This design comes from an exercise in tuning for small area on the open sky130 flow, not from production work.
RTL that was checked went through simulation tests only; none was proved equivalent to the original.
Some runs may be left out. An edit can pass the tests and still lose a function that they never use.
For runs 3 and 4, only the layout was checked, not whether the RTL still works.

Fig. 1: run 1, PDN straps and rails
Scale bar: 100 um. Pins as bars on the die edge. Tap cells in grey.
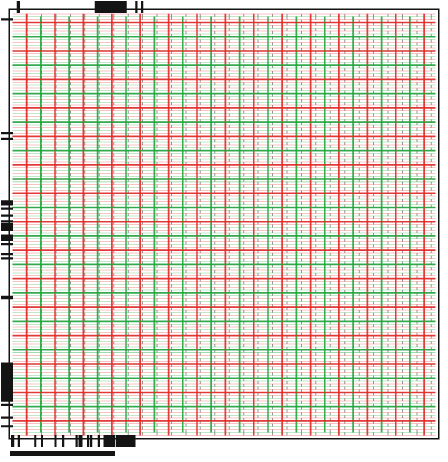
Fig. 2: run 1, cell classes on the final placement
Fill, decap, tap and diode cells in grey.
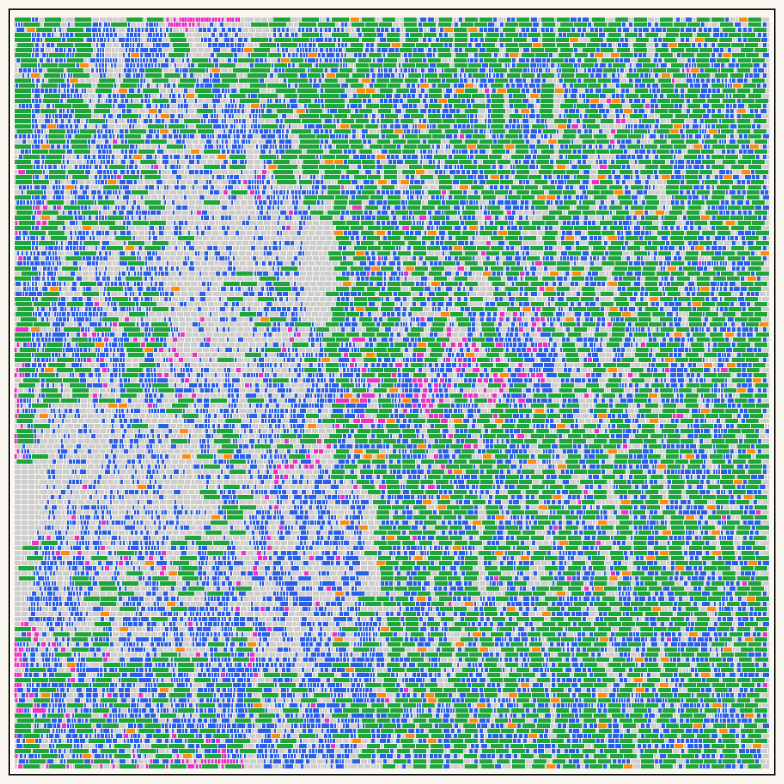
Fig. 3: run 1, routed clock nets over the placement
Scale bar: 100 um.
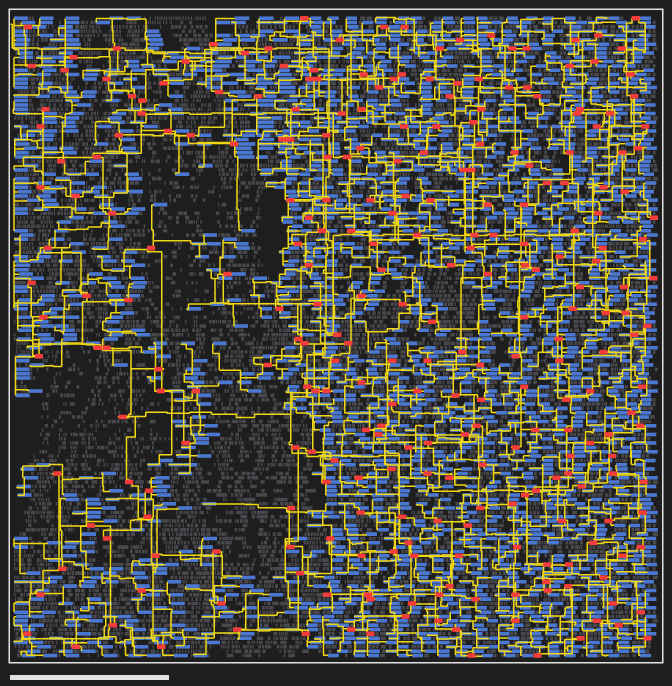
## flow/standard.sh

```bash
#!/bin/bash
# synth_recipe.tcl (not shown) runs the flow's synth.tcl, then flattens the netlist and writes it again
# the make line also repeats each setting of config.mk as NAME=value (left out here)
make -C /OpenROAD-flow-scripts/flow DESIGN_CONFIG=/design/flow/config.mk WORK_HOME=/design/flow/orfs CLKGATE_MAP_FILE= SYNTH_SCRIPT=/design/flow/synth_recipe.tcl "${@:-finish}"
```

## flow/config.mk

```make
export PLATFORM = sky130hd
export DESIGN_NAME = oc8051_top
export DESIGN_NICKNAME = oc8051_top
export VERILOG_FILES = /design/flow/design.v
export SDC_FILE = /design/flow/constraint.sdc
export NUM_CORES = 4
export LEC_CHECK = 0
export CAP_MARGIN = 35
export CORE_MARGIN = 2
export CORE_UTILIZATION = 65
export CTS_BUF_LIST = sky130_fd_sc_hd__clkbuf_8
export CTS_CLUSTER_DIAMETER = 80
export CTS_CLUSTER_SIZE = 12
export PLACE_DENSITY = 0.75
export SLEW_MARGIN = 35
```

## flow/design.v

```verilog
`timescale 1ns/10ps
`timescale 1ns/10ps
module oc8051_top (
		wb_rst_i, 
		wb_clk_i,
		wbi_adr_o, 
		wbi_dat_i, 
		wbi_stb_o, 
		wbi_ack_i, 
		wbi_cyc_o, 
		wbi_err_i,
		wbd_dat_i, 
		wbd_dat_o,
		wbd_adr_o, 
		wbd_we_o, 
		wbd_ack_i,
		wbd_stb_o, 
		wbd_cyc_o, 
		wbd_err_i,
		p0_i,
		p0_o,
		p1_i,
		p1_o,
		t0_i, t1_i,
		t2_i, t2ex_i,
		ea_in
		);
input				wb_rst_i,		 
					wb_clk_i;		 
wire				wb_rst_s;
wire				wb_rst_w;
wire				wb_clk_s;				  
wire           int0_i,		 
					int1_i;		 
assign int0_i = 1'b1;
assign int1_i = 1'b1;
input				ea_in;		 
		input   			wbi_ack_i,	 
							wbi_err_i;	 
		input [31:0]	wbi_dat_i;	 
		output	      wbi_stb_o,	 
							wbi_cyc_o;	 
		output [15:0]	wbi_adr_o;	 
		output 			wbd_we_o,	 
							wbd_stb_o,	 
							wbd_cyc_o;	 
wire        iack_i,
				istb_o;
wire [31:0]	idat_i;
wire [15:0] iadr_o;
	input [7:0]		wbd_dat_i;	 
	input				wbd_ack_i,	 
						wbd_err_i;	 
	output [7:0]	wbd_dat_o;	 
	output [15:0]	wbd_adr_o;	 
	input  [7:0]  p0_i;		 
	output [7:0]  p0_o;		 
	input  [7:0]  p1_i;		 
	output [7:0]  p1_o;		 
	input         t0_i,		 
					  t1_i;		 
	input         t2_i,		 
					  t2ex_i;		
wire [7:0]	dptr_hi,
				dptr_lo, 
				ri, 
				data_out,
            op1,
            op2,
				op3,
            acc,
				acc_bypass,
            p0_out,
				p1_out,
				p2_out,
				p3_out,
            sp,
            sp_w;
wire [31:0] idat_onchip;
wire [15:0] pc,dptr;
assign wbd_cyc_o = wbd_stb_o;
wire [1:0]  src_sel3;
wire [1:0]  wr_sfr;
wire [2:0]  src_sel2;
wire [2:0]  ram_rd_sel,	 
            ram_wr_sel;	 
wire [3:0]  src_sel1;
wire [7:0]  ram_data,
            ram_out,	 
				wr_dat,
            wr_addr,	 
            rd_addr;	 
wire [7:0] 	sfr_out;
wire [7:0] 	sfr_out_s;
wire        sfr_bit_s;				
wire        sfr_bit;
wire [1:0]  cy_sel,	 
            bank_sel;
wire        rom_addr_sel,	 
            rmw,
				ea_int;
wire        reti,
            intr,
				int_ack,
				istb;
wire [7:0]  int_src;
wire        mem_wait;
wire [2:0]  mem_act;
wire [3:0]  alu_op;	 
wire [1:0]  psw_set;     
wire [7:0]  src1,	 
            src2,	 
            src3,	 
				des_acc,
				des1,	 
				des2;	 
wire        desCy,	 
            desAc,
				desOv,	 
				alu_cy,
				wr,		 
				wr_o;
wire        rd,		 
            pc_wr;
wire [2:0]  pc_wr_sel;	 
wire [7:0]  op1_n,  
            op2_n,
				op3_n;
wire [1:0]  comp_sel;	 
wire        eq,		 
            srcAc,
				cy,
				wr_ind,
				comp_wait;
wire [2:0]  op1_cur;
wire        bit_addr,	 
            bit_data,	 
				bit_out,	 
				bit_addr_o,
				wait_data;
reg 			wr_bit_r;
always @(posedge wb_clk_s or posedge wb_rst_w)
begin
  if (wb_rst_w) begin
    wr_bit_r <= 1'b0;
  end else begin
    wr_bit_r <= bit_addr_o;
  end
end
	assign 
		wb_rst_s = ~wb_rst_i,
		wb_clk_s = wb_clk_i;
	assign wb_rst_w = wb_rst_s;
wire sfr_wait;	
wire [7:0] opcs;
oc8051_decoder oc8051_decoder1(.clk(wb_clk_s), 
                               .rst(wb_rst_w), 
			       .op_in(op1_n), 
			       .op1_c(op1_cur),
			       .ram_rd_sel_o(ram_rd_sel), 
			       .ram_wr_sel_o(ram_wr_sel), 
			       .bit_addr(bit_addr),
			       .src_sel1(src_sel1),
			       .src_sel2(src_sel2),
			       .src_sel3(src_sel3),
			       .alu_op_o(alu_op),
			       .psw_set(psw_set),
			       .cy_sel(cy_sel),
			       .wr_o(wr),
			       .pc_wr(pc_wr),
			       .pc_sel(pc_wr_sel),
			       .comp_sel(comp_sel),
			       .eq(eq),
			       .wr_sfr_o(wr_sfr),
			       .rd(rd),
			       .rmw(rmw),
			       .istb(istb),
			       .mem_act(mem_act),
			       .mem_wait(mem_wait),
			       .wait_data(wait_data | sfr_wait),
					 .op_cur(opcs));
wire [7:0] sub_result;
oc8051_alu oc8051_alu1(.rst(wb_rst_w),
                       .clk(wb_clk_s),
		       .op_code(alu_op),
		       .src1(src1),
		       .src2(src2),
		       .src3(src3),
		       .srcCy(alu_cy),
		       .srcAc(srcAc),
		       .des_acc(des_acc),
		       .sub_result(sub_result),
		       .des1(des1),
		       .des2(des2),
		       .desCy(desCy),
		       .desAc(desAc),
		       .desOv(desOv),
		       .bit_in(bit_out));
oc8051_ram_top oc8051_ram_top1(.clk(wb_clk_s),
                               .rst(wb_rst_w),
			       .rd_addr(rd_addr),
			       .rd_data(ram_data),
			       .wr_addr(wr_addr),
			       .bit_addr(bit_addr_o),
			       .wr_data(wr_dat),
			       .wr(wr_o && (!wr_addr[7] || wr_ind)),
			       .bit_data_in(desCy),
			       .bit_data_out(bit_data)
			       );
oc8051_alu_src_sel oc8051_alu_src_sel1(.clk(wb_clk_s),
                                       .rst(wb_rst_w),
				       .rd(rd),
				       .sel1(src_sel1),
				       .sel2(src_sel2),
				       .sel3(src_sel3),
				       .acc(acc),
				       .ram(ram_out),
				       .pc(pc),
				       .dptr({dptr_hi, dptr_lo}),
				       .op1(op1_n),
				       .op2(op2_n),
				       .op3(op3_n),
				       .src1(src1),
				       .src2(src2),
				       .src3(src3));
oc8051_comp oc8051_comp1(.sel(comp_sel),
                         .eq(eq),
			 .b_in(bit_out),
			 .cy(cy),
			 .acc(acc),
			 .des(sub_result)
			 );
	assign ea_int = 1'b1;
	assign idat_onchip = 32'h0;
oc8051_cy_select oc8051_cy_select1(.cy_sel(cy_sel), 
                                   .cy_in(cy), 
				   .data_in(bit_out),
				   .data_out(alu_cy));
oc8051_indi_addr oc8051_indi_addr1 (.clk(wb_clk_s), 
                                    .rst(wb_rst_w), 
				    .wr_addr(wr_addr),
				    .data_in(wr_dat),
				    .wr(wr_o),
				    .wr_bit(bit_addr_o), 
				    .ri_out(ri),
				    .sel(op1_cur[0]),
				    .bank(bank_sel));
wire need_sync;
	wire [19:0] sfr_bus_1e;
	wire [19:0] sfr_bus_1;
	wire [8:0] sfr_bus_1p;
	wire [8:0] sfr_bus_1c;
	wire sfr_get;
	wire sfr_rrdy;
	wire sfr_wrdy;
	wire sfr_put;
	reg sfr_pget;
	reg sfr_preput;
	reg sfr_pput;
	reg sfr_postget;
	wire sfr_pwrdy;
	wire sfr_prrdy;
	wire od;
	wire sfr_bit1;
	wire [7:0] sfr_out1;
	assign
		sfr_bit =  sfr_bit_s | (sfr_postget ? sfr_bus_1p[0] : 1'b0),
		sfr_out =  sfr_out_s | (sfr_postget ? sfr_bus_1p[8:1] : 8'h00);
	always @(posedge wb_clk_s)
	if ( wb_rst_w)
		sfr_pput <= 0;
	else
		sfr_pput <= sfr_preput;
	always @(posedge wb_clk_s)
	if ( wb_rst_w)
		sfr_postget <= 1'b0;
	else
		sfr_postget <= sfr_get;
	always @(posedge wb_clk_s)
	begin
		if ( wb_rst_w)
		begin
			sfr_pget <= 0;
			sfr_preput <= 0;
		end
		else if ( sfr_prrdy)
		begin
			sfr_pget <= 1;
			sfr_preput <= 0;
		end
		else if ( sfr_pget & sfr_pwrdy & sfr_bus_1[0])
		begin
			sfr_pget <= 0;
			sfr_preput <= 1;
		end
		else if ( sfr_preput)
		begin
			sfr_preput <= 0;
		end
	end
	lp805x_sfrbuse sfrbus_1
	(
		.clk(wb_clk_s),
		.wr_addr(wr_addr[7:0]),
		.rd_addr(rd_addr[7:0]),
		.data_in(wr_dat),
		.wr(wr_o && !wr_ind),
		.bit_in(desCy),
		.wr_bit(wr_bit_r),
		.load( need_sync),
		.sfr_bus( sfr_bus_1e)
   );
	lp805x_sfrbusd sfrbus_1d
	(
		.clk(wb_clk_s),
		.data_out( sfr_out1),
		.bit_out( sfr_bit1),
		.load( od),
		.sfr_bus( sfr_bus_1p)
   );
	lp805x_syncg #(.DATA_WIDTH(9)) sync_1fp
	(
		.wclk(wb_clk_s),
		.wrst(wb_rst_w),
		.data_in(sfr_bus_1p),
		.wput(sfr_pput),
		.wrdy(sfr_pwrdy),
		.rclk(wb_clk_s),
		.rrst(wb_rst_w),
		.data_out(sfr_bus_1c),
		.rget(sfr_get),
		.rrdy(sfr_rrdy)
	);
	lp805x_syncg #(.DATA_WIDTH(20)) sync_1tp
	(
		.wclk(wb_clk_s),
		.wrst(wb_rst_w),
		.data_in(sfr_bus_1e),
		.wput(sfr_put),
		.wrdy(sfr_wrdy),
		.rclk(wb_clk_s),
		.rrst(wb_rst_w),
		.data_out(sfr_bus_1),
		.rget(sfr_pget),
		.rrdy(sfr_prrdy)
	);
  oc8051_ports oc8051_ports1(
				.output_data( od),
				.clk(wb_clk_s),
				.rst(wb_rst_w),
				.bit_out( sfr_bit1),
				.data_out( sfr_out1),
				.wval( sfr_bus_1[19:12]),
				.widx( sfr_bus_1[11:9]),
				.wbit( sfr_bus_1[8]),
				.w1( sfr_bus_1[7]),
				.w0( sfr_bus_1[6]),
				.ridx( sfr_bus_1[5:3]),
				.r1b( sfr_bus_1[2]),
				.r0b( sfr_bus_1[1]),
				.p0_out(p0_o),
				.p0_in(p0_i),
				.p1_out(p1_o),
				.p1_in(p1_i),
				.rmw(rmw));
oc8051_memory_interface oc8051_memory_interface1
		(
			.clk(wb_clk_s), 
         .rst(wb_rst_w),
			.wr_i(wr), 
			.wr_o(wr_o), 
			.wr_bit_i(bit_addr), 
			.wr_bit_o(bit_addr_o), 
			.wr_dat(wr_dat),
			.des_acc(des_acc),
			.des1(des1),
			.des2(des2),
			.rd_addr(rd_addr),
			.wr_addr(wr_addr),
			.wr_ind(wr_ind),
			.bit_in(bit_data),
			.in_ram(ram_data),
			.sfr(sfr_out),
			.sfr_bit(sfr_bit),
			.bit_out(bit_out),
			.iram_out(ram_out),
			.iack_i(iack_i),
			.iadr_o(iadr_o),
			.idat_i(idat_i),
			.istb_o(istb_o),
			.idat_onchip(idat_onchip),
			.dadr_o(wbd_adr_o),
			.ddat_o(wbd_dat_o),
			.dwe_o(wbd_we_o),
			.dstb_o(wbd_stb_o),
			.ddat_i(wbd_dat_i),
			.dack_i(wbd_ack_i),
			.rd_sel(ram_rd_sel),
			.wr_sel(ram_wr_sel),
			.rn({bank_sel, op1_cur}),
			.rd(rd),
			.mem_act(mem_act),
			.mem_wait(mem_wait),
			.ea(ea_in),
			.ea_int(ea_int),
			.op1_out(op1_n),
			.op2_out(op2_n),
			.op3_out(op3_n),
			.intr(intr), 
			.int_v(int_src), 
			.int_ack(int_ack), 
			.istb(istb),
			.reti(reti),
			.pc_wr_sel(pc_wr_sel), 
			.pc_wr(pc_wr & comp_wait),
			.pc(pc),
			.sp_w(sp_w), 
			.dptr({dptr_hi, dptr_lo}),
			.dptr_bypass( dptr),
			.ri(ri), 
			.acc(acc),
			.acc_bypass(acc_bypass),
			.sp(sp),
			.sfr_put(sfr_put),
			.sfr_get(sfr_get),
			.sfr_wrdy(sfr_wrdy),
			.sfr_rrdy(sfr_rrdy),
			.need_sync(need_sync),
			.sfr_wait(sfr_wait),
			.op_cur(opcs)
		);
wire ntf0,ntr0;
assign ntf0 = 1'b0;
assign ntr0 = 1'b0;
oc8051_sfr oc8051_sfr1(
				.rst(wb_rst_w), 
				.clk(wb_clk_s), 
		      .adr0(rd_addr[7:0]), 
		      .adr1(wr_addr[7:0]),
		      .data_out(sfr_out_s),
		      .dat1(wr_dat),
		      .dat2(des2),
		      .des_acc(des_acc),
		      .we(wr_o && !wr_ind),
		      .bit_in(desCy),
		      .bit_out(sfr_bit_s), 
		      .wr_bit(bit_addr_o),
		      .ram_rd_sel(ram_rd_sel),
		      .ram_wr_sel(ram_wr_sel),
		      .wr_sfr(wr_sfr),
		      .comp_sel(comp_sel),
		      .comp_wait(comp_wait),
		      .acc(acc),
				.acc_bypass(acc_bypass),
		      .sp(sp), 
		      .sp_w(sp_w),
		      .bank_sel(bank_sel), 
		      .desAc(desAc), 
		      .desOv(desOv), 
		      .psw_set(psw_set),
		      .srcAc(srcAc), 
		      .cy(cy),
		       .int_ack(int_ack),
		       .intr(intr),
		       .int0(int0_i),
		       .int1(int1_i),
		       .reti(reti),
		       .int_src(int_src),
				 .ntf(ntf0),
				 .ntr(ntr0),
		       .t0(t0_i),
		       .t1(t1_i),
		       .t2(t2_i),
		       .t2ex(t2ex_i),
		       .dptr_hi(dptr_hi),
		       .dptr_lo(dptr_lo),
				 .dptr(dptr),
		       .wait_data(wait_data)
		       );
    assign wbi_adr_o = iadr_o    ;
    assign idat_i    = wbi_dat_i ;
    assign wbi_stb_o = 1'b1      ;
    assign iack_i    = wbi_ack_i ;
    assign wbi_cyc_o = 1'b1      ;
endmodule
`timescale 1ns/10ps
module oc8051_alu (clk, rst, op_code, src1, src2, src3, srcCy, srcAc, bit_in, 
                  des1, des2, des_acc, desCy, desAc, desOv, sub_result);
input        srcCy, srcAc, bit_in, clk, rst;
input  [3:0] op_code;
input  [7:0] src1, src2, src3;
output       desCy, desAc, desOv;
output [7:0] des1, des2, des_acc, sub_result;
reg desCy, desAc, desOv;
reg [7:0] des1, des2, des_acc;
wire [4:0] add1, add2, add3, add4;
wire [3:0] add5, add6, add7, add8;
wire [1:0] add9, adda, addb, addc;
wire [4:0] sub1, sub2, sub3, sub4;
wire [3:0] sub5, sub6, sub7, sub8;
wire [1:0] sub9, suba, subb, subc;
wire [7:0] sub_result;
  wire [7:0] mulsrc1, mulsrc2;
  wire mulOv;
  reg enable_mul;
wire [7:0] divsrc1,divsrc2;
wire divOv;
reg enable_div;
reg da_tmp, da_tmp1;
wire [15:0] inc, dec;
oc8051_multiply oc8051_mul1(.clk(clk), .rst(rst), .enable(enable_mul), .src1(src1), .src2(src2), .des1(mulsrc1), .des2(mulsrc2), .desOv(mulOv));
oc8051_divide oc8051_div1(.clk(clk), .rst(rst), .enable(enable_div), .src1(src1), .src2(src2), .des1(divsrc1), .des2(divsrc2), .desOv(divOv));
assign add1 = {1'b0,src1[3:0]};
assign add2 = {1'b0,src2[3:0]};
assign add3 = {3'b000,srcCy};
assign add4 = add1+add2+add3;
assign add5 = {1'b0,src1[6:4]};
assign add6 = {1'b0,src2[6:4]};
assign add7 = {1'b0,1'b0,1'b0,add4[4]};
assign add8 = add5+add6+add7;
assign add9 = {1'b0,src1[7]};
assign adda = {1'b0,src2[7]};
assign addb = {1'b0,add8[3]};
assign addc = add9+adda+addb;
assign sub1 = {1'b1,src1[3:0]};
assign sub2 = {1'b0,src2[3:0]};
assign sub3 = {1'b0,1'b0,1'b0,srcCy};
assign sub4 = sub1-sub2-sub3;
assign sub5 = {1'b1,src1[6:4]};
assign sub6 = {1'b0,src2[6:4]};
assign sub7 = {1'b0,1'b0,1'b0, !sub4[4]};
assign sub8 = sub5-sub6-sub7;
assign sub9 = {1'b1,src1[7]};
assign suba = {1'b0,src2[7]};
assign subb = {1'b0,!sub8[3]};
assign subc = sub9-suba-subb;
assign sub_result = {subc[0],sub8[2:0],sub4[3:0]};
assign inc = {src2, src1} + {15'h0, 1'b1};
assign dec = {src2, src1} - {15'h0, 1'b1};
always @(op_code or src1 or src2 or srcCy or srcAc or bit_in or src3 or mulsrc1
      or mulsrc2 or mulOv or divsrc1 or divsrc2 or divOv or addc or add8 or add4
      or sub4 or sub8 or subc or da_tmp or inc or dec or sub_result)
begin
  da_tmp = 1'b0;
  da_tmp1 = 1'b0;
  case (op_code)  
    4'b0001: begin
      des_acc = {addc[0],add8[2:0],add4[3:0]};
      des1 = src1;
      des2 = src3+ {7'b0, addc[1]};
      desCy = addc[1];
      desAc = add4[4];
      desOv = addc[1] ^ add8[3];
      enable_mul = 1'b0;
      enable_div = 1'b0;
    end
    4'b0010: begin
      des_acc = sub_result;
      des1 = 8'h00;
      des2 = 8'h00;
      desCy = !subc[1];
      desAc = !sub4[4];
      desOv = !subc[1] ^ !sub8[3];
      enable_mul = 1'b0;
      enable_div = 1'b0;
    end
    4'b0011: begin
      des_acc = mulsrc1;
      des1 = src1;
      des2 = mulsrc2;
      desOv = mulOv;
      desCy = 1'b0;
      desAc = 1'b0;
      enable_mul = 1'b1;
      enable_div = 1'b0;
    end
    4'b0100: begin
      des_acc = divsrc1;
      des1 = src1;
      des2 = divsrc2;
      desOv = divOv;
      desAc = 1'b0;
      desCy = 1'b0;
      enable_mul = 1'b0;
      enable_div = 1'b1;
    end
    4'b0101: begin
      if (srcAc==1'b1 | src1[3:0]>4'b1001) {da_tmp, des_acc[3:0]} = {1'b0, src1[3:0]}+ 5'b00110;
      else {da_tmp, des_acc[3:0]} = {1'b0, src1[3:0]};
      if (srcCy | da_tmp | src1[7:4]>4'b1001)
        {da_tmp1, des_acc[7:4]} = {srcCy, src1[7:4]}+ 5'b00110 + {4'b0, da_tmp};
      else {da_tmp1, des_acc[7:4]} = {srcCy, src1[7:4]} + {4'b0, da_tmp};
      desCy = da_tmp | da_tmp1;
      des1 = src1;
      des2 = 8'h00;
      desAc = 1'b0;
      desOv = 1'b0;
      enable_mul = 1'b0;
      enable_div = 1'b0;
    end
    4'b0110: begin
      des_acc = ~src1;
      des1 = ~src1;
      des2 = 8'h00;
      desCy = !srcCy;
      desAc = 1'b0;
      desOv = 1'b0;
      enable_mul = 1'b0;
      enable_div = 1'b0;
    end
    4'b0111: begin
      des_acc = src1 & src2;
      des1 = src1 & src2;
      des2 = 8'h00;
      desCy = srcCy & bit_in;
      desAc = 1'b0;
      desOv = 1'b0;
      enable_mul = 1'b0;
      enable_div = 1'b0;
    end
    4'b1000: begin
      des_acc = src1 ^ src2;
      des1 = src1 ^ src2;
      des2 = 8'h00;
      desCy = srcCy ^ bit_in;
      desAc = 1'b0;
      desOv = 1'b0;
      enable_mul = 1'b0;
      enable_div = 1'b0;
    end
    4'b1001: begin
      des_acc = src1 | src2;
      des1 = src1 | src2;
      des2 = 8'h00;
      desCy = srcCy | bit_in;
      desAc = 1'b0;
      desOv = 1'b0;
      enable_mul = 1'b0;
      enable_div = 1'b0;
    end
    4'b1010: begin
      des_acc = {src1[6:0], src1[7]};
      des1 = src1 ;
      des2 = 8'h00;
      desCy = srcCy | !bit_in;
      desAc = 1'b0;
      desOv = 1'b0;
      enable_mul = 1'b0;
      enable_div = 1'b0;
    end
    4'b1011: begin
      des_acc = {src1[6:0], srcCy};
      des1 = src1 ;
      des2 = {src1[3:0], src1[7:4]};
      desCy = src1[7];
      desAc = 1'b0;
      desOv = 1'b0;
      enable_mul = 1'b0;
      enable_div = 1'b0;
    end
    4'b1100: begin
      des_acc = {src1[0], src1[7:1]};
      des1 = src1 ;
      des2 = 8'h00;
      desCy = srcCy & !bit_in;
      desAc = 1'b0;
      desOv = 1'b0;
      enable_mul = 1'b0;
      enable_div = 1'b0;
    end
    4'b1101: begin
      des_acc = {srcCy, src1[7:1]};
      des1 = src1 ;
      des2 = 8'h00;
      desCy = src1[0];
      desAc = 1'b0;
      desOv = 1'b0;
      enable_mul = 1'b0;
      enable_div = 1'b0;
    end
    4'b1110: begin
      if (srcCy) begin
        des_acc = dec[7:0];
	des1 = dec[7:0];
        des2 = dec[15:8];
      end else begin
        des_acc = inc[7:0];
	des1 = inc[7:0];
        des2 = inc[15:8];
      end
      desCy = 1'b0;
      desAc = 1'b0;
      desOv = 1'b0;
      enable_mul = 1'b0;
      enable_div = 1'b0;
    end
    4'b1111: begin
      if (srcCy)
      begin
        des_acc = src2;
        des1 = src2;
        des2 = src1;
      end else begin
        des_acc = {src1[7:4],src2[3:0]};
        des1 = {src1[7:4],src2[3:0]};
        des2 = {src2[7:4],src1[3:0]};
      end
      desCy = 1'b0;
      desAc = 1'b0;
      desOv = 1'b0;
      enable_mul = 1'b0;
      enable_div = 1'b0;
    end
    4'b0000: begin
      des_acc = src1;
      des1 = src1;
      des2 = src2;
      desCy = srcCy;
      desAc = srcAc;
      desOv = 1'b0;
      enable_mul = 1'b0;
      enable_div = 1'b0;
    end
  endcase
end
endmodule
`timescale 1ns/10ps
module oc8051_multiply (clk, rst, enable, src1, src2, des1, des2, desOv);
input clk, rst, enable;
input [7:0] src1, src2;
output desOv;
output [7:0] des1, des2;
wire [15:0] mul_result1, mul_result, shifted;
reg [1:0] cycle;
reg [15:0] tmp_mul;
assign mul_result1 = src1 * (cycle == 2'h0 ? src2[7:6] 
                           : cycle == 2'h1 ? src2[5:4]
                           : cycle == 2'h2 ? src2[3:2]
                           : src2[1:0]);
assign shifted = (cycle == 2'h0 ? 16'h0 : {tmp_mul[13:0], 2'b00});
assign mul_result = mul_result1 + shifted;
assign des1 = mul_result[15:8];
assign des2 = mul_result[7:0];
assign desOv = | des1;
always @(posedge clk or posedge rst)
begin
  if (rst) begin
    cycle <= 2'b0;
    tmp_mul <= 16'b0;
  end else begin
    if (enable) cycle <= cycle + 2'b1;
    tmp_mul <= mul_result;
  end
end
endmodule
`timescale 1ns/10ps
module oc8051_divide (clk, rst, enable, src1, src2, des1, des2, desOv);
input clk, rst, enable;
input [7:0] src1, src2;
output desOv;
output [7:0] des1, des2;
wire desOv;
wire div0, div1;
wire [7:0] rem0, rem1, rem2;
wire [8:0] sub0, sub1;
wire [15:0] cmp0, cmp1;
wire [7:0] div_out, rem_out;
reg [1:0] cycle;
reg [5:0] tmp_div;
reg [7:0] tmp_rem;
assign cmp1 = src2 << ({2'h3 - cycle, 1'b0} + 3'h1);
assign cmp0 = src2 << ({2'h3 - cycle, 1'b0} + 3'h0);
assign rem2 = cycle != 0 ? tmp_rem : src1;
assign sub1 = {1'b0, rem2} - {1'b0, cmp1[7:0]};
assign div1 = |cmp1[15:8] ? 1'b0 : !sub1[8];
assign rem1 = div1 ? sub1[7:0] : rem2[7:0];
assign sub0 = {1'b0, rem1} - {1'b0, cmp0[7:0]};
assign div0 = |cmp0[15:8] ? 1'b0 : !sub0[8];
assign rem0 = div0 ? sub0[7:0] : rem1[7:0];
assign div_out = {tmp_div, div1, div0};
assign rem_out = rem0;
assign desOv = src2 == 8'h0;
always @(posedge clk or posedge rst)
begin
  if (rst) begin
    cycle <= 2'b0;
    tmp_div <= 6'h0;
    tmp_rem <= 8'h0;
  end else begin
    if (enable) cycle <= cycle + 2'b1;
    tmp_div <= div_out[5:0];
    tmp_rem <= rem_out;
  end
end
assign des1 = rem_out;
assign des2 = div_out;
endmodule
`timescale 1ns/10ps
module oc8051_ram_top (clk, 
                       rst, 
		       rd_addr, 
		       rd_data, 
		       wr_addr, 
		       bit_addr, 
		       wr_data, 
		       wr, 
		       bit_data_in, 
		       bit_data_out
		       );
parameter ram_aw = 8;  
input clk, wr, bit_addr, bit_data_in, rst;
input [7:0] wr_data;
input [7:0] rd_addr, wr_addr;
output bit_data_out;
output [7:0] rd_data;
reg [7:0] wr_data_m;
reg [7:0] rd_addr_m, wr_addr_m;
reg        bit_addr_r;
reg  [2:0] bit_select;
assign bit_data_out = rd_data[bit_select];
reg           ph;
reg           pw_wr,
              pw_wr_n;
reg    [7:0]  pw_addr,
              pw_addr_n,
              pw_dat;
reg    [7:0]  rd_addr_r;
reg           zero_r;
reg    [2047:0] mem_q;
always @(posedge clk)
begin
  ph        <= !ph;
  pw_wr     <= wr;
  pw_wr_n   <= !wr;
  pw_addr   <= wr_addr_m;
  pw_addr_n <= ~wr_addr_m;
  pw_dat    <= wr_data_m;
  zero_r    <= rst;
  rd_addr_r <= rd_addr_m;
end
wire [15:0] wr_hi = pw_wr ? (16'h1 << pw_addr[7:4]) : 16'h0;
wire [15:0] wr_lo = 16'h1 << pw_addr[3:0];
wire [15:0] kp_hi = !pw_wr_n ? (16'h1 << ~pw_addr_n[7:4]) : 16'h0;
wire [15:0] kp_lo = 16'h1 << ~pw_addr_n[3:0];
wire [7:0]  wr_val_n = pw_dat ^ {8{ph}};
genvar gr;
generate
  for (gr = 0; gr < 256; gr = gr + 1) begin : g_row
    wire row_wr   = wr_hi[gr / 16] & wr_lo[gr % 16];
    wire row_keep;
    oc8051_ram_nd2 u_keep(.a(kp_hi[gr / 16]), .b(kp_lo[gr % 16]), .y(row_keep));
    always @(posedge clk)
      mem_q[gr*8 +: 8] <= ~((mem_q[gr*8 +: 8] | {8{row_wr}}) & ({8{row_keep}} | wr_val_n));
  end
endgenerate
wire [15:0]  rd_hi = 16'h1 << rd_addr_r[7:4];
wire [15:0]  rd_lo = 16'h1 << rd_addr_r[3:0];
wire [255:0] rd_sel;
wire [7:0]   rd_mux;
genvar gs, gb, gt;
generate
  for (gs = 0; gs < 256; gs = gs + 1) begin : g_sel
    assign rd_sel[gs] = rd_hi[gs / 16] & rd_lo[gs % 16];
  end
  for (gb = 0; gb < 8; gb = gb + 1) begin : g_rbit
    wire [85:0] t;
    for (gt = 0; gt < 85; gt = gt + 1) begin : g_t
      oc8051_ram_ao3n u_ao(.a(mem_q[(3*gt)*8+gb]),   .b(rd_sel[3*gt]),
                           .c(mem_q[(3*gt+1)*8+gb]), .d(rd_sel[3*gt+1]),
                           .e(mem_q[(3*gt+2)*8+gb]), .f(rd_sel[3*gt+2]),
                           .y(t[gt]));
    end
    assign t[85] = !(mem_q[255*8+gb] & rd_sel[255]);
    assign rd_mux[gb] = !(&t);
  end
endgenerate
wire [7:0] rd_cell = rd_mux ^ {8{ph}};
assign rd_data = zero_r ? 8'h00 :
                 (pw_wr && (pw_addr == rd_addr_r)) ? pw_dat : rd_cell;
always @(posedge clk)
  if (rst) begin
    bit_addr_r <= 1'b0;
    bit_select <= 3'b0;
  end else begin
    bit_addr_r <= bit_addr;
    bit_select <= rd_addr[2:0];
  end
always @(rd_addr or bit_addr)
  casex ( {bit_addr, rd_addr[7]} )  
      2'b0?: rd_addr_m = rd_addr;
      2'b10: rd_addr_m = {4'b0010, rd_addr[6:3]};
      2'b11: rd_addr_m = {1'b1, rd_addr[6:3], 3'b000};
  endcase
always @(wr_addr or bit_addr_r)
  casex ( {bit_addr_r, wr_addr[7]} )  
      2'b0?: wr_addr_m = wr_addr;
      2'b10: wr_addr_m = {8'h00, 4'b0010, wr_addr[6:3]};
      2'b11: wr_addr_m = {8'h00, 1'b1, wr_addr[6:3], 3'b000};
  endcase
always @(rd_data or bit_select or bit_data_in or wr_data or bit_addr_r)
  casex ( {bit_addr_r, bit_select} )  
      4'b0_???: wr_data_m = wr_data;
      4'b1_000: wr_data_m = {rd_data[7:1], bit_data_in};
      4'b1_001: wr_data_m = {rd_data[7:2], bit_data_in, rd_data[0]};
      4'b1_010: wr_data_m = {rd_data[7:3], bit_data_in, rd_data[1:0]};
      4'b1_011: wr_data_m = {rd_data[7:4], bit_data_in, rd_data[2:0]};
      4'b1_100: wr_data_m = {rd_data[7:5], bit_data_in, rd_data[3:0]};
      4'b1_101: wr_data_m = {rd_data[7:6], bit_data_in, rd_data[4:0]};
      4'b1_110: wr_data_m = {rd_data[7], bit_data_in, rd_data[5:0]};
      4'b1_111: wr_data_m = {bit_data_in, rd_data[6:0]};
  endcase
endmodule
module oc8051_ram_ao3n (a, b, c, d, e, f, y);
input  a, b, c, d, e, f;
output y;
assign y = !((a & b) | (c & d) | (e & f));
endmodule
module oc8051_ram_nd2 (a, b, y);
input  a, b;
output y;
assign y = !(a & b);
endmodule
`timescale 1ns/10ps
module oc8051_ram_256x8_two_bist (
                     clk,
                     rst,
		     rd_addr,
		     rd_data,
		     rd_en,
		     wr_addr,
		     wr_data,
		     wr_en,
		     wr
		     );
input         clk, 
              wr, 
	      rst,
	      rd_en,
	      wr_en;
input  [7:0]  wr_data;
input  [7:0]  rd_addr,
              wr_addr;
output [7:0]  rd_data;
      reg    [7:0]  rd_data;
      reg    [7:0]  buff [0:255];
      always @(posedge clk)
      begin
       if (wr)
          buff[wr_addr] <= wr_data;
      end
      always @(posedge clk)
      begin
        if (rst)
          rd_data <= 8'h0;
        else if ((wr_addr==rd_addr) & wr & rd_en)
          rd_data <= wr_data;
        else if (rd_en)
          rd_data <= buff[rd_addr];
      end
endmodule
`timescale 1ns/10ps
module oc8051_alu_src_sel (clk, rst, rd, sel1, sel2, sel3,
                     acc, ram, pc, dptr,
                     op1, op2, op3,
                     src1, src2, src3);
input clk, rst, rd;
input [1:0] sel3;
input [2:0] sel2;
input [3:0] sel1;
input [7:0] acc, ram;
input [15:0] dptr;
input [15:0] pc;
input [7:0] op1, op2, op3;
output [7:0] src1, src2, src3;
reg [7:0] src1, src2, src3;
reg [7:0] op1_r, op2_r, op3_r;
always @(sel1 or op1_r or op2_r or op3_r or pc or acc or ram)
begin
  case (sel1)  
    4'b0000: src1 = ram;
    4'b0011: src1 = acc;
    4'b0111: src1 = op1_r;
    4'b0001: src1 = op2_r;
    4'b0010: src1 = op3_r;
    4'b0100: src1 = pc[15:8];
    4'b0101: src1 = pc[7:0];
	 4'b1000: src1 = 8'h00;
    default: src1 = 8'h00;
  endcase
end
always @(sel2 or op2_r or acc or ram or op1_r)
begin
  case (sel2)  
    3'b001: src2= acc;
    3'b010: src2= 8'h00;
    3'b000: src2= ram;
    3'b011: src2= op2_r;
	 3'b100: src2= 8'h00;
    default: src2= 8'h00;
  endcase
end
always @(sel3 or pc[15:8] or dptr[15:8] or op1_r)
begin
  case (sel3)  
    2'b00:   src3= dptr[15:8];
    2'b01:   src3= pc[15:8];
	 2'b10: src3=16'h0;
    default: src3= 16'h0;
  endcase
end
always @(posedge clk or posedge rst)
  if (rst) begin
    op1_r <= 8'h00;
    op2_r <= 8'h00;
    op3_r <= 8'h00;
  end else begin
    op1_r <= op1;
    op2_r <= op2;
    op3_r <= op3;
  end
endmodule
`timescale 1ns/10ps
module oc8051_comp (sel, b_in, cy, acc, des,  eq);
input [1:0] sel;
input b_in, cy ;
input [7:0] acc, des;
output eq;
reg eq_r;
assign eq = eq_r; 
always @(sel or b_in or cy or acc or des)
begin
  case (sel)  
    2'b00  : eq_r = (acc == 8'h00);
    2'b01 : eq_r = (des == 8'h00);
    2'b10  : eq_r = cy;
    2'b11 : eq_r = b_in;
  endcase
end
endmodule
`timescale 1ns/10ps
module oc8051_cy_select (cy_sel, cy_in, data_in, data_out);
input [1:0] cy_sel;
input cy_in, data_in;
output data_out;
reg data_out;
always @(cy_sel or cy_in or data_in)
begin
  case (cy_sel)  
    2'b00: data_out = 1'b0;
    2'b01: data_out = cy_in;
    2'b10: data_out = data_in;
    2'b11: data_out = 1'b1;
  endcase
end
endmodule
`timescale 1ns/10ps
module oc8051_indi_addr (clk, rst, wr_addr, data_in, wr, wr_bit, ri_out, sel, bank);
input        clk,	 
             rst,	 
	     wr,	 
             sel,	 
	     wr_bit;	 
input  [1:0] bank;	 
input  [7:0] data_in;	 
input  [7:0] wr_addr;	 
output [7:0] ri_out;
reg wr_bit_r;
reg [7:0] buff [0:7];
always @(posedge clk or posedge rst)
begin
  if (rst) begin
    buff[3'b000] <= 8'h00;
    buff[3'b001] <= 8'h00;
    buff[3'b010] <= 8'h00;
    buff[3'b011] <= 8'h00;
    buff[3'b100] <= 8'h00;
    buff[3'b101] <= 8'h00;
    buff[3'b110] <= 8'h00;
    buff[3'b111] <= 8'h00;
  end else begin
    if ((wr) & !(wr_bit_r)) begin
      case (wr_addr)  
        8'h00: buff[3'b000] <= data_in;
        8'h01: buff[3'b001] <= data_in;
        8'h08: buff[3'b010] <= data_in;
        8'h09: buff[3'b011] <= data_in;
        8'h10: buff[3'b100] <= data_in;
        8'h11: buff[3'b101] <= data_in;
        8'h18: buff[3'b110] <= data_in;
        8'h19: buff[3'b111] <= data_in;
      endcase
    end
  end
end
assign ri_out = (({3'b000, bank, 2'b00, sel}==wr_addr) & (wr) & !wr_bit_r) ?
                 data_in : buff[{bank, sel}];
always @(posedge clk or posedge rst)
  if (rst) begin
    wr_bit_r <= 1'b0;
  end else begin
    wr_bit_r <= wr_bit;
  end
endmodule
`timescale 1ns / 1ps
module lp805x_sfrbuse(
	 input clk,
    input [7:0] wr_addr,
    input [7:0] rd_addr,
    input [7:0] data_in,
    input wr,
    input bit_in,
    input wr_bit,
	 input load,
	 output reg [19:0] sfr_bus
    );
	wire w0 = wr & (wr_bit ? (wr_addr[7:3] == 5'b10000) : (wr_addr == 8'h80));
	wire w1 = wr & (wr_bit ? (wr_addr[7:3] == 5'b10010) : (wr_addr == 8'h90));
	wire [19:0] sfr_bus_;
	assign
		sfr_bus_ = { wr_bit ? {8{bit_in}} : data_in, wr_addr[2:0], wr_bit, w1, w0,
						rd_addr[2:0], (rd_addr[7:3] == 5'b10010), (rd_addr[7:3] == 5'b10000), !wr };
	always @(posedge clk)
		if ( load)
			sfr_bus <= sfr_bus_;
endmodule
module lp805x_sfrbusd(
	 input clk,
    input [7:0] data_out,
    input bit_out,
	 input load,
	 output reg [8:0] sfr_bus
    );
	 wire [8:0] sfr_bus_;
	assign
		sfr_bus_ = { data_out, bit_out };
	always @(posedge clk)
		if ( load)
			sfr_bus <= sfr_bus_;
endmodule
`timescale 1ns / 1ps
module lp805x_syncg(
		wclk,
		wrst,
		data_in,
		wput,
		wrdy,
		rclk,
		rrst,
		data_out,
		rget,
		rrdy
    );
	parameter WR=0;
	parameter RD=1;
	parameter DATA_WIDTH = 40;
	input [DATA_WIDTH-1:0] data_in;
	input wclk,wrst,wput;
	output wrdy;
	output [DATA_WIDTH-1:0] data_out;
	input rclk,rrst,rget;
	output rrdy;
	wire we,wptr;
	wire rd,rptr;
	wire wq2_rptr,rq2_wptr;
	rwctl #(.OPERATION(WR)) wctl( .clk( wclk), .rst(wrst), .ld(wput),
							.rdy(wrdy), .en(we), .ptr(wptr), .q2_ptr(wq2_rptr));
	sync2 syncrtow( .clk( wclk), .rst( wrst), .in(rptr), .out(wq2_rptr));
	rwctl #(.OPERATION(RD)) rctl( .clk( rclk), .rst(rrst), .ld(rget),
							.rdy(rrdy), .en(rd), .ptr(rptr), .q2_ptr(rq2_wptr));
	sync2 syncwtor( .clk( rclk), .rst( rrst), .in(wptr), .out(rq2_wptr));						
	myfifo #(.DATA_WIDTH(DATA_WIDTH))
	fifo_1
	(
		.wclk( wclk),
		.we( we),
		.waddr( wptr),
		.wdata( data_in),
		.rclk( rclk),
		.rrst( rrst),
		.rd( rd),
		.raddr( rptr),
		.rdata( data_out)
	);
endmodule
module myfifo(
	wclk,
	we,
	waddr,
	wdata,
	rclk,
	rrst,
	rd,
	raddr,
	rdata
	);
	parameter DATA_WIDTH = 40;
	parameter ADDR_WIDTH = 1;
	input wclk,we;
	input [DATA_WIDTH-1:0] wdata;
	input [ADDR_WIDTH-1:0] waddr;
	input rclk,rd;
	input rrst;
	output reg [DATA_WIDTH-1:0] rdata;
	input [ADDR_WIDTH-1:0] raddr;
	always @(posedge rclk)
		if ( rrst)
			rdata <= 0;
		else if ( rd)
			rdata <= wdata;
endmodule
module rwctl( clk, rst, ld, rdy, en, ptr, q2_ptr);
	input clk,rst;
	input ld;
	input q2_ptr;
	output rdy;
	output ptr;
	output en;
	reg ffd;
	parameter WR=0;
	parameter RD=1;
	parameter OPERATION = WR;
	generate
		if ( OPERATION==WR)
			assign rdy = ~(ptr ^ q2_ptr);
		else
			assign rdy = (ptr ^ q2_ptr);
	endgenerate
	assign
		en = ld & rdy,
		ptr = ffd;
	always @(posedge clk or posedge rst)
		if ( rst)
			ffd <= 0;
		else
			ffd <= ffd ^ en;
endmodule
module sync2( clk, rst, in, out );
	input clk,rst;
	input in;
	output out;
	reg ff1,ff2;
	assign out = ff2;
	always @(posedge clk or posedge rst)
	begin
		if ( rst) begin
			ff1 <= 0;
			ff2 <= 0;
		end else begin
			ff1 <= in;
			ff2 <= ff1;
		end
	end
endmodule
`timescale 1ns/10ps
module oc8051_ports(
			output_data,
			clk,
			rst,
			bit_out,
			data_out,
			w0,
			w1,
			wbit,
			widx,
			wval,
			r0b,
			r1b,
			ridx,
			p0_out,
			p0_in,
			p1_out,
			p1_in,
			rmw);
input        clk,	 
             rst,	 
             w0,	 
             w1,	 
             wbit,	 
             r0b,	 
             r1b,	 
             rmw;	 
input  [2:0] widx,	 
             ridx;	 
input  [7:0] wval;	 
output       bit_out;
output [7:0] data_out;
output       output_data;
input  [7:0] p0_in;
output [7:0] p0_out;
reg    [7:0] p0_out;
wire   [7:0] p0_data;
assign p0_data = rmw ? p0_out : p0_in;
input  [7:0] p1_in;
output [7:0] p1_out;
reg    [7:0] p1_out;
wire   [7:0] p1_data;
assign p1_data = rmw ? p1_out : p1_in;
always @(posedge clk or posedge rst)
begin
  if (rst) begin
    p0_out <= 8'b1111_1111;
    p1_out <= 8'b1111_1111;
  end else begin
    if (w0) begin
      if (wbit)
        p0_out[widx] <= wval[0];
      else
        p0_out <= wval;
    end
    if (w1) begin
      if (wbit)
        p1_out[widx] <= wval[0];
      else
        p1_out <= wval;
    end
  end
end
reg bit_outc;
reg bit_outd;
assign bit_out = bit_outc ? bit_outd : 1'b0;
always @(posedge clk or posedge rst)
begin
  if (rst)
    {bit_outc,bit_outd} <= {1'b0,1'b0};
  else if (r0b)
    {bit_outc,bit_outd} <= {1'b1,p0_data[ridx]};
  else if (r1b)
    {bit_outc,bit_outd} <= {1'b1,p1_data[ridx]};
  else
    {bit_outc,bit_outd} <= {1'b0,1'b0};
end
reg output_data;
reg [7:0] data_read;
always @(posedge clk or posedge rst)
begin
  if (rst)
    {output_data,data_read} <= {1'b0,8'h0};
  else if (r0b && (ridx == 3'b000))
    {output_data,data_read} <= {1'b1,p0_data};
  else if (r1b && (ridx == 3'b000))
    {output_data,data_read} <= {1'b1,p1_data};
  else
    {output_data,data_read} <= {1'b0,8'h0};
end
assign data_out = output_data ? data_read : 8'h00;
endmodule
`timescale 1ns/10ps
module oc8051_memory_interface (clk, rst,
     wr_i,
     wr_bit_i,
     rd_sel,
     wr_sel,
     pc_wr_sel,
     pc_wr,
     pc,
     rd,
     mem_wait,
     mem_act,
     istb,
     wr_o, 
     wr_bit_o, 
     rd_addr, 
     wr_addr, 
     wr_ind, 
     wr_dat,
     bit_in, 
     in_ram, 
     sfr, 
     sfr_bit, 
     bit_out, 
     iram_out,
     iadr_o, 
     ea, 
     ea_int,
     op1_out, 
     op2_out, 
     op3_out,
     idat_onchip,
     iack_i, 
     istb_o, 
     idat_i,
     dadr_o, 
     dwe_o, 
     dstb_o, 
     dack_i,
     ddat_i, 
     ddat_o,
     intr, 
     int_v, 
     int_ack,
     des_acc, 
     des1, 
     des2,
     dptr, 
	  dptr_bypass,
     ri, 
     sp,  
     sp_w, 
     rn, 
     acc, 
	  acc_bypass,
     reti,
	  sfr_put,
	  sfr_get,
	  sfr_wrdy,
	  sfr_rrdy,
	  need_sync,
	  sfr_wait,
	  op_cur
   );
	input [7:0] op_cur;
	output sfr_put;
	output sfr_get;
	input sfr_wrdy;
	input sfr_rrdy;
	output sfr_wait;
	output need_sync;
input         clk,
              rst,
	      wr_i,
	      wr_bit_i;
input         bit_in,
              sfr_bit,
	      dack_i;
input [2:0]   mem_act;
input [7:0]   in_ram,
              sfr,
	      acc,
			acc_bypass,
	      sp_w;
input [31:0]  idat_i;
output        bit_out,
              mem_wait,
	      reti;
output [7:0]  iram_out,
              wr_dat;
reg           bit_out,
              reti;
reg [7:0]     iram_out,
              sp_r;
reg           rd_addr_r;
output        wr_o,
              wr_bit_o;
reg           dack_ir;
reg [23:0]    idat_ir;
input         iack_i;
input [7:0]   des_acc,
              des1,
	      des2;
output [15:0] iadr_o;
wire          ea_rom_sel;
input [7:0]   ri,
              ddat_i;
input [15:0]  dptr,dptr_bypass;
output        dstb_o,
              dwe_o;
output [7:0]  ddat_o;
output [15:0] dadr_o;
input [2:0]   rd_sel,
              wr_sel;
input [4:0]   rn;
input [7:0]   sp;
output          wr_ind;
output [7:0]  wr_addr,
              rd_addr;
reg           rd_ind,
              wr_ind;
reg [7:0]     wr_addr,
              rd_addr;
reg [4:0]     rn_r;
reg [7:0]     ri_r,
              imm_r,
	      imm2_r;
wire [7:0]    imm,
              imm2;
input         intr,
              rd,
	      ea, 
	      ea_int, 
	      istb;
input  [7:0]  int_v;
input  [31:0] idat_onchip;
output        int_ack,
              istb_o;
output  [7:0] op1_out,
              op3_out,
	      op2_out;
reg           int_ack_t,
              int_ack,
	      int_ack_buff;
reg [7:0]     int_vec_buff;
reg [7:0]     op1_out,
              op2_buff,
	      op3_buff;
reg [7:0]     op1_o,
              op2_o,
	      op3_o;
reg [7:0]     op3_xt, 
              op2_xt;
reg [7:0]     op1,
              op2,
	      op3;
wire [7:0]    op2_direct;
input [2:0]   pc_wr_sel;
input         pc_wr;
output [15:0] pc;
reg [15:0]    pc;
reg [15:0]    pc_buf;
wire [15:0]   alu;
reg           int_buff;
reg           istb_t,
              imem_wait,
	      dstb_o,
	      dwe_o;
reg [7:0]     ddat_o;
reg [15:0]    iadr_t,
              dadr_ot;
reg           dmem_wait;
wire          pc_wait;
wire [7:0]    isr_call;
reg [1:0]     op_length;
reg [2:0]     op_pos;
wire          inc_pc;
reg           pc_wr_r;
wire [15:0]   pc_out;
reg [31:0]    idat_cur,
              idat_old;
reg           pc_wr_r2;
reg [7:0]     cdata;
reg           cdone;
wire sfr_wait;
assign imm        = op2_out;
assign imm2       = op3_out;
assign alu        = {des2, des_acc};
assign ea_rom_sel = ea && ea_int;
assign wr_o       = wr_i;
assign wr_bit_o   = wr_bit_i;
assign mem_wait   = dmem_wait || imem_wait || pc_wr_r2; 
assign istb_o     = (istb || (istb_t & !iack_i)) && !dstb_o && !ea_rom_sel;
assign pc_wait    = rd && (ea_rom_sel || (!istb_t && iack_i));
assign wr_dat     = des1;
always @(rd_addr_r or in_ram or sfr or bit_in or sfr_bit or rd_ind)
begin
  if (rd_addr_r && !rd_ind) begin
    iram_out = sfr;
    bit_out = sfr_bit;
  end else begin
    iram_out = in_ram;
    bit_out = bit_in;
  end
end
always @(rd_sel or sp or ri or rn or imm or dadr_o[15:0]) 
begin
  case (rd_sel)  
    3'b000   : rd_addr = {3'h0, rn};
    3'b001    : rd_addr = ri;
    3'b010    : rd_addr = imm;
    3'b011   : rd_addr = sp;
    3'b100    : rd_addr = 8'hf0;
    3'b101 : rd_addr = 8'h82;
    3'b110  : rd_addr = 8'hd0;
    3'b111  : rd_addr = 8'he0;
    default          : rd_addr = 2'bxx;
  endcase
end
always @(wr_sel or sp_w or rn_r or imm_r or ri_r or imm2_r or dadr_o[15:0]) 
begin
  case (wr_sel)  
    3'b000 : wr_addr = {3'h0, rn_r};  
    3'b010  : wr_addr = ri_r;
    3'b001  : wr_addr = imm_r;
    3'b011 : wr_addr = sp_w;
    3'b101 : wr_addr = imm2_r;
    3'b111  : wr_addr = 8'hf0;
    default        : wr_addr = 2'bxx;
  endcase
end
always @(posedge clk or posedge rst)
  if (rst)
    rd_ind <= 1'b0;
  else if ((rd_sel==3'b001) || (rd_sel==3'b011))
    rd_ind <= 1'b1;
  else
    rd_ind <= 1'b0;
always @(wr_sel)
  if ((wr_sel==3'b010) || (wr_sel==3'b011))
    wr_ind = 1'b1;
  else
    wr_ind = 1'b0;
reg xwait;
assign iadr_o = (xwait) ? alu : pc_out;
always @(posedge clk or posedge rst)
begin
	if (rst) begin
		istb_t <= 1'b0;
		idat_ir <= 24'h0;
		imem_wait <= 1'b0;
		xwait <= 1'b0;
	end
	else if ( xwait) begin
		xwait <= 1'b0;
		istb_t <= 1'b1;
		imem_wait <= 1'b0;
	end
	else if (mem_act==3'b100) begin
		xwait <= 1'b1;
	end
	else if (ea_rom_sel && imem_wait) begin
		imem_wait <= 1'b0;
   end 
	else if (!imem_wait && istb_t) begin
		istb_t <= 1'b0;
   end
	else if (iack_i) begin
		imem_wait <= 1'b0;
		idat_ir <= idat_i [23:0];
	end
end
assign dadr_o = dadr_ot;
always @(posedge clk or posedge rst)
begin
  if (rst) begin
    dwe_o <= 1'b0;
    dmem_wait <= 1'b0;
    dstb_o <= 1'b0;
    ddat_o <= 8'h00;
    dadr_ot <= 23'h0;
  end else if (dack_i) begin
    dwe_o <= 1'b0;
    dstb_o <= 1'b0;
    dmem_wait <= 1'b0;
  end else begin
    case (mem_act)  
      3'b000: begin   
        dwe_o <= 1'b0;
        dstb_o <= 1'b1;
        ddat_o <= 8'h00;
        dadr_ot <= {7'h0, dptr_bypass};
        dmem_wait <= 1'b0;
      end
      3'b001: begin   
        dwe_o <= 1'b1;
        dstb_o <= 1'b1;
        ddat_o <= acc_bypass;
        dadr_ot <= {7'h0, dptr_bypass};
        dmem_wait <= 1'b0;
      end
      3'b010:   begin   
        dwe_o <= 1'b0;
        dstb_o <= 1'b1;
        ddat_o <= 8'h00;
        dadr_ot <= {15'h0, ri};
        dmem_wait <= 1'b0;
      end
      3'b011: begin     
        dwe_o <= 1'b1;
        dstb_o <= 1'b1;
        ddat_o <= acc_bypass;
        dadr_ot <= {15'h0, ri};
        dmem_wait <= 1'b0;
      end
    endcase
  end
end
always @(posedge clk or posedge rst)
begin
  if (rst) begin
    idat_cur <= 32'h0;
    idat_old <= 32'h0;
  end else if ((iack_i | ea_rom_sel) & (inc_pc | pc_wr_r2)) begin
    idat_cur <= ea_rom_sel ? idat_onchip : idat_i;
    idat_old <= idat_cur;
  end
end
always @(*)
begin
	cdata = 1'b0;
	cdone = 1'b0;
  if (rst) begin
    cdata = 8'h00;
    cdone = 1'b0;
  end else if (istb_t) begin
    cdata = ea_rom_sel ? idat_onchip[7:0] : idat_i[7:0];
    cdone = 1'b1;
  end
end
always @(op_pos or idat_cur or idat_old)
begin
  case (op_pos)   
    3'b000: begin
       op1 = idat_old[7:0]  ;
       op2 = idat_old[15:8] ;
       op3 = idat_old[23:16];
      end
    3'b001: begin
       op1 = idat_old[15:8] ;
       op2 = idat_old[23:16];
       op3 = idat_old[31:24];
      end
    3'b010: begin
       op1 = idat_old[23:16];
       op2 = idat_old[31:24];
       op3 = idat_cur[7:0]  ;
      end
    3'b011: begin
       op1 = idat_old[31:24];
       op2 = idat_cur[7:0]  ;
       op3 = idat_cur[15:8] ;
      end
    3'b100: begin
       op1 = idat_cur[7:0]  ;
       op2 = idat_cur[15:8] ;
       op3 = idat_cur[23:16];
      end
    default: begin
       op1 = idat_cur[15:8] ;
       op2 = idat_cur[23:16];
       op3 = idat_cur[31:24];
      end
  endcase
end
always @( *)
  if (dack_i)
    op1_out = ddat_i;
  else if (cdone)
    op1_out = cdata;
  else
    op1_out = op1_o;
assign op3_out = (rd) ? op3_o : op3_buff;
assign op2_out = (rd) ? op2_o : op2_buff;
always @(idat_i or iack_i or idat_ir or rd)
begin
  if (iack_i) begin
    op2_xt = idat_i[15:8];
    op3_xt = idat_i[23:16];
  end else if (!rd) begin
    op2_xt = idat_ir[15:8];
    op3_xt = idat_ir[23:16];
  end else begin
    op2_xt = 8'h00;
    op3_xt = 8'h00;
  end
end
always @(op1 or op2 or op3 or int_ack_t or int_vec_buff or iack_i or ea_rom_sel)
begin
  if (int_ack_t && (iack_i || ea_rom_sel)) begin
    op1_o = 8'b0001_0010;
    op2_o = 8'h00;
    op3_o = int_vec_buff;
  end else begin
    op1_o = op1;
    op2_o = op2;
    op3_o = op3;
  end
end
always @(posedge clk or posedge rst)
  if (rst) reti <= 1'b0;
  else if ((op1_o==8'b0011_0010) & rd & !mem_wait) reti <= 1'b1;
  else reti <= 1'b0;
always @(posedge clk or posedge rst)
begin
  if (rst) begin
    op2_buff <= 8'h0;
    op3_buff <= 8'h0;
  end else if (rd) begin
    op2_buff <= op2_o;
    op3_buff <= op3_o;
  end
end
always @(op1_out)
begin
        casex (op1_out)  
          8'bxxx1_0001 :  op_length = 2'h2;
          8'bxxx0_0001 :   op_length = 2'h2;
          8'b1011_1xxx : op_length = 2'h3;
          8'b1101_1xxx : op_length = 2'h2;
          8'b1010_1xxx : op_length = 2'h2;
          8'b0111_1xxx : op_length = 2'h2;
          8'b1000_1xxx : op_length = 2'h2;
          8'b1011_011x : op_length = 2'h3;
          8'b1000_011x : op_length = 2'h2;
          8'b1010_011x : op_length = 2'h2;
          8'b0111_011x : op_length = 2'h2;
          8'b0010_0101 :  op_length = 2'h2;
          8'b0010_0100 :  op_length = 2'h2;
          8'b0011_0101 : op_length = 2'h2;
          8'b0011_0100 : op_length = 2'h2;
          8'b0101_0101 :  op_length = 2'h2;
          8'b0101_0100 :  op_length = 2'h2;
          8'b0101_0010 : op_length = 2'h2;
          8'b0101_0011 : op_length = 2'h3;
          8'b1000_0010 :  op_length = 2'h2;
          8'b1011_0000 : op_length = 2'h2;
          8'b1011_0101 : op_length = 2'h3;
          8'b1011_0100 : op_length = 2'h3;
          8'b1100_0010 :  op_length = 2'h2;
          8'b1011_0010 :  op_length = 2'h2;
          8'b0001_0101 :  op_length = 2'h2;
          8'b1101_0101 : op_length = 2'h3;
          8'b0000_0101 :  op_length = 2'h2;
          8'b0010_0000 :     op_length = 2'h3;
          8'b0001_0000 :    op_length = 2'h3;
          8'b0100_0000 :     op_length = 2'h2;
          8'b0011_0000 :    op_length = 2'h3;
          8'b0101_0000 :    op_length = 2'h2;
          8'b0111_0000 :    op_length = 2'h2;
          8'b0110_0000 :     op_length = 2'h2;
          8'b0001_0010 :  op_length = 2'h3;
          8'b0000_0010 :   op_length = 2'h3;
          8'b1110_0101 :  op_length = 2'h2;
          8'b0111_0100 :  op_length = 2'h2;
          8'b1111_0101 : op_length = 2'h2;
          8'b1000_0101 : op_length = 2'h3;
          8'b0111_0101 : op_length = 2'h3;
          8'b1010_0010 : op_length = 2'h2;
          8'b1001_0010 : op_length = 2'h2;
          8'b1001_0000 : op_length = 2'h3;
          8'b0100_0101 :  op_length = 2'h2;
          8'b0100_0100 :  op_length = 2'h2;
          8'b0100_0010 : op_length = 2'h2;
          8'b0100_0011 : op_length = 2'h3;
          8'b0111_0010 :  op_length = 2'h2;
          8'b1010_0000 : op_length = 2'h2;
          8'b1101_0000 :    op_length = 2'h2;
          8'b1100_0000 :   op_length = 2'h2;
          8'b1101_0010 : op_length = 2'h2;
          8'b1000_0000 :   op_length = 2'h2;
          8'b1001_0101 : op_length = 2'h2;
          8'b1001_0100 : op_length = 2'h2;
          8'b1100_0101 :  op_length = 2'h2;
          8'b0110_0101 :  op_length = 2'h2;
          8'b0110_0100 :  op_length = 2'h2;
          8'b0110_0010 : op_length = 2'h2;
          8'b0110_0011 : op_length = 2'h3;
          default:         op_length = 2'h1;
        endcase
end
assign inc_pc = ((op_pos[2] | (&op_pos[1:0])) & rd) | pc_wr_r2;
always @(posedge rst or posedge clk)
begin
  if (rst) begin
    op_pos <= 3'h3;
  end else if (pc_wr_r2) begin
    op_pos <= 3'h4; 
  end else if (inc_pc & rd) begin
    op_pos[2]   <= op_pos[2] & !op_pos[1] & op_pos[0] & (&op_length);
    op_pos[1:0] <= op_pos[1:0] + op_length;
  end else if (rd) begin
    op_pos <= op_pos + {1'b0, op_length};
  end
end
always @(posedge clk or posedge rst)
 if (rst) begin
   int_ack_t <= 1'b0;
   int_vec_buff <= 8'h00;
 end else if (intr) begin
   int_ack_t <= 1'b1;
   int_vec_buff <= int_v;
 end else if (rd && (ea_rom_sel || iack_i) && !pc_wr_r2) int_ack_t <= 1'b0;
always @(posedge clk or posedge rst)
  if (rst) int_ack_buff <= 1'b0;
  else int_ack_buff <= int_ack_t;
always @(posedge clk or posedge rst)
  if (rst) int_ack <= 1'b0;
  else begin
    if ((int_ack_buff) & !(int_ack_t))
      int_ack <= 1'b1;
    else int_ack <= 1'b0;
  end
always @(posedge clk or posedge rst)
  if (rst) begin
    int_buff <= 1'b0;
  end else if (intr) begin
    int_buff <= 1'b1;
  end else if (pc_wait)
    int_buff <= 1'b0;
wire [7:0]  pcs_source;
reg  [15:0] pcs_result;
reg         pcs_cy;
assign pcs_source = pc_wr_sel[0] ? op3_out : op2_out;
always @(pcs_source or pc or pcs_cy)
begin
	pcs_cy = 1'b0;
  if (pcs_source[7]) begin
    {pcs_cy, pcs_result[7:0]} = {1'b0, pc[7:0]} + {1'b0, pcs_source};
    pcs_result[15:8] = pc[15:8] - {7'h0, !pcs_cy};
  end else pcs_result = pc + {8'h00, pcs_source};
end
always @(posedge clk or posedge rst)
begin
  if (rst)
    pc <= 16'h0;
  else if (pc_wr_r2)
    pc <= pc_buf;
  else if (rd & !int_ack_t)
    pc <= pc_buf - 16'h8 + {13'h0, op_pos} + {14'h0, op_length};
end
always @(posedge clk or posedge rst)
begin
  if (rst) begin
    pc_buf <= 23'h0;
  end else if (pc_wr) begin
      case (pc_wr_sel)  
        3'b110: pc_buf        <= alu;
        3'b000:  pc_buf[7:0]   <= alu[7:0];
        3'b001:  pc_buf[15:8]  <= alu[7:0];
        3'b100: pc_buf[10:0]  <= {op1_out[7:5], op2_out};
        3'b101: pc_buf        <= {op2_out, op3_out};
        3'b010: pc_buf        <= pcs_result;
        3'b011: pc_buf        <= pcs_result;
      endcase
  end else begin
      pc_buf <= pc_out;
  end
end
assign pc_out = inc_pc ? pc_buf + 16'h4
                       : pc_buf ;
always @(posedge clk or posedge rst)
  if (rst) begin
    rn_r      <= 5'd0;
    ri_r      <= 8'h00;
    imm_r     <= 8'h00;
    imm2_r    <= 8'h00;
    rd_addr_r <= 1'b0;
    dack_ir   <= 1'b0;
    sp_r      <= 1'b0;
    pc_wr_r   <= 1'b0;
    pc_wr_r2  <= 1'b0;
  end else begin
    rn_r      <= rn;
    ri_r      <= ri;
    imm_r     <= imm;
    imm2_r    <= imm2;
    rd_addr_r <= rd_addr[7]; 
    dack_ir   <= dack_i & dstb_o;
    sp_r      <= sp;
    pc_wr_r   <= pc_wr && (pc_wr_sel != 3'b001);
    pc_wr_r2  <= pc_wr_r;
  end
reg need_syncr;
reg need_syncw;
assign need_sync = (need_syncr | need_syncw) & !sfr_stall;
always @(*)
begin
	need_syncr = 0;
	if ( rd_sel == 3'b010)
	begin
		case ( rd_addr)
		8'h80:
			need_syncr = 1;
		8'h90:
			need_syncr = 1;
		default: 
			need_syncr=0;
		endcase
	end
end
always @(*)
begin
	need_syncw = 0;
	if ( (wr_sel == 3'b101) | (wr_sel == 3'b110) | (wr_sel == 3'b001))
	begin
		case ( wr_addr)
		8'h80:
			need_syncw = 1;
		8'h90:
			need_syncw = 1;
		default: 
			need_syncw=0;
		endcase
	end
end
reg sfr_stall;
reg sfr_put;
reg sfr_get;
reg wr;
assign sfr_wait = sfr_stall;
always @(posedge clk)
begin
	if ( rst) begin
		sfr_stall <= 0;
		sfr_put <= 0;
		sfr_get <= 0;
		wr <= 0;
	end else if ( (need_syncw | need_syncr) & !sfr_stall ) begin
		wr <= wr_o & !wr_ind;
		sfr_stall <= 1;
		sfr_put <= 1;
		sfr_get <= 0;
	end else if ( sfr_put) begin
		sfr_put <= 0;
	end else if ( sfr_get) begin
		sfr_get <= 0;
		sfr_stall <= 0;
	end else if ( sfr_rrdy) begin
		sfr_put <= 0;
		sfr_get <= 1;
	end else if ( sfr_wrdy & wr) begin
		sfr_stall <= 0;
	end
end
endmodule
`timescale 1ns/10ps
module oc8051_sfr (rst, clk,
       adr0, adr1, data_out, 
       dat1, dat2, bit_in,
       des_acc,
       we, wr_bit,
       bit_out,
       wr_sfr, acc, acc_bypass,
       ram_wr_sel, ram_rd_sel, 
       sp, sp_w, 
       bank_sel, 
       desAc, desOv,
       srcAc, cy,
       psw_set,
       comp_sel,
       comp_wait,
       int_ack, intr,
       int0, int1,
       int_src,
       reti,
		 ntf,
		 ntr,
       t0, t1,
       t2, t2ex,
       dptr_hi, dptr_lo, dptr,
       wait_data);
input ntf,ntr;
input       rst,	 
	    clk,	 
            we,		 
	    bit_in,
	    desAc,
	    desOv;
input       int_ack,
            int0,
	    int1,
            reti,
	    wr_bit;
input [1:0] psw_set,
            wr_sfr,
	    comp_sel;
input [2:0] ram_rd_sel,
            ram_wr_sel;
input [7:0] adr0, 	 
            adr1, 	 
	    des_acc,
	    dat1,	 
            dat2;	 
output       bit_out,
             intr,
             srcAc,
	     cy,
	     wait_data,
	     comp_wait;
output [1:0] bank_sel;
output [7:0] int_src,
	     dptr_hi,
	     dptr_lo,
	     acc,
		  acc_bypass;
output [15:0] dptr;		  
output [7:0] data_out;	 
output [7:0] sp,
             sp_w;
input	     t0, t1;
input	     t2, t2ex;
wire		bit_out;
reg        bit_outd, 
           wait_data;
reg [7:0]  adr0_r;
reg        wr_bit_r;
reg [2:0]  ram_wr_sel_r;
wire       p,
           uart_int,
	   tf0,
	   tf1,
	   tr0,
	   tr1,
           rclk,
           tclk,
	   brate2,
	   tc2_int;
wire [7:0] b_reg, 
           psw,
	   t2con, 
	   tl2, 
	   th2, 
	   rcap2l, 
	   rcap2h,
	   tmod, 
	   tl0, 
	   th0, 
	   tl1,
	   th1,
	   ie, 
	   tcon, 
	   ip;
reg        pres_ow;
reg [3:0]  prescaler;
assign cy = psw[7];
assign srcAc = psw [6];
oc8051_acc oc8051_acc1(.clk(clk), 
                       .rst(rst), 
		       .bit_in(bit_in), 
		       .data_in(des_acc),
		       .data2_in(dat2),
		       .wr(we),
		       .wr_bit(wr_bit_r),
		       .wr_sfr(wr_sfr),
		       .wr_addr(adr1),
		       .data_out(acc),
				 .acc(acc_bypass),
		       .p(p));
oc8051_b_register oc8051_b_register (.clk(clk),
                                     .rst(rst),
				     .bit_in(bit_in),
				     .data_in(des_acc),
				     .wr(we), 
				     .wr_bit(wr_bit_r), 
				     .wr_addr(adr1),
				     .data_out(b_reg));
oc8051_sp oc8051_sp1(.clk(clk), 
                     .rst(rst), 
		     .ram_rd_sel(ram_rd_sel), 
		     .ram_wr_sel(ram_wr_sel), 
		     .wr_addr(adr1), 
		     .wr(we), 
		     .wr_bit(wr_bit_r), 
		     .data_in(dat1), 
		     .sp_out(sp), 
		     .sp_w(sp_w));
oc8051_dptr oc8051_dptr1(.clk(clk), 
                         .rst(rst), 
			 .addr(adr1), 
			 .data_in(des_acc),
			 .data2_in(dat2), 
			 .wr(we), 
			 .wr_bit(wr_bit_r),
			 .data_hi(dptr_hi),
			 .data_lo(dptr_lo), 
			 .wr_sfr(wr_sfr),
			 .dptr(dptr));
oc8051_psw oc8051_psw1 (
			.clk(clk), 
         .rst(rst), 
			.wr_addr(adr1), 
			.data_in(dat1),
			.wr(we), 
			.wr_bit(wr_bit_r), 
			.data_out(psw), 
			.p(p), 
			.cy_in(bit_in),
			.ac_in(desAc), 
			.ov_in(desOv), 
			.set(psw_set), 
			.bank_sel(bank_sel));
  assign uart_int = 1'b0;
oc8051_int oc8051_int1 (.clk(clk), 
                        .rst(rst), 
			.wr_addr(adr1), 
			.bit_in(bit_in),
			.ack(int_ack), 
			.data_in(dat1),
			.wr(we), 
			.wr_bit(wr_bit_r),
			.tf0(tf0), 
			.tf1(tf1), 
			.t2_int(tc2_int), 
			.tr0(tr0), 
			.tr1(tr1),
			.ie0(int0), 
			.ie1(int1),
			.uart_int(uart_int),
			.reti(reti),
			.intr(intr),
			.int_vec(int_src),
			.ie(ie),
			.tcon(tcon), 
			.ip(ip),
			.ntf(ntf),
			.ntr(ntr)
			);
  oc8051_tc oc8051_tc1(.clk(clk), 
                       .rst(rst), 
		       .wr_addr(adr1),
		       .data_in(dat1), 
		       .wr(we), 
		       .wr_bit(wr_bit_r), 
		       .ie0(int0), 
		       .ie1(int1), 
		       .tr0(tr0),
		       .tr1(tr1), 
		       .t0(t0), 
		       .t1(t1), 
		       .tf0(tf0), 
		       .tf1(tf1), 
		       .pres_ow(pres_ow),
		       .tmod(tmod), 
		       .tl0(tl0), 
		       .th0(th0), 
		       .tl1(tl1), 
		       .th1(th1));
  oc8051_tc2 oc8051_tc21(.clk(clk), 
                         .rst(rst), 
			 .wr_addr(adr1),
			 .data_in(dat1), 
			 .wr(we),
			 .wr_bit(wr_bit_r), 
			 .bit_in(bit_in), 
			 .t2(t2), 
			 .t2ex(t2ex),
			 .rclk(rclk), 
			 .tclk(tclk), 
			 .brate2(brate2), 
			 .tc2_int(tc2_int), 
			 .pres_ow(pres_ow),
			 .t2con(t2con), 
			 .tl2(tl2), 
			 .th2(th2), 
			 .rcap2l(rcap2l), 
			 .rcap2h(rcap2h));
always @(posedge clk or posedge rst)
  if (rst) begin
    adr0_r <= 8'h00;
    ram_wr_sel_r <= 3'b000;
    wr_bit_r <= 1'b0;
  end else begin
    adr0_r <= adr0;
    ram_wr_sel_r <= ram_wr_sel;
    wr_bit_r <= wr_bit;
  end
assign comp_wait = !(
                    ((comp_sel==2'b00) &
		       ((wr_sfr==2'b01) |
		        (wr_sfr==2'b10) |
			((adr1==8'he0) & we & !wr_bit_r) |
			((adr1[7:3]==5'b11100) & we & wr_bit_r))) |
		    ((comp_sel==2'b10) &
		       ((|psw_set) |
			((adr1==8'hd0) & we & !wr_bit_r) |
			((adr1[7:3]==5'b11010) & we & wr_bit_r))) |
		    ((comp_sel==2'b11) &
		       ((adr1[7:3]==adr0[7:3]) & (~&adr1[2:0]) &  we & !wr_bit_r) |
		       ((adr1==adr0) & adr1[7] & we & !wr_bit_r)));
reg [7:0] data_outd;
reg 		data_outc;
assign data_out = data_outc ? data_outd : 8'h00;
always @(posedge clk or posedge rst)
begin
  if (rst) begin
    {data_outc,data_outd} <= {1'b0,8'h00};
    wait_data <= 1'b0;
  end else if ((wr_sfr==2'b11) & (adr0==8'h82)) begin				 
    {data_outc,data_outd} <= {1'b1,des_acc};
    wait_data <= 1'b0;
  end else if (
      (
        ((wr_sfr==2'b01) & (adr0==8'he0)) | 	 
        (adr1[7] & (adr1==adr0) & we & !wr_bit_r) |			 
        (adr1[7] & (adr1[7:3]==adr0[7:3]) & (~&adr0[2:0]) &  we & wr_bit_r)  
      ) & !wait_data) begin
    wait_data <= 1'b1;
  end else if ((
      ((|psw_set) & (adr0==8'hd0)) |
      ((wr_sfr==2'b10) & (adr0==8'he0)) | 	 
      ((wr_sfr==2'b11) & (adr0==8'h83))	 
      ) & !wait_data) begin
    wait_data <= 1'b1;
  end else begin
    case (adr0)
      8'he0: 		{data_outc,data_outd} <= {1'b1,acc};
      8'hd0: 		{data_outc,data_outd} <= {1'b1,psw};
      8'h81: 		{data_outc,data_outd} <= {1'b1,sp};
      8'hf0: 		{data_outc,data_outd} <= {1'b1,b_reg};
      8'h83: 	{data_outc,data_outd} <= {1'b1,dptr_hi};
      8'h82: 	{data_outc,data_outd} <= {1'b1,dptr_lo};
      8'h8c: 		{data_outc,data_outd} <= {1'b1,th0};
      8'h8d: 		{data_outc,data_outd} <= {1'b1,th1};
      8'h8a: 		{data_outc,data_outd} <= {1'b1,tl0};
      8'h8b: 		{data_outc,data_outd} <= {1'b1,tl1};
      8'h89: 	{data_outc,data_outd} <= {1'b1,tmod};
      8'hb7: 		{data_outc,data_outd} <= {1'b1,ip};
      8'ha8: 		{data_outc,data_outd} <= {1'b1,ie};
      8'h88: 	{data_outc,data_outd} <= {1'b1,tcon};
      8'hcb: 	{data_outc,data_outd} <= {1'b1,rcap2h};
      8'hca: 	{data_outc,data_outd} <= {1'b1,rcap2l};
      8'hcd:    	{data_outc,data_outd} <= {1'b1,th2};
      8'hcc:    	{data_outc,data_outd} <= {1'b1,tl2};
      8'hc8:  	{data_outc,data_outd} <= {1'b1,t2con};
      default: 			{data_outc,data_outd} <= {1'b0,8'h00};
    endcase
    wait_data <= 1'b0;
  end
end
reg bit_outc;
assign bit_out = bit_outc ? bit_outd : 1'b0;
always @(posedge clk or posedge rst)
begin
  if (rst)
    {bit_outc,bit_outd} <= {1'b0,1'b0};
  else if (
          ((adr1[7:3]==adr0[7:3]) & (~&adr1[2:0]) &  we & !wr_bit_r) |
          ((wr_sfr==2'b01) & (adr0[7:3]==5'b11100)) 	 
	  )
    {bit_outc,bit_outd} <= {1'b1,dat1[adr0[2:0]]};
  else if ((adr1==adr0) & we & wr_bit_r)
    {bit_outc,bit_outd} <= {1'b1,bit_in};
  else
    case (adr0[7:3])  
      5'b11100:   {bit_outc,bit_outd} <= {1'b1,acc[adr0[2:0]]};
      5'b11010:   {bit_outc,bit_outd} <= {1'b1,psw[adr0[2:0]]};
      5'b11110:     {bit_outc,bit_outd} <= {1'b1,b_reg[adr0[2:0]]};
      5'b10111:    {bit_outc,bit_outd} <= {1'b1,ip[adr0[2:0]]};
      5'b10101:    {bit_outc,bit_outd} <= {1'b1,ie[adr0[2:0]]};
      5'b10001:  {bit_outc,bit_outd} <= {1'b1,tcon[adr0[2:0]]};
      5'b11001: {bit_outc,bit_outd} <= {1'b1,t2con[adr0[2:0]]};
      default:             {bit_outc,bit_outd} <= {1'b0,1'b0};
    endcase
end
always @(posedge clk or posedge rst)
begin
  if (rst) begin
    prescaler <= 4'h0;
    pres_ow <= 1'b0;
  end else if (prescaler==4'b1011) begin
    prescaler <= 4'h0;
    pres_ow <= 1'b1;
  end else begin
    prescaler <= prescaler + 4'h1;
    pres_ow <= 1'b0;
  end
end
endmodule
`timescale 1ns/10ps
module oc8051_acc (clk, rst, 
                 bit_in, data_in, data2_in, 
		 data_out,
		 acc,
		 wr, wr_bit, wr_addr,
		 p, wr_sfr);
input clk, rst, wr, wr_bit, bit_in;
input [1:0] wr_sfr;
input [7:0] wr_addr, data_in, data2_in;
output p;
output [7:0] data_out;
output [7:0] acc;
reg [7:0] data_out;
reg [7:0] acc;
wire wr_acc, wr2_acc, wr_bit_acc;
assign p = ^acc;
assign wr_acc     = (wr_sfr==2'b01) | (wr & !wr_bit & (wr_addr==8'he0));
assign wr2_acc    = (wr_sfr==2'b10);
assign wr_bit_acc = (wr & wr_bit & (wr_addr[7:3]==5'b11100));
always @(wr_sfr or data2_in or wr2_acc or wr_acc or wr_bit_acc or wr_addr[2:0] or data_in or bit_in or data_out)
begin
  if (wr2_acc)
    acc = data2_in;
  else if (wr_acc)
    acc = data_in;
  else if (wr_bit_acc)
    case (wr_addr[2:0])
      3'b000: acc = {data_out[7:1], bit_in};
      3'b001: acc = {data_out[7:2], bit_in, data_out[0]};
      3'b010: acc = {data_out[7:3], bit_in, data_out[1:0]};
      3'b011: acc = {data_out[7:4], bit_in, data_out[2:0]};
      3'b100: acc = {data_out[7:5], bit_in, data_out[3:0]};
      3'b101: acc = {data_out[7:6], bit_in, data_out[4:0]};
      3'b110: acc = {data_out[7],   bit_in, data_out[5:0]};
      3'b111: acc = {bit_in, data_out[6:0]};
    endcase
  else
    acc = data_out;
end
always @(posedge clk or posedge rst)
begin
  if (rst)
    data_out <= 8'h00;
  else
    data_out <= acc;
end
endmodule
`timescale 1ns/10ps
module oc8051_b_register (clk, rst, bit_in, data_in, wr, wr_bit,
              wr_addr, data_out);
input clk, rst, wr, wr_bit, bit_in;
input [7:0] wr_addr, data_in;
output [7:0] data_out;
reg [7:0] data_out;
always @(posedge clk or posedge rst)
begin
  if (rst)
    data_out <= 8'h00;
  else if (wr) begin
    if (!wr_bit) begin
      if (wr_addr==8'hf0)
        data_out <= data_in;
    end else begin
      if (wr_addr[7:3]==5'b11110)
        data_out[wr_addr[2:0]] <= bit_in;
    end
  end
end
endmodule
`timescale 1ns/10ps
module oc8051_sp (clk, rst, ram_rd_sel, ram_wr_sel, wr_addr, wr, wr_bit, data_in, sp_out, sp_w);
input clk, rst, wr, wr_bit;
input [2:0] ram_rd_sel, ram_wr_sel;
input [7:0] data_in, wr_addr;
output [7:0] sp_out, sp_w;
reg [7:0] sp_out, sp_w;
reg pop;
wire write;
wire [7:0] sp_t;
reg [7:0] sp;
assign write = ((wr_addr==8'h81) & (wr) & !(wr_bit));
assign sp_t= write ? data_in : sp;
always @(posedge clk or posedge rst)
begin
  if (rst)
    sp <= 8'b0000_0111;
  else if (write)
    sp <= data_in;
  else
    sp <= sp_out;
end
always @(sp or ram_wr_sel)
begin
  if (ram_wr_sel==3'b011) sp_w = sp + 8'h01;
  else sp_w = sp;
end
always @(sp_t or ram_wr_sel or pop or write)
begin
  if (write) sp_out = sp_t;
  else if (ram_wr_sel==3'b011) sp_out = sp_t + 8'h01;
  else sp_out = sp_t - {7'b0, pop};
end
always @(posedge clk or posedge rst)
begin
  if (rst)
    pop <= 1'b0;
  else if (ram_rd_sel==3'b011) pop <= 1'b1;
  else pop <= 1'b0;
end
endmodule
`timescale 1ns/10ps
module oc8051_dptr(clk, rst, addr, data_in, data2_in, wr, wr_sfr, wr_bit, data_hi, data_lo, dptr);
input clk, rst, wr, wr_bit;
input [1:0] wr_sfr;
input [7:0] addr, data_in, data2_in;
output [7:0] data_hi, data_lo;
output [15:0] dptr;
reg [7:0] data_hi, data_lo;
reg [15:0] dptr;
always @(*)
begin
	if (rst)
		dptr = {8'h00,8'h00};
	else if (wr_sfr==2'b11)
		dptr = {data2_in,data_in};
	else if ((addr==8'h83) & (wr) & !(wr_bit))
		dptr = {data_in,data_lo};
	else if ((addr==8'h82) & (wr) & !(wr_bit))
		dptr = {data_hi,data_in};
	else
		dptr = { data_hi, data_lo };
end
always @(posedge clk or posedge rst)
begin
  if (rst) begin
    data_hi <= 8'h00;
    data_lo <= 8'h00;
  end else if (wr_sfr==2'b11) begin
    data_hi <= data2_in;
    data_lo <= data_in;
  end else if ((addr==8'h83) & (wr) & !(wr_bit))
    data_hi <= data_in;
  else if ((addr==8'h82) & (wr) & !(wr_bit))
    data_lo <= data_in;
end
endmodule
`timescale 1ns/10ps
module oc8051_psw (clk, rst, wr_addr, data_in, wr, wr_bit, data_out, p,
                cy_in, ac_in, ov_in, set, bank_sel);
input clk, rst, wr, p, cy_in, ac_in, ov_in, wr_bit;
input [1:0] set;
input [7:0] wr_addr, data_in;
output [1:0] bank_sel;
output [7:0] data_out;
reg [7:1] data;
wire wr_psw;
assign wr_psw = (wr & (wr_addr==8'hd0) && !wr_bit);
assign bank_sel = wr_psw ? data_in[4:3]:data[4:3];
assign data_out = {data[7:1], p};
always @(posedge clk or posedge rst)
begin
  if (rst)
    data <= 8'h00;
  else begin
    if (wr & (wr_bit==1'b0) & (wr_addr==8'hd0))
      data[7:1] <= data_in[7:1];
    else if (wr & wr_bit & (wr_addr[7:3]==5'b11010))
      data[wr_addr[2:0]] <= cy_in;
    else begin
      case (set)  
        2'b01: begin
          data[7] <= cy_in;
        end
        2'b10: begin
          data[7] <= cy_in;
          data[2] <= ov_in;
        end
        2'b11:begin
          data[7] <= cy_in;
          data[6] <= ac_in;
          data[2] <= ov_in;
        end
      endcase
    end
  end
end
endmodule
`timescale 1ns/10ps
module oc8051_int (clk, rst, 
        wr_addr,  
	data_in, bit_in, 
	wr, wr_bit,
        tf0, tf1, t2_int,
	tr0, tr1,
	ntf,
	ntr,
        ie0, ie1,
        uart_int,
        intr, reti, int_vec, ack,
	ie, tcon, ip);
input ntf,ntr;
input [7:0] wr_addr, data_in;
input wr, tf0, tf1, t2_int, ie0, ie1, clk, rst, reti, wr_bit, bit_in, ack, uart_int;
output tr0, tr1, intr;
output [7:0] int_vec,
             ie,
	     tcon,
	     ip;
reg [7:0] ip, ie, int_vec;
reg [3:0] tcon_s;
reg tcon_tf1, tcon_tf0, tcon_ie1, tcon_ie0;
wire [2:0] isrc_cur;
reg [2:0] isrc [1:0];
reg [1:0] int_dept;
wire [1:0] int_dept_1;
reg int_proc;
reg [1:0] int_lev [1:0];
wire cur_lev;
assign isrc_cur = int_proc ? isrc[int_dept_1] : 2'h0;
assign int_dept_1 = int_dept - 2'b01;
assign cur_lev = int_lev[int_dept_1];
wire [5:0] int_l0, int_l1;
wire [5:0] ip_l0, ip_l1;
wire [5:0] int_src;
wire il0, il1;
reg tf0_buff, tf1_buff, ie0_buff, ie1_buff;
assign ip_l0 = ~ip[5:0];
assign ip_l1 = ip[5:0];
assign int_src = {t2_int, uart_int, tcon_tf1, tcon_ie1, tcon_tf0, tcon_ie0};
assign int_l0 = ip_l0 & {ie[5:0]} & int_src;
assign int_l1 = ip_l1 & {ie[5:0]} & int_src;
assign il0 = |int_l0;
assign il1 = |int_l1;
assign tcon = {tcon_tf1, tcon_s[3], tcon_tf0, tcon_s[2], tcon_ie1, tcon_s[1], tcon_ie0, tcon_s[0]};
assign tr0 = tcon_s[2];
assign tr1 = tcon_s[3];
assign intr = |int_vec;
always @(posedge clk or posedge rst)
begin
 if (rst) begin
   ip <= 8'b0000_0000;
 end else if ((wr) & !(wr_bit) & (wr_addr==8'hb7)) begin
   ip <= data_in;
 end else if ((wr) & (wr_bit) & (wr_addr[7:3]==5'b10111))
   ip[wr_addr[2:0]] <= bit_in;
end
always @(posedge clk or posedge rst)
begin
 if (rst) begin
   ie <= 8'b0000_0000;
 end else if ((wr) & !(wr_bit) & (wr_addr==8'ha8)) begin
   ie <= data_in;
 end else if ((wr) & (wr_bit) & (wr_addr[7:3]==5'b10101))
   ie[wr_addr[2:0]] <= bit_in;
end
always @(posedge clk or posedge rst)
begin
 if (rst) begin
   tcon_s <= 4'b0000;
 end else if ((wr) & !(wr_bit) & (wr_addr==8'h88)) begin
   tcon_s <= {data_in[6], data_in[4], data_in[2], data_in[0]};
 end else if ((wr) & (wr_bit) & (wr_addr[7:3]==5'b10001)) begin
   case (wr_addr[2:0])  
     3'b000: tcon_s[0] <= bit_in;
     3'b010: tcon_s[1] <= bit_in;
     3'b100: tcon_s[2] <= bit_in;
     3'b110: tcon_s[3] <= bit_in;
   endcase
 end
end
always @(posedge clk or posedge rst)
begin
 if (rst) begin
   tcon_tf1 <= 1'b0;
 end else if ((wr) & !(wr_bit) & (wr_addr==8'h88)) begin
   tcon_tf1 <= data_in[7];
 end else if ((wr) & (wr_bit) & (wr_addr=={5'b10001, 3'b111})) begin
   tcon_tf1 <= bit_in;
 end else if (!(tf1_buff) & (tf1)) begin
   tcon_tf1 <= 1'b1;
 end else if (ack & (isrc_cur==3'b100)) begin
   tcon_tf1 <= 1'b0;
 end
end
always @(posedge clk or posedge rst)
begin
 if (rst) begin
   tcon_tf0 <= 1'b0;
 end else if ((wr) & !(wr_bit) & (wr_addr==8'h88)) begin
   tcon_tf0 <= data_in[5];
 end else if ((wr) & (wr_bit) & (wr_addr=={5'b10001, 3'b101})) begin
   tcon_tf0 <= bit_in;
 end else if (!(tf0_buff) & (tf0)) begin
   tcon_tf0 <= 1'b1;
 end else if (ack & (isrc_cur==3'b010)) begin
   tcon_tf0 <= 1'b0;
 end
end
always @(posedge clk or posedge rst)
begin
 if (rst) begin
   tcon_ie0 <= 1'b0;
 end else if ((wr) & !(wr_bit) & (wr_addr==8'h88)) begin
   tcon_ie0 <= data_in[1];
 end else if ((wr) & (wr_bit) & (wr_addr=={5'b10001, 3'b001})) begin
   tcon_ie0 <= bit_in;
 end else if (((tcon_s[0]) & (ie0_buff) & !(ie0)) | (!(tcon_s[0]) & !(ie0))) begin
   tcon_ie0 <= 1'b1;
 end else if (ack & (isrc_cur==3'b001) & (tcon_s[0])) begin
   tcon_ie0 <= 1'b0;
 end else if (!(tcon_s[0]) & (ie0)) begin
   tcon_ie0 <= 1'b0;
 end
end
always @(posedge clk or posedge rst)
begin
 if (rst) begin
   tcon_ie1 <= 1'b0;
 end else if ((wr) & !(wr_bit) & (wr_addr==8'h88)) begin
   tcon_ie1 <= data_in[3];
 end else if ((wr) & (wr_bit) & (wr_addr=={5'b10001, 3'b011})) begin
   tcon_ie1 <= bit_in;
 end else if (((tcon_s[1]) & (ie1_buff) & !(ie1)) | (!(tcon_s[1]) & !(ie1))) begin
   tcon_ie1 <= 1'b1;
 end else if (ack & (isrc_cur==3'b011) & (tcon_s[1])) begin
   tcon_ie1 <= 1'b0;
 end else if (!(tcon_s[1]) & (ie1)) begin
   tcon_ie1 <= 1'b0;
 end
end
always @(posedge clk or posedge rst)
begin
  if (rst) begin
    int_vec <= 8'h00;
    int_dept <= 2'b0;
    isrc[0] <= 3'h0;
    isrc[1] <= 3'h0;
    int_proc <= 1'b0;
    int_lev[0] <= 1'b0;
    int_lev[1] <= 1'b0;
  end else if (reti & int_proc) begin   
   if (int_dept==2'b01)
     int_proc <= 1'b0;
   int_dept <= int_dept - 2'b01;
  end else if (((ie[7]) & (!cur_lev) || !int_proc) & il1) begin   
   int_proc <= 1'b1;
   int_lev[int_dept] <= 1'b1;
   int_dept <= int_dept + 2'b01;
   if (int_l1[0]) begin
     int_vec <= 8'h03;
     isrc[int_dept] <= 3'b001;
   end else if (int_l1[1]) begin
     int_vec <= 8'h0b;
     isrc[int_dept] <= 3'b010;
   end else if (int_l1[2]) begin
     int_vec <= 8'h13;
     isrc[int_dept] <= 3'b011;
   end else if (int_l1[3]) begin
     int_vec <= 8'h1b;
     isrc[int_dept] <= 3'b100;
   end else if (int_l1[4]) begin
     int_vec <= 8'h23;
     isrc[int_dept] <= 3'b101;
   end else if (int_l1[5]) begin
     int_vec <= 8'h2b;
     isrc[int_dept] <= 3'b110;
   end
 end else if ((ie[7]) & !int_proc & il0) begin   
   int_proc <= 1'b1;
   int_lev[int_dept] <= 1'b0;
   int_dept <= 2'b01;
   if (int_l0[0]) begin
     int_vec <= 8'h03;
     isrc[int_dept] <= 3'b001;
   end else if (int_l0[1]) begin
     int_vec <= 8'h0b;
     isrc[int_dept] <= 3'b010;
   end else if (int_l0[2]) begin
     int_vec <= 8'h13;
     isrc[int_dept] <= 3'b011;
   end else if (int_l0[3]) begin
     int_vec <= 8'h1b;
     isrc[int_dept] <= 3'b100;
   end else if (int_l0[4]) begin
     int_vec <= 8'h23;
     isrc[int_dept] <= 3'b101;
   end else if (int_l0[5]) begin
     int_vec <= 8'h2b;
     isrc[int_dept] <= 3'b110;
   end
 end else begin
   int_vec <= 8'h00;
 end
end
always @(posedge clk or posedge rst)
  if (rst) begin
    tf0_buff <= 1'b0;
    tf1_buff <= 1'b0;
    ie0_buff <= 1'b0;
    ie1_buff <= 1'b0;
  end else begin
    tf0_buff <= tf0;
    tf1_buff <= tf1;
    ie0_buff <= ie0;
    ie1_buff <= ie1;
  end
endmodule
`timescale 1ns/10ps
module oc8051_tc (clk, rst, 
            data_in,
            wr_addr,
	    wr, wr_bit,
	    ie0, ie1,
	    tr0, tr1,
	    t0, t1,
            tf0, tf1,
	    pres_ow,
	    tmod, tl0, th0, tl1, th1);
input [7:0]  wr_addr,
             data_in;
input        clk,
             rst,
	     wr,
	     wr_bit,
	     ie0,
	     ie1,
	     tr0,
	     tr1,
	     t0,
	     t1,
	     pres_ow;
output [7:0] tmod,
             tl0,
	     th0,
	     tl1,
	     th1;
output       tf0,
             tf1;
reg [7:0] tmod, tl0, th0, tl1, th1;
reg tf0, tf1_0, tf1_1, t0_buff, t1_buff;
wire tc0_add, tc1_add;
assign tc0_add = (tr0 & (!tmod[3] | !ie0) & ((!tmod[2] & pres_ow) | (tmod[2] & !t0 & t0_buff)));
assign tc1_add = (tr1 & (!tmod[7] | !ie1) & ((!tmod[6] & pres_ow) | (tmod[6] & !t1 & t1_buff)));
assign tf1= tf1_0 | tf1_1;
always @(posedge clk or posedge rst)
begin
 if (rst) begin
   tmod <= 8'b0000_0000;
 end else if ((wr) & !(wr_bit) & (wr_addr==8'h89))
    tmod <= data_in;
end
always @(posedge clk or posedge rst)
begin
 if (rst) begin
   tl0 <= 8'b0000_0000;
   th0 <= 8'b0000_0000;
   tf0 <= 1'b0;
   tf1_0 <= 1'b0;
 end else if ((wr) & !(wr_bit) & (wr_addr==8'h8a)) begin
   tl0 <= data_in;
   tf0 <= 1'b0;
   tf1_0 <= 1'b0;
 end else if ((wr) & !(wr_bit) & (wr_addr==8'h8c)) begin
   th0 <= data_in;
   tf0 <= 1'b0;
   tf1_0 <= 1'b0;
 end else begin
     case (tmod[1:0])  
      2'b00: begin                        
        tf1_0 <= 1'b0;
        if (tc0_add)
          {tf0, th0,tl0[4:0]} <= {1'b0, th0, tl0[4:0]}+ 1'b1;
      end
      2'b01: begin                        
        tf1_0 <= 1'b0;
        if (tc0_add)
          {tf0, th0,tl0} <= {1'b0, th0, tl0}+ 1'b1;
      end
      2'b10: begin                        
        tf1_0 <= 1'b0;
        if (tc0_add) begin
	  if (tl0 == 8'b1111_1111) begin
            tf0 <= 1'b1;
            tl0 <= th0;
           end
          else begin
            tl0 <= tl0 + 8'h1;
            tf0 <= 1'b0;
          end
	end
      end
      2'b11: begin                        
	 if (tc0_add)
	   {tf0, tl0} <= {1'b0, tl0} +1'b1;
         if (tr1 & pres_ow)
	   {tf1_0, th0} <= {1'b0, th0} +1'b1;
      end
    endcase
 end
end
always @(posedge clk or posedge rst)
begin
 if (rst) begin
   tl1 <= 8'b0000_0000;
   th1 <= 8'b0000_0000;
   tf1_1 <= 1'b0;
 end else if ((wr) & !(wr_bit) & (wr_addr==8'h8b)) begin
   tl1 <= data_in;
   tf1_1 <= 1'b0;
 end else if ((wr) & !(wr_bit) & (wr_addr==8'h8d)) begin
   th1 <= data_in;
   tf1_1 <= 1'b0;
 end else begin
     case (tmod[5:4])  
      2'b00: begin                        
        if (tc1_add)
          {tf1_1, th1,tl1[4:0]} <= {1'b0, th1, tl1[4:0]}+ 1'b1;
      end
      2'b01: begin                        
        if (tc1_add)
          {tf1_1, th1,tl1} <= {1'b0, th1, tl1}+ 1'b1;
      end
      2'b10: begin                        
        if (tc1_add) begin
	  if (tl1 == 8'b1111_1111) begin
            tf1_1 <= 1'b1;
            tl1 <= th1;
           end
          else begin
            tl1 <= tl1 + 8'h1;
            tf1_1 <= 1'b0;
          end
	end
      end
    endcase
 end
end
always @(posedge clk or posedge rst)
  if (rst) begin
    t0_buff <= 1'b0;
    t1_buff <= 1'b0;
  end else begin
    t0_buff <= t0;
    t1_buff <= t1;
  end
endmodule
`timescale 1ns/10ps
module oc8051_tc2 (clk, rst,
            wr_addr,
	    data_in, bit_in,
	    wr, wr_bit,
	    t2, t2ex,
            rclk, tclk,
	    brate2, tc2_int,
	    pres_ow,
	    t2con, tl2, th2, rcap2l, rcap2h);
input [7:0]  wr_addr,
             data_in;
input        clk,
             rst,
	     wr,
	     wr_bit,
	     t2,
	     t2ex,
	     bit_in,
	     pres_ow;	 
output [7:0] t2con,
             tl2,
	     th2,
	     rcap2l,
	     rcap2h;
output       tc2_int,
	     rclk,
	     tclk,
	     brate2;
reg brate2;
reg [7:0] t2con, tl2, th2, rcap2l, rcap2h;
reg neg_trans, t2ex_r, t2_r, tc2_event, tf2_set;
wire run;
wire tf2, exf2, exen2, tr2, ct2, cprl2;
assign tc2_int = tf2 | exf2;
assign tf2   = t2con[7];
assign exf2  = t2con[6];
assign rclk  = t2con[5];
assign tclk  = t2con[4];
assign exen2 = t2con[3];
assign tr2   = t2con[2];
assign ct2   = t2con[1];
assign cprl2 = t2con[0];
always @(posedge clk or posedge rst)
begin
  if (rst) begin
    t2con <= 8'h00;
  end else if ((wr) & !(wr_bit) & (wr_addr==8'hc8)) begin
    t2con <= data_in;
  end else if ((wr) & (wr_bit) & (wr_addr[7:3]==5'b11001)) begin
    t2con[wr_addr[2:0]] <= bit_in;
  end else if (tf2_set) begin
    t2con[7] <= 1'b1;
  end else if (exen2 & neg_trans) begin
    t2con[6] <= 1'b1;
  end
end
assign run = tr2 & ((!ct2 & pres_ow) | (ct2 & tc2_event));
always @(posedge clk or posedge rst)
begin
  if (rst) begin
    tl2 <= 8'h00;
    th2 <= 8'h00;
    brate2 <= 1'b0;
    tf2_set <= 1'b0;
  end else if ((wr) & !(wr_bit) & (wr_addr==8'hcd)) begin
    th2 <= data_in;
  end else if ((wr) & !(wr_bit) & (wr_addr==8'hcc)) begin
    tl2 <= data_in;
  end else if (!(rclk | tclk) & !cprl2 & exen2 & neg_trans) begin
    th2 <= rcap2h;
    tl2 <= rcap2l;
    tf2_set <= 1'b0;
  end else if (run) begin
    if (rclk | tclk) begin
      if (&{th2, tl2}) begin
        th2 <= rcap2h;
        tl2 <= rcap2l;
        brate2 <= 1'b1;
      end else begin
        {brate2, th2, tl2}  <= {1'b0, th2, tl2} + 17'h1;
      end
      tf2_set <= 1'b0;
    end else if (cprl2) begin
      {tf2_set, th2, tl2}  <= {1'b0, th2, tl2} + 17'h1;
    end else begin
      if (&{th2, tl2}) begin
        th2 <= rcap2h;
        tl2 <= rcap2l;
        tf2_set <= 1'b1;
      end else begin
        {tf2_set, th2, tl2} <= {1'b0, th2, tl2} + 17'h1;
      end
    end
  end else tf2_set <= 1'b0;
end
always @(posedge clk or posedge rst)
begin
  if (rst) begin
    rcap2l <= 8'h00;
    rcap2h <= 8'h00;
  end else if ((wr) & !(wr_bit) & (wr_addr==8'hcb)) begin
    rcap2h <= data_in;
  end else if ((wr) & !(wr_bit) & (wr_addr==8'hca)) begin
    rcap2l <= data_in;
  end else if (!(rclk | tclk) & exen2 & cprl2 & neg_trans) begin
    rcap2l <= tl2;
    rcap2h <= th2;
  end
end
always @(posedge clk or posedge rst)
begin
  if (rst) begin
    neg_trans <= 1'b0;
    t2ex_r <= 1'b0;
  end else if (t2ex) begin
    neg_trans <= 1'b0;
    t2ex_r <= 1'b1;
  end else if (t2ex_r) begin
    neg_trans <= 1'b1;
    t2ex_r <= 1'b0;
  end else begin
    neg_trans <= 1'b0;
    t2ex_r <= t2ex_r;
  end
end
always @(posedge clk or posedge rst)
begin
  if (rst) begin
    tc2_event <= 1'b0;
    t2_r <= 1'b0;
  end else if (t2) begin
    tc2_event <= 1'b0;
    t2_r <= 1'b1;
  end else if (!t2 & t2_r) begin
    tc2_event <= 1'b1;
    t2_r <= 1'b0;
  end else begin
    tc2_event <= 1'b0;
  end
end
endmodule
`timescale 1ns/10ps
module oc8051_decoder (clk, rst, op_in, op1_c,
  ram_rd_sel_o, ram_wr_sel_o,
  bit_addr, wr_o, wr_sfr_o,
  src_sel1, src_sel2, src_sel3,
  alu_op_o, psw_set, eq, cy_sel, comp_sel,
  pc_wr, pc_sel, rd, rmw, istb, mem_act, mem_wait,
  wait_data, op_cur
  );
output [7:0] op_cur;  
input clk, rst, eq, mem_wait, wait_data;
input [7:0] op_in;
output wr_o, bit_addr, pc_wr, rmw, istb;
output [1:0] psw_set, cy_sel, wr_sfr_o, comp_sel, src_sel3;
output [2:0] mem_act, ram_rd_sel_o, ram_wr_sel_o, pc_sel, op1_c, src_sel2;
output [3:0] alu_op_o, src_sel1;
output rd;
reg rmw;
reg wr,  bit_addr, pc_wr;
reg [1:0] src_sel3;
reg [3:0] alu_op;
reg [1:0] comp_sel, psw_set, cy_sel, wr_sfr;
reg [2:0] src_sel2;
reg [2:0] ram_wr_sel, ram_rd_sel, pc_sel;
reg [3:0] src_sel1;
reg  [1:0] state;
wire [1:0] state_dec;
reg  [7:0] op;
wire [7:0] op_cur;
reg  [2:0] ram_rd_sel_r;
reg stb_i;
assign rd = !state[0] && !state[1] && !wait_data; 
assign istb = (!state[1]) && stb_i;
assign state_dec = wait_data ? 2'b00 : state;
assign op_cur = mem_wait ? 8'h00
                : (state[0] || state[1] || mem_wait || wait_data) ? op : op_in;
assign op1_c = op_cur[2:0];
assign alu_op_o     = wait_data ? 4'b0000 : alu_op;
assign wr_sfr_o     = wait_data ? 2'b00   : wr_sfr;
assign ram_rd_sel_o = wait_data ? ram_rd_sel_r    : ram_rd_sel;
assign ram_wr_sel_o = wait_data ? 3'b000  : ram_wr_sel;
assign wr_o         = wait_data ? 1'b0            : wr;
always @(op_cur or eq or state_dec or mem_wait)
begin
    case (state_dec)  
      2'b01: begin
        casex (op_cur)  
          8'b1000_0100 : begin
              ram_rd_sel = 3'b100;
            end
          8'b1010_0100 : begin
              ram_rd_sel = 3'b100;
            end
          default begin
              ram_rd_sel = 3'b000;
          end
        endcase
        stb_i = 1'b1;
        bit_addr = 1'b0;
        pc_wr = 1'b0;
        pc_sel = 3'b000;
        comp_sel =  2'b01;
        rmw = 1'b0;
      end
      2'b10: begin
        casex (op_cur)  
          8'b1000_0000 : begin
              ram_rd_sel = 3'b000;
              pc_wr = 1'b1;
              pc_sel = 3'b010;
              comp_sel =  2'b01;
              bit_addr = 1'b0;
            end
          8'b0100_0000 : begin
              ram_rd_sel = 3'b110;
              pc_wr = eq;
              pc_sel = 3'b010;
              comp_sel =  2'b10;
              bit_addr = 1'b0;
            end
          8'b0101_0000 : begin
              ram_rd_sel = 3'b110;
              pc_wr = !eq;
              pc_sel = 3'b010;
              comp_sel =  2'b10;
              bit_addr = 1'b0;
            end
          8'b0111_0000 : begin
              ram_rd_sel = 3'b111;
              pc_wr = !eq;
              pc_sel = 3'b010;
              comp_sel =  2'b00;
              bit_addr = 1'b0;
            end
          8'b0110_0000 : begin
              ram_rd_sel = 3'b111;
              pc_wr = eq;
              pc_sel = 3'b010;
              comp_sel =  2'b00;
              bit_addr = 1'b0;
            end
          8'b0010_0010 : begin
              ram_rd_sel = 3'b000;
              pc_wr = 1'b1;
              pc_sel = 3'b000;
              comp_sel =  2'b01;
              bit_addr = 1'b0;
            end
          8'b0011_0010 : begin
              ram_rd_sel = 3'b000;
              pc_wr = 1'b1;
              pc_sel = 3'b000;
              comp_sel =  2'b01;
              bit_addr = 1'b0;
            end
          8'b1011_1xxx : begin
              ram_rd_sel = 3'b000;
              pc_wr = !eq;
              pc_sel = 3'b011;
              comp_sel =  2'b01;
              bit_addr = 1'b0;
            end
          8'b1011_011x : begin
              ram_rd_sel = 3'b000;
              pc_wr = !eq;
              pc_sel = 3'b011;
              comp_sel =  2'b01;
              bit_addr = 1'b0;
            end
          8'b1011_0101 : begin
              ram_rd_sel = 3'b000;
              pc_wr = !eq;
              pc_sel = 3'b011;
              comp_sel =  2'b01;
              bit_addr = 1'b0;
            end
          8'b1011_0100 : begin
              ram_rd_sel = 3'b000;
              pc_wr = !eq;
              pc_sel = 3'b011;
              comp_sel =  2'b01;
              bit_addr = 1'b0;
            end
          8'b1101_1xxx : begin
              ram_rd_sel = 3'b000;
              pc_wr = !eq;
              pc_sel = 3'b010;
              comp_sel =  2'b01;
              bit_addr = 1'b0;
            end
          8'b1101_0101 : begin
              ram_rd_sel = 3'b000;
              pc_wr = !eq;
              pc_sel = 3'b011;
              comp_sel =  2'b01;
              bit_addr = 1'b0;
            end
          8'b0010_0000 : begin
              ram_rd_sel = 3'b000;
              pc_wr = eq;
              pc_sel = 3'b011;
              comp_sel =  2'b11;
              bit_addr = 1'b0;
            end
          8'b0001_0000 : begin
              ram_rd_sel = 3'b000;
              pc_wr = eq;
              pc_sel = 3'b011;
              comp_sel =  2'b11;
              bit_addr = 1'b1;
            end
          8'b0111_0011 : begin
              ram_rd_sel = 3'b000;
              pc_wr = 1'b1;
              pc_sel = 3'b110;
              comp_sel =  2'b01;
              bit_addr = 1'b0;
            end
          8'b0011_0000 : begin
              ram_rd_sel = 3'b000;
              pc_wr = !eq;
              pc_sel = 3'b011;
              comp_sel =  2'b11;
              bit_addr = 1'b1;
            end
          8'b1000_0100 : begin
              ram_rd_sel = 3'b100;
              pc_wr = 1'b0;
              pc_sel = 3'b000;
              comp_sel =  2'b01;
              bit_addr = 1'b0;
            end
          8'b1010_0100 : begin
              ram_rd_sel = 3'b100;
              pc_wr = 1'b0;
              pc_sel = 3'b000;
              comp_sel =  2'b01;
              bit_addr = 1'b0;
            end
          default begin
              ram_rd_sel = 3'b000;
              pc_wr = 1'b0;
              pc_sel = 3'b000;
              comp_sel =  2'b01;
              bit_addr = 1'b0;
          end
        endcase
        rmw = 1'b0;
        stb_i = 1'b1;
      end
      2'b11: begin
        casex (op_cur)  
          8'b1011_1xxx : begin
              ram_rd_sel = 3'b000;
              pc_wr = 1'b0;
              pc_sel = 3'b000;
            end
          8'b1011_011x : begin
              ram_rd_sel = 3'b000;
              pc_wr = 1'b0;
              pc_sel = 3'b000;
            end
          8'b1011_0101 : begin
              ram_rd_sel = 3'b000;
              pc_wr = 1'b0;
              pc_sel = 3'b000;
            end
          8'b1011_0100 : begin
              ram_rd_sel = 3'b000;
              pc_wr = 1'b0;
              pc_sel = 3'b000;
            end
          8'b1101_1xxx : begin
              ram_rd_sel = 3'b000;
              pc_wr = 1'b0;
              pc_sel = 3'b000;
            end
          8'b1101_0101 : begin
              ram_rd_sel = 3'b000;
              pc_wr = 1'b0;
              pc_sel = 3'b000;
            end
          8'b0010_0010 : begin
              ram_rd_sel = 3'b011;
              pc_wr = 1'b1;
              pc_sel = 3'b001;
            end
          8'b0011_0010 : begin
              ram_rd_sel = 3'b011;
              pc_wr = 1'b1;
              pc_sel = 3'b001;
            end
          8'b1000_0100 : begin
              ram_rd_sel = 3'b100;
              pc_wr = 1'b0;
              pc_sel = 3'b000;
            end
          8'b1010_0100 : begin
              ram_rd_sel = 3'b100;
              pc_wr = 1'b0;
              pc_sel = 3'b000;
            end
         default begin
              ram_rd_sel = 3'b000;
              pc_wr = 1'b0;
              pc_sel = 3'b000;
          end
        endcase
        comp_sel =  2'b01;
        rmw = 1'b0;
        stb_i = 1'b1;
        bit_addr = 1'b0;
      end
      2'b00: begin
        casex (op_cur)  
		  8'b1000_0101 : begin
              ram_rd_sel = 3'b010;
              pc_wr = 1'b0;
              pc_sel = 3'b000;
              comp_sel =  2'b01;
              rmw = 1'b0;
              stb_i = 1'b1;
              bit_addr = 1'b0;
            end
          8'bxxx1_0001 :begin
              ram_rd_sel = 3'b000;
              pc_wr = 1'b1;
              pc_sel = 3'b100;
              comp_sel =  2'b01;
              rmw = 1'b0;
              stb_i = 1'b0;
              bit_addr = 1'b0;
            end
          8'bxxx0_0001 : begin
              ram_rd_sel = 3'b000;
              pc_wr = 1'b1;
              pc_sel = 3'b100;
              comp_sel =  2'b01;
              rmw = 1'b0;
              stb_i = 1'b0;
              bit_addr = 1'b0;
            end
          8'b0010_1xxx : begin
              ram_rd_sel = 3'b000;
              pc_wr = 1'b0;
              pc_sel = 3'b000;
              comp_sel =  2'b01;
              rmw = 1'b0;
              stb_i = 1'b1;
              bit_addr = 1'b0;
            end
          8'b0011_1xxx : begin
             ram_rd_sel = 3'b000;
              pc_wr = 1'b0;
              pc_sel = 3'b000;
              comp_sel =  2'b01;
              rmw = 1'b0;
              stb_i = 1'b1;
              bit_addr = 1'b0;
            end
          8'b0101_1xxx : begin
              ram_rd_sel = 3'b000;
              pc_wr = 1'b0;
              pc_sel = 3'b000;
              comp_sel =  2'b01;
              rmw = 1'b1;
              stb_i = 1'b1;
              bit_addr = 1'b0;
            end
          8'b1011_1xxx : begin
              ram_rd_sel = 3'b000;
              pc_wr = 1'b0;
              pc_sel = 3'b000;
              comp_sel =  2'b01;
              rmw = 1'b0;
              stb_i = 1'b0;
              bit_addr = 1'b0;
            end
          8'b0001_1xxx : begin
              ram_rd_sel = 3'b000;
              pc_wr = 1'b0;
              pc_sel = 3'b000;
              comp_sel =  2'b01;
              rmw = 1'b1;
              stb_i = 1'b1;
              bit_addr = 1'b0;
            end
          8'b1101_1xxx : begin
              ram_rd_sel = 3'b000;
              pc_wr = 1'b0;
              pc_sel = 3'b000;
              comp_sel =  2'b01;
              rmw = 1'b1;
              stb_i = 1'b0;
              bit_addr = 1'b0;
            end
          8'b0000_1xxx : begin
              ram_rd_sel = 3'b000;
              pc_wr = 1'b0;
              pc_sel = 3'b000;
              comp_sel =  2'b01;
              rmw = 1'b1;
              stb_i = 1'b1;
              bit_addr = 1'b0;
            end
          8'b1110_1xxx : begin
              ram_rd_sel = 3'b000;
              pc_wr = 1'b0;
              pc_sel = 3'b000;
              comp_sel =  2'b01;
              rmw = 1'b0;
              stb_i = 1'b1;
              bit_addr = 1'b0;
            end
          8'b1010_1xxx : begin
              ram_rd_sel = 3'b010;
              pc_wr = 1'b0;
              pc_sel = 3'b000;
              comp_sel =  2'b01;
              rmw = 1'b0;
              stb_i = 1'b1;
              bit_addr = 1'b0;
            end
          8'b1000_1xxx : begin
              ram_rd_sel = 3'b000;
              pc_wr = 1'b0;
              pc_sel = 3'b000;
              comp_sel =  2'b01;
              rmw = 1'b0;
              stb_i = 1'b1;
              bit_addr = 1'b0;
            end
          8'b0100_1xxx : begin
              ram_rd_sel = 3'b000;
              pc_wr = 1'b0;
              pc_sel = 3'b000;
              comp_sel =  2'b01;
              rmw = 1'b1;
              stb_i = 1'b1;
              bit_addr = 1'b0;
            end
          8'b1001_1xxx : begin
              ram_rd_sel = 3'b000;
              pc_wr = 1'b0;
              pc_sel = 3'b000;
              comp_sel =  2'b01;
              rmw = 1'b0;
              stb_i = 1'b1;
              bit_addr = 1'b0;
            end
          8'b1100_1xxx : begin
              ram_rd_sel = 3'b000;
              pc_wr = 1'b0;
              pc_sel = 3'b000;
              comp_sel =  2'b01;
              rmw = 1'b0;
              stb_i = 1'b1;
              bit_addr = 1'b0;
            end
          8'b0110_1xxx : begin
              ram_rd_sel = 3'b000;
              pc_wr = 1'b0;
              pc_sel = 3'b000;
              comp_sel =  2'b01;
              rmw = 1'b1;
              stb_i = 1'b1;
              bit_addr = 1'b0;
            end
          8'b0010_011x : begin
              ram_rd_sel = 3'b001;
              pc_wr = 1'b0;
              pc_sel = 3'b000;
              comp_sel =  2'b01;
              rmw = 1'b0;
              stb_i = 1'b1;
              bit_addr = 1'b0;
            end
          8'b0011_011x : begin
              ram_rd_sel = 3'b001;
              pc_wr = 1'b0;
              pc_sel = 3'b000;
              comp_sel =  2'b01;
              rmw = 1'b0;
              stb_i = 1'b1;
              bit_addr = 1'b0;
            end
          8'b0101_011x : begin
              ram_rd_sel = 3'b001;
              pc_wr = 1'b0;
              pc_sel = 3'b000;
              comp_sel =  2'b01;
              rmw = 1'b1;
              stb_i = 1'b1;
              bit_addr = 1'b0;
            end
          8'b1011_011x : begin
              ram_rd_sel = 3'b001;
              pc_wr = 1'b0;
              pc_sel = 3'b000;
              comp_sel =  2'b01;
              rmw = 1'b0;
              stb_i = 1'b0;
              bit_addr = 1'b0;
            end
          8'b0001_011x : begin
              ram_rd_sel = 3'b001;
              pc_wr = 1'b0;
              pc_sel = 3'b000;
              comp_sel =  2'b01;
              rmw = 1'b1;
              stb_i = 1'b1;
              bit_addr = 1'b0;
            end
          8'b0000_011x : begin
              ram_rd_sel = 3'b001;
              pc_wr = 1'b0;
              pc_sel = 3'b000;
              comp_sel =  2'b01;
              rmw = 1'b1;
              stb_i = 1'b1;
              bit_addr = 1'b0;
            end
          8'b1110_011x : begin
              ram_rd_sel = 3'b001;
              pc_wr = 1'b0;
              pc_sel = 3'b000;
              comp_sel =  2'b01;
              rmw = 1'b0;
              stb_i = 1'b1;
              bit_addr = 1'b0;
            end
          8'b1000_011x : begin
              ram_rd_sel = 3'b001;
              pc_wr = 1'b0;
              pc_sel = 3'b000;
              comp_sel =  2'b01;
              rmw = 1'b0;
              stb_i = 1'b1;
              bit_addr = 1'b0;
            end
          8'b1010_011x : begin
              ram_rd_sel = 3'b010;
              pc_wr = 1'b0;
              pc_sel = 3'b000;
              comp_sel =  2'b01;
              rmw = 1'b0;
              stb_i = 1'b1;
              bit_addr = 1'b0;
            end
          8'b1110_001x : begin
              ram_rd_sel = 3'b000;
              pc_wr = 1'b0;
              pc_sel = 3'b000;
              comp_sel =  2'b01;
              rmw = 1'b0;
              stb_i = 1'b0;
              bit_addr = 1'b0;
            end
          8'b1111_001x :begin
              ram_rd_sel = 3'b000;
              pc_wr = 1'b0;
              pc_sel = 3'b000;
              comp_sel =  2'b01;
              rmw = 1'b0;
              stb_i = 1'b0;
              bit_addr = 1'b0;
            end
          8'b0100_011x : begin
              ram_rd_sel = 3'b001;
              pc_wr = 1'b0;
              pc_sel = 3'b000;
              comp_sel =  2'b01;
              rmw = 1'b1;
              stb_i = 1'b1;
              bit_addr = 1'b0;
            end
          8'b1001_011x : begin
              ram_rd_sel = 3'b001;
              pc_wr = 1'b0;
              pc_sel = 3'b000;
              comp_sel =  2'b01;
              rmw = 1'b0;
              stb_i = 1'b1;
              bit_addr = 1'b0;
            end
          8'b1100_011x : begin
              ram_rd_sel = 3'b001;
              pc_wr = 1'b0;
              pc_sel = 3'b000;
              comp_sel =  2'b01;
              rmw = 1'b0;
              stb_i = 1'b1;
              bit_addr = 1'b0;
            end
          8'b1101_011x :begin
              ram_rd_sel = 3'b001;
              pc_wr = 1'b0;
              pc_sel = 3'b000;
              comp_sel =  2'b01;
              rmw = 1'b0;
              stb_i = 1'b1;
              bit_addr = 1'b0;
            end
          8'b0110_011x : begin
              ram_rd_sel = 3'b001;
              pc_wr = 1'b0;
              pc_sel = 3'b000;
              comp_sel =  2'b01;
              rmw = 1'b1;
              stb_i = 1'b1;
              bit_addr = 1'b0;
            end
          8'b0010_0101 : begin
              ram_rd_sel = 3'b010;
              pc_wr = 1'b0;
              pc_sel = 3'b000;
              comp_sel =  2'b01;
              rmw = 1'b0;
              stb_i = 1'b1;
              bit_addr = 1'b0;
            end
          8'b0011_0101 : begin
              ram_rd_sel = 3'b010;
              pc_wr = 1'b0;
              pc_sel = 3'b000;
              comp_sel =  2'b01;
              rmw = 1'b0;
              stb_i = 1'b1;
              bit_addr = 1'b0;
            end
          8'b0101_0101 : begin
              ram_rd_sel = 3'b010;
              pc_wr = 1'b0;
              pc_sel = 3'b000;
              comp_sel =  2'b01;
              rmw = 1'b1;
              stb_i = 1'b1;
              bit_addr = 1'b0;
            end
          8'b0101_0100 : begin
              ram_rd_sel = 3'b000;
              pc_wr = 1'b0;
              pc_sel = 3'b000;
              comp_sel =  2'b01;
              rmw = 1'b1;
              stb_i = 1'b1;
              bit_addr = 1'b0;
            end
          8'b0101_0010 : begin
              ram_rd_sel = 3'b010;
              pc_wr = 1'b0;
              pc_sel = 3'b000;
              comp_sel =  2'b01;
              rmw = 1'b1;
              stb_i = 1'b1;
              bit_addr = 1'b0;
            end
          8'b0101_0011 : begin
              ram_rd_sel = 3'b010;
              pc_wr = 1'b0;
              pc_sel = 3'b000;
              comp_sel =  2'b01;
              rmw = 1'b1;
              stb_i = 1'b1;
              bit_addr = 1'b0;
            end
          8'b1000_0010 : begin
              ram_rd_sel = 3'b010;
              pc_wr = 1'b0;
              pc_sel = 3'b000;
              comp_sel =  2'b01;
              rmw = 1'b1;
              stb_i = 1'b1;
              bit_addr = 1'b1;
            end
          8'b1011_0000 : begin
              ram_rd_sel = 3'b010;
              pc_wr = 1'b0;
              pc_sel = 3'b000;
              comp_sel =  2'b01;
              rmw = 1'b1;
              stb_i = 1'b1;
              bit_addr = 1'b1;
            end
          8'b1011_0101 : begin
              ram_rd_sel = 3'b010;
              pc_wr = 1'b0;
              pc_sel = 3'b000;
              comp_sel =  2'b01;
              rmw = 1'b0;
              stb_i = 1'b0;
              bit_addr = 1'b0;
            end
          8'b1011_0100 : begin
              ram_rd_sel = 3'b000;
              pc_wr = 1'b0;
              pc_sel = 3'b000;
              comp_sel =  2'b01;
              rmw = 1'b0;
              stb_i = 1'b0;
              bit_addr = 1'b0;
            end
          8'b1100_0010 : begin
              ram_rd_sel = 3'b010;
              pc_wr = 1'b0;
              pc_sel = 3'b000;
              comp_sel =  2'b01;
              rmw = 1'b1;
              stb_i = 1'b1;
              bit_addr = 1'b1;
            end
          8'b1011_0010 : begin
              ram_rd_sel = 3'b010;
              pc_wr = 1'b0;
              pc_sel = 3'b000;
              comp_sel =  2'b01;
              rmw = 1'b1;
              stb_i = 1'b1;
              bit_addr = 1'b1;
            end
          8'b0001_0101 : begin
              ram_rd_sel = 3'b010;
              pc_wr = 1'b0;
              pc_sel = 3'b000;
              comp_sel =  2'b01;
              rmw = 1'b1;
              stb_i = 1'b1;
              bit_addr = 1'b0;
            end
          8'b1000_0100 : begin
              ram_rd_sel = 3'b100;
              pc_wr = 1'b0;
              pc_sel = 3'b000;
              comp_sel =  2'b01;
              rmw = 1'b0;
              stb_i = 1'b0;
              bit_addr = 1'b0;
            end
          8'b1101_0101 : begin
              ram_rd_sel = 3'b010;
              pc_wr = 1'b0;
              pc_sel = 3'b000;
              comp_sel =  2'b01;
              rmw = 1'b1;
              stb_i = 1'b0;
              bit_addr = 1'b0;
            end
          8'b0000_0101 : begin
              ram_rd_sel = 3'b010;
              pc_wr = 1'b0;
              pc_sel = 3'b000;
              comp_sel =  2'b01;
              rmw = 1'b1;
              stb_i = 1'b1;
              bit_addr = 1'b0;
            end
          8'b1010_0011 : begin
              ram_rd_sel = 3'b101;
              pc_wr = 1'b0;
              pc_sel = 3'b000;
              comp_sel =  2'b01;
              rmw = 1'b0;
              stb_i = 1'b1;
              bit_addr = 1'b0;
            end
          8'b0010_0000 : begin
              ram_rd_sel = 3'b010;
              pc_wr = 1'b0;
              pc_sel = 3'b011;
              comp_sel =  2'b11;
              rmw = 1'b0;
              stb_i = 1'b0;
              bit_addr = 1'b1;
            end
          8'b0001_0000 : begin
              ram_rd_sel = 3'b010;
              pc_wr = 1'b0;
              pc_sel = 3'b000;
              comp_sel =  2'b11;
              rmw = 1'b0;
              stb_i = 1'b0;
              bit_addr = 1'b1;
            end
          8'b0111_0011 : begin
              ram_rd_sel = 3'b101;
              pc_wr = 1'b0;
              pc_sel = 3'b000;
              comp_sel =  2'b01;
              rmw = 1'b0;
              stb_i = 1'b0;
              bit_addr = 1'b0;
            end
          8'b0011_0000 : begin
              ram_rd_sel = 3'b010;
              pc_wr = 1'b0;
              pc_sel = 3'b011;
              comp_sel =  2'b11;
              rmw = 1'b0;
              stb_i = 1'b0;
              bit_addr = 1'b1;
            end
          8'b0001_0010 :begin
              ram_rd_sel = 3'b000;
              pc_wr = 1'b1;
              pc_sel = 3'b101;
              comp_sel =  2'b01;
              rmw = 1'b0;
              stb_i = 1'b0;
              bit_addr = 1'b0;
            end
          8'b0000_0010 : begin
              ram_rd_sel = 3'b000;
              pc_wr = 1'b1;
              pc_sel = 3'b101;
              comp_sel =  2'b01;
              rmw = 1'b0;
              stb_i = 1'b0;
              bit_addr = 1'b0;
            end
          8'b1110_0101 : begin
              ram_rd_sel = 3'b010;
              pc_wr = 1'b0;
              pc_sel = 3'b000;
              comp_sel =  2'b01;
              rmw = 1'b0;
              stb_i = 1'b1;
              bit_addr = 1'b0;
            end
          8'b1010_0010 : begin
              ram_rd_sel = 3'b010;
              pc_wr = 1'b0;
              pc_sel = 3'b000;
              comp_sel =  2'b01;
              rmw = 1'b0;
              stb_i = 1'b1;
              bit_addr = 1'b1;
            end
          8'b1001_0010 : begin
              ram_rd_sel = 3'b010;
              pc_wr = 1'b0;
              pc_sel = 3'b000;
              comp_sel =  2'b01;
              rmw = 1'b0;
              stb_i = 1'b1;
              bit_addr = 1'b1;
            end
          8'b1001_0011 :begin
              ram_rd_sel = 3'b101;
              pc_wr = 1'b0;
              pc_sel = 3'b000;
              comp_sel =  2'b01;
              rmw = 1'b0;
              stb_i = 1'b0;
              bit_addr = 1'b0;
            end
          8'b1000_0011 : begin
              ram_rd_sel = 3'b000;
              pc_wr = 1'b0;
              pc_sel = 3'b000;
              comp_sel =  2'b01;
              rmw = 1'b0;
              stb_i = 1'b0;
              bit_addr = 1'b0;
            end
          8'b1110_0000 : begin
              ram_rd_sel = 3'b000;
              pc_wr = 1'b0;
              pc_sel = 3'b000;
              comp_sel =  2'b01;
              rmw = 1'b0;
              stb_i = 1'b0;
              bit_addr = 1'b0;
            end
          8'b1111_0000 : begin
              ram_rd_sel = 3'b000;
              pc_wr = 1'b0;
              pc_sel = 3'b000;
              comp_sel =  2'b01;
              rmw = 1'b0;
              stb_i = 1'b0;
              bit_addr = 1'b0;
            end
          8'b1010_0100 : begin
              ram_rd_sel = 3'b100;
              pc_wr = 1'b0;
              pc_sel = 3'b000;
              comp_sel =  2'b01;
              rmw = 1'b0;
              stb_i = 1'b0;
              bit_addr = 1'b0;
            end
          8'b0100_0101 : begin
              ram_rd_sel = 3'b010;
              pc_wr = 1'b0;
              pc_sel = 3'b000;
              comp_sel =  2'b01;
              rmw = 1'b1;
              stb_i = 1'b1;
              bit_addr = 1'b0;
            end
          8'b0100_0010 : begin
              ram_rd_sel = 3'b010;
              pc_wr = 1'b0;
              pc_sel = 3'b000;
              comp_sel =  2'b01;
              rmw = 1'b1;
              stb_i = 1'b1;
              bit_addr = 1'b0;
            end
          8'b0100_0011 : begin
              ram_rd_sel = 3'b010;
              pc_wr = 1'b0;
              pc_sel = 3'b000;
              comp_sel =  2'b01;
              rmw = 1'b1;
              stb_i = 1'b1;
              bit_addr = 1'b0;
            end
          8'b0111_0010 : begin
              ram_rd_sel = 3'b010;
              pc_wr = 1'b0;
              pc_sel = 3'b000;
              comp_sel =  2'b01;
              rmw = 1'b1;
              stb_i = 1'b1;
              bit_addr = 1'b1;
            end
          8'b1010_0000 : begin
              ram_rd_sel = 3'b010;
              pc_wr = 1'b0;
              pc_sel = 3'b000;
              comp_sel =  2'b01;
              rmw = 1'b1;
              stb_i = 1'b1;
              bit_addr = 1'b1;
            end
          8'b1101_0000 : begin
              ram_rd_sel = 3'b011;
              pc_wr = 1'b0;
              pc_sel = 3'b000;
              comp_sel =  2'b01;
              rmw = 1'b0;
              stb_i = 1'b1;
              bit_addr = 1'b0;
            end
          8'b1100_0000 : begin
              ram_rd_sel = 3'b010;
              pc_wr = 1'b0;
              pc_sel = 3'b000;
              comp_sel =  2'b01;
              rmw = 1'b0;
              stb_i = 1'b1;
              bit_addr = 1'b0;
            end
          8'b0010_0010 : begin
              ram_rd_sel = 3'b011;
              pc_wr = 1'b0;
              pc_sel = 3'b000;
              comp_sel =  2'b01;
              rmw = 1'b0;
              stb_i = 1'b0;
              bit_addr = 1'b0;
            end
          8'b0011_0010 : begin
              ram_rd_sel = 3'b011;
              pc_wr = 1'b0;
              pc_sel = 3'b000;
              comp_sel =  2'b01;
              rmw = 1'b0;
              stb_i = 1'b0;
              bit_addr = 1'b0;
            end
          8'b1101_0010 : begin
              ram_rd_sel = 3'b010;
              pc_wr = 1'b0;
              pc_sel = 3'b000;
              comp_sel =  2'b01;
              rmw = 1'b1;
              stb_i = 1'b1;
              bit_addr = 1'b1;
            end
          8'b1001_0101 : begin
              ram_rd_sel = 3'b010;
              pc_wr = 1'b0;
              pc_sel = 3'b000;
              comp_sel =  2'b01;
              rmw = 1'b0;
              stb_i = 1'b1;
              bit_addr = 1'b0;
            end
          8'b1100_0101 : begin
              ram_rd_sel = 3'b010;
              pc_wr = 1'b0;
              pc_sel = 3'b000;
              comp_sel =  2'b01;
              rmw = 1'b0;
              stb_i = 1'b1;
              bit_addr = 1'b0;
            end
          8'b0110_0101 : begin
              ram_rd_sel = 3'b010;
              pc_wr = 1'b0;
              pc_sel = 3'b000;
              comp_sel =  2'b01;
              rmw = 1'b1;
              stb_i = 1'b1;
              bit_addr = 1'b0;
            end
          8'b0110_0010 : begin
              ram_rd_sel = 3'b010;
              pc_wr = 1'b0;
              pc_sel = 3'b000;
              comp_sel =  2'b01;
              rmw = 1'b1;
              stb_i = 1'b1;
              bit_addr = 1'b0;
            end
          8'b0110_0011 : begin
              ram_rd_sel = 3'b010;
              pc_wr = 1'b0;
              pc_sel = 3'b000;
              comp_sel =  2'b01;
              rmw = 1'b1;
              stb_i = 1'b1;
              bit_addr = 1'b0;
            end
          default: begin
              ram_rd_sel = 3'b000;
              pc_wr = 1'b0;
              pc_sel = 3'b000;
              comp_sel =  2'b01;
              rmw = 1'b0;
              stb_i = 1'b1;
              bit_addr = 1'b0;
           end
        endcase
      end
    endcase
end
always @(posedge clk or posedge rst)
begin
  if (rst) begin
    ram_wr_sel <= 3'b000;
    src_sel1 <= 4'b1000;
    src_sel2 <= 3'b100;
    alu_op <= 4'b0000;
    wr <= 1'b0;
    psw_set <= 2'b00;
    cy_sel <= 2'b00;
    src_sel3 <= 2'b10;
    wr_sfr <= 2'b00;
  end else if (!wait_data) begin
    case (state_dec)  
      2'b01: begin
        casex (op_cur)  
          8'b1001_0011 :begin
              ram_wr_sel <= 3'b000;
              src_sel1 <= 4'b0111;
              src_sel2 <= 3'b100;
              alu_op <= 4'b0000;
              wr <= 1'b0;
              psw_set <= 2'b00;
              wr_sfr <= 2'b01;
            end
          8'b1000_0011 :begin
              ram_wr_sel <= 3'b000;
              src_sel1 <= 4'b0111;
              src_sel2 <= 3'b100;
              alu_op <= 4'b0000;
              wr <= 1'b0;
              psw_set <= 2'b00;
              wr_sfr <= 2'b01;
            end
          8'b1110_0000 : begin
              ram_wr_sel <= 3'b000;
              src_sel1 <= 4'b0111;
              src_sel2 <= 3'b100;
              alu_op <= 4'b0000;
              wr <= 1'b0;
              psw_set <= 2'b00;
              wr_sfr <= 2'b01;
            end
          8'b1110_001x : begin
              ram_wr_sel <= 3'b000;
              src_sel1 <= 4'b0111;
              src_sel2 <= 3'b100;
              alu_op <= 4'b0000;
              wr <= 1'b0;
              psw_set <= 2'b00;
              wr_sfr <= 2'b01;
            end
          8'b1000_0100 : begin
              ram_wr_sel <= 3'b111;
              src_sel1 <= 4'b0011;
              src_sel2 <= 3'b000;
              alu_op <= 4'b0100;
              wr <= 1'b1;
              psw_set <= 2'b10;
              wr_sfr <= 2'b10;
            end
          8'b1010_0100 : begin
              ram_wr_sel <= 3'b111;
              src_sel1 <= 4'b0011;
              src_sel2 <= 3'b000;
              alu_op <= 4'b0011;
              wr <= 1'b1;
              psw_set <= 2'b10;
              wr_sfr <= 2'b10;
            end
          default begin
              ram_wr_sel <= 3'b000;
              src_sel1 <= 4'b1000;
              src_sel2 <= 3'b100;
              alu_op <= 4'b0000;
              wr <= 1'b0;
              psw_set <= 2'b00;
              wr_sfr <= 2'b00;
          end
        endcase
        cy_sel <= 2'b00;
        src_sel3 <= 2'b10;
      end
      2'b10: begin
        casex (op_cur)  
		  	8'b1000_0101 : begin
              ram_wr_sel <= 3'b101;
              src_sel1 <= 4'b0000;
              src_sel2 <= 3'b100;
              alu_op <= 4'b0000;
              wr <= 1'b1;
              psw_set <= 2'b00;
              cy_sel <= 2'b00;
              src_sel3 <= 2'b10;
              wr_sfr <= 2'b00;
            end
          8'bxxx1_0001 :begin
              ram_wr_sel <= 3'b011;
              src_sel1 <= 4'b0100;
              src_sel2 <= 3'b100;
              alu_op <= 4'b0000;
              wr <= 1'b1;
              psw_set <= 2'b00;
            end
          8'b0001_0010 :begin
              ram_wr_sel <= 3'b011;
              src_sel1 <= 4'b0100;
              src_sel2 <= 3'b100;
              alu_op <= 4'b0000;
              wr <= 1'b1;
              psw_set <= 2'b00;
            end
          8'b0001_0000 : begin
              ram_wr_sel <= 3'b001;
              src_sel1 <= 4'b1000;
              src_sel2 <= 3'b100;
              alu_op <= 4'b0000;
              wr <= 1'b1;
              psw_set <= 2'b00;
            end
          8'b1000_0100 : begin
              ram_wr_sel <= 3'b000;
              src_sel1 <= 4'b0011;
              src_sel2 <= 3'b000;
              alu_op <= 4'b0100;
              wr <= 1'b0;
              psw_set <= 2'b10;
            end
          8'b1010_0100 : begin
              ram_wr_sel <= 3'b000;
              src_sel1 <= 4'b0011;
              src_sel2 <= 3'b000;
              alu_op <= 4'b0011;
              wr <= 1'b0;
              psw_set <= 2'b10;
            end
          default begin
              ram_wr_sel <= 3'b000;
              src_sel1 <= 4'b1000;
              src_sel2 <= 3'b100;
              alu_op <= 4'b0000;
              wr <= 1'b0;
              psw_set <= 2'b00;
          end
        endcase
        cy_sel <= 2'b00;
        src_sel3 <= 2'b10;
        wr_sfr <= 2'b00;
      end
      2'b11: begin
        casex (op_cur)  
          8'b0010_0010 : begin
              src_sel1 <= 4'b0000;
              src_sel2 <= 3'b100;
              alu_op <= 4'b0000;
              psw_set <= 2'b00;
            end
          8'b0011_0010 : begin
              src_sel1 <= 4'b0000;
              src_sel2 <= 3'b100;
              alu_op <= 4'b0000;
              psw_set <= 2'b00;
            end
          8'b1000_0100 : begin
              src_sel1 <= 4'b0011;
              src_sel2 <= 3'b000;
              alu_op <= 4'b0100;
              psw_set <= 2'b10;
            end
          8'b1010_0100 : begin
              src_sel1 <= 4'b0011;
              src_sel2 <= 3'b000;
              alu_op <= 4'b0011;
              psw_set <= 2'b10;
            end
         default begin
              src_sel1 <= 4'b1000;
              src_sel2 <= 3'b100;
              alu_op <= 4'b0000;
              psw_set <= 2'b00;
          end
        endcase
        ram_wr_sel <= 3'b000;
        wr <= 1'b0;
        cy_sel <= 2'b00;
        src_sel3 <= 2'b10;
        wr_sfr <= 2'b00;
      end
      default: begin
        casex (op_cur)  
          8'bxxx1_0001 :begin
              ram_wr_sel <= 3'b011;
              src_sel1 <= 4'b0101;
              src_sel2 <= 3'b100;
              alu_op <= 4'b0000;
              wr <= 1'b1;
              psw_set <= 2'b00;
              cy_sel <= 2'b00;
              src_sel3 <= 2'b10;
              wr_sfr <= 2'b00;
            end
          8'bxxx0_0001 : begin
              ram_wr_sel <= 3'b000;
              src_sel1 <= 4'b1000;
              src_sel2 <= 3'b100;
              alu_op <= 4'b0000;
              wr <= 1'b0;
              psw_set <= 2'b00;
              cy_sel <= 2'b00;
              src_sel3 <= 2'b10;
              wr_sfr <= 2'b00;
            end
          8'b0010_1xxx : begin
              ram_wr_sel <= 3'b000;
              src_sel1 <= 4'b0011;
              src_sel2 <= 3'b000;
              alu_op <= 4'b0001;
              wr <= 1'b0;
              psw_set <= 2'b11;
              cy_sel <= 2'b00;
              src_sel3 <= 2'b10;
              wr_sfr <= 2'b01;
            end
          8'b0011_1xxx : begin
              ram_wr_sel <= 3'b000;
              src_sel1 <= 4'b0011;
              src_sel2 <= 3'b000;
              alu_op <= 4'b0001;
              wr <= 1'b0;
              psw_set <= 2'b11;
              cy_sel <= 2'b01;
              src_sel3 <= 2'b10;
              wr_sfr <= 2'b01;
            end
          8'b0101_1xxx : begin
              ram_wr_sel <= 3'b000;
              src_sel1 <= 4'b0011;
              src_sel2 <= 3'b000;
              alu_op <= 4'b0111;
              wr <= 1'b0;
              psw_set <= 2'b00;
              cy_sel <= 2'b00;
              src_sel3 <= 2'b10;
              wr_sfr <= 2'b01;
            end
          8'b1011_1xxx : begin
              ram_wr_sel <= 3'b000;
              src_sel1 <= 4'b0000;
              src_sel2 <= 3'b011;
              alu_op <= 4'b0010;
              wr <= 1'b0;
              psw_set <= 2'b01;
              cy_sel <= 2'b00;
              src_sel3 <= 2'b10;
              wr_sfr <= 2'b00;
            end
          8'b0001_1xxx : begin
              ram_wr_sel <= 3'b000;
              src_sel1 <= 4'b0000;
              src_sel2 <= 3'b010;
              alu_op <= 4'b1110;
              wr <= 1'b1;
              psw_set <= 2'b00;
              cy_sel <= 2'b11;
              src_sel3 <= 2'b10;
              wr_sfr <= 2'b00;
            end
          8'b1101_1xxx : begin
              ram_wr_sel <= 3'b000;
              src_sel1 <= 4'b0000;
              src_sel2 <= 3'b010;
              alu_op <= 4'b1110;
              wr <= 1'b1;
              psw_set <= 2'b00;
              cy_sel <= 2'b11;
              src_sel3 <= 2'b10;
              wr_sfr <= 2'b00;
            end
          8'b0000_1xxx : begin
              ram_wr_sel <= 3'b000;
              src_sel1 <= 4'b0000;
              src_sel2 <= 3'b010;
              alu_op <= 4'b1110;
              wr <= 1'b1;
              psw_set <= 2'b00;
              cy_sel <= 2'b00;
              src_sel3 <= 2'b10;
              wr_sfr <= 2'b00;
            end
          8'b1110_1xxx : begin
              ram_wr_sel <= 3'b000;
              src_sel1 <= 4'b0000;
              src_sel2 <= 3'b100;
              alu_op <= 4'b0000;
              wr <= 1'b0;
              psw_set <= 2'b00;
              cy_sel <= 2'b00;
              src_sel3 <= 2'b10;
              wr_sfr <= 2'b01;
            end
          8'b1111_1xxx : begin
              ram_wr_sel <= 3'b000;
              src_sel1 <= 4'b0011;
              src_sel2 <= 3'b100;
              alu_op <= 4'b0000;
              wr <= 1'b1;
              psw_set <= 2'b00;
              cy_sel <= 2'b00;
              src_sel3 <= 2'b10;
              wr_sfr <= 2'b00;
            end
          8'b1010_1xxx : begin
              ram_wr_sel <= 3'b000;
              src_sel1 <= 4'b0000;
              src_sel2 <= 3'b100;
              alu_op <= 4'b0000;
              wr <= 1'b1;
              psw_set <= 2'b00;
              cy_sel <= 2'b00;
              src_sel3 <= 2'b10;
              wr_sfr <= 2'b00;
            end
          8'b0111_1xxx : begin
              ram_wr_sel <= 3'b000;
              src_sel1 <= 4'b0001;
              src_sel2 <= 3'b100;
              alu_op <= 4'b0000;
              wr <= 1'b1;
              psw_set <= 2'b00;
              cy_sel <= 2'b00;
              src_sel3 <= 2'b10;
              wr_sfr <= 2'b00;
            end
          8'b1000_1xxx : begin
              ram_wr_sel <= 3'b001;
              src_sel1 <= 4'b0000;
              src_sel2 <= 3'b100;
              alu_op <= 4'b0000;
              wr <= 1'b1;
              psw_set <= 2'b00;
              cy_sel <= 2'b00;
              src_sel3 <= 2'b10;
              wr_sfr <= 2'b00;
            end
          8'b0100_1xxx : begin
              ram_wr_sel <= 3'b000;
              src_sel1 <= 4'b0000;
              src_sel2 <= 3'b001;
              alu_op <= 4'b1001;
              wr <= 1'b0;
              psw_set <= 2'b00;
              cy_sel <= 2'b00;
              src_sel3 <= 2'b10;
              wr_sfr <= 2'b01;
            end
          8'b1001_1xxx : begin
              ram_wr_sel <= 3'b000;
              src_sel1 <= 4'b0011;
              src_sel2 <= 3'b000;
              alu_op <= 4'b0010;
              wr <= 1'b0;
              psw_set <= 2'b11;
              cy_sel <= 2'b01;
              src_sel3 <= 2'b10;
              wr_sfr <= 2'b01;
            end
          8'b1100_1xxx : begin
              ram_wr_sel <= 3'b000;
              src_sel1 <= 4'b0000;
              src_sel2 <= 3'b001;
              alu_op <= 4'b1111;
              wr <= 1'b1;
              psw_set <= 2'b00;
              cy_sel <= 2'b11;
              src_sel3 <= 2'b10;
              wr_sfr <= 2'b10;
            end
          8'b0110_1xxx : begin
              ram_wr_sel <= 3'b000;
              src_sel1 <= 4'b0000;
              src_sel2 <= 3'b001;
              alu_op <= 4'b1000;
              wr <= 1'b0;
              psw_set <= 2'b00;
              cy_sel <= 2'b00;
              src_sel3 <= 2'b10;
              wr_sfr <= 2'b01;
            end
          8'b0010_011x : begin
              ram_wr_sel <= 3'b000;
              src_sel1 <= 4'b0011;
              src_sel2 <= 3'b000;
              alu_op <= 4'b0001;
              wr <= 1'b0;
              psw_set <= 2'b11;
              cy_sel <= 2'b00;
              src_sel3 <= 2'b10;
              wr_sfr <= 2'b01;
            end
          8'b0011_011x : begin
              ram_wr_sel <= 3'b000;
              src_sel1 <= 4'b0011;
              src_sel2 <= 3'b000;
              alu_op <= 4'b0001;
              wr <= 1'b0;
              psw_set <= 2'b11;
              cy_sel <= 2'b01;
              src_sel3 <= 2'b10;
              wr_sfr <= 2'b01;
            end
          8'b0101_011x : begin
              ram_wr_sel <= 3'b000;
              src_sel1 <= 4'b0011;
              src_sel2 <= 3'b000;
              alu_op <= 4'b0111;
              wr <= 1'b0;
              psw_set <= 2'b00;
              cy_sel <= 2'b00;
              src_sel3 <= 2'b10;
              wr_sfr <= 2'b01;
            end
          8'b1011_011x : begin
              ram_wr_sel <= 3'b000;
              src_sel1 <= 4'b0000;
              src_sel2 <= 3'b011;
              alu_op <= 4'b0010;
              wr <= 1'b0;
              psw_set <= 2'b01;
              cy_sel <= 2'b00;
              src_sel3 <= 2'b10;
              wr_sfr <= 2'b00;
            end
          8'b0001_011x : begin
              ram_wr_sel <= 3'b010;
              src_sel1 <= 4'b0000;
              src_sel2 <= 3'b010;
              alu_op <= 4'b1110;
              wr <= 1'b1;
              psw_set <= 2'b00;
              cy_sel <= 2'b11;
              src_sel3 <= 2'b10;
              wr_sfr <= 2'b00;
            end
          8'b0000_011x : begin
              ram_wr_sel <= 3'b010;
              src_sel1 <= 4'b0000;
              src_sel2 <= 3'b010;
              alu_op <= 4'b1110;
              wr <= 1'b1;
              psw_set <= 2'b00;
              cy_sel <= 2'b00;
              src_sel3 <= 2'b10;
              wr_sfr <= 2'b00;
            end
          8'b1110_011x : begin
              ram_wr_sel <= 3'b000;
              src_sel1 <= 4'b0000;
              src_sel2 <= 3'b100;
              alu_op <= 4'b0000;
              wr <= 1'b0;
              psw_set <= 2'b00;
              cy_sel <= 2'b00;
              src_sel3 <= 2'b10;
              wr_sfr <= 2'b01;
            end
          8'b1000_011x : begin
              ram_wr_sel <= 3'b001;
              src_sel1 <= 4'b0000;
              src_sel2 <= 3'b100;
              alu_op <= 4'b0000;
              wr <= 1'b1;
              psw_set <= 2'b00;
              cy_sel <= 2'b00;
              src_sel3 <= 2'b10;
              wr_sfr <= 2'b00;
            end
          8'b1111_011x : begin
              ram_wr_sel <= 3'b010;
              src_sel1 <= 4'b0011;
              src_sel2 <= 3'b100;
              alu_op <= 4'b0000;
              wr <= 1'b1;
              psw_set <= 2'b00;
              cy_sel <= 2'b00;
              src_sel3 <= 2'b10;
              wr_sfr <= 2'b00;
            end
          8'b1010_011x : begin
              ram_wr_sel <= 3'b010;
              src_sel1 <= 4'b0000;
              src_sel2 <= 3'b100;
              alu_op <= 4'b0000;
              wr <= 1'b1;
              psw_set <= 2'b00;
              cy_sel <= 2'b00;
              src_sel3 <= 2'b10;
              wr_sfr <= 2'b00;
            end
          8'b0111_011x : begin
              ram_wr_sel <= 3'b010;
              src_sel1 <= 4'b0001;
              src_sel2 <= 3'b100;
              alu_op <= 4'b0000;
              wr <= 1'b1;
              psw_set <= 2'b00;
              cy_sel <= 2'b00;
              src_sel3 <= 2'b10;
              wr_sfr <= 2'b00;
            end
          8'b1110_001x : begin
              ram_wr_sel <= 3'b000;
              src_sel1 <= 4'b1000;
              src_sel2 <= 3'b100;
              alu_op <= 4'b0000;
              wr <= 1'b0;
              psw_set <= 2'b00;
              cy_sel <= 2'b00;
              src_sel3 <= 2'b10;
              wr_sfr <= 2'b00;
            end
          8'b1111_001x :begin
              ram_wr_sel <= 3'b000;
              src_sel1 <= 4'b1000;
              src_sel2 <= 3'b100;
              alu_op <= 4'b0000;
              wr <= 1'b0;
              psw_set <= 2'b00;
              cy_sel <= 2'b00;
              src_sel3 <= 2'b10;
              wr_sfr <= 2'b00;
            end
          8'b0100_011x : begin
              ram_wr_sel <= 3'b000;
              src_sel1 <= 4'b0000;
              src_sel2 <= 3'b001;
              alu_op <= 4'b1001;
              wr <= 1'b0;
              psw_set <= 2'b00;
              cy_sel <= 2'b00;
              src_sel3 <= 2'b10;
              wr_sfr <= 2'b01;
            end
          8'b1001_011x : begin
              ram_wr_sel <= 3'b000;
              src_sel1 <= 4'b0011;
              src_sel2 <= 3'b000;
              alu_op <= 4'b0010;
              wr <= 1'b0;
              psw_set <= 2'b11;
              cy_sel <= 2'b01;
              src_sel3 <= 2'b10;
              wr_sfr <= 2'b01;
            end
          8'b1100_011x : begin
              ram_wr_sel <= 3'b010;
              src_sel1 <= 4'b0000;
              src_sel2 <= 3'b001;
              alu_op <= 4'b1111;
              wr <= 1'b1;
              psw_set <= 2'b00;
              cy_sel <= 2'b11;
              src_sel3 <= 2'b10;
              wr_sfr <= 2'b10;
            end
          8'b1101_011x :begin
              ram_wr_sel <= 3'b010;
              src_sel1 <= 4'b0000;
              src_sel2 <= 3'b001;
              alu_op <= 4'b1111;
              wr <= 1'b1;
              psw_set <= 2'b00;
              cy_sel <= 2'b00;
              src_sel3 <= 2'b10;
              wr_sfr <= 2'b10;
            end
          8'b0110_011x : begin
              ram_wr_sel <= 3'b000;
              src_sel1 <= 4'b0000;
              src_sel2 <= 3'b001;
              alu_op <= 4'b1000;
              wr <= 1'b0;
              psw_set <= 2'b00;
              cy_sel <= 2'b00;
              src_sel3 <= 2'b10;
              wr_sfr <= 2'b01;
            end
          8'b0010_0101 : begin
              ram_wr_sel <= 3'b000;
              src_sel1 <= 4'b0011;
              src_sel2 <= 3'b000;
              alu_op <= 4'b0001;
              wr <= 1'b0;
              psw_set <= 2'b11;
              cy_sel <= 2'b00;
              src_sel3 <= 2'b10;
              wr_sfr <= 2'b01;
            end
          8'b0010_0100 : begin
              ram_wr_sel <= 3'b000;
              src_sel1 <= 4'b0001;
              src_sel2 <= 3'b001;
              alu_op <= 4'b0001;
              wr <= 1'b0;
              psw_set <= 2'b11;
              cy_sel <= 2'b00;
              src_sel3 <= 2'b10;
              wr_sfr <= 2'b01;
            end
          8'b0011_0101 : begin
              ram_wr_sel <= 3'b000;
              src_sel1 <= 4'b0011;
              src_sel2 <= 3'b000;
              alu_op <= 4'b0001;
              wr <= 1'b0;
              psw_set <= 2'b11;
              cy_sel <= 2'b01;
              src_sel3 <= 2'b10;
              wr_sfr <= 2'b01;
            end
          8'b0011_0100 : begin
              ram_wr_sel <= 3'b000;
              src_sel1 <= 4'b0001;
              src_sel2 <= 3'b001;
              alu_op <= 4'b0001;
              wr <= 1'b0;
              psw_set <= 2'b11;
              cy_sel <= 2'b01;
              src_sel3 <= 2'b10;
              wr_sfr <= 2'b01;
            end
          8'b0101_0101 : begin
              ram_wr_sel <= 3'b000;
              src_sel1 <= 4'b0011;
              src_sel2 <= 3'b000;
              alu_op <= 4'b0111;
              wr <= 1'b0;
              psw_set <= 2'b00;
              cy_sel <= 2'b00;
              src_sel3 <= 2'b10;
              wr_sfr <= 2'b01;
            end
          8'b0101_0100 : begin
              ram_wr_sel <= 3'b000;
              src_sel1 <= 4'b0001;
              src_sel2 <= 3'b001;
              alu_op <= 4'b0111;
              wr <= 1'b0;
              psw_set <= 2'b00;
              cy_sel <= 2'b00;
              src_sel3 <= 2'b10;
              wr_sfr <= 2'b01;
            end
          8'b0101_0010 : begin
              ram_wr_sel <= 3'b001;
              src_sel1 <= 4'b0011;
              src_sel2 <= 3'b000;
              alu_op <= 4'b0111;
              wr <= 1'b1;
              psw_set <= 2'b00;
              cy_sel <= 2'b00;
              src_sel3 <= 2'b10;
              wr_sfr <= 2'b00;
            end
          8'b0101_0011 : begin
              ram_wr_sel <= 3'b001;
              src_sel1 <= 4'b0010;
              src_sel2 <= 3'b000;
              alu_op <= 4'b0111;
              wr <= 1'b1;
              psw_set <= 2'b00;
              cy_sel <= 2'b00;
              src_sel3 <= 2'b10;
              wr_sfr <= 2'b00;
            end
          8'b1000_0010 : begin
              ram_wr_sel <= 3'b000;
              src_sel1 <= 4'b1000;
              src_sel2 <= 3'b100;
              alu_op <= 4'b0111;
              wr <= 1'b0;
              psw_set <= 2'b01;
              cy_sel <= 2'b01;
              src_sel3 <= 2'b10;
              wr_sfr <= 2'b00;
            end
          8'b1011_0000 : begin
              ram_wr_sel <= 3'b000;
              src_sel1 <= 4'b1000;
              src_sel2 <= 3'b100;
              alu_op <= 4'b1100;
              wr <= 1'b0;
              psw_set <= 2'b01;
              cy_sel <= 2'b01;
              src_sel3 <= 2'b10;
              wr_sfr <= 2'b00;
            end
          8'b1011_0101 : begin
              ram_wr_sel <= 3'b000;
              src_sel1 <= 4'b0011;
              src_sel2 <= 3'b000;
              alu_op <= 4'b0010;
              wr <= 1'b0;
              psw_set <= 2'b01;
              cy_sel <= 2'b00;
              src_sel3 <= 2'b10;
              wr_sfr <= 2'b00;
            end
          8'b1011_0100 : begin
              ram_wr_sel <= 3'b000;
              src_sel1 <= 4'b0011;
              src_sel2 <= 3'b011;
              alu_op <= 4'b0010;
              wr <= 1'b0;
              psw_set <= 2'b01;
              cy_sel <= 2'b00;
              src_sel3 <= 2'b10;
              wr_sfr <= 2'b00;
            end
          8'b1110_0100 : begin
              ram_wr_sel <= 3'b000;
              src_sel1 <= 4'b0011;
              src_sel2 <= 3'b001;
              alu_op <= 4'b0010;
              wr <= 1'b0;
              psw_set <= 2'b00;
              cy_sel <= 2'b00;
              src_sel3 <= 2'b01;
              wr_sfr <= 2'b01;
            end
          8'b1100_0011 : begin
              ram_wr_sel <= 3'b000;
              src_sel1 <= 4'b1000;
              src_sel2 <= 3'b100;
              alu_op <= 4'b0000;
              wr <= 1'b0;
              psw_set <= 2'b01;
              cy_sel <= 2'b00;
              src_sel3 <= 2'b01;
              wr_sfr <= 2'b00;
            end
          8'b1100_0010 : begin
              ram_wr_sel <= 3'b001;
              src_sel1 <= 4'b1000;
              src_sel2 <= 3'b100;
              alu_op <= 4'b0000;
              wr <= 1'b1;
              psw_set <= 2'b00;
              cy_sel <= 2'b00;
              src_sel3 <= 2'b01;
              wr_sfr <= 2'b00;
            end
          8'b1111_0100 : begin
              ram_wr_sel <= 3'b000;
              src_sel1 <= 4'b0011;
              src_sel2 <= 3'b100;
              alu_op <= 4'b0110;
              wr <= 1'b0;
              psw_set <= 2'b00;
              cy_sel <= 2'b00;
              src_sel3 <= 2'b10;
              wr_sfr <= 2'b01;
            end
          8'b1011_0011 : begin
              ram_wr_sel <= 3'b000;
              src_sel1 <= 4'b1000;
              src_sel2 <= 3'b100;
              alu_op <= 4'b0110;
              wr <= 1'b0;
              psw_set <= 2'b01;
              cy_sel <= 2'b01;
              src_sel3 <= 2'b10;
              wr_sfr <= 2'b00;
            end
          8'b1011_0010 : begin
              ram_wr_sel <= 3'b001;
              src_sel1 <= 4'b1000;
              src_sel2 <= 3'b100;
              alu_op <= 4'b0110;
              wr <= 1'b1;
              psw_set <= 2'b00;
              cy_sel <= 2'b10;
              src_sel3 <= 2'b10;
              wr_sfr <= 2'b00;
            end
          8'b1101_0100 : begin
              ram_wr_sel <= 3'b000;
              src_sel1 <= 4'b0011;
              src_sel2 <= 3'b100;
              alu_op <= 4'b0101;
              wr <= 1'b0;
              psw_set <= 2'b01;
              cy_sel <= 2'b01;
              src_sel3 <= 2'b10;
              wr_sfr <= 2'b01;
            end
          8'b0001_0100 : begin
              ram_wr_sel <= 3'b000;
              src_sel1 <= 4'b0011;
              src_sel2 <= 3'b010;
              alu_op <= 4'b1110;
              wr <= 1'b0;
              psw_set <= 2'b00;
              cy_sel <= 2'b11;
              src_sel3 <= 2'b10;
              wr_sfr <= 2'b01;
            end
          8'b0001_0101 : begin
              ram_wr_sel <= 3'b001;
              src_sel1 <= 4'b0000;
              src_sel2 <= 3'b010;
              alu_op <= 4'b1110;
              wr <= 1'b1;
              psw_set <= 2'b00;
              cy_sel <= 2'b11;
              src_sel3 <= 2'b10;
              wr_sfr <= 2'b00;
            end
          8'b1000_0100 : begin
              ram_wr_sel <= 3'b000;
              src_sel1 <= 4'b0011;
              src_sel2 <= 3'b000;
              alu_op <= 4'b0100;
              wr <= 1'b0;
              psw_set <= 2'b10;
              cy_sel <= 2'b00;
              src_sel3 <= 2'b10;
              wr_sfr <= 2'b00;
            end
          8'b1101_0101 : begin
              ram_wr_sel <= 3'b001;
              src_sel1 <= 4'b0000;
              src_sel2 <= 3'b010;
              alu_op <= 4'b1110;
              wr <= 1'b1;
              psw_set <= 2'b00;
              cy_sel <= 2'b11;
              src_sel3 <= 2'b10;
              wr_sfr <= 2'b00;
            end
          8'b0000_0100 : begin
              ram_wr_sel <= 3'b000;
              src_sel1 <= 4'b0011;
              src_sel2 <= 3'b010;
              alu_op <= 4'b1110;
              wr <= 1'b0;
              psw_set <= 2'b00;
              cy_sel <= 2'b00;
              src_sel3 <= 2'b10;
              wr_sfr <= 2'b01;
            end
          8'b0000_0101 : begin
              ram_wr_sel <= 3'b001;
              src_sel1 <= 4'b0000;
              src_sel2 <= 3'b010;
              alu_op <= 4'b1110;
              wr <= 1'b1;
              psw_set <= 2'b00;
              cy_sel <= 2'b00;
              src_sel3 <= 2'b10;
              wr_sfr <= 2'b00;
            end
          8'b1010_0011 : begin
              ram_wr_sel <= 3'b000;
              src_sel1 <= 4'b0000;
              src_sel2 <= 3'b010;
              alu_op <= 4'b0001;
              wr <= 1'b0;
              psw_set <= 2'b00;
              cy_sel <= 2'b11;
              src_sel3 <= 2'b00;
              wr_sfr <= 2'b11;
            end
          8'b0010_0000 : begin
              ram_wr_sel <= 3'b000;
              src_sel1 <= 4'b1000;
              src_sel2 <= 3'b100;
              alu_op <= 4'b0000;
              wr <= 1'b0;
              psw_set <= 2'b00;
              cy_sel <= 2'b00;
              src_sel3 <= 2'b01;
              wr_sfr <= 2'b00;
            end
          8'b0001_0000 :begin
              ram_wr_sel <= 3'b000;
              src_sel1 <= 4'b1000;
              src_sel2 <= 3'b100;
              alu_op <= 4'b0000;
              wr <= 1'b0;
              psw_set <= 2'b00;
              cy_sel <= 2'b00;
              src_sel3 <= 2'b01;
              wr_sfr <= 2'b00;
            end
          8'b0100_0000 : begin
              ram_wr_sel <= 3'b000;
              src_sel1 <= 4'b1000;
              src_sel2 <= 3'b100;
              alu_op <= 4'b0000;
              wr <= 1'b0;
              psw_set <= 2'b00;
              cy_sel <= 2'b00;
              src_sel3 <= 2'b01;
              wr_sfr <= 2'b00;
            end
          8'b0111_0011 : begin
              ram_wr_sel <= 3'b000;
              src_sel1 <= 4'b0011;
              src_sel2 <= 3'b000;
              alu_op <= 4'b0001;
              wr <= 1'b0;
              psw_set <= 2'b00;
              cy_sel <= 2'b00;
              src_sel3 <= 2'b00;
              wr_sfr <= 2'b00;
            end
          8'b0011_0000 : begin
              ram_wr_sel <= 3'b000;
              src_sel1 <= 4'b1000;
              src_sel2 <= 3'b100;
              alu_op <= 4'b0000;
              wr <= 1'b0;
              psw_set <= 2'b00;
              cy_sel <= 2'b00;
              src_sel3 <= 2'b01;
              wr_sfr <= 2'b00;
            end
          8'b0101_0000 : begin
              ram_wr_sel <= 3'b000;
              src_sel1 <= 4'b1000;
              src_sel2 <= 3'b100;
              alu_op <= 4'b0000;
              wr <= 1'b0;
              psw_set <= 2'b00;
              cy_sel <= 2'b00;
              src_sel3 <= 2'b01;
              wr_sfr <= 2'b00;
            end
          8'b0111_0000 :begin
              ram_wr_sel <= 3'b000;
              src_sel1 <= 4'b1000;
              src_sel2 <= 3'b100;
              alu_op <= 4'b0000;
              wr <= 1'b0;
              psw_set <= 2'b00;
              cy_sel <= 2'b00;
              src_sel3 <= 2'b01;
              wr_sfr <= 2'b00;
            end
          8'b0110_0000 : begin
              ram_wr_sel <= 3'b000;
              src_sel1 <= 4'b1000;
              src_sel2 <= 3'b100;
              alu_op <= 4'b0000;
              wr <= 1'b0;
              psw_set <= 2'b00;
              cy_sel <= 2'b00;
              src_sel3 <= 2'b01;
              wr_sfr <= 2'b00;
            end
          8'b0001_0010 :begin
              ram_wr_sel <= 3'b011;
              src_sel1 <= 4'b0101;
              src_sel2 <= 3'b100;
              alu_op <= 4'b0000;
              wr <= 1'b1;
              psw_set <= 2'b00;
              cy_sel <= 2'b00;
              src_sel3 <= 2'b10;
              wr_sfr <= 2'b00;
            end
          8'b0000_0010 : begin
              ram_wr_sel <= 3'b000;
              src_sel1 <= 4'b1000;
              src_sel2 <= 3'b100;
              alu_op <= 4'b0000;
              wr <= 1'b0;
              psw_set <= 2'b00;
              cy_sel <= 2'b00;
              src_sel3 <= 2'b10;
              wr_sfr <= 2'b00;
            end
          8'b1110_0101 : begin
              ram_wr_sel <= 3'b000;
              src_sel1 <= 4'b0000;
              src_sel2 <= 3'b100;
              alu_op <= 4'b0000;
              wr <= 1'b0;
              psw_set <= 2'b00;
              cy_sel <= 2'b00;
              src_sel3 <= 2'b10;
              wr_sfr <= 2'b01;
            end
          8'b0111_0100 : begin
              ram_wr_sel <= 3'b000;
              src_sel1 <= 4'b0001;
              src_sel2 <= 3'b100;
              alu_op <= 4'b0000;
              wr <= 1'b0;
              psw_set <= 2'b00;
              cy_sel <= 2'b00;
              src_sel3 <= 2'b10;
              wr_sfr <= 2'b01;
            end
          8'b1111_0101 : begin
              ram_wr_sel <= 3'b001;
              src_sel1 <= 4'b0011;
              src_sel2 <= 3'b100;
              alu_op <= 4'b0000;
              wr <= 1'b1;
              psw_set <= 2'b00;
              cy_sel <= 2'b00;
              src_sel3 <= 2'b10;
              wr_sfr <= 2'b00;
            end
          8'b0111_0101 : begin
              ram_wr_sel <= 3'b001;
              src_sel1 <= 4'b0010;
              src_sel2 <= 3'b100;
              alu_op <= 4'b0000;
              wr <= 1'b1;
              psw_set <= 2'b00;
              cy_sel <= 2'b00;
              src_sel3 <= 2'b10;
              wr_sfr <= 2'b00;
            end
          8'b1010_0010 : begin
              ram_wr_sel <= 3'b000;
              src_sel1 <= 4'b1000;
              src_sel2 <= 3'b100;
              alu_op <= 4'b0000;
              wr <= 1'b0;
              psw_set <= 2'b01;
              cy_sel <= 2'b10;
              src_sel3 <= 2'b10;
              wr_sfr <= 2'b00;
            end
          8'b1001_0010 : begin
              ram_wr_sel <= 3'b001;
              src_sel1 <= 4'b1000;
              src_sel2 <= 3'b100;
              alu_op <= 4'b0000;
              wr <= 1'b1;
              psw_set <= 2'b00;
              cy_sel <= 2'b01;
              src_sel3 <= 2'b10;
              wr_sfr <= 2'b00;
            end
          8'b1001_0000 : begin
              ram_wr_sel <= 3'b000;
              src_sel1 <= 4'b0010;
              src_sel2 <= 3'b011;
              alu_op <= 4'b0000;
              wr <= 1'b0;
              psw_set <= 2'b00;
              cy_sel <= 2'b00;
              src_sel3 <= 2'b10;
              wr_sfr <= 2'b11;
            end
          8'b1001_0011 :begin
              ram_wr_sel <= 3'b000;
              src_sel1 <= 4'b0011;
              src_sel2 <= 3'b000;
              alu_op <= 4'b0001;
              wr <= 1'b0;
              psw_set <= 2'b00;
              cy_sel <= 2'b00;
              src_sel3 <= 2'b00;
              wr_sfr <= 2'b00;
            end
          8'b1000_0011 : begin
              ram_wr_sel <= 3'b000;
              src_sel1 <= 4'b0101;
              src_sel2 <= 3'b001;
              alu_op <= 4'b0001;
              wr <= 1'b0;
              psw_set <= 2'b00;
              cy_sel <= 2'b00;
              src_sel3 <= 2'b01;
              wr_sfr <= 2'b00;
            end
          8'b1110_0000 : begin
              ram_wr_sel <= 3'b000;
              src_sel1 <= 4'b1000;
              src_sel2 <= 3'b100;
              alu_op <= 4'b0000;
              wr <= 1'b0;
              psw_set <= 2'b00;
              cy_sel <= 2'b00;
              src_sel3 <= 2'b10;
              wr_sfr <= 2'b00;
            end
          8'b1111_0000 : begin
              ram_wr_sel <= 3'b000;
              src_sel1 <= 4'b1000;
              src_sel2 <= 3'b100;
              alu_op <= 4'b0000;
              wr <= 1'b0;
              psw_set <= 2'b00;
              cy_sel <= 2'b00;
              src_sel3 <= 2'b10;
              wr_sfr <= 2'b00;
            end
          8'b1010_0100 : begin
              ram_wr_sel <= 3'b000;
              src_sel1 <= 4'b0011;
              src_sel2 <= 3'b000;
              alu_op <= 4'b0011;
              wr <= 1'b0;
              psw_set <= 2'b10;
              cy_sel <= 2'b00;
              src_sel3 <= 2'b10;
              wr_sfr <= 2'b00;
            end
          8'b0100_0101 : begin
              ram_wr_sel <= 3'b000;
              src_sel1 <= 4'b0000;
              src_sel2 <= 3'b001;
              alu_op <= 4'b1001;
              wr <= 1'b0;
              psw_set <= 2'b00;
              cy_sel <= 2'b00;
              src_sel3 <= 2'b10;
              wr_sfr <= 2'b01;
            end
          8'b0100_0100 : begin
              ram_wr_sel <= 3'b000;
              src_sel1 <= 4'b0001;
              src_sel2 <= 3'b001;
              alu_op <= 4'b1001;
              wr <= 1'b0;
              psw_set <= 2'b00;
              cy_sel <= 2'b00;
              src_sel3 <= 2'b10;
              wr_sfr <= 2'b01;
            end
          8'b0100_0010 : begin
              ram_wr_sel <= 3'b001;
              src_sel1 <= 4'b0000;
              src_sel2 <= 3'b001;
              alu_op <= 4'b1001;
              wr <= 1'b1;
              psw_set <= 2'b00;
              cy_sel <= 2'b00;
              src_sel3 <= 2'b10;
              wr_sfr <= 2'b00;
            end
          8'b0100_0011 : begin
              ram_wr_sel <= 3'b001;
              src_sel1 <= 4'b0010;
              src_sel2 <= 3'b000;
              alu_op <= 4'b1001;
              wr <= 1'b1;
              psw_set <= 2'b00;
              cy_sel <= 2'b00;
              src_sel3 <= 2'b10;
              wr_sfr <= 2'b00;
            end
          8'b0111_0010 : begin
              ram_wr_sel <= 3'b000;
              src_sel1 <= 4'b1000;
              src_sel2 <= 3'b100;
              alu_op <= 4'b1001;
              wr <= 1'b0;
              psw_set <= 2'b01;
              cy_sel <= 2'b01;
              src_sel3 <= 2'b10;
              wr_sfr <= 2'b00;
            end
          8'b1010_0000 : begin
              ram_wr_sel <= 3'b000;
              src_sel1 <= 4'b1000;
              src_sel2 <= 3'b100;
              alu_op <= 4'b1010;
              wr <= 1'b0;
              psw_set <= 2'b01;
              cy_sel <= 2'b01;
              src_sel3 <= 2'b10;
              wr_sfr <= 2'b00;
            end
          8'b1101_0000 : begin
              ram_wr_sel <= 3'b001;
              src_sel1 <= 4'b0000;
              src_sel2 <= 3'b100;
              alu_op <= 4'b0000;
              wr <= 1'b1;
              psw_set <= 2'b00;
              cy_sel <= 2'b00;
              src_sel3 <= 2'b10;
              wr_sfr <= 2'b00;
            end
          8'b1100_0000 : begin
              ram_wr_sel <= 3'b011;
              src_sel1 <= 4'b0000;
              src_sel2 <= 3'b100;
              alu_op <= 4'b0000;
              wr <= 1'b1;
              psw_set <= 2'b00;
              cy_sel <= 2'b00;
              src_sel3 <= 2'b10;
              wr_sfr <= 2'b00;
            end
          8'b0010_0010 : begin
              ram_wr_sel <= 3'b000;
              src_sel1 <= 4'b0000;
              src_sel2 <= 3'b100;
              alu_op <= 4'b0000;
              wr <= 1'b0;
              psw_set <= 2'b00;
              cy_sel <= 2'b00;
              src_sel3 <= 2'b10;
              wr_sfr <= 2'b00;
            end
          8'b0011_0010 : begin
              ram_wr_sel <= 3'b000;
              src_sel1 <= 4'b0000;
              src_sel2 <= 3'b100;
              alu_op <= 4'b0000;
              wr <= 1'b0;
              psw_set <= 2'b00;
              cy_sel <= 2'b00;
              src_sel3 <= 2'b10;
              wr_sfr <= 2'b00;
            end
          8'b0010_0011 : begin
              ram_wr_sel <= 3'b000;
              src_sel1 <= 4'b0011;
              src_sel2 <= 3'b100;
              alu_op <= 4'b1010;
              wr <= 1'b0;
              psw_set <= 2'b00;
              cy_sel <= 2'b00;
              src_sel3 <= 2'b10;
              wr_sfr <= 2'b01;
            end
          8'b0011_0011 : begin
              ram_wr_sel <= 3'b000;
              src_sel1 <= 4'b0011;
              src_sel2 <= 3'b100;
              alu_op <= 4'b1011;
              wr <= 1'b0;
              psw_set <= 2'b01;
              cy_sel <= 2'b01;
              src_sel3 <= 2'b10;
              wr_sfr <= 2'b01;
            end
          8'b0000_0011 : begin
              ram_wr_sel <= 3'b000;
              src_sel1 <= 4'b0011;
              src_sel2 <= 3'b100;
              alu_op <= 4'b1100;
              wr <= 1'b0;
              psw_set <= 2'b00;
              cy_sel <= 2'b00;
              src_sel3 <= 2'b10;
              wr_sfr <= 2'b01;
            end
          8'b0001_0011 : begin
              ram_wr_sel <= 3'b000;
              src_sel1 <= 4'b0011;
              src_sel2 <= 3'b100;
              alu_op <= 4'b1101;
              wr <= 1'b0;
              psw_set <= 2'b01;
              cy_sel <= 2'b01;
              src_sel3 <= 2'b10;
              wr_sfr <= 2'b01;
            end
          8'b1101_0011 : begin
              ram_wr_sel <= 3'b000;
              src_sel1 <= 4'b1000;
              src_sel2 <= 3'b100;
              alu_op <= 4'b0000;
              wr <= 1'b0;
              psw_set <= 2'b01;
              cy_sel <= 2'b11;
              src_sel3 <= 2'b01;
              wr_sfr <= 2'b00;
            end
          8'b1101_0010 : begin
              ram_wr_sel <= 3'b001;
              src_sel1 <= 4'b1000;
              src_sel2 <= 3'b100;
              alu_op <= 4'b0000;
              wr <= 1'b1;
              psw_set <= 2'b00;
              cy_sel <= 2'b11;
              src_sel3 <= 2'b01;
              wr_sfr <= 2'b00;
            end
          8'b1000_0000 : begin
              ram_wr_sel <= 3'b000;
              src_sel1 <= 4'b1000;
              src_sel2 <= 3'b100;
              alu_op <= 4'b0000;
              wr <= 1'b0;
              psw_set <= 2'b00;
              cy_sel <= 2'b00;
              src_sel3 <= 2'b01;
              wr_sfr <= 2'b00;
            end
          8'b1001_0101 : begin
              ram_wr_sel <= 3'b000;
              src_sel1 <= 4'b0011;
              src_sel2 <= 3'b000;
              alu_op <= 4'b0010;
              wr <= 1'b0;
              psw_set <= 2'b11;
              cy_sel <= 2'b01;
              src_sel3 <= 2'b10;
              wr_sfr <= 2'b01;
            end
          8'b1001_0100 : begin
              ram_wr_sel <= 3'b000;
              src_sel1 <= 4'b0011;
              src_sel2 <= 3'b011;
              alu_op <= 4'b0010;
              wr <= 1'b0;
              psw_set <= 2'b11;
              cy_sel <= 2'b01;
              src_sel3 <= 2'b10;
              wr_sfr <= 2'b01;
            end
          8'b1100_0100 : begin
              ram_wr_sel <= 3'b000;
              src_sel1 <= 4'b0011;
              src_sel2 <= 3'b100;
              alu_op <= 4'b1011;
              wr <= 1'b0;
              psw_set <= 2'b00;
              cy_sel <= 2'b00;
              src_sel3 <= 2'b10;
              wr_sfr <= 2'b10;
            end
          8'b1100_0101 : begin
              ram_wr_sel <= 3'b001;
              src_sel1 <= 4'b0000;
              src_sel2 <= 3'b001;
              alu_op <= 4'b1111;
              wr <= 1'b1;
              psw_set <= 2'b00;
              cy_sel <= 2'b11;
              src_sel3 <= 2'b10;
              wr_sfr <= 2'b10;
            end
          8'b0110_0101 : begin
              ram_wr_sel <= 3'b000;
              src_sel1 <= 4'b0000;
              src_sel2 <= 3'b001;
              alu_op <= 4'b1000;
              wr <= 1'b0;
              psw_set <= 2'b00;
              cy_sel <= 2'b00;
              src_sel3 <= 2'b10;
              wr_sfr <= 2'b01;
            end
          8'b0110_0100 : begin
              ram_wr_sel <= 3'b000;
              src_sel1 <= 4'b0001;
              src_sel2 <= 3'b001;
              alu_op <= 4'b1000;
              wr <= 1'b0;
              psw_set <= 2'b00;
              cy_sel <= 2'b00;
              src_sel3 <= 2'b10;
              wr_sfr <= 2'b01;
            end
          8'b0110_0010 : begin
              ram_wr_sel <= 3'b001;
              src_sel1 <= 4'b0000;
              src_sel2 <= 3'b001;
              alu_op <= 4'b1000;
              wr <= 1'b1;
              psw_set <= 2'b00;
              cy_sel <= 2'b00;
              src_sel3 <= 2'b10;
              wr_sfr <= 2'b00;
            end
          8'b0110_0011 : begin
              ram_wr_sel <= 3'b001;
              src_sel1 <= 4'b0010;
              src_sel2 <= 3'b000;
              alu_op <= 4'b1000;
              wr <= 1'b1;
              psw_set <= 2'b00;
              cy_sel <= 2'b00;
              src_sel3 <= 2'b10;
              wr_sfr <= 2'b00;
            end
          default: begin
              ram_wr_sel <= 3'b000;
              src_sel1 <= 4'b1000;
              src_sel2 <= 3'b100;
              alu_op <= 4'b0000;
              wr <= 1'b0;
              psw_set <= 2'b00;
              cy_sel <= 2'b00;
              src_sel3 <= 2'b10;
              wr_sfr <= 2'b00;
           end
        endcase
      end
      endcase
  end
end
always @(posedge clk or posedge rst)
  if (rst) op <= 2'b00;
  else if (state==2'b00 & !wait_data) op <= op_in;
always @(posedge clk or posedge rst)
begin
  if (rst)
    state <= 2'b01;
  else if  (!mem_wait & !wait_data) begin
    case (state)  
      2'b10: state <= 2'b01;
      2'b11: state <= 2'b10;
      2'b00:
          casex (op_in)  
            8'bxxx1_0001   : state <= 2'b10;
            8'bxxx0_0001    : state <= 2'b10;
            8'b1011_1xxx  : state <= 2'b10;
            8'b1011_011x  : state <= 2'b10;
            8'b1011_0101  : state <= 2'b10;
            8'b1011_0100  : state <= 2'b10;
            8'b0000_0010    : state <= 2'b10;
            8'b1101_1xxx  : state <= 2'b10;
            8'b1101_0101  : state <= 2'b10;
            8'b0001_0010   : state <= 2'b10;
            8'b1001_0011 : state <= 2'b10;
            8'b1000_0011 : state <= 2'b10;
            8'b1110_001x : state <= 2'b10;
            8'b1111_001x : state <= 2'b01;
            8'b1110_0000 : state <= 2'b10;
            8'b1111_0000 : state <= 2'b01;
            8'b0010_0010     : state <= 2'b11;
            8'b0011_0010    : state <= 2'b11;
            8'b1000_0000    : state <= 2'b10;
            8'b0010_0000      : state <= 2'b10;
            8'b0001_0000     : state <= 2'b10;
            8'b0100_0000      : state <= 2'b10;
            8'b0111_0011   : state <= 2'b10;
            8'b0101_0000     : state <= 2'b10;
            8'b0011_0000     : state <= 2'b10;
            8'b0111_0000     : state <= 2'b10;
            8'b0110_0000      : state <= 2'b10;
            8'b1000_0100     : state <= 2'b11;
            8'b1010_0100     : state <= 2'b11;
				8'b0111_0101  : state <= 2'b01;
				8'b1111_0101  : state <= 2'b01;
				8'b1000_0101  : state <= 2'b11;
          endcase
      default: state <= 2'b00;
    endcase
  end
end
reg [2:0] mem_act;
always @(*)
begin
	 if ( !rd)
		mem_act = 3'b111;
	 else 
	 begin
		 casex (op_cur)  
			8'b1111_001x : mem_act = 3'b011;
			8'b1111_0000 : mem_act = 3'b001;
			8'b1110_001x : mem_act = 3'b010;
			8'b1110_0000 : mem_act = 3'b000;
			8'b1001_0011 : mem_act = 3'b100;
			8'b1000_0011 : mem_act = 3'b100;
			default : mem_act = 3'b111;
		 endcase
	 end
end
always @(posedge clk or posedge rst)
begin
  if (rst) begin
    ram_rd_sel_r <= 3'h0;
  end else begin
    ram_rd_sel_r <= ram_rd_sel;
  end
end
endmodule
```

## flow/constraint.sdc

```tcl
create_clock -name core_clock -period 20.0 [get_ports {wb_clk_i}]
set_input_delay 4.0000 -clock core_clock [delete_from_list [all_inputs] [get_ports {wb_clk_i}]]
set_output_delay 4.0000 -clock core_clock [all_outputs]
set_load 0.01 [all_outputs]
```

## flow/flow/run.sh

```bash
#!/bin/bash
# Layout flow: the standard flow (standard.sh) with these changes:
#  - synthesis: ABC maps the logic with an area-oriented script (flow/area.script)
#    instead of ORFS's speed script; registers are mapped exactly as in the
#    standard synthesis (ABC only maps the combinational logic);
#  - synthesis keeps two tiny cells of the internal RAM (oc8051_ram_ao3n, the
#    read multiplexer's AND-OR-invert, and oc8051_ram_nd2, the row keep NAND)
#    as their own modules, so ABC maps each to one library cell; the standard flow's
#    synthesis wrapper flattens them afterwards, as usual;
#  - the few flip-flops that synthesis leaves with generated instance names get
#    the names the standard synthesis gives them (flow/rename_flops.py), so every
#    register keeps its standard name;
#  - port buffers: the smallest buffer (buf_1) instead of the default choice;
set -euo pipefail
W=$PWD
R=$W/orfs/results/sky130hd/oc8051_top/base

# 1. the standard synthesis, for the flip-flop names
bash standard.sh synth > "$W/flow_std_synth.log" 2>&1
cp "$R/1_2_yosys.v" "$W/std_1_2_yosys.v"
rm -f "$R/1_2_yosys.v" "$R/1_2_yosys.sdc" "$R/1_synth.odb" "$R/1_synth.sdc"

# 2. the area-oriented synthesis: ORFS's synth.tcl with the ABC script swapped
#    right after its preamble, inside the standard flow's synthesis wrapper
sed "s#^source \$::env(SCRIPTS_DIR)/synth_preamble.tcl\$#source \$::env(SCRIPTS_DIR)/synth_preamble.tcl\nset abc_args [lreplace \$abc_args 1 1 $W/flow/area.script]#" \
  "$FLOW_HOME/scripts/synth.tcl" > "$W/synth_area.tcl"
grep -q "flow/area.script" "$W/synth_area.tcl"
sed "s#\$::env(SCRIPTS_DIR)/synth.tcl#$W/synth_area.tcl#" synth_recipe.tcl > "$W/synth_recipe_area.tcl"
grep -q "synth_area.tcl" "$W/synth_recipe_area.tcl"
ARGS=(SYNTH_SCRIPT="$W/synth_recipe_area.tcl" SYNTH_KEEP_MODULES="oc8051_ram_ao3n oc8051_ram_nd2")
bash standard.sh "${ARGS[@]}" "$R/1_2_yosys.v" > "$W/flow_synth.log" 2>&1
cp "$R/1_2_yosys.v" "$W/area_1_2_yosys.v"

# 3. standard flip-flop names
python3 "$W/flow/rename_flops.py" "$W/std_1_2_yosys.v" "$R/1_2_yosys.v" > "$W/flow_rename.log" 2>&1

# 4. the rest of the flow
CTS="-sink_clustering_enable -repair_clock_nets -sink_clustering_size 12 -sink_clustering_max_diameter 80 -buf_list sky130_fd_sc_hd__clkbuf_8 -dont_use_dummy_load"
bash standard.sh "${ARGS[@]}" CTS_ARGS="$CTS" BUFFER_PORTS_ARGS="-buffer_cell sky130_fd_sc_hd__buf_1" finish > "$W/flow_make.log" 2>&1

# the layout's netlist must still carry the renamed flip-flops
python3 - "$W/std_1_2_yosys.v" "$R/6_final.v" > "$W/flow_check.log" 2>&1 <<'PY'
import re, sys
ff = re.compile(r'^\s*(sky130_fd_sc_hd__(?:df|edf|sdf|dl)\w*)\s+(\S+)\s*\(', re.M)
a = {n for _, n in ff.findall(open(sys.argv[1]).read())}
b = {n for _, n in ff.findall(open(sys.argv[2]).read())}
print(len(a), len(b), sorted(a - b)[:5], sorted(b - a)[:5])
PY
```

## flow/flow/area.script

```
&get -n
&st
&syn2
&synch2
&dch -f
&put
amap
topo
```

## flow/flow/rename_flops.py

```python
#!/usr/bin/env python3
"""Give the flip-flops of a netlist the instance names the standard synthesis gave them.

usage: rename_flops.py STANDARD.v MINE.v

Flip-flops are paired by the name of the net on their Q pin (or, when that net has
no name of its own, the net on their D pin), and must have the same cell type up to
drive strength. Only flip-flops whose names differ are renamed; the script fails if
any flip-flop cannot be paired one to one.
"""
import re, sys

INST = re.compile(r'^(\s*)(sky130_fd_sc_hd__\w+)\s+(\S+)\s*\(\s*$')
FF = re.compile(r'^sky130_fd_sc_hd__(df|edf|sdf|dl)\w*$')


def parse(path):
    lines = open(path).read().split('\n')
    insts = []  # (line index, cell, name, pins)
    i = 0
    while i < len(lines):
        m = INST.match(lines[i])
        if m:
            j = i
            body = []
            while not lines[j].rstrip().endswith(');'):
                j += 1
                body.append(lines[j])
            pins = dict(re.findall(r'\.(\w+)\(\s*([^()]*?)\s*\)', ' '.join(body)))
            insts.append((i, m.group(2), m.group(3), pins))
            i = j
        i += 1
    return lines, insts


def auto(net):
    return net is None or re.fullmatch(r'_\d+_', net) is not None


def key(cell, pins):
    base = re.sub(r'_\d+$', '', cell)
    q = pins.get('Q')
    if not auto(q):
        return (base, 'Q', q)
    d = pins.get('D')
    if not auto(d):
        return (base, 'D', d)
    return None


def main():
    _, std = parse(sys.argv[1])
    lines, mine = parse(sys.argv[2])
    std_ff = [(c, n, p) for _, c, n, p in std if FF.match(c)]
    my_ff = [(i, c, n, p) for i, c, n, p in mine if FF.match(c)]
    if len(std_ff) != len(my_ff):
        sys.exit(f'flip-flop counts differ: {len(std_ff)} vs {len(my_ff)}')
    std_names = {n for _, n, _ in std_ff}
    by_key = {}
    for c, n, p in std_ff:
        k = key(c, p)
        if k is not None:
            by_key.setdefault(k, []).append(n)
    used = {n for _, _, n, _ in mine}
    renames = {}
    for i, c, n, p in my_ff:
        if n in std_names:
            continue
        k = key(c, p)
        cands = by_key.get(k, []) if k else []
        if len(cands) != 1:
            sys.exit(f'cannot pair flip-flop {n} ({c}, {p})')
        renames[i] = (n, cands[0])
    targets = [t for _, t in renames.values()]
    if len(set(targets)) != len(targets):
        sys.exit('two flip-flops paired with one name')
    # move any other instance out of the way of a new name
    taken = set(targets)
    fresh = 0
    for i, c, n, p in mine:
        if n in taken and i not in renames:
            while f'_rn{fresh}_' in used:
                fresh += 1
            new = f'_rn{fresh}_'
            used.add(new)
            renames[i] = (n, new)
    for i, (old, new) in renames.items():
        m = INST.match(lines[i])
        lines[i] = f'{m.group(1)}{m.group(2)} {new} ('
    open(sys.argv[2], 'w').write('\n'.join(lines))
    # check
    _, after = parse(sys.argv[2])
    names = [n for _, _, n, _ in after]
    if len(names) != len(set(names)):
        sys.exit('duplicate instance names after renaming')
    if {n for _, c, n, _ in after if FF.match(c)} != std_names:
        sys.exit('flip-flop names still differ')
    print(f'renamed {len(renames)} instances')


main()
```

==> impl_metrics.env, run 1 <==
export IMPL_nFlopsAndLatches=2689
export IMPL_synth_top_family_by_area="compound AO/OA/AOI/OAI gates"
export IMPL_grt_busiest_layer="met2"
export IMPL_fillerInstances=11900
export IMPL_met3_usage_pct=19.6
export IMPL_setup_violations_final=0
export IMPL_cp_buffers_inverters=12
export IMPL_worst_hold_slack_ns=0.321
export IMPL_met1_length_um=151000
export IMPL_tightest_slew_ns=1.15
export IMPL_multi_input_area_share_pct=40.6
export IMPL_globalplace_congestion=1.11
export IMPL_r2r_start="oc8051_ram_top1.rd_addr_r[3]$_DFF_P_"
export IMPL_die_x_um=409
export IMPL_use_met2_pct=74.5
export IMPL_crit_family="compound AO/OA/AOI/OAI gates"
export IMPL_synth_edf_count=29
export IMPL_yosys_area_share_adder_pct=2.10
export IMPL_status="complete, no violations"
export IMPL_drt_iter0_drc=26000
export IMPL_yosys_area_share_simple_pct=11.1
export IMPL_hold_viol_final=0
export IMPL_numPortBuffers=123
export IMPL_required_ns=16.00
export IMPL_end_kind="output port"
export IMPL_antenna_found_initial=39
export IMPL_drive_gt1_share_pct=5.98
export IMPL_fin_crit_sh_pct=93.1
export IMPL_final_cell_count_no_fill=13900
export IMPL_worstSetupEndpoint="wbi_adr_o[4]"
export IMPL_dr_wl_met2_um=185000
export IMPL_dp_slack_ns=3.49
export IMPL_largest_reg_flops=2048
export IMPL_max_slew_margin_pct=23.2
export IMPL_cts_resized=0
export IMPL_yosys_area_top_type="dfxtp_1"
export IMPL_clock_area_share_pct=3.26
export IMPL_largest_class="registers"
export IMPL_nNonClkBuffers=437
export IMPL_ctsHoldBuffers=0
export IMPL_seqCellArea_mm2=0.0569
export IMPL_cts_tree="yes"
export IMPL_top_register="oc8051_ram_top1.mem_q"
Back to the opening pictures, Fig. 1:
Key: green = VDD; red = VSS
29 straps on met4. 29 straps on met5.

Back to the opening pictures, Fig. 2:
Key: green = flip-flops [cells 2689, share of their area 50%]; magenta = other buffers and delay cells [cells 437, share of their area 2.6%]; blue = all other logic [cells 8327, share of their area 44%]; orange = cells driving clock nets [cells 277, share of their area 3.3%]

Back to the opening pictures, Fig. 3:
Key: blue = flip-flops [count 2689]; red = cells driving clock nets [count 277]; yellow = clock wires [length 28.4 mm]
Position of the flops: all over the die. There are 278 routed clock nets.

## Run 2: what changed since run 1
--- a/flow/design.v
+++ b/flow/design.v
@@ -818,7 +818,6 @@
 reg        bit_addr_r;
 reg  [2:0] bit_select;
 assign bit_data_out = rd_data[bit_select];
-reg           ph;
 reg           pw_wr,
               pw_wr_n;
 reg    [7:0]  pw_addr,
@@ -829,7 +828,6 @@
 reg    [2047:0] mem_q;
 always @(posedge clk)
 begin
-  ph        <= !ph;
   pw_wr     <= wr;
   pw_wr_n   <= !wr;
   pw_addr   <= wr_addr_m;
@@ -842,7 +840,6 @@
 wire [15:0] wr_lo = 16'h1 << pw_addr[3:0];
 wire [15:0] kp_hi = !pw_wr_n ? (16'h1 << ~pw_addr_n[7:4]) : 16'h0;
 wire [15:0] kp_lo = 16'h1 << ~pw_addr_n[3:0];
-wire [7:0]  wr_val_n = pw_dat ^ {8{ph}};
 genvar gr;
 generate
   for (gr = 0; gr < 256; gr = gr + 1) begin : g_row
@@ -850,7 +847,7 @@
     wire row_keep;
     oc8051_ram_nd2 u_keep(.a(kp_hi[gr / 16]), .b(kp_lo[gr % 16]), .y(row_keep));
     always @(posedge clk)
-      mem_q[gr*8 +: 8] <= ~((mem_q[gr*8 +: 8] | {8{row_wr}}) & ({8{row_keep}} | wr_val_n));
+      mem_q[gr*8 +: 8] <= (mem_q[gr*8 +: 8] | {8{row_wr}}) & ({8{row_keep}} | pw_dat);
   end
 endgenerate
 wire [15:0]  rd_hi = 16'h1 << rd_addr_r[7:4];
@@ -874,7 +871,7 @@
     assign rd_mux[gb] = !(&t);
   end
 endgenerate
-wire [7:0] rd_cell = rd_mux ^ {8{ph}};
+wire [7:0] rd_cell = rd_mux;
 assign rd_data = zero_r ? 8'h00 :
                  (pw_wr && (pw_addr == rd_addr_r)) ? pw_dat : rd_cell;
 always @(posedge clk)
==> run 2 against run 1 <==
Effect of this change:
- still clean
- first-iteration DRC count fell by 18%
- clock skew fell by 0.045 ns
- global-route usage fell by 2.3 points
- die area rose by 4.7%
- worst hold slack improved by 0.029 ns
- critical endpoint unchanged
- register-to-register slack improved by 2.0 ns
- worst setup slack improved by 0.91 ns
- maximum frequency rose by 5.1%
==> impl_metrics.env, run 2 <==
export IMPL_cp_buffers_inverters=15
export IMPL_required_ns=16.00
export IMPL_antenna_found_initial=23
export IMPL_worst_hold_slack_ns=0.350
export IMPL_dp_slack_ns=3.69
export IMPL_nNonClkBuffers=399
export IMPL_taps=2233
export IMPL_drt_iter0_drc=21400
export IMPL_hold_viol_final=0
export IMPL_drive_gt1_share_pct=5.76
export IMPL_synth_edf_count=29
export IMPL_ctsHoldBuffers=0
export IMPL_crit_family="compound AO/OA/AOI/OAI gates"
export IMPL_yosys_area_top_type="dfxtp_1"
export IMPL_cts_buffers=277
export IMPL_grt_busiest_layer="met2"
export IMPL_top_register="oc8051_ram_top1.mem_q"
export IMPL_fin_crit_sh_pct=88.6
export IMPL_final_cell_count_no_fill=14000
export IMPL_post_route_cell_area_mm2=0.122
export IMPL_dr_wl_met2_um=188000
export IMPL_largest_class="registers"
export IMPL_multi_input_area_share_pct=43.1
export IMPL_die_y_um=419
export IMPL_die_x_um=419
export IMPL_tightest_slew_ns=1.07
export IMPL_met1_length_um=153000
export IMPL_cts_tree="yes"
export IMPL_r2r_start="oc8051_ram_top1.rd_addr_r[2]$_DFF_P_"
export IMPL_clock_area_share_pct=3.14
export IMPL_status="complete, no violations"
export IMPL_synth_most_common_cell="dfxtp_1"
export IMPL_synth_top_family_by_area="compound AO/OA/AOI/OAI gates"
export IMPL_dp_hpwl_um=315000
export IMPL_setup_violations_final=0
export IMPL_globalplace_congestion=1.11
export IMPL_nFlopsAndLatches=2688
export IMPL_fillerInstances=12700
export IMPL_largest_reg_flops=2048
export IMPL_worstSetupEndpoint="wbi_adr_o[4]"
export IMPL_yosys_area_share_adder_pct=2.01
export IMPL_end_kind="output port"
Fig. 4: run 2, metal layers overlaid
Scale bar: 100 um.
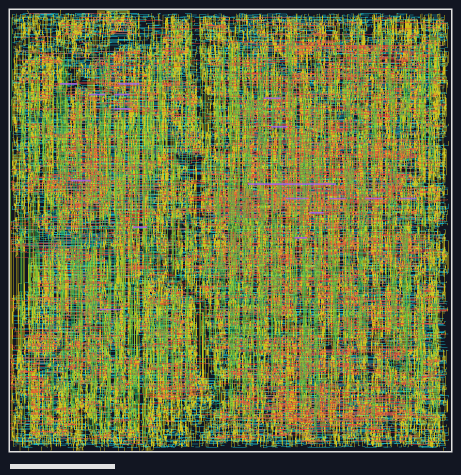
Key: yellow = met2 [wire length 188 mm]; cyan = met1 [wire length 153 mm]; red = met3 [wire length 65.5 mm]; green = met4 [wire length 50.4 mm]; purple = met5 [wire length 318 um]

Fig. 5: run 2, routing congestion
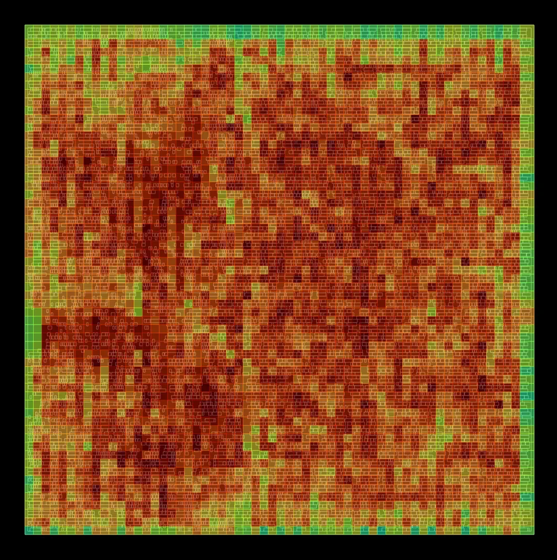
M2 GR Usage: 72.8%
All-Layer GR Usage: 50.3%
met1 Use GR: 60.1%
Util after Layout: 71.0%
drt wl/cell: 32.8 um

## Run 3: what changed since run 2
--- a/flow/design.v
+++ b/flow/design.v
@@ -246,8 +246,8 @@
 				    .sel(op1_cur[0]),
 				    .bank(bank_sel));
 wire need_sync;
-	wire [19:0] sfr_bus_1e;
-	wire [19:0] sfr_bus_1;
+	wire [28:0] sfr_bus_1e;
+	wire [28:0] sfr_bus_1;
 	wire [8:0] sfr_bus_1p;
 	wire [8:0] sfr_bus_1c;
 	wire sfr_get;
@@ -288,7 +288,7 @@
 			sfr_pget <= 1;
 			sfr_preput <= 0;
 		end
-		else if ( sfr_pget & sfr_pwrdy & sfr_bus_1[0])
+		else if ( sfr_pget & sfr_pwrdy & sfr_bus_1[3])
 		begin
 			sfr_pget <= 0;
 			sfr_preput <= 1;
@@ -305,8 +305,10 @@
 		.rd_addr(rd_addr[7:0]),
 		.data_in(wr_dat),
 		.wr(wr_o && !wr_ind),
+		.rd(!(wr_o && !wr_ind)),
 		.bit_in(desCy),
 		.wr_bit(wr_bit_r),
+		.rd_bit(1'b1),
 		.load( need_sync),
 		.sfr_bus( sfr_bus_1e)
    );
@@ -331,7 +333,7 @@
 		.rget(sfr_get),
 		.rrdy(sfr_rrdy)
 	);
-	lp805x_syncg #(.DATA_WIDTH(20)) sync_1tp
+	lp805x_syncg #(.DATA_WIDTH(29)) sync_1tp
 	(
 		.wclk(wb_clk_s),
 		.wrst(wb_rst_w),
@@ -347,22 +349,22 @@
   oc8051_ports oc8051_ports1(
 				.output_data( od),
 				.clk(wb_clk_s),
-				.rst(wb_rst_w),
+            .rst(wb_rst_w),
+			   .bit_in( sfr_bus_1[2]),
 				.bit_out( sfr_bit1),
+			   .data_in( sfr_bus_1[12:5]),
 				.data_out( sfr_out1),
-				.wval( sfr_bus_1[19:12]),
-				.widx( sfr_bus_1[11:9]),
-				.wbit( sfr_bus_1[8]),
-				.w1( sfr_bus_1[7]),
-				.w0( sfr_bus_1[6]),
-				.ridx( sfr_bus_1[5:3]),
-				.r1b( sfr_bus_1[2]),
-				.r0b( sfr_bus_1[1]),
-				.p0_out(p0_o),
-				.p0_in(p0_i),
-				.p1_out(p1_o),
-				.p1_in(p1_i),
-				.rmw(rmw));
+			   .wr( sfr_bus_1[4]),
+				.rd( sfr_bus_1[3]),
+			   .wr_bit( sfr_bus_1[1]),
+				.rd_bit( sfr_bus_1[0]),
+			   .wr_addr( sfr_bus_1[28:21]),
+				.rd_addr( sfr_bus_1[20:13]),
+			   .p0_out(p0_o),
+			   .p0_in(p0_i),
+			   .p1_out(p1_o),
+			   .p1_in(p1_i),
+			   .rmw(rmw));
 oc8051_memory_interface oc8051_memory_interface1
 		(
 			.clk(wb_clk_s), 
@@ -815,65 +817,26 @@
 output [7:0] rd_data;
 reg [7:0] wr_data_m;
 reg [7:0] rd_addr_m, wr_addr_m;
-reg        bit_addr_r;
+wire       rd_en;
+reg        bit_addr_r,
+           rd_en_r;
+reg  [7:0] wr_data_r;
+wire [7:0] rd_data_m;
 reg  [2:0] bit_select;
 assign bit_data_out = rd_data[bit_select];
-reg           pw_wr,
-              pw_wr_n;
-reg    [7:0]  pw_addr,
-              pw_addr_n,
-              pw_dat;
-reg    [7:0]  rd_addr_r;
-reg           zero_r;
-reg    [2047:0] mem_q;
-always @(posedge clk)
-begin
-  pw_wr     <= wr;
-  pw_wr_n   <= !wr;
-  pw_addr   <= wr_addr_m;
-  pw_addr_n <= ~wr_addr_m;
-  pw_dat    <= wr_data_m;
-  zero_r    <= rst;
-  rd_addr_r <= rd_addr_m;
-end
-wire [15:0] wr_hi = pw_wr ? (16'h1 << pw_addr[7:4]) : 16'h0;
-wire [15:0] wr_lo = 16'h1 << pw_addr[3:0];
-wire [15:0] kp_hi = !pw_wr_n ? (16'h1 << ~pw_addr_n[7:4]) : 16'h0;
-wire [15:0] kp_lo = 16'h1 << ~pw_addr_n[3:0];
-genvar gr;
-generate
-  for (gr = 0; gr < 256; gr = gr + 1) begin : g_row
-    wire row_wr   = wr_hi[gr / 16] & wr_lo[gr % 16];
-    wire row_keep;
-    oc8051_ram_nd2 u_keep(.a(kp_hi[gr / 16]), .b(kp_lo[gr % 16]), .y(row_keep));
-    always @(posedge clk)
-      mem_q[gr*8 +: 8] <= (mem_q[gr*8 +: 8] | {8{row_wr}}) & ({8{row_keep}} | pw_dat);
-  end
-endgenerate
-wire [15:0]  rd_hi = 16'h1 << rd_addr_r[7:4];
-wire [15:0]  rd_lo = 16'h1 << rd_addr_r[3:0];
-wire [255:0] rd_sel;
-wire [7:0]   rd_mux;
-genvar gs, gb, gt;
-generate
-  for (gs = 0; gs < 256; gs = gs + 1) begin : g_sel
-    assign rd_sel[gs] = rd_hi[gs / 16] & rd_lo[gs % 16];
-  end
-  for (gb = 0; gb < 8; gb = gb + 1) begin : g_rbit
-    wire [85:0] t;
-    for (gt = 0; gt < 85; gt = gt + 1) begin : g_t
-      oc8051_ram_ao3n u_ao(.a(mem_q[(3*gt)*8+gb]),   .b(rd_sel[3*gt]),
-                           .c(mem_q[(3*gt+1)*8+gb]), .d(rd_sel[3*gt+1]),
-                           .e(mem_q[(3*gt+2)*8+gb]), .f(rd_sel[3*gt+2]),
-                           .y(t[gt]));
-    end
-    assign t[85] = !(mem_q[255*8+gb] & rd_sel[255]);
-    assign rd_mux[gb] = !(&t);
-  end
-endgenerate
-wire [7:0] rd_cell = rd_mux;
-assign rd_data = zero_r ? 8'h00 :
-                 (pw_wr && (pw_addr == rd_addr_r)) ? pw_dat : rd_cell;
+assign rd_data = rd_en_r ? wr_data_r: rd_data_m;
+assign rd_en   = (rd_addr_m == wr_addr_m) & wr;
+oc8051_ram_256x8_two_bist oc8051_idata(
+                           .clk     ( clk        ),
+                           .rst     ( rst        ),
+			   .rd_addr ( rd_addr_m  ),
+			   .rd_data ( rd_data_m  ),
+			   .rd_en   ( !rd_en     ),
+			   .wr_addr ( wr_addr_m  ),
+			   .wr_data ( wr_data_m  ),
+			   .wr_en   ( 1'b1       ),
+			   .wr      ( wr         )
+			   );
 always @(posedge clk)
   if (rst) begin
     bit_addr_r <= 1'b0;
@@ -882,6 +845,14 @@
     bit_addr_r <= bit_addr;
     bit_select <= rd_addr[2:0];
   end
+always @(posedge clk)
+  if (rst) begin
+    rd_en_r    <= 1'b0;
+    wr_data_r  <= 8'h0;
+  end else begin
+    rd_en_r    <= rd_en;
+    wr_data_r  <= wr_data_m;
+  end
 always @(rd_addr or bit_addr)
   casex ( {bit_addr, rd_addr[7]} )  
       2'b0?: rd_addr_m = rd_addr;
@@ -907,16 +878,6 @@
       4'b1_111: wr_data_m = {bit_data_in, rd_data[6:0]};
   endcase
 endmodule
-module oc8051_ram_ao3n (a, b, c, d, e, f, y);
-input  a, b, c, d, e, f;
-output y;
-assign y = !((a & b) | (c & d) | (e & f));
-endmodule
-module oc8051_ram_nd2 (a, b, y);
-input  a, b;
-output y;
-assign y = !(a & b);
-endmodule
 `timescale 1ns/10ps
 module oc8051_ram_256x8_two_bist (
                      clk,
@@ -1105,17 +1066,17 @@
     input [7:0] rd_addr,
     input [7:0] data_in,
     input wr,
+    input rd,
     input bit_in,
     input wr_bit,
+    input rd_bit,
 	 input load,
-	 output reg [19:0] sfr_bus
+	 output reg [28:0] sfr_bus
     );
-	wire w0 = wr & (wr_bit ? (wr_addr[7:3] == 5'b10000) : (wr_addr == 8'h80));
-	wire w1 = wr & (wr_bit ? (wr_addr[7:3] == 5'b10010) : (wr_addr == 8'h90));
-	wire [19:0] sfr_bus_;
-	assign
-		sfr_bus_ = { wr_bit ? {8{bit_in}} : data_in, wr_addr[2:0], wr_bit, w1, w0,
-						rd_addr[2:0], (rd_addr[7:3] == 5'b10010), (rd_addr[7:3] == 5'b10000), !wr };
+	 wire [28:0] sfr_bus_;
+	assign 
+		sfr_bus_ = { wr_addr, rd_addr, data_in, 
+						wr, rd, bit_in, wr_bit, rd_bit };
 	always @(posedge clk)
 		if ( load)
 			sfr_bus <= sfr_bus_;
@@ -1128,7 +1089,7 @@
 	 output reg [8:0] sfr_bus
     );
 	 wire [8:0] sfr_bus_;
-	assign
+	assign 
 		sfr_bus_ = { data_out, bit_out };
 	always @(posedge clk)
 		if ( load)
@@ -1199,11 +1160,15 @@
 	input rrst;
 	output reg [DATA_WIDTH-1:0] rdata;
 	input [ADDR_WIDTH-1:0] raddr;
+	reg [DATA_WIDTH-1:0] buff [0:(1<<ADDR_WIDTH)-1];  
+	always @(posedge wclk)
+		if ( we)
+			buff[waddr] <= wdata;
 	always @(posedge rclk)
 		if ( rrst)
 			rdata <= 0;
 		else if ( rd)
-			rdata <= wdata;
+			rdata <= buff[raddr];
 endmodule
 module rwctl( clk, rst, ld, rdy, en, ptr, q2_ptr);
 	input clk,rst;
@@ -1250,94 +1215,96 @@
 endmodule
 `timescale 1ns/10ps
 module oc8051_ports(
-			output_data,
-			clk,
-			rst,
+output_data,
+			clk, 
+         rst,
+			bit_in,
 			bit_out,
+		   data_in,
 			data_out,
-			w0,
-			w1,
-			wbit,
-			widx,
-			wval,
-			r0b,
-			r1b,
-			ridx,
-			p0_out,
-			p0_in,
-			p1_out,
-			p1_in,
-			rmw);
-input        clk,	 
-             rst,	 
-             w0,	 
-             w1,	 
-             wbit,	 
-             r0b,	 
-             r1b,	 
-             rmw;	 
-input  [2:0] widx,	 
-             ridx;	 
-input  [7:0] wval;	 
-output       bit_out;
+		   wr, 
+		   wr_bit,
+			rd,
+			rd_bit,
+		   wr_addr, 
+			rd_addr,
+		    p0_out,
+          p0_in,
+		    p1_out,
+		    p1_in,
+		   rmw);
+input   clk,	 
+        rst,	 
+	     wr,	 
+		  rd,
+	     wr_bit,	 
+		  rd_bit,
+	     bit_in,	 
+	     rmw;	 
+output 	bit_out;
+input [7:0]  wr_addr,	 
+				 rd_addr,
+             data_in; 	 
 output [7:0] data_out;
-output       output_data;
-input  [7:0] p0_in;
-output [7:0] p0_out;
-reg    [7:0] p0_out;
-wire   [7:0] p0_data;
-assign p0_data = rmw ? p0_out : p0_in;
-input  [7:0] p1_in;
-output [7:0] p1_out;
-reg    [7:0] p1_out;
-wire   [7:0] p1_data;
-assign p1_data = rmw ? p1_out : p1_in;
+reg [7:0] data_read;
+output output_data;
+  input  [7:0] p0_in;
+  output [7:0] p0_out;
+  wire    [7:0] p0_data;
+  reg    [7:0] p0_out;
+  assign p0_data = rmw ? p0_out : p0_in;
+  input  [7:0] p1_in;
+  output [7:0] p1_out;
+  wire    [7:0] p1_data;
+  reg    [7:0] p1_out;
+  assign p1_data = rmw ? p1_out : p1_in;
 always @(posedge clk or posedge rst)
 begin
   if (rst) begin
     p0_out <= 8'b1111_1111;
     p1_out <= 8'b1111_1111;
-  end else begin
-    if (w0) begin
-      if (wbit)
-        p0_out[widx] <= wval[0];
-      else
-        p0_out <= wval;
-    end
-    if (w1) begin
-      if (wbit)
-        p1_out[widx] <= wval[0];
-      else
-        p1_out <= wval;
+  end else if (wr) begin
+    if (!wr_bit) begin
+      case (wr_addr)
+        8'h80: p0_out <= data_in;
+        8'h90: p1_out <= data_in;
+      endcase
+    end else begin
+      case (wr_addr[7:3])
+        5'b10000: p0_out[wr_addr[2:0]] <= bit_in;
+        5'b10010: p1_out[wr_addr[2:0]] <= bit_in;
+      endcase
     end
   end
 end
+wire bit_out;
 reg bit_outc;
 reg bit_outd;
 assign bit_out = bit_outc ? bit_outd : 1'b0;
 always @(posedge clk or posedge rst)
 begin
   if (rst)
-    {bit_outc,bit_outd} <= {1'b0,1'b0};
-  else if (r0b)
-    {bit_outc,bit_outd} <= {1'b1,p0_data[ridx]};
-  else if (r1b)
-    {bit_outc,bit_outd} <= {1'b1,p1_data[ridx]};
+   {bit_outc,bit_outd} <= {1'b0,1'b0};
   else
-    {bit_outc,bit_outd} <= {1'b0,1'b0};
+   if ( rd_bit)
+    case (rd_addr[7:3])
+      5'b10000:    {bit_outc,bit_outd} <= {1'b1,p0_data[rd_addr[2:0]]};
+      5'b10010:    {bit_outc,bit_outd} <= {1'b1,p1_data[rd_addr[2:0]]};
+	default:		{bit_outc,bit_outd} <= {1'b0,1'b0};
+    endcase
 end
 reg output_data;
-reg [7:0] data_read;
 always @(posedge clk or posedge rst)
 begin
-  if (rst)
+  if (rst) begin
     {output_data,data_read} <= {1'b0,8'h0};
-  else if (r0b && (ridx == 3'b000))
-    {output_data,data_read} <= {1'b1,p0_data};
-  else if (r1b && (ridx == 3'b000))
-    {output_data,data_read} <= {1'b1,p1_data};
+	end
   else
-    {output_data,data_read} <= {1'b0,8'h0};
+    case (rd_addr)
+      8'h80: 		{output_data,data_read} <= {1'b1,p0_data};
+      8'h90: 		{output_data,data_read} <= {1'b1,p1_data};
+      default:             {output_data,data_read} <= {1'b0,8'h0};
+    endcase
 end
 assign data_out = output_data ? data_read : 8'h00;
 endmodule
@@ -1936,7 +1903,7 @@
   end
 reg need_syncr;
 reg need_syncw;
-assign need_sync = (need_syncr | need_syncw) & !sfr_stall;
+assign need_sync = need_syncr | need_syncw | sfr_stall;
 always @(*)
 begin
 	need_syncr = 0;
==> flow/run.sh (new file) <==
#!/bin/bash
# synth_recipe.tcl (not shown) runs the flow's synth.tcl, then flattens the netlist and writes it again
# the make line also repeats each setting of config.mk as NAME=value (left out here)
make -C /OpenROAD-flow-scripts/flow DESIGN_CONFIG=/design/flow/config.mk WORK_HOME=/design/flow/orfs CLKGATE_MAP_FILE= SYNTH_SCRIPT=/design/flow/synth_recipe.tcl finish
==> flow/config.mk (replaced) <==
export PLATFORM = sky130hd
export DESIGN_NAME = oc8051_top
export DESIGN_NICKNAME = oc8051_top
export VERILOG_FILES = /design/flow/design.v
export SDC_FILE = /design/flow/constraint.sdc
export NUM_CORES = 4
export LEC_CHECK = 0
export CAP_MARGIN = 20
export CORE_MARGIN = 2
export CORE_UTILIZATION = 40
export PLACE_DENSITY = 0.6
export SLEW_MARGIN = 20
removed: flow/flow/run.sh
removed: flow/flow/area.script
removed: flow/flow/rename_flops.py
removed: flow/standard.sh
==> run 3 against run 2 <==
Effect of this change:
- still clean on timing, DRC and antenna
- utilization shrank 26 points
- clock skew is 0.022 ns lower
- register-to-register slack gained 2.6 ns
- via count decreased by 13%
- sequential share of layout area grew 7.6 points
- die area increased by 87%
- clock-buffer cell count rose by 101
==> impl_metrics.env, run 3 <==
export IMPL_hold_viol_final=0
export IMPL_synth_top_family_by_area="simple AND/OR/NAND/NOR gates"
export IMPL_ctsHoldBuffers=0
export IMPL_dp_slack_ns=5.03
export IMPL_cts_resized=0
export IMPL_required_ns=16.00
export IMPL_dr_wl_met2_um=209000
export IMPL_r2r_start="oc8051_memory_interface1.rd_addr_r$_DFF_PN0_"
export IMPL_synth_edf_count=2141
export IMPL_tightest_slew_ns=1.22
export IMPL_numPortBuffers=123
export IMPL_status="complete, no violations"
export IMPL_nNonClkBuffers=402
export IMPL_end_kind="output port"
export IMPL_drive_gt1_share_pct=9.42
export IMPL_cts_buffers=303
export IMPL_yosys_area_top_type="edfxtp_1"
export IMPL_yosys_area_share_adder_pct=1.77
export IMPL_met1_length_um=182000
export IMPL_dp_hpwl_um=299000
export IMPL_final_cell_count_no_fill=15700
export IMPL_largest_reg_flops=2048
Fig. 6: run 3, routing congestion
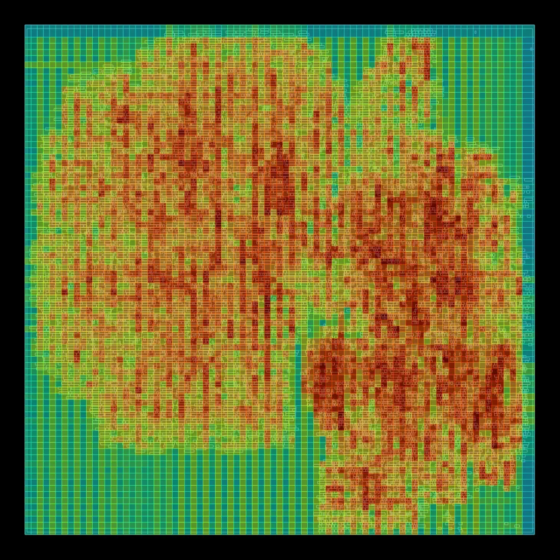
met1 Use GR: 36.7%
All-Layer GR Usage: 27.3%
met3 Resource Use GR: 5.29%
drt wl/cell: 29.2 um
M2 GR Usage: 42.7%

Fig. 7: run 3, cell classes on the final placement
Fill, decap, tap and diode cells in grey.
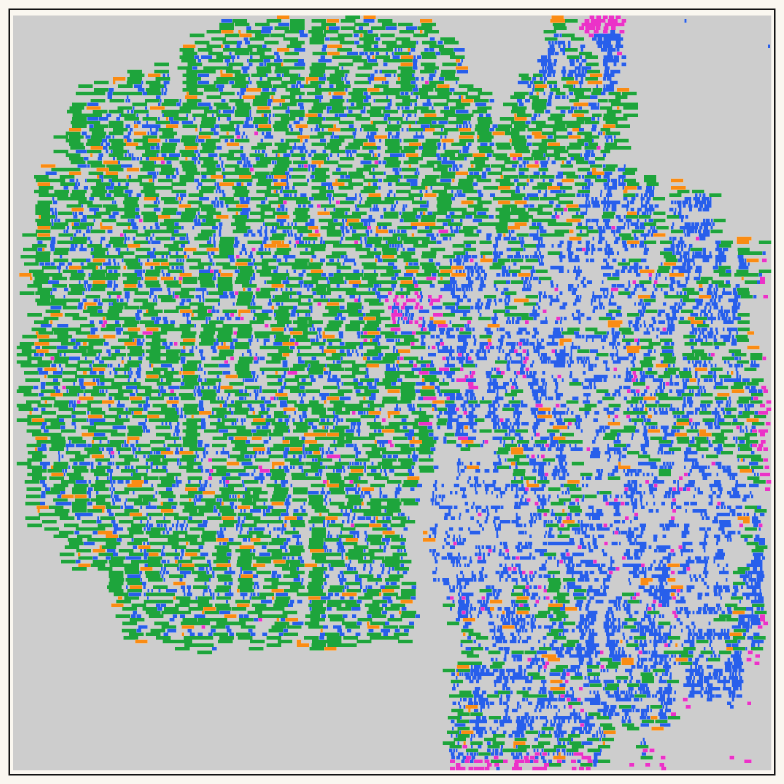
site row count: 208
Placeable Area: 0.321 mm^2
Util after Layout: 45.2%
sequential share of cell area: 54.4%
fin area: 0.145 mm^2

## Run 4: what changed since run 3
--- a/flow/config.mk
+++ b/flow/config.mk
@@ -7,6 +7,7 @@
 export LEC_CHECK = 0
 export CAP_MARGIN = 20
 export CORE_MARGIN = 2
-export CORE_UTILIZATION = 40
-export PLACE_DENSITY = 0.6
+export CORE_UTILIZATION = 65
+export CTS_BUF_LIST = sky130_fd_sc_hd__clkbuf_8
+export PLACE_DENSITY = 0.75
 export SLEW_MARGIN = 20
==> run 4 against run 3 <==
Effect of this change:
- clock-buffer cell count up 90
- die area fell by 38%
- critical path type unchanged
==> impl_metrics.env, run 4 <==
export IMPL_largest_class="registers"
export IMPL_seqCellArea_mm2=0.0791
export IMPL_ctsHoldBuffers=0
export IMPL_end_kind="output port"
export IMPL_nNonClkBuffers=396
export IMPL_required_ns=16.00
export IMPL_status="complete, no violations"
export IMPL_cts_tree="yes"
export IMPL_globalplace_congestion=1.02
export IMPL_numPortBuffers=123
export IMPL_antenna_found_initial=11
export IMPL_rows=163
export IMPL_yosys_area_top_type="edfxtp_1"
export IMPL_cp_buffers_inverters=3
export IMPL_setup_violations_final=0
export IMPL_yosys_area_share_simple_pct=13.6
export IMPL_die_y_um=450
export IMPL_worst_hold_slack_ns=0.312
export IMPL_multi_input_area_share_pct=32.9
export IMPL_synth_most_common_cell="edfxtp_1"
export IMPL_cts_buffers=433
export IMPL_core_area_mm2=0.197
export IMPL_synth_top_family_by_area="simple AND/OR/NAND/NOR gates"
export IMPL_fillerInstances=13400
export IMPL_dp_slack_ns=5.23
export IMPL_fin_crit_sh_pct=76.6
export IMPL_met3_usage_pct=10.5
export IMPL_top_register="oc8051_ram_top1.oc8051_idata.buff"
export IMPL_nFlopsAndLatches=2743
export IMPL_dr_wl_met2_um=196000
export IMPL_post_route_cell_area_mm2=0.141
export IMPL_hold_viol_final=0
export IMPL_taps=2640
export IMPL_drive_gt1_share_pct=10.1
export IMPL_dp_hpwl_um=285000
export IMPL_track_usage_pct=42.7
Fig. 8: run 4, routed clock nets over the placement
Scale bar: 100 um.
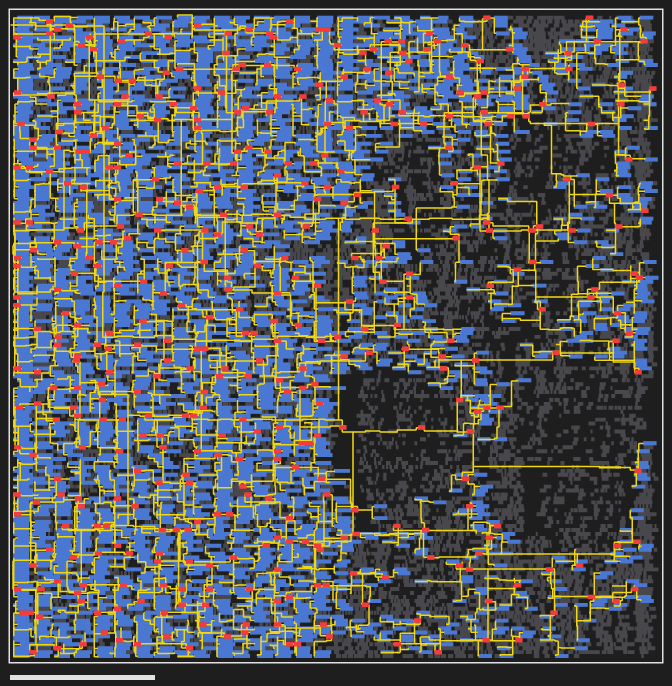
Key: red = cells driving clock nets [count 433]; blue = flip-flops [count 2743]; yellow = clock wires [length 32.2 mm]
Position of the flops: all over the die. There are 434 routed clock nets.

Fig. 9: run 4, metal layers overlaid
Scale bar: 100 um.
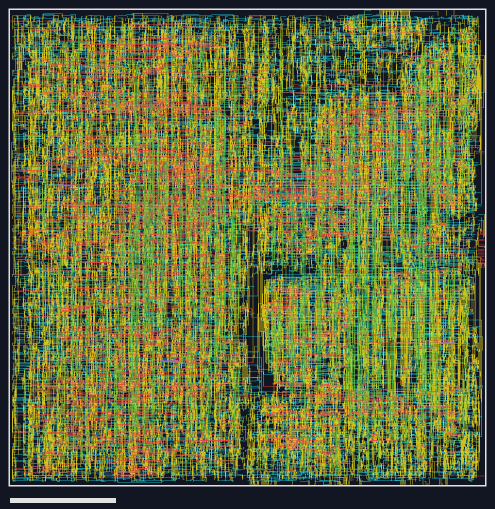
Key: green = met4 [wire length 34.5 mm]; cyan = met1 [wire length 153 mm]; purple = met5 [wire length 42.3 um]; yellow = met2 [wire length 196 mm]; red = met3 [wire length 54.8 mm]


==> layout pictures side by side <==
PDN straps and rails.
Plate I
Scale bar: 100 um. Pins as bars on the die edge. Tap cells in grey.
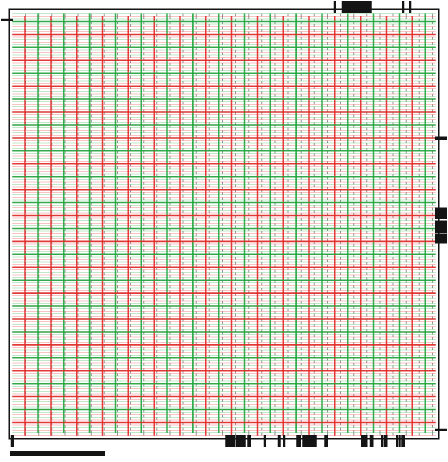
Plate II
Scale bar: 100 um. Pins as bars on the die edge. Tap cells in grey.
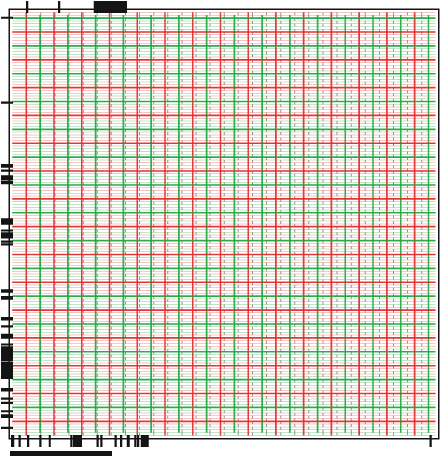
Plate III
Scale bar: 200 um. Pins as bars on the die edge. Tap cells in grey.
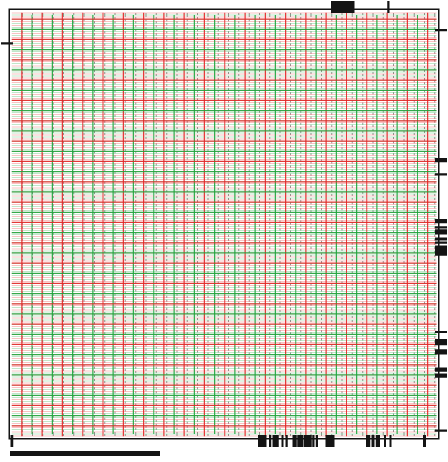
run 2 -> Plate II
run 4 -> Plate I
run 3 -> Plate III
- smallest die: Plate II
- largest die: Plate III

afterwards: timing with drivers on the ports:
The results above use ideal ports. As a check the final layouts listed here were re-extracted and re-timed, cells and wires unchanged.
Step 1 sets driving cells, clkbuf_16 on the clock port and buf_2 on the other inputs (assumed; they add their load-dependent delay and slew).
Step 2, shift: input delay + t, output delay - t, t = (earliest + latest rising clock arrival at the registers) / 2. This alone moves slack from input paths to output paths.
Slacks: ideal ports / drivers / drivers and shift; pairs: ideal ports / drivers.
run | t, ns | setup slack, ns | worst setup path after step 2 | clock arrival spread, ns | worst slew at a driven data input, ns
run 1 | 1.143 | 1.382 / 1.285 / 2.429 | register to output | 0.157 / 0.157 | 0.04
run 2 | 1.141 | 2.289 / 2.198 / 3.043 | input to register | 0.120 / 0.121 | 0.04
run 3 | 1.013 | 4.636 / 4.534 / 5.075 | input to register | 0.091 / 0.092 | 0.06
run 4 | 1.192 | 4.681 / 4.576 / 4.712 | input to register | 0.128 / 0.129 | 0.06
After both steps setup and hold are still met in every run listed.
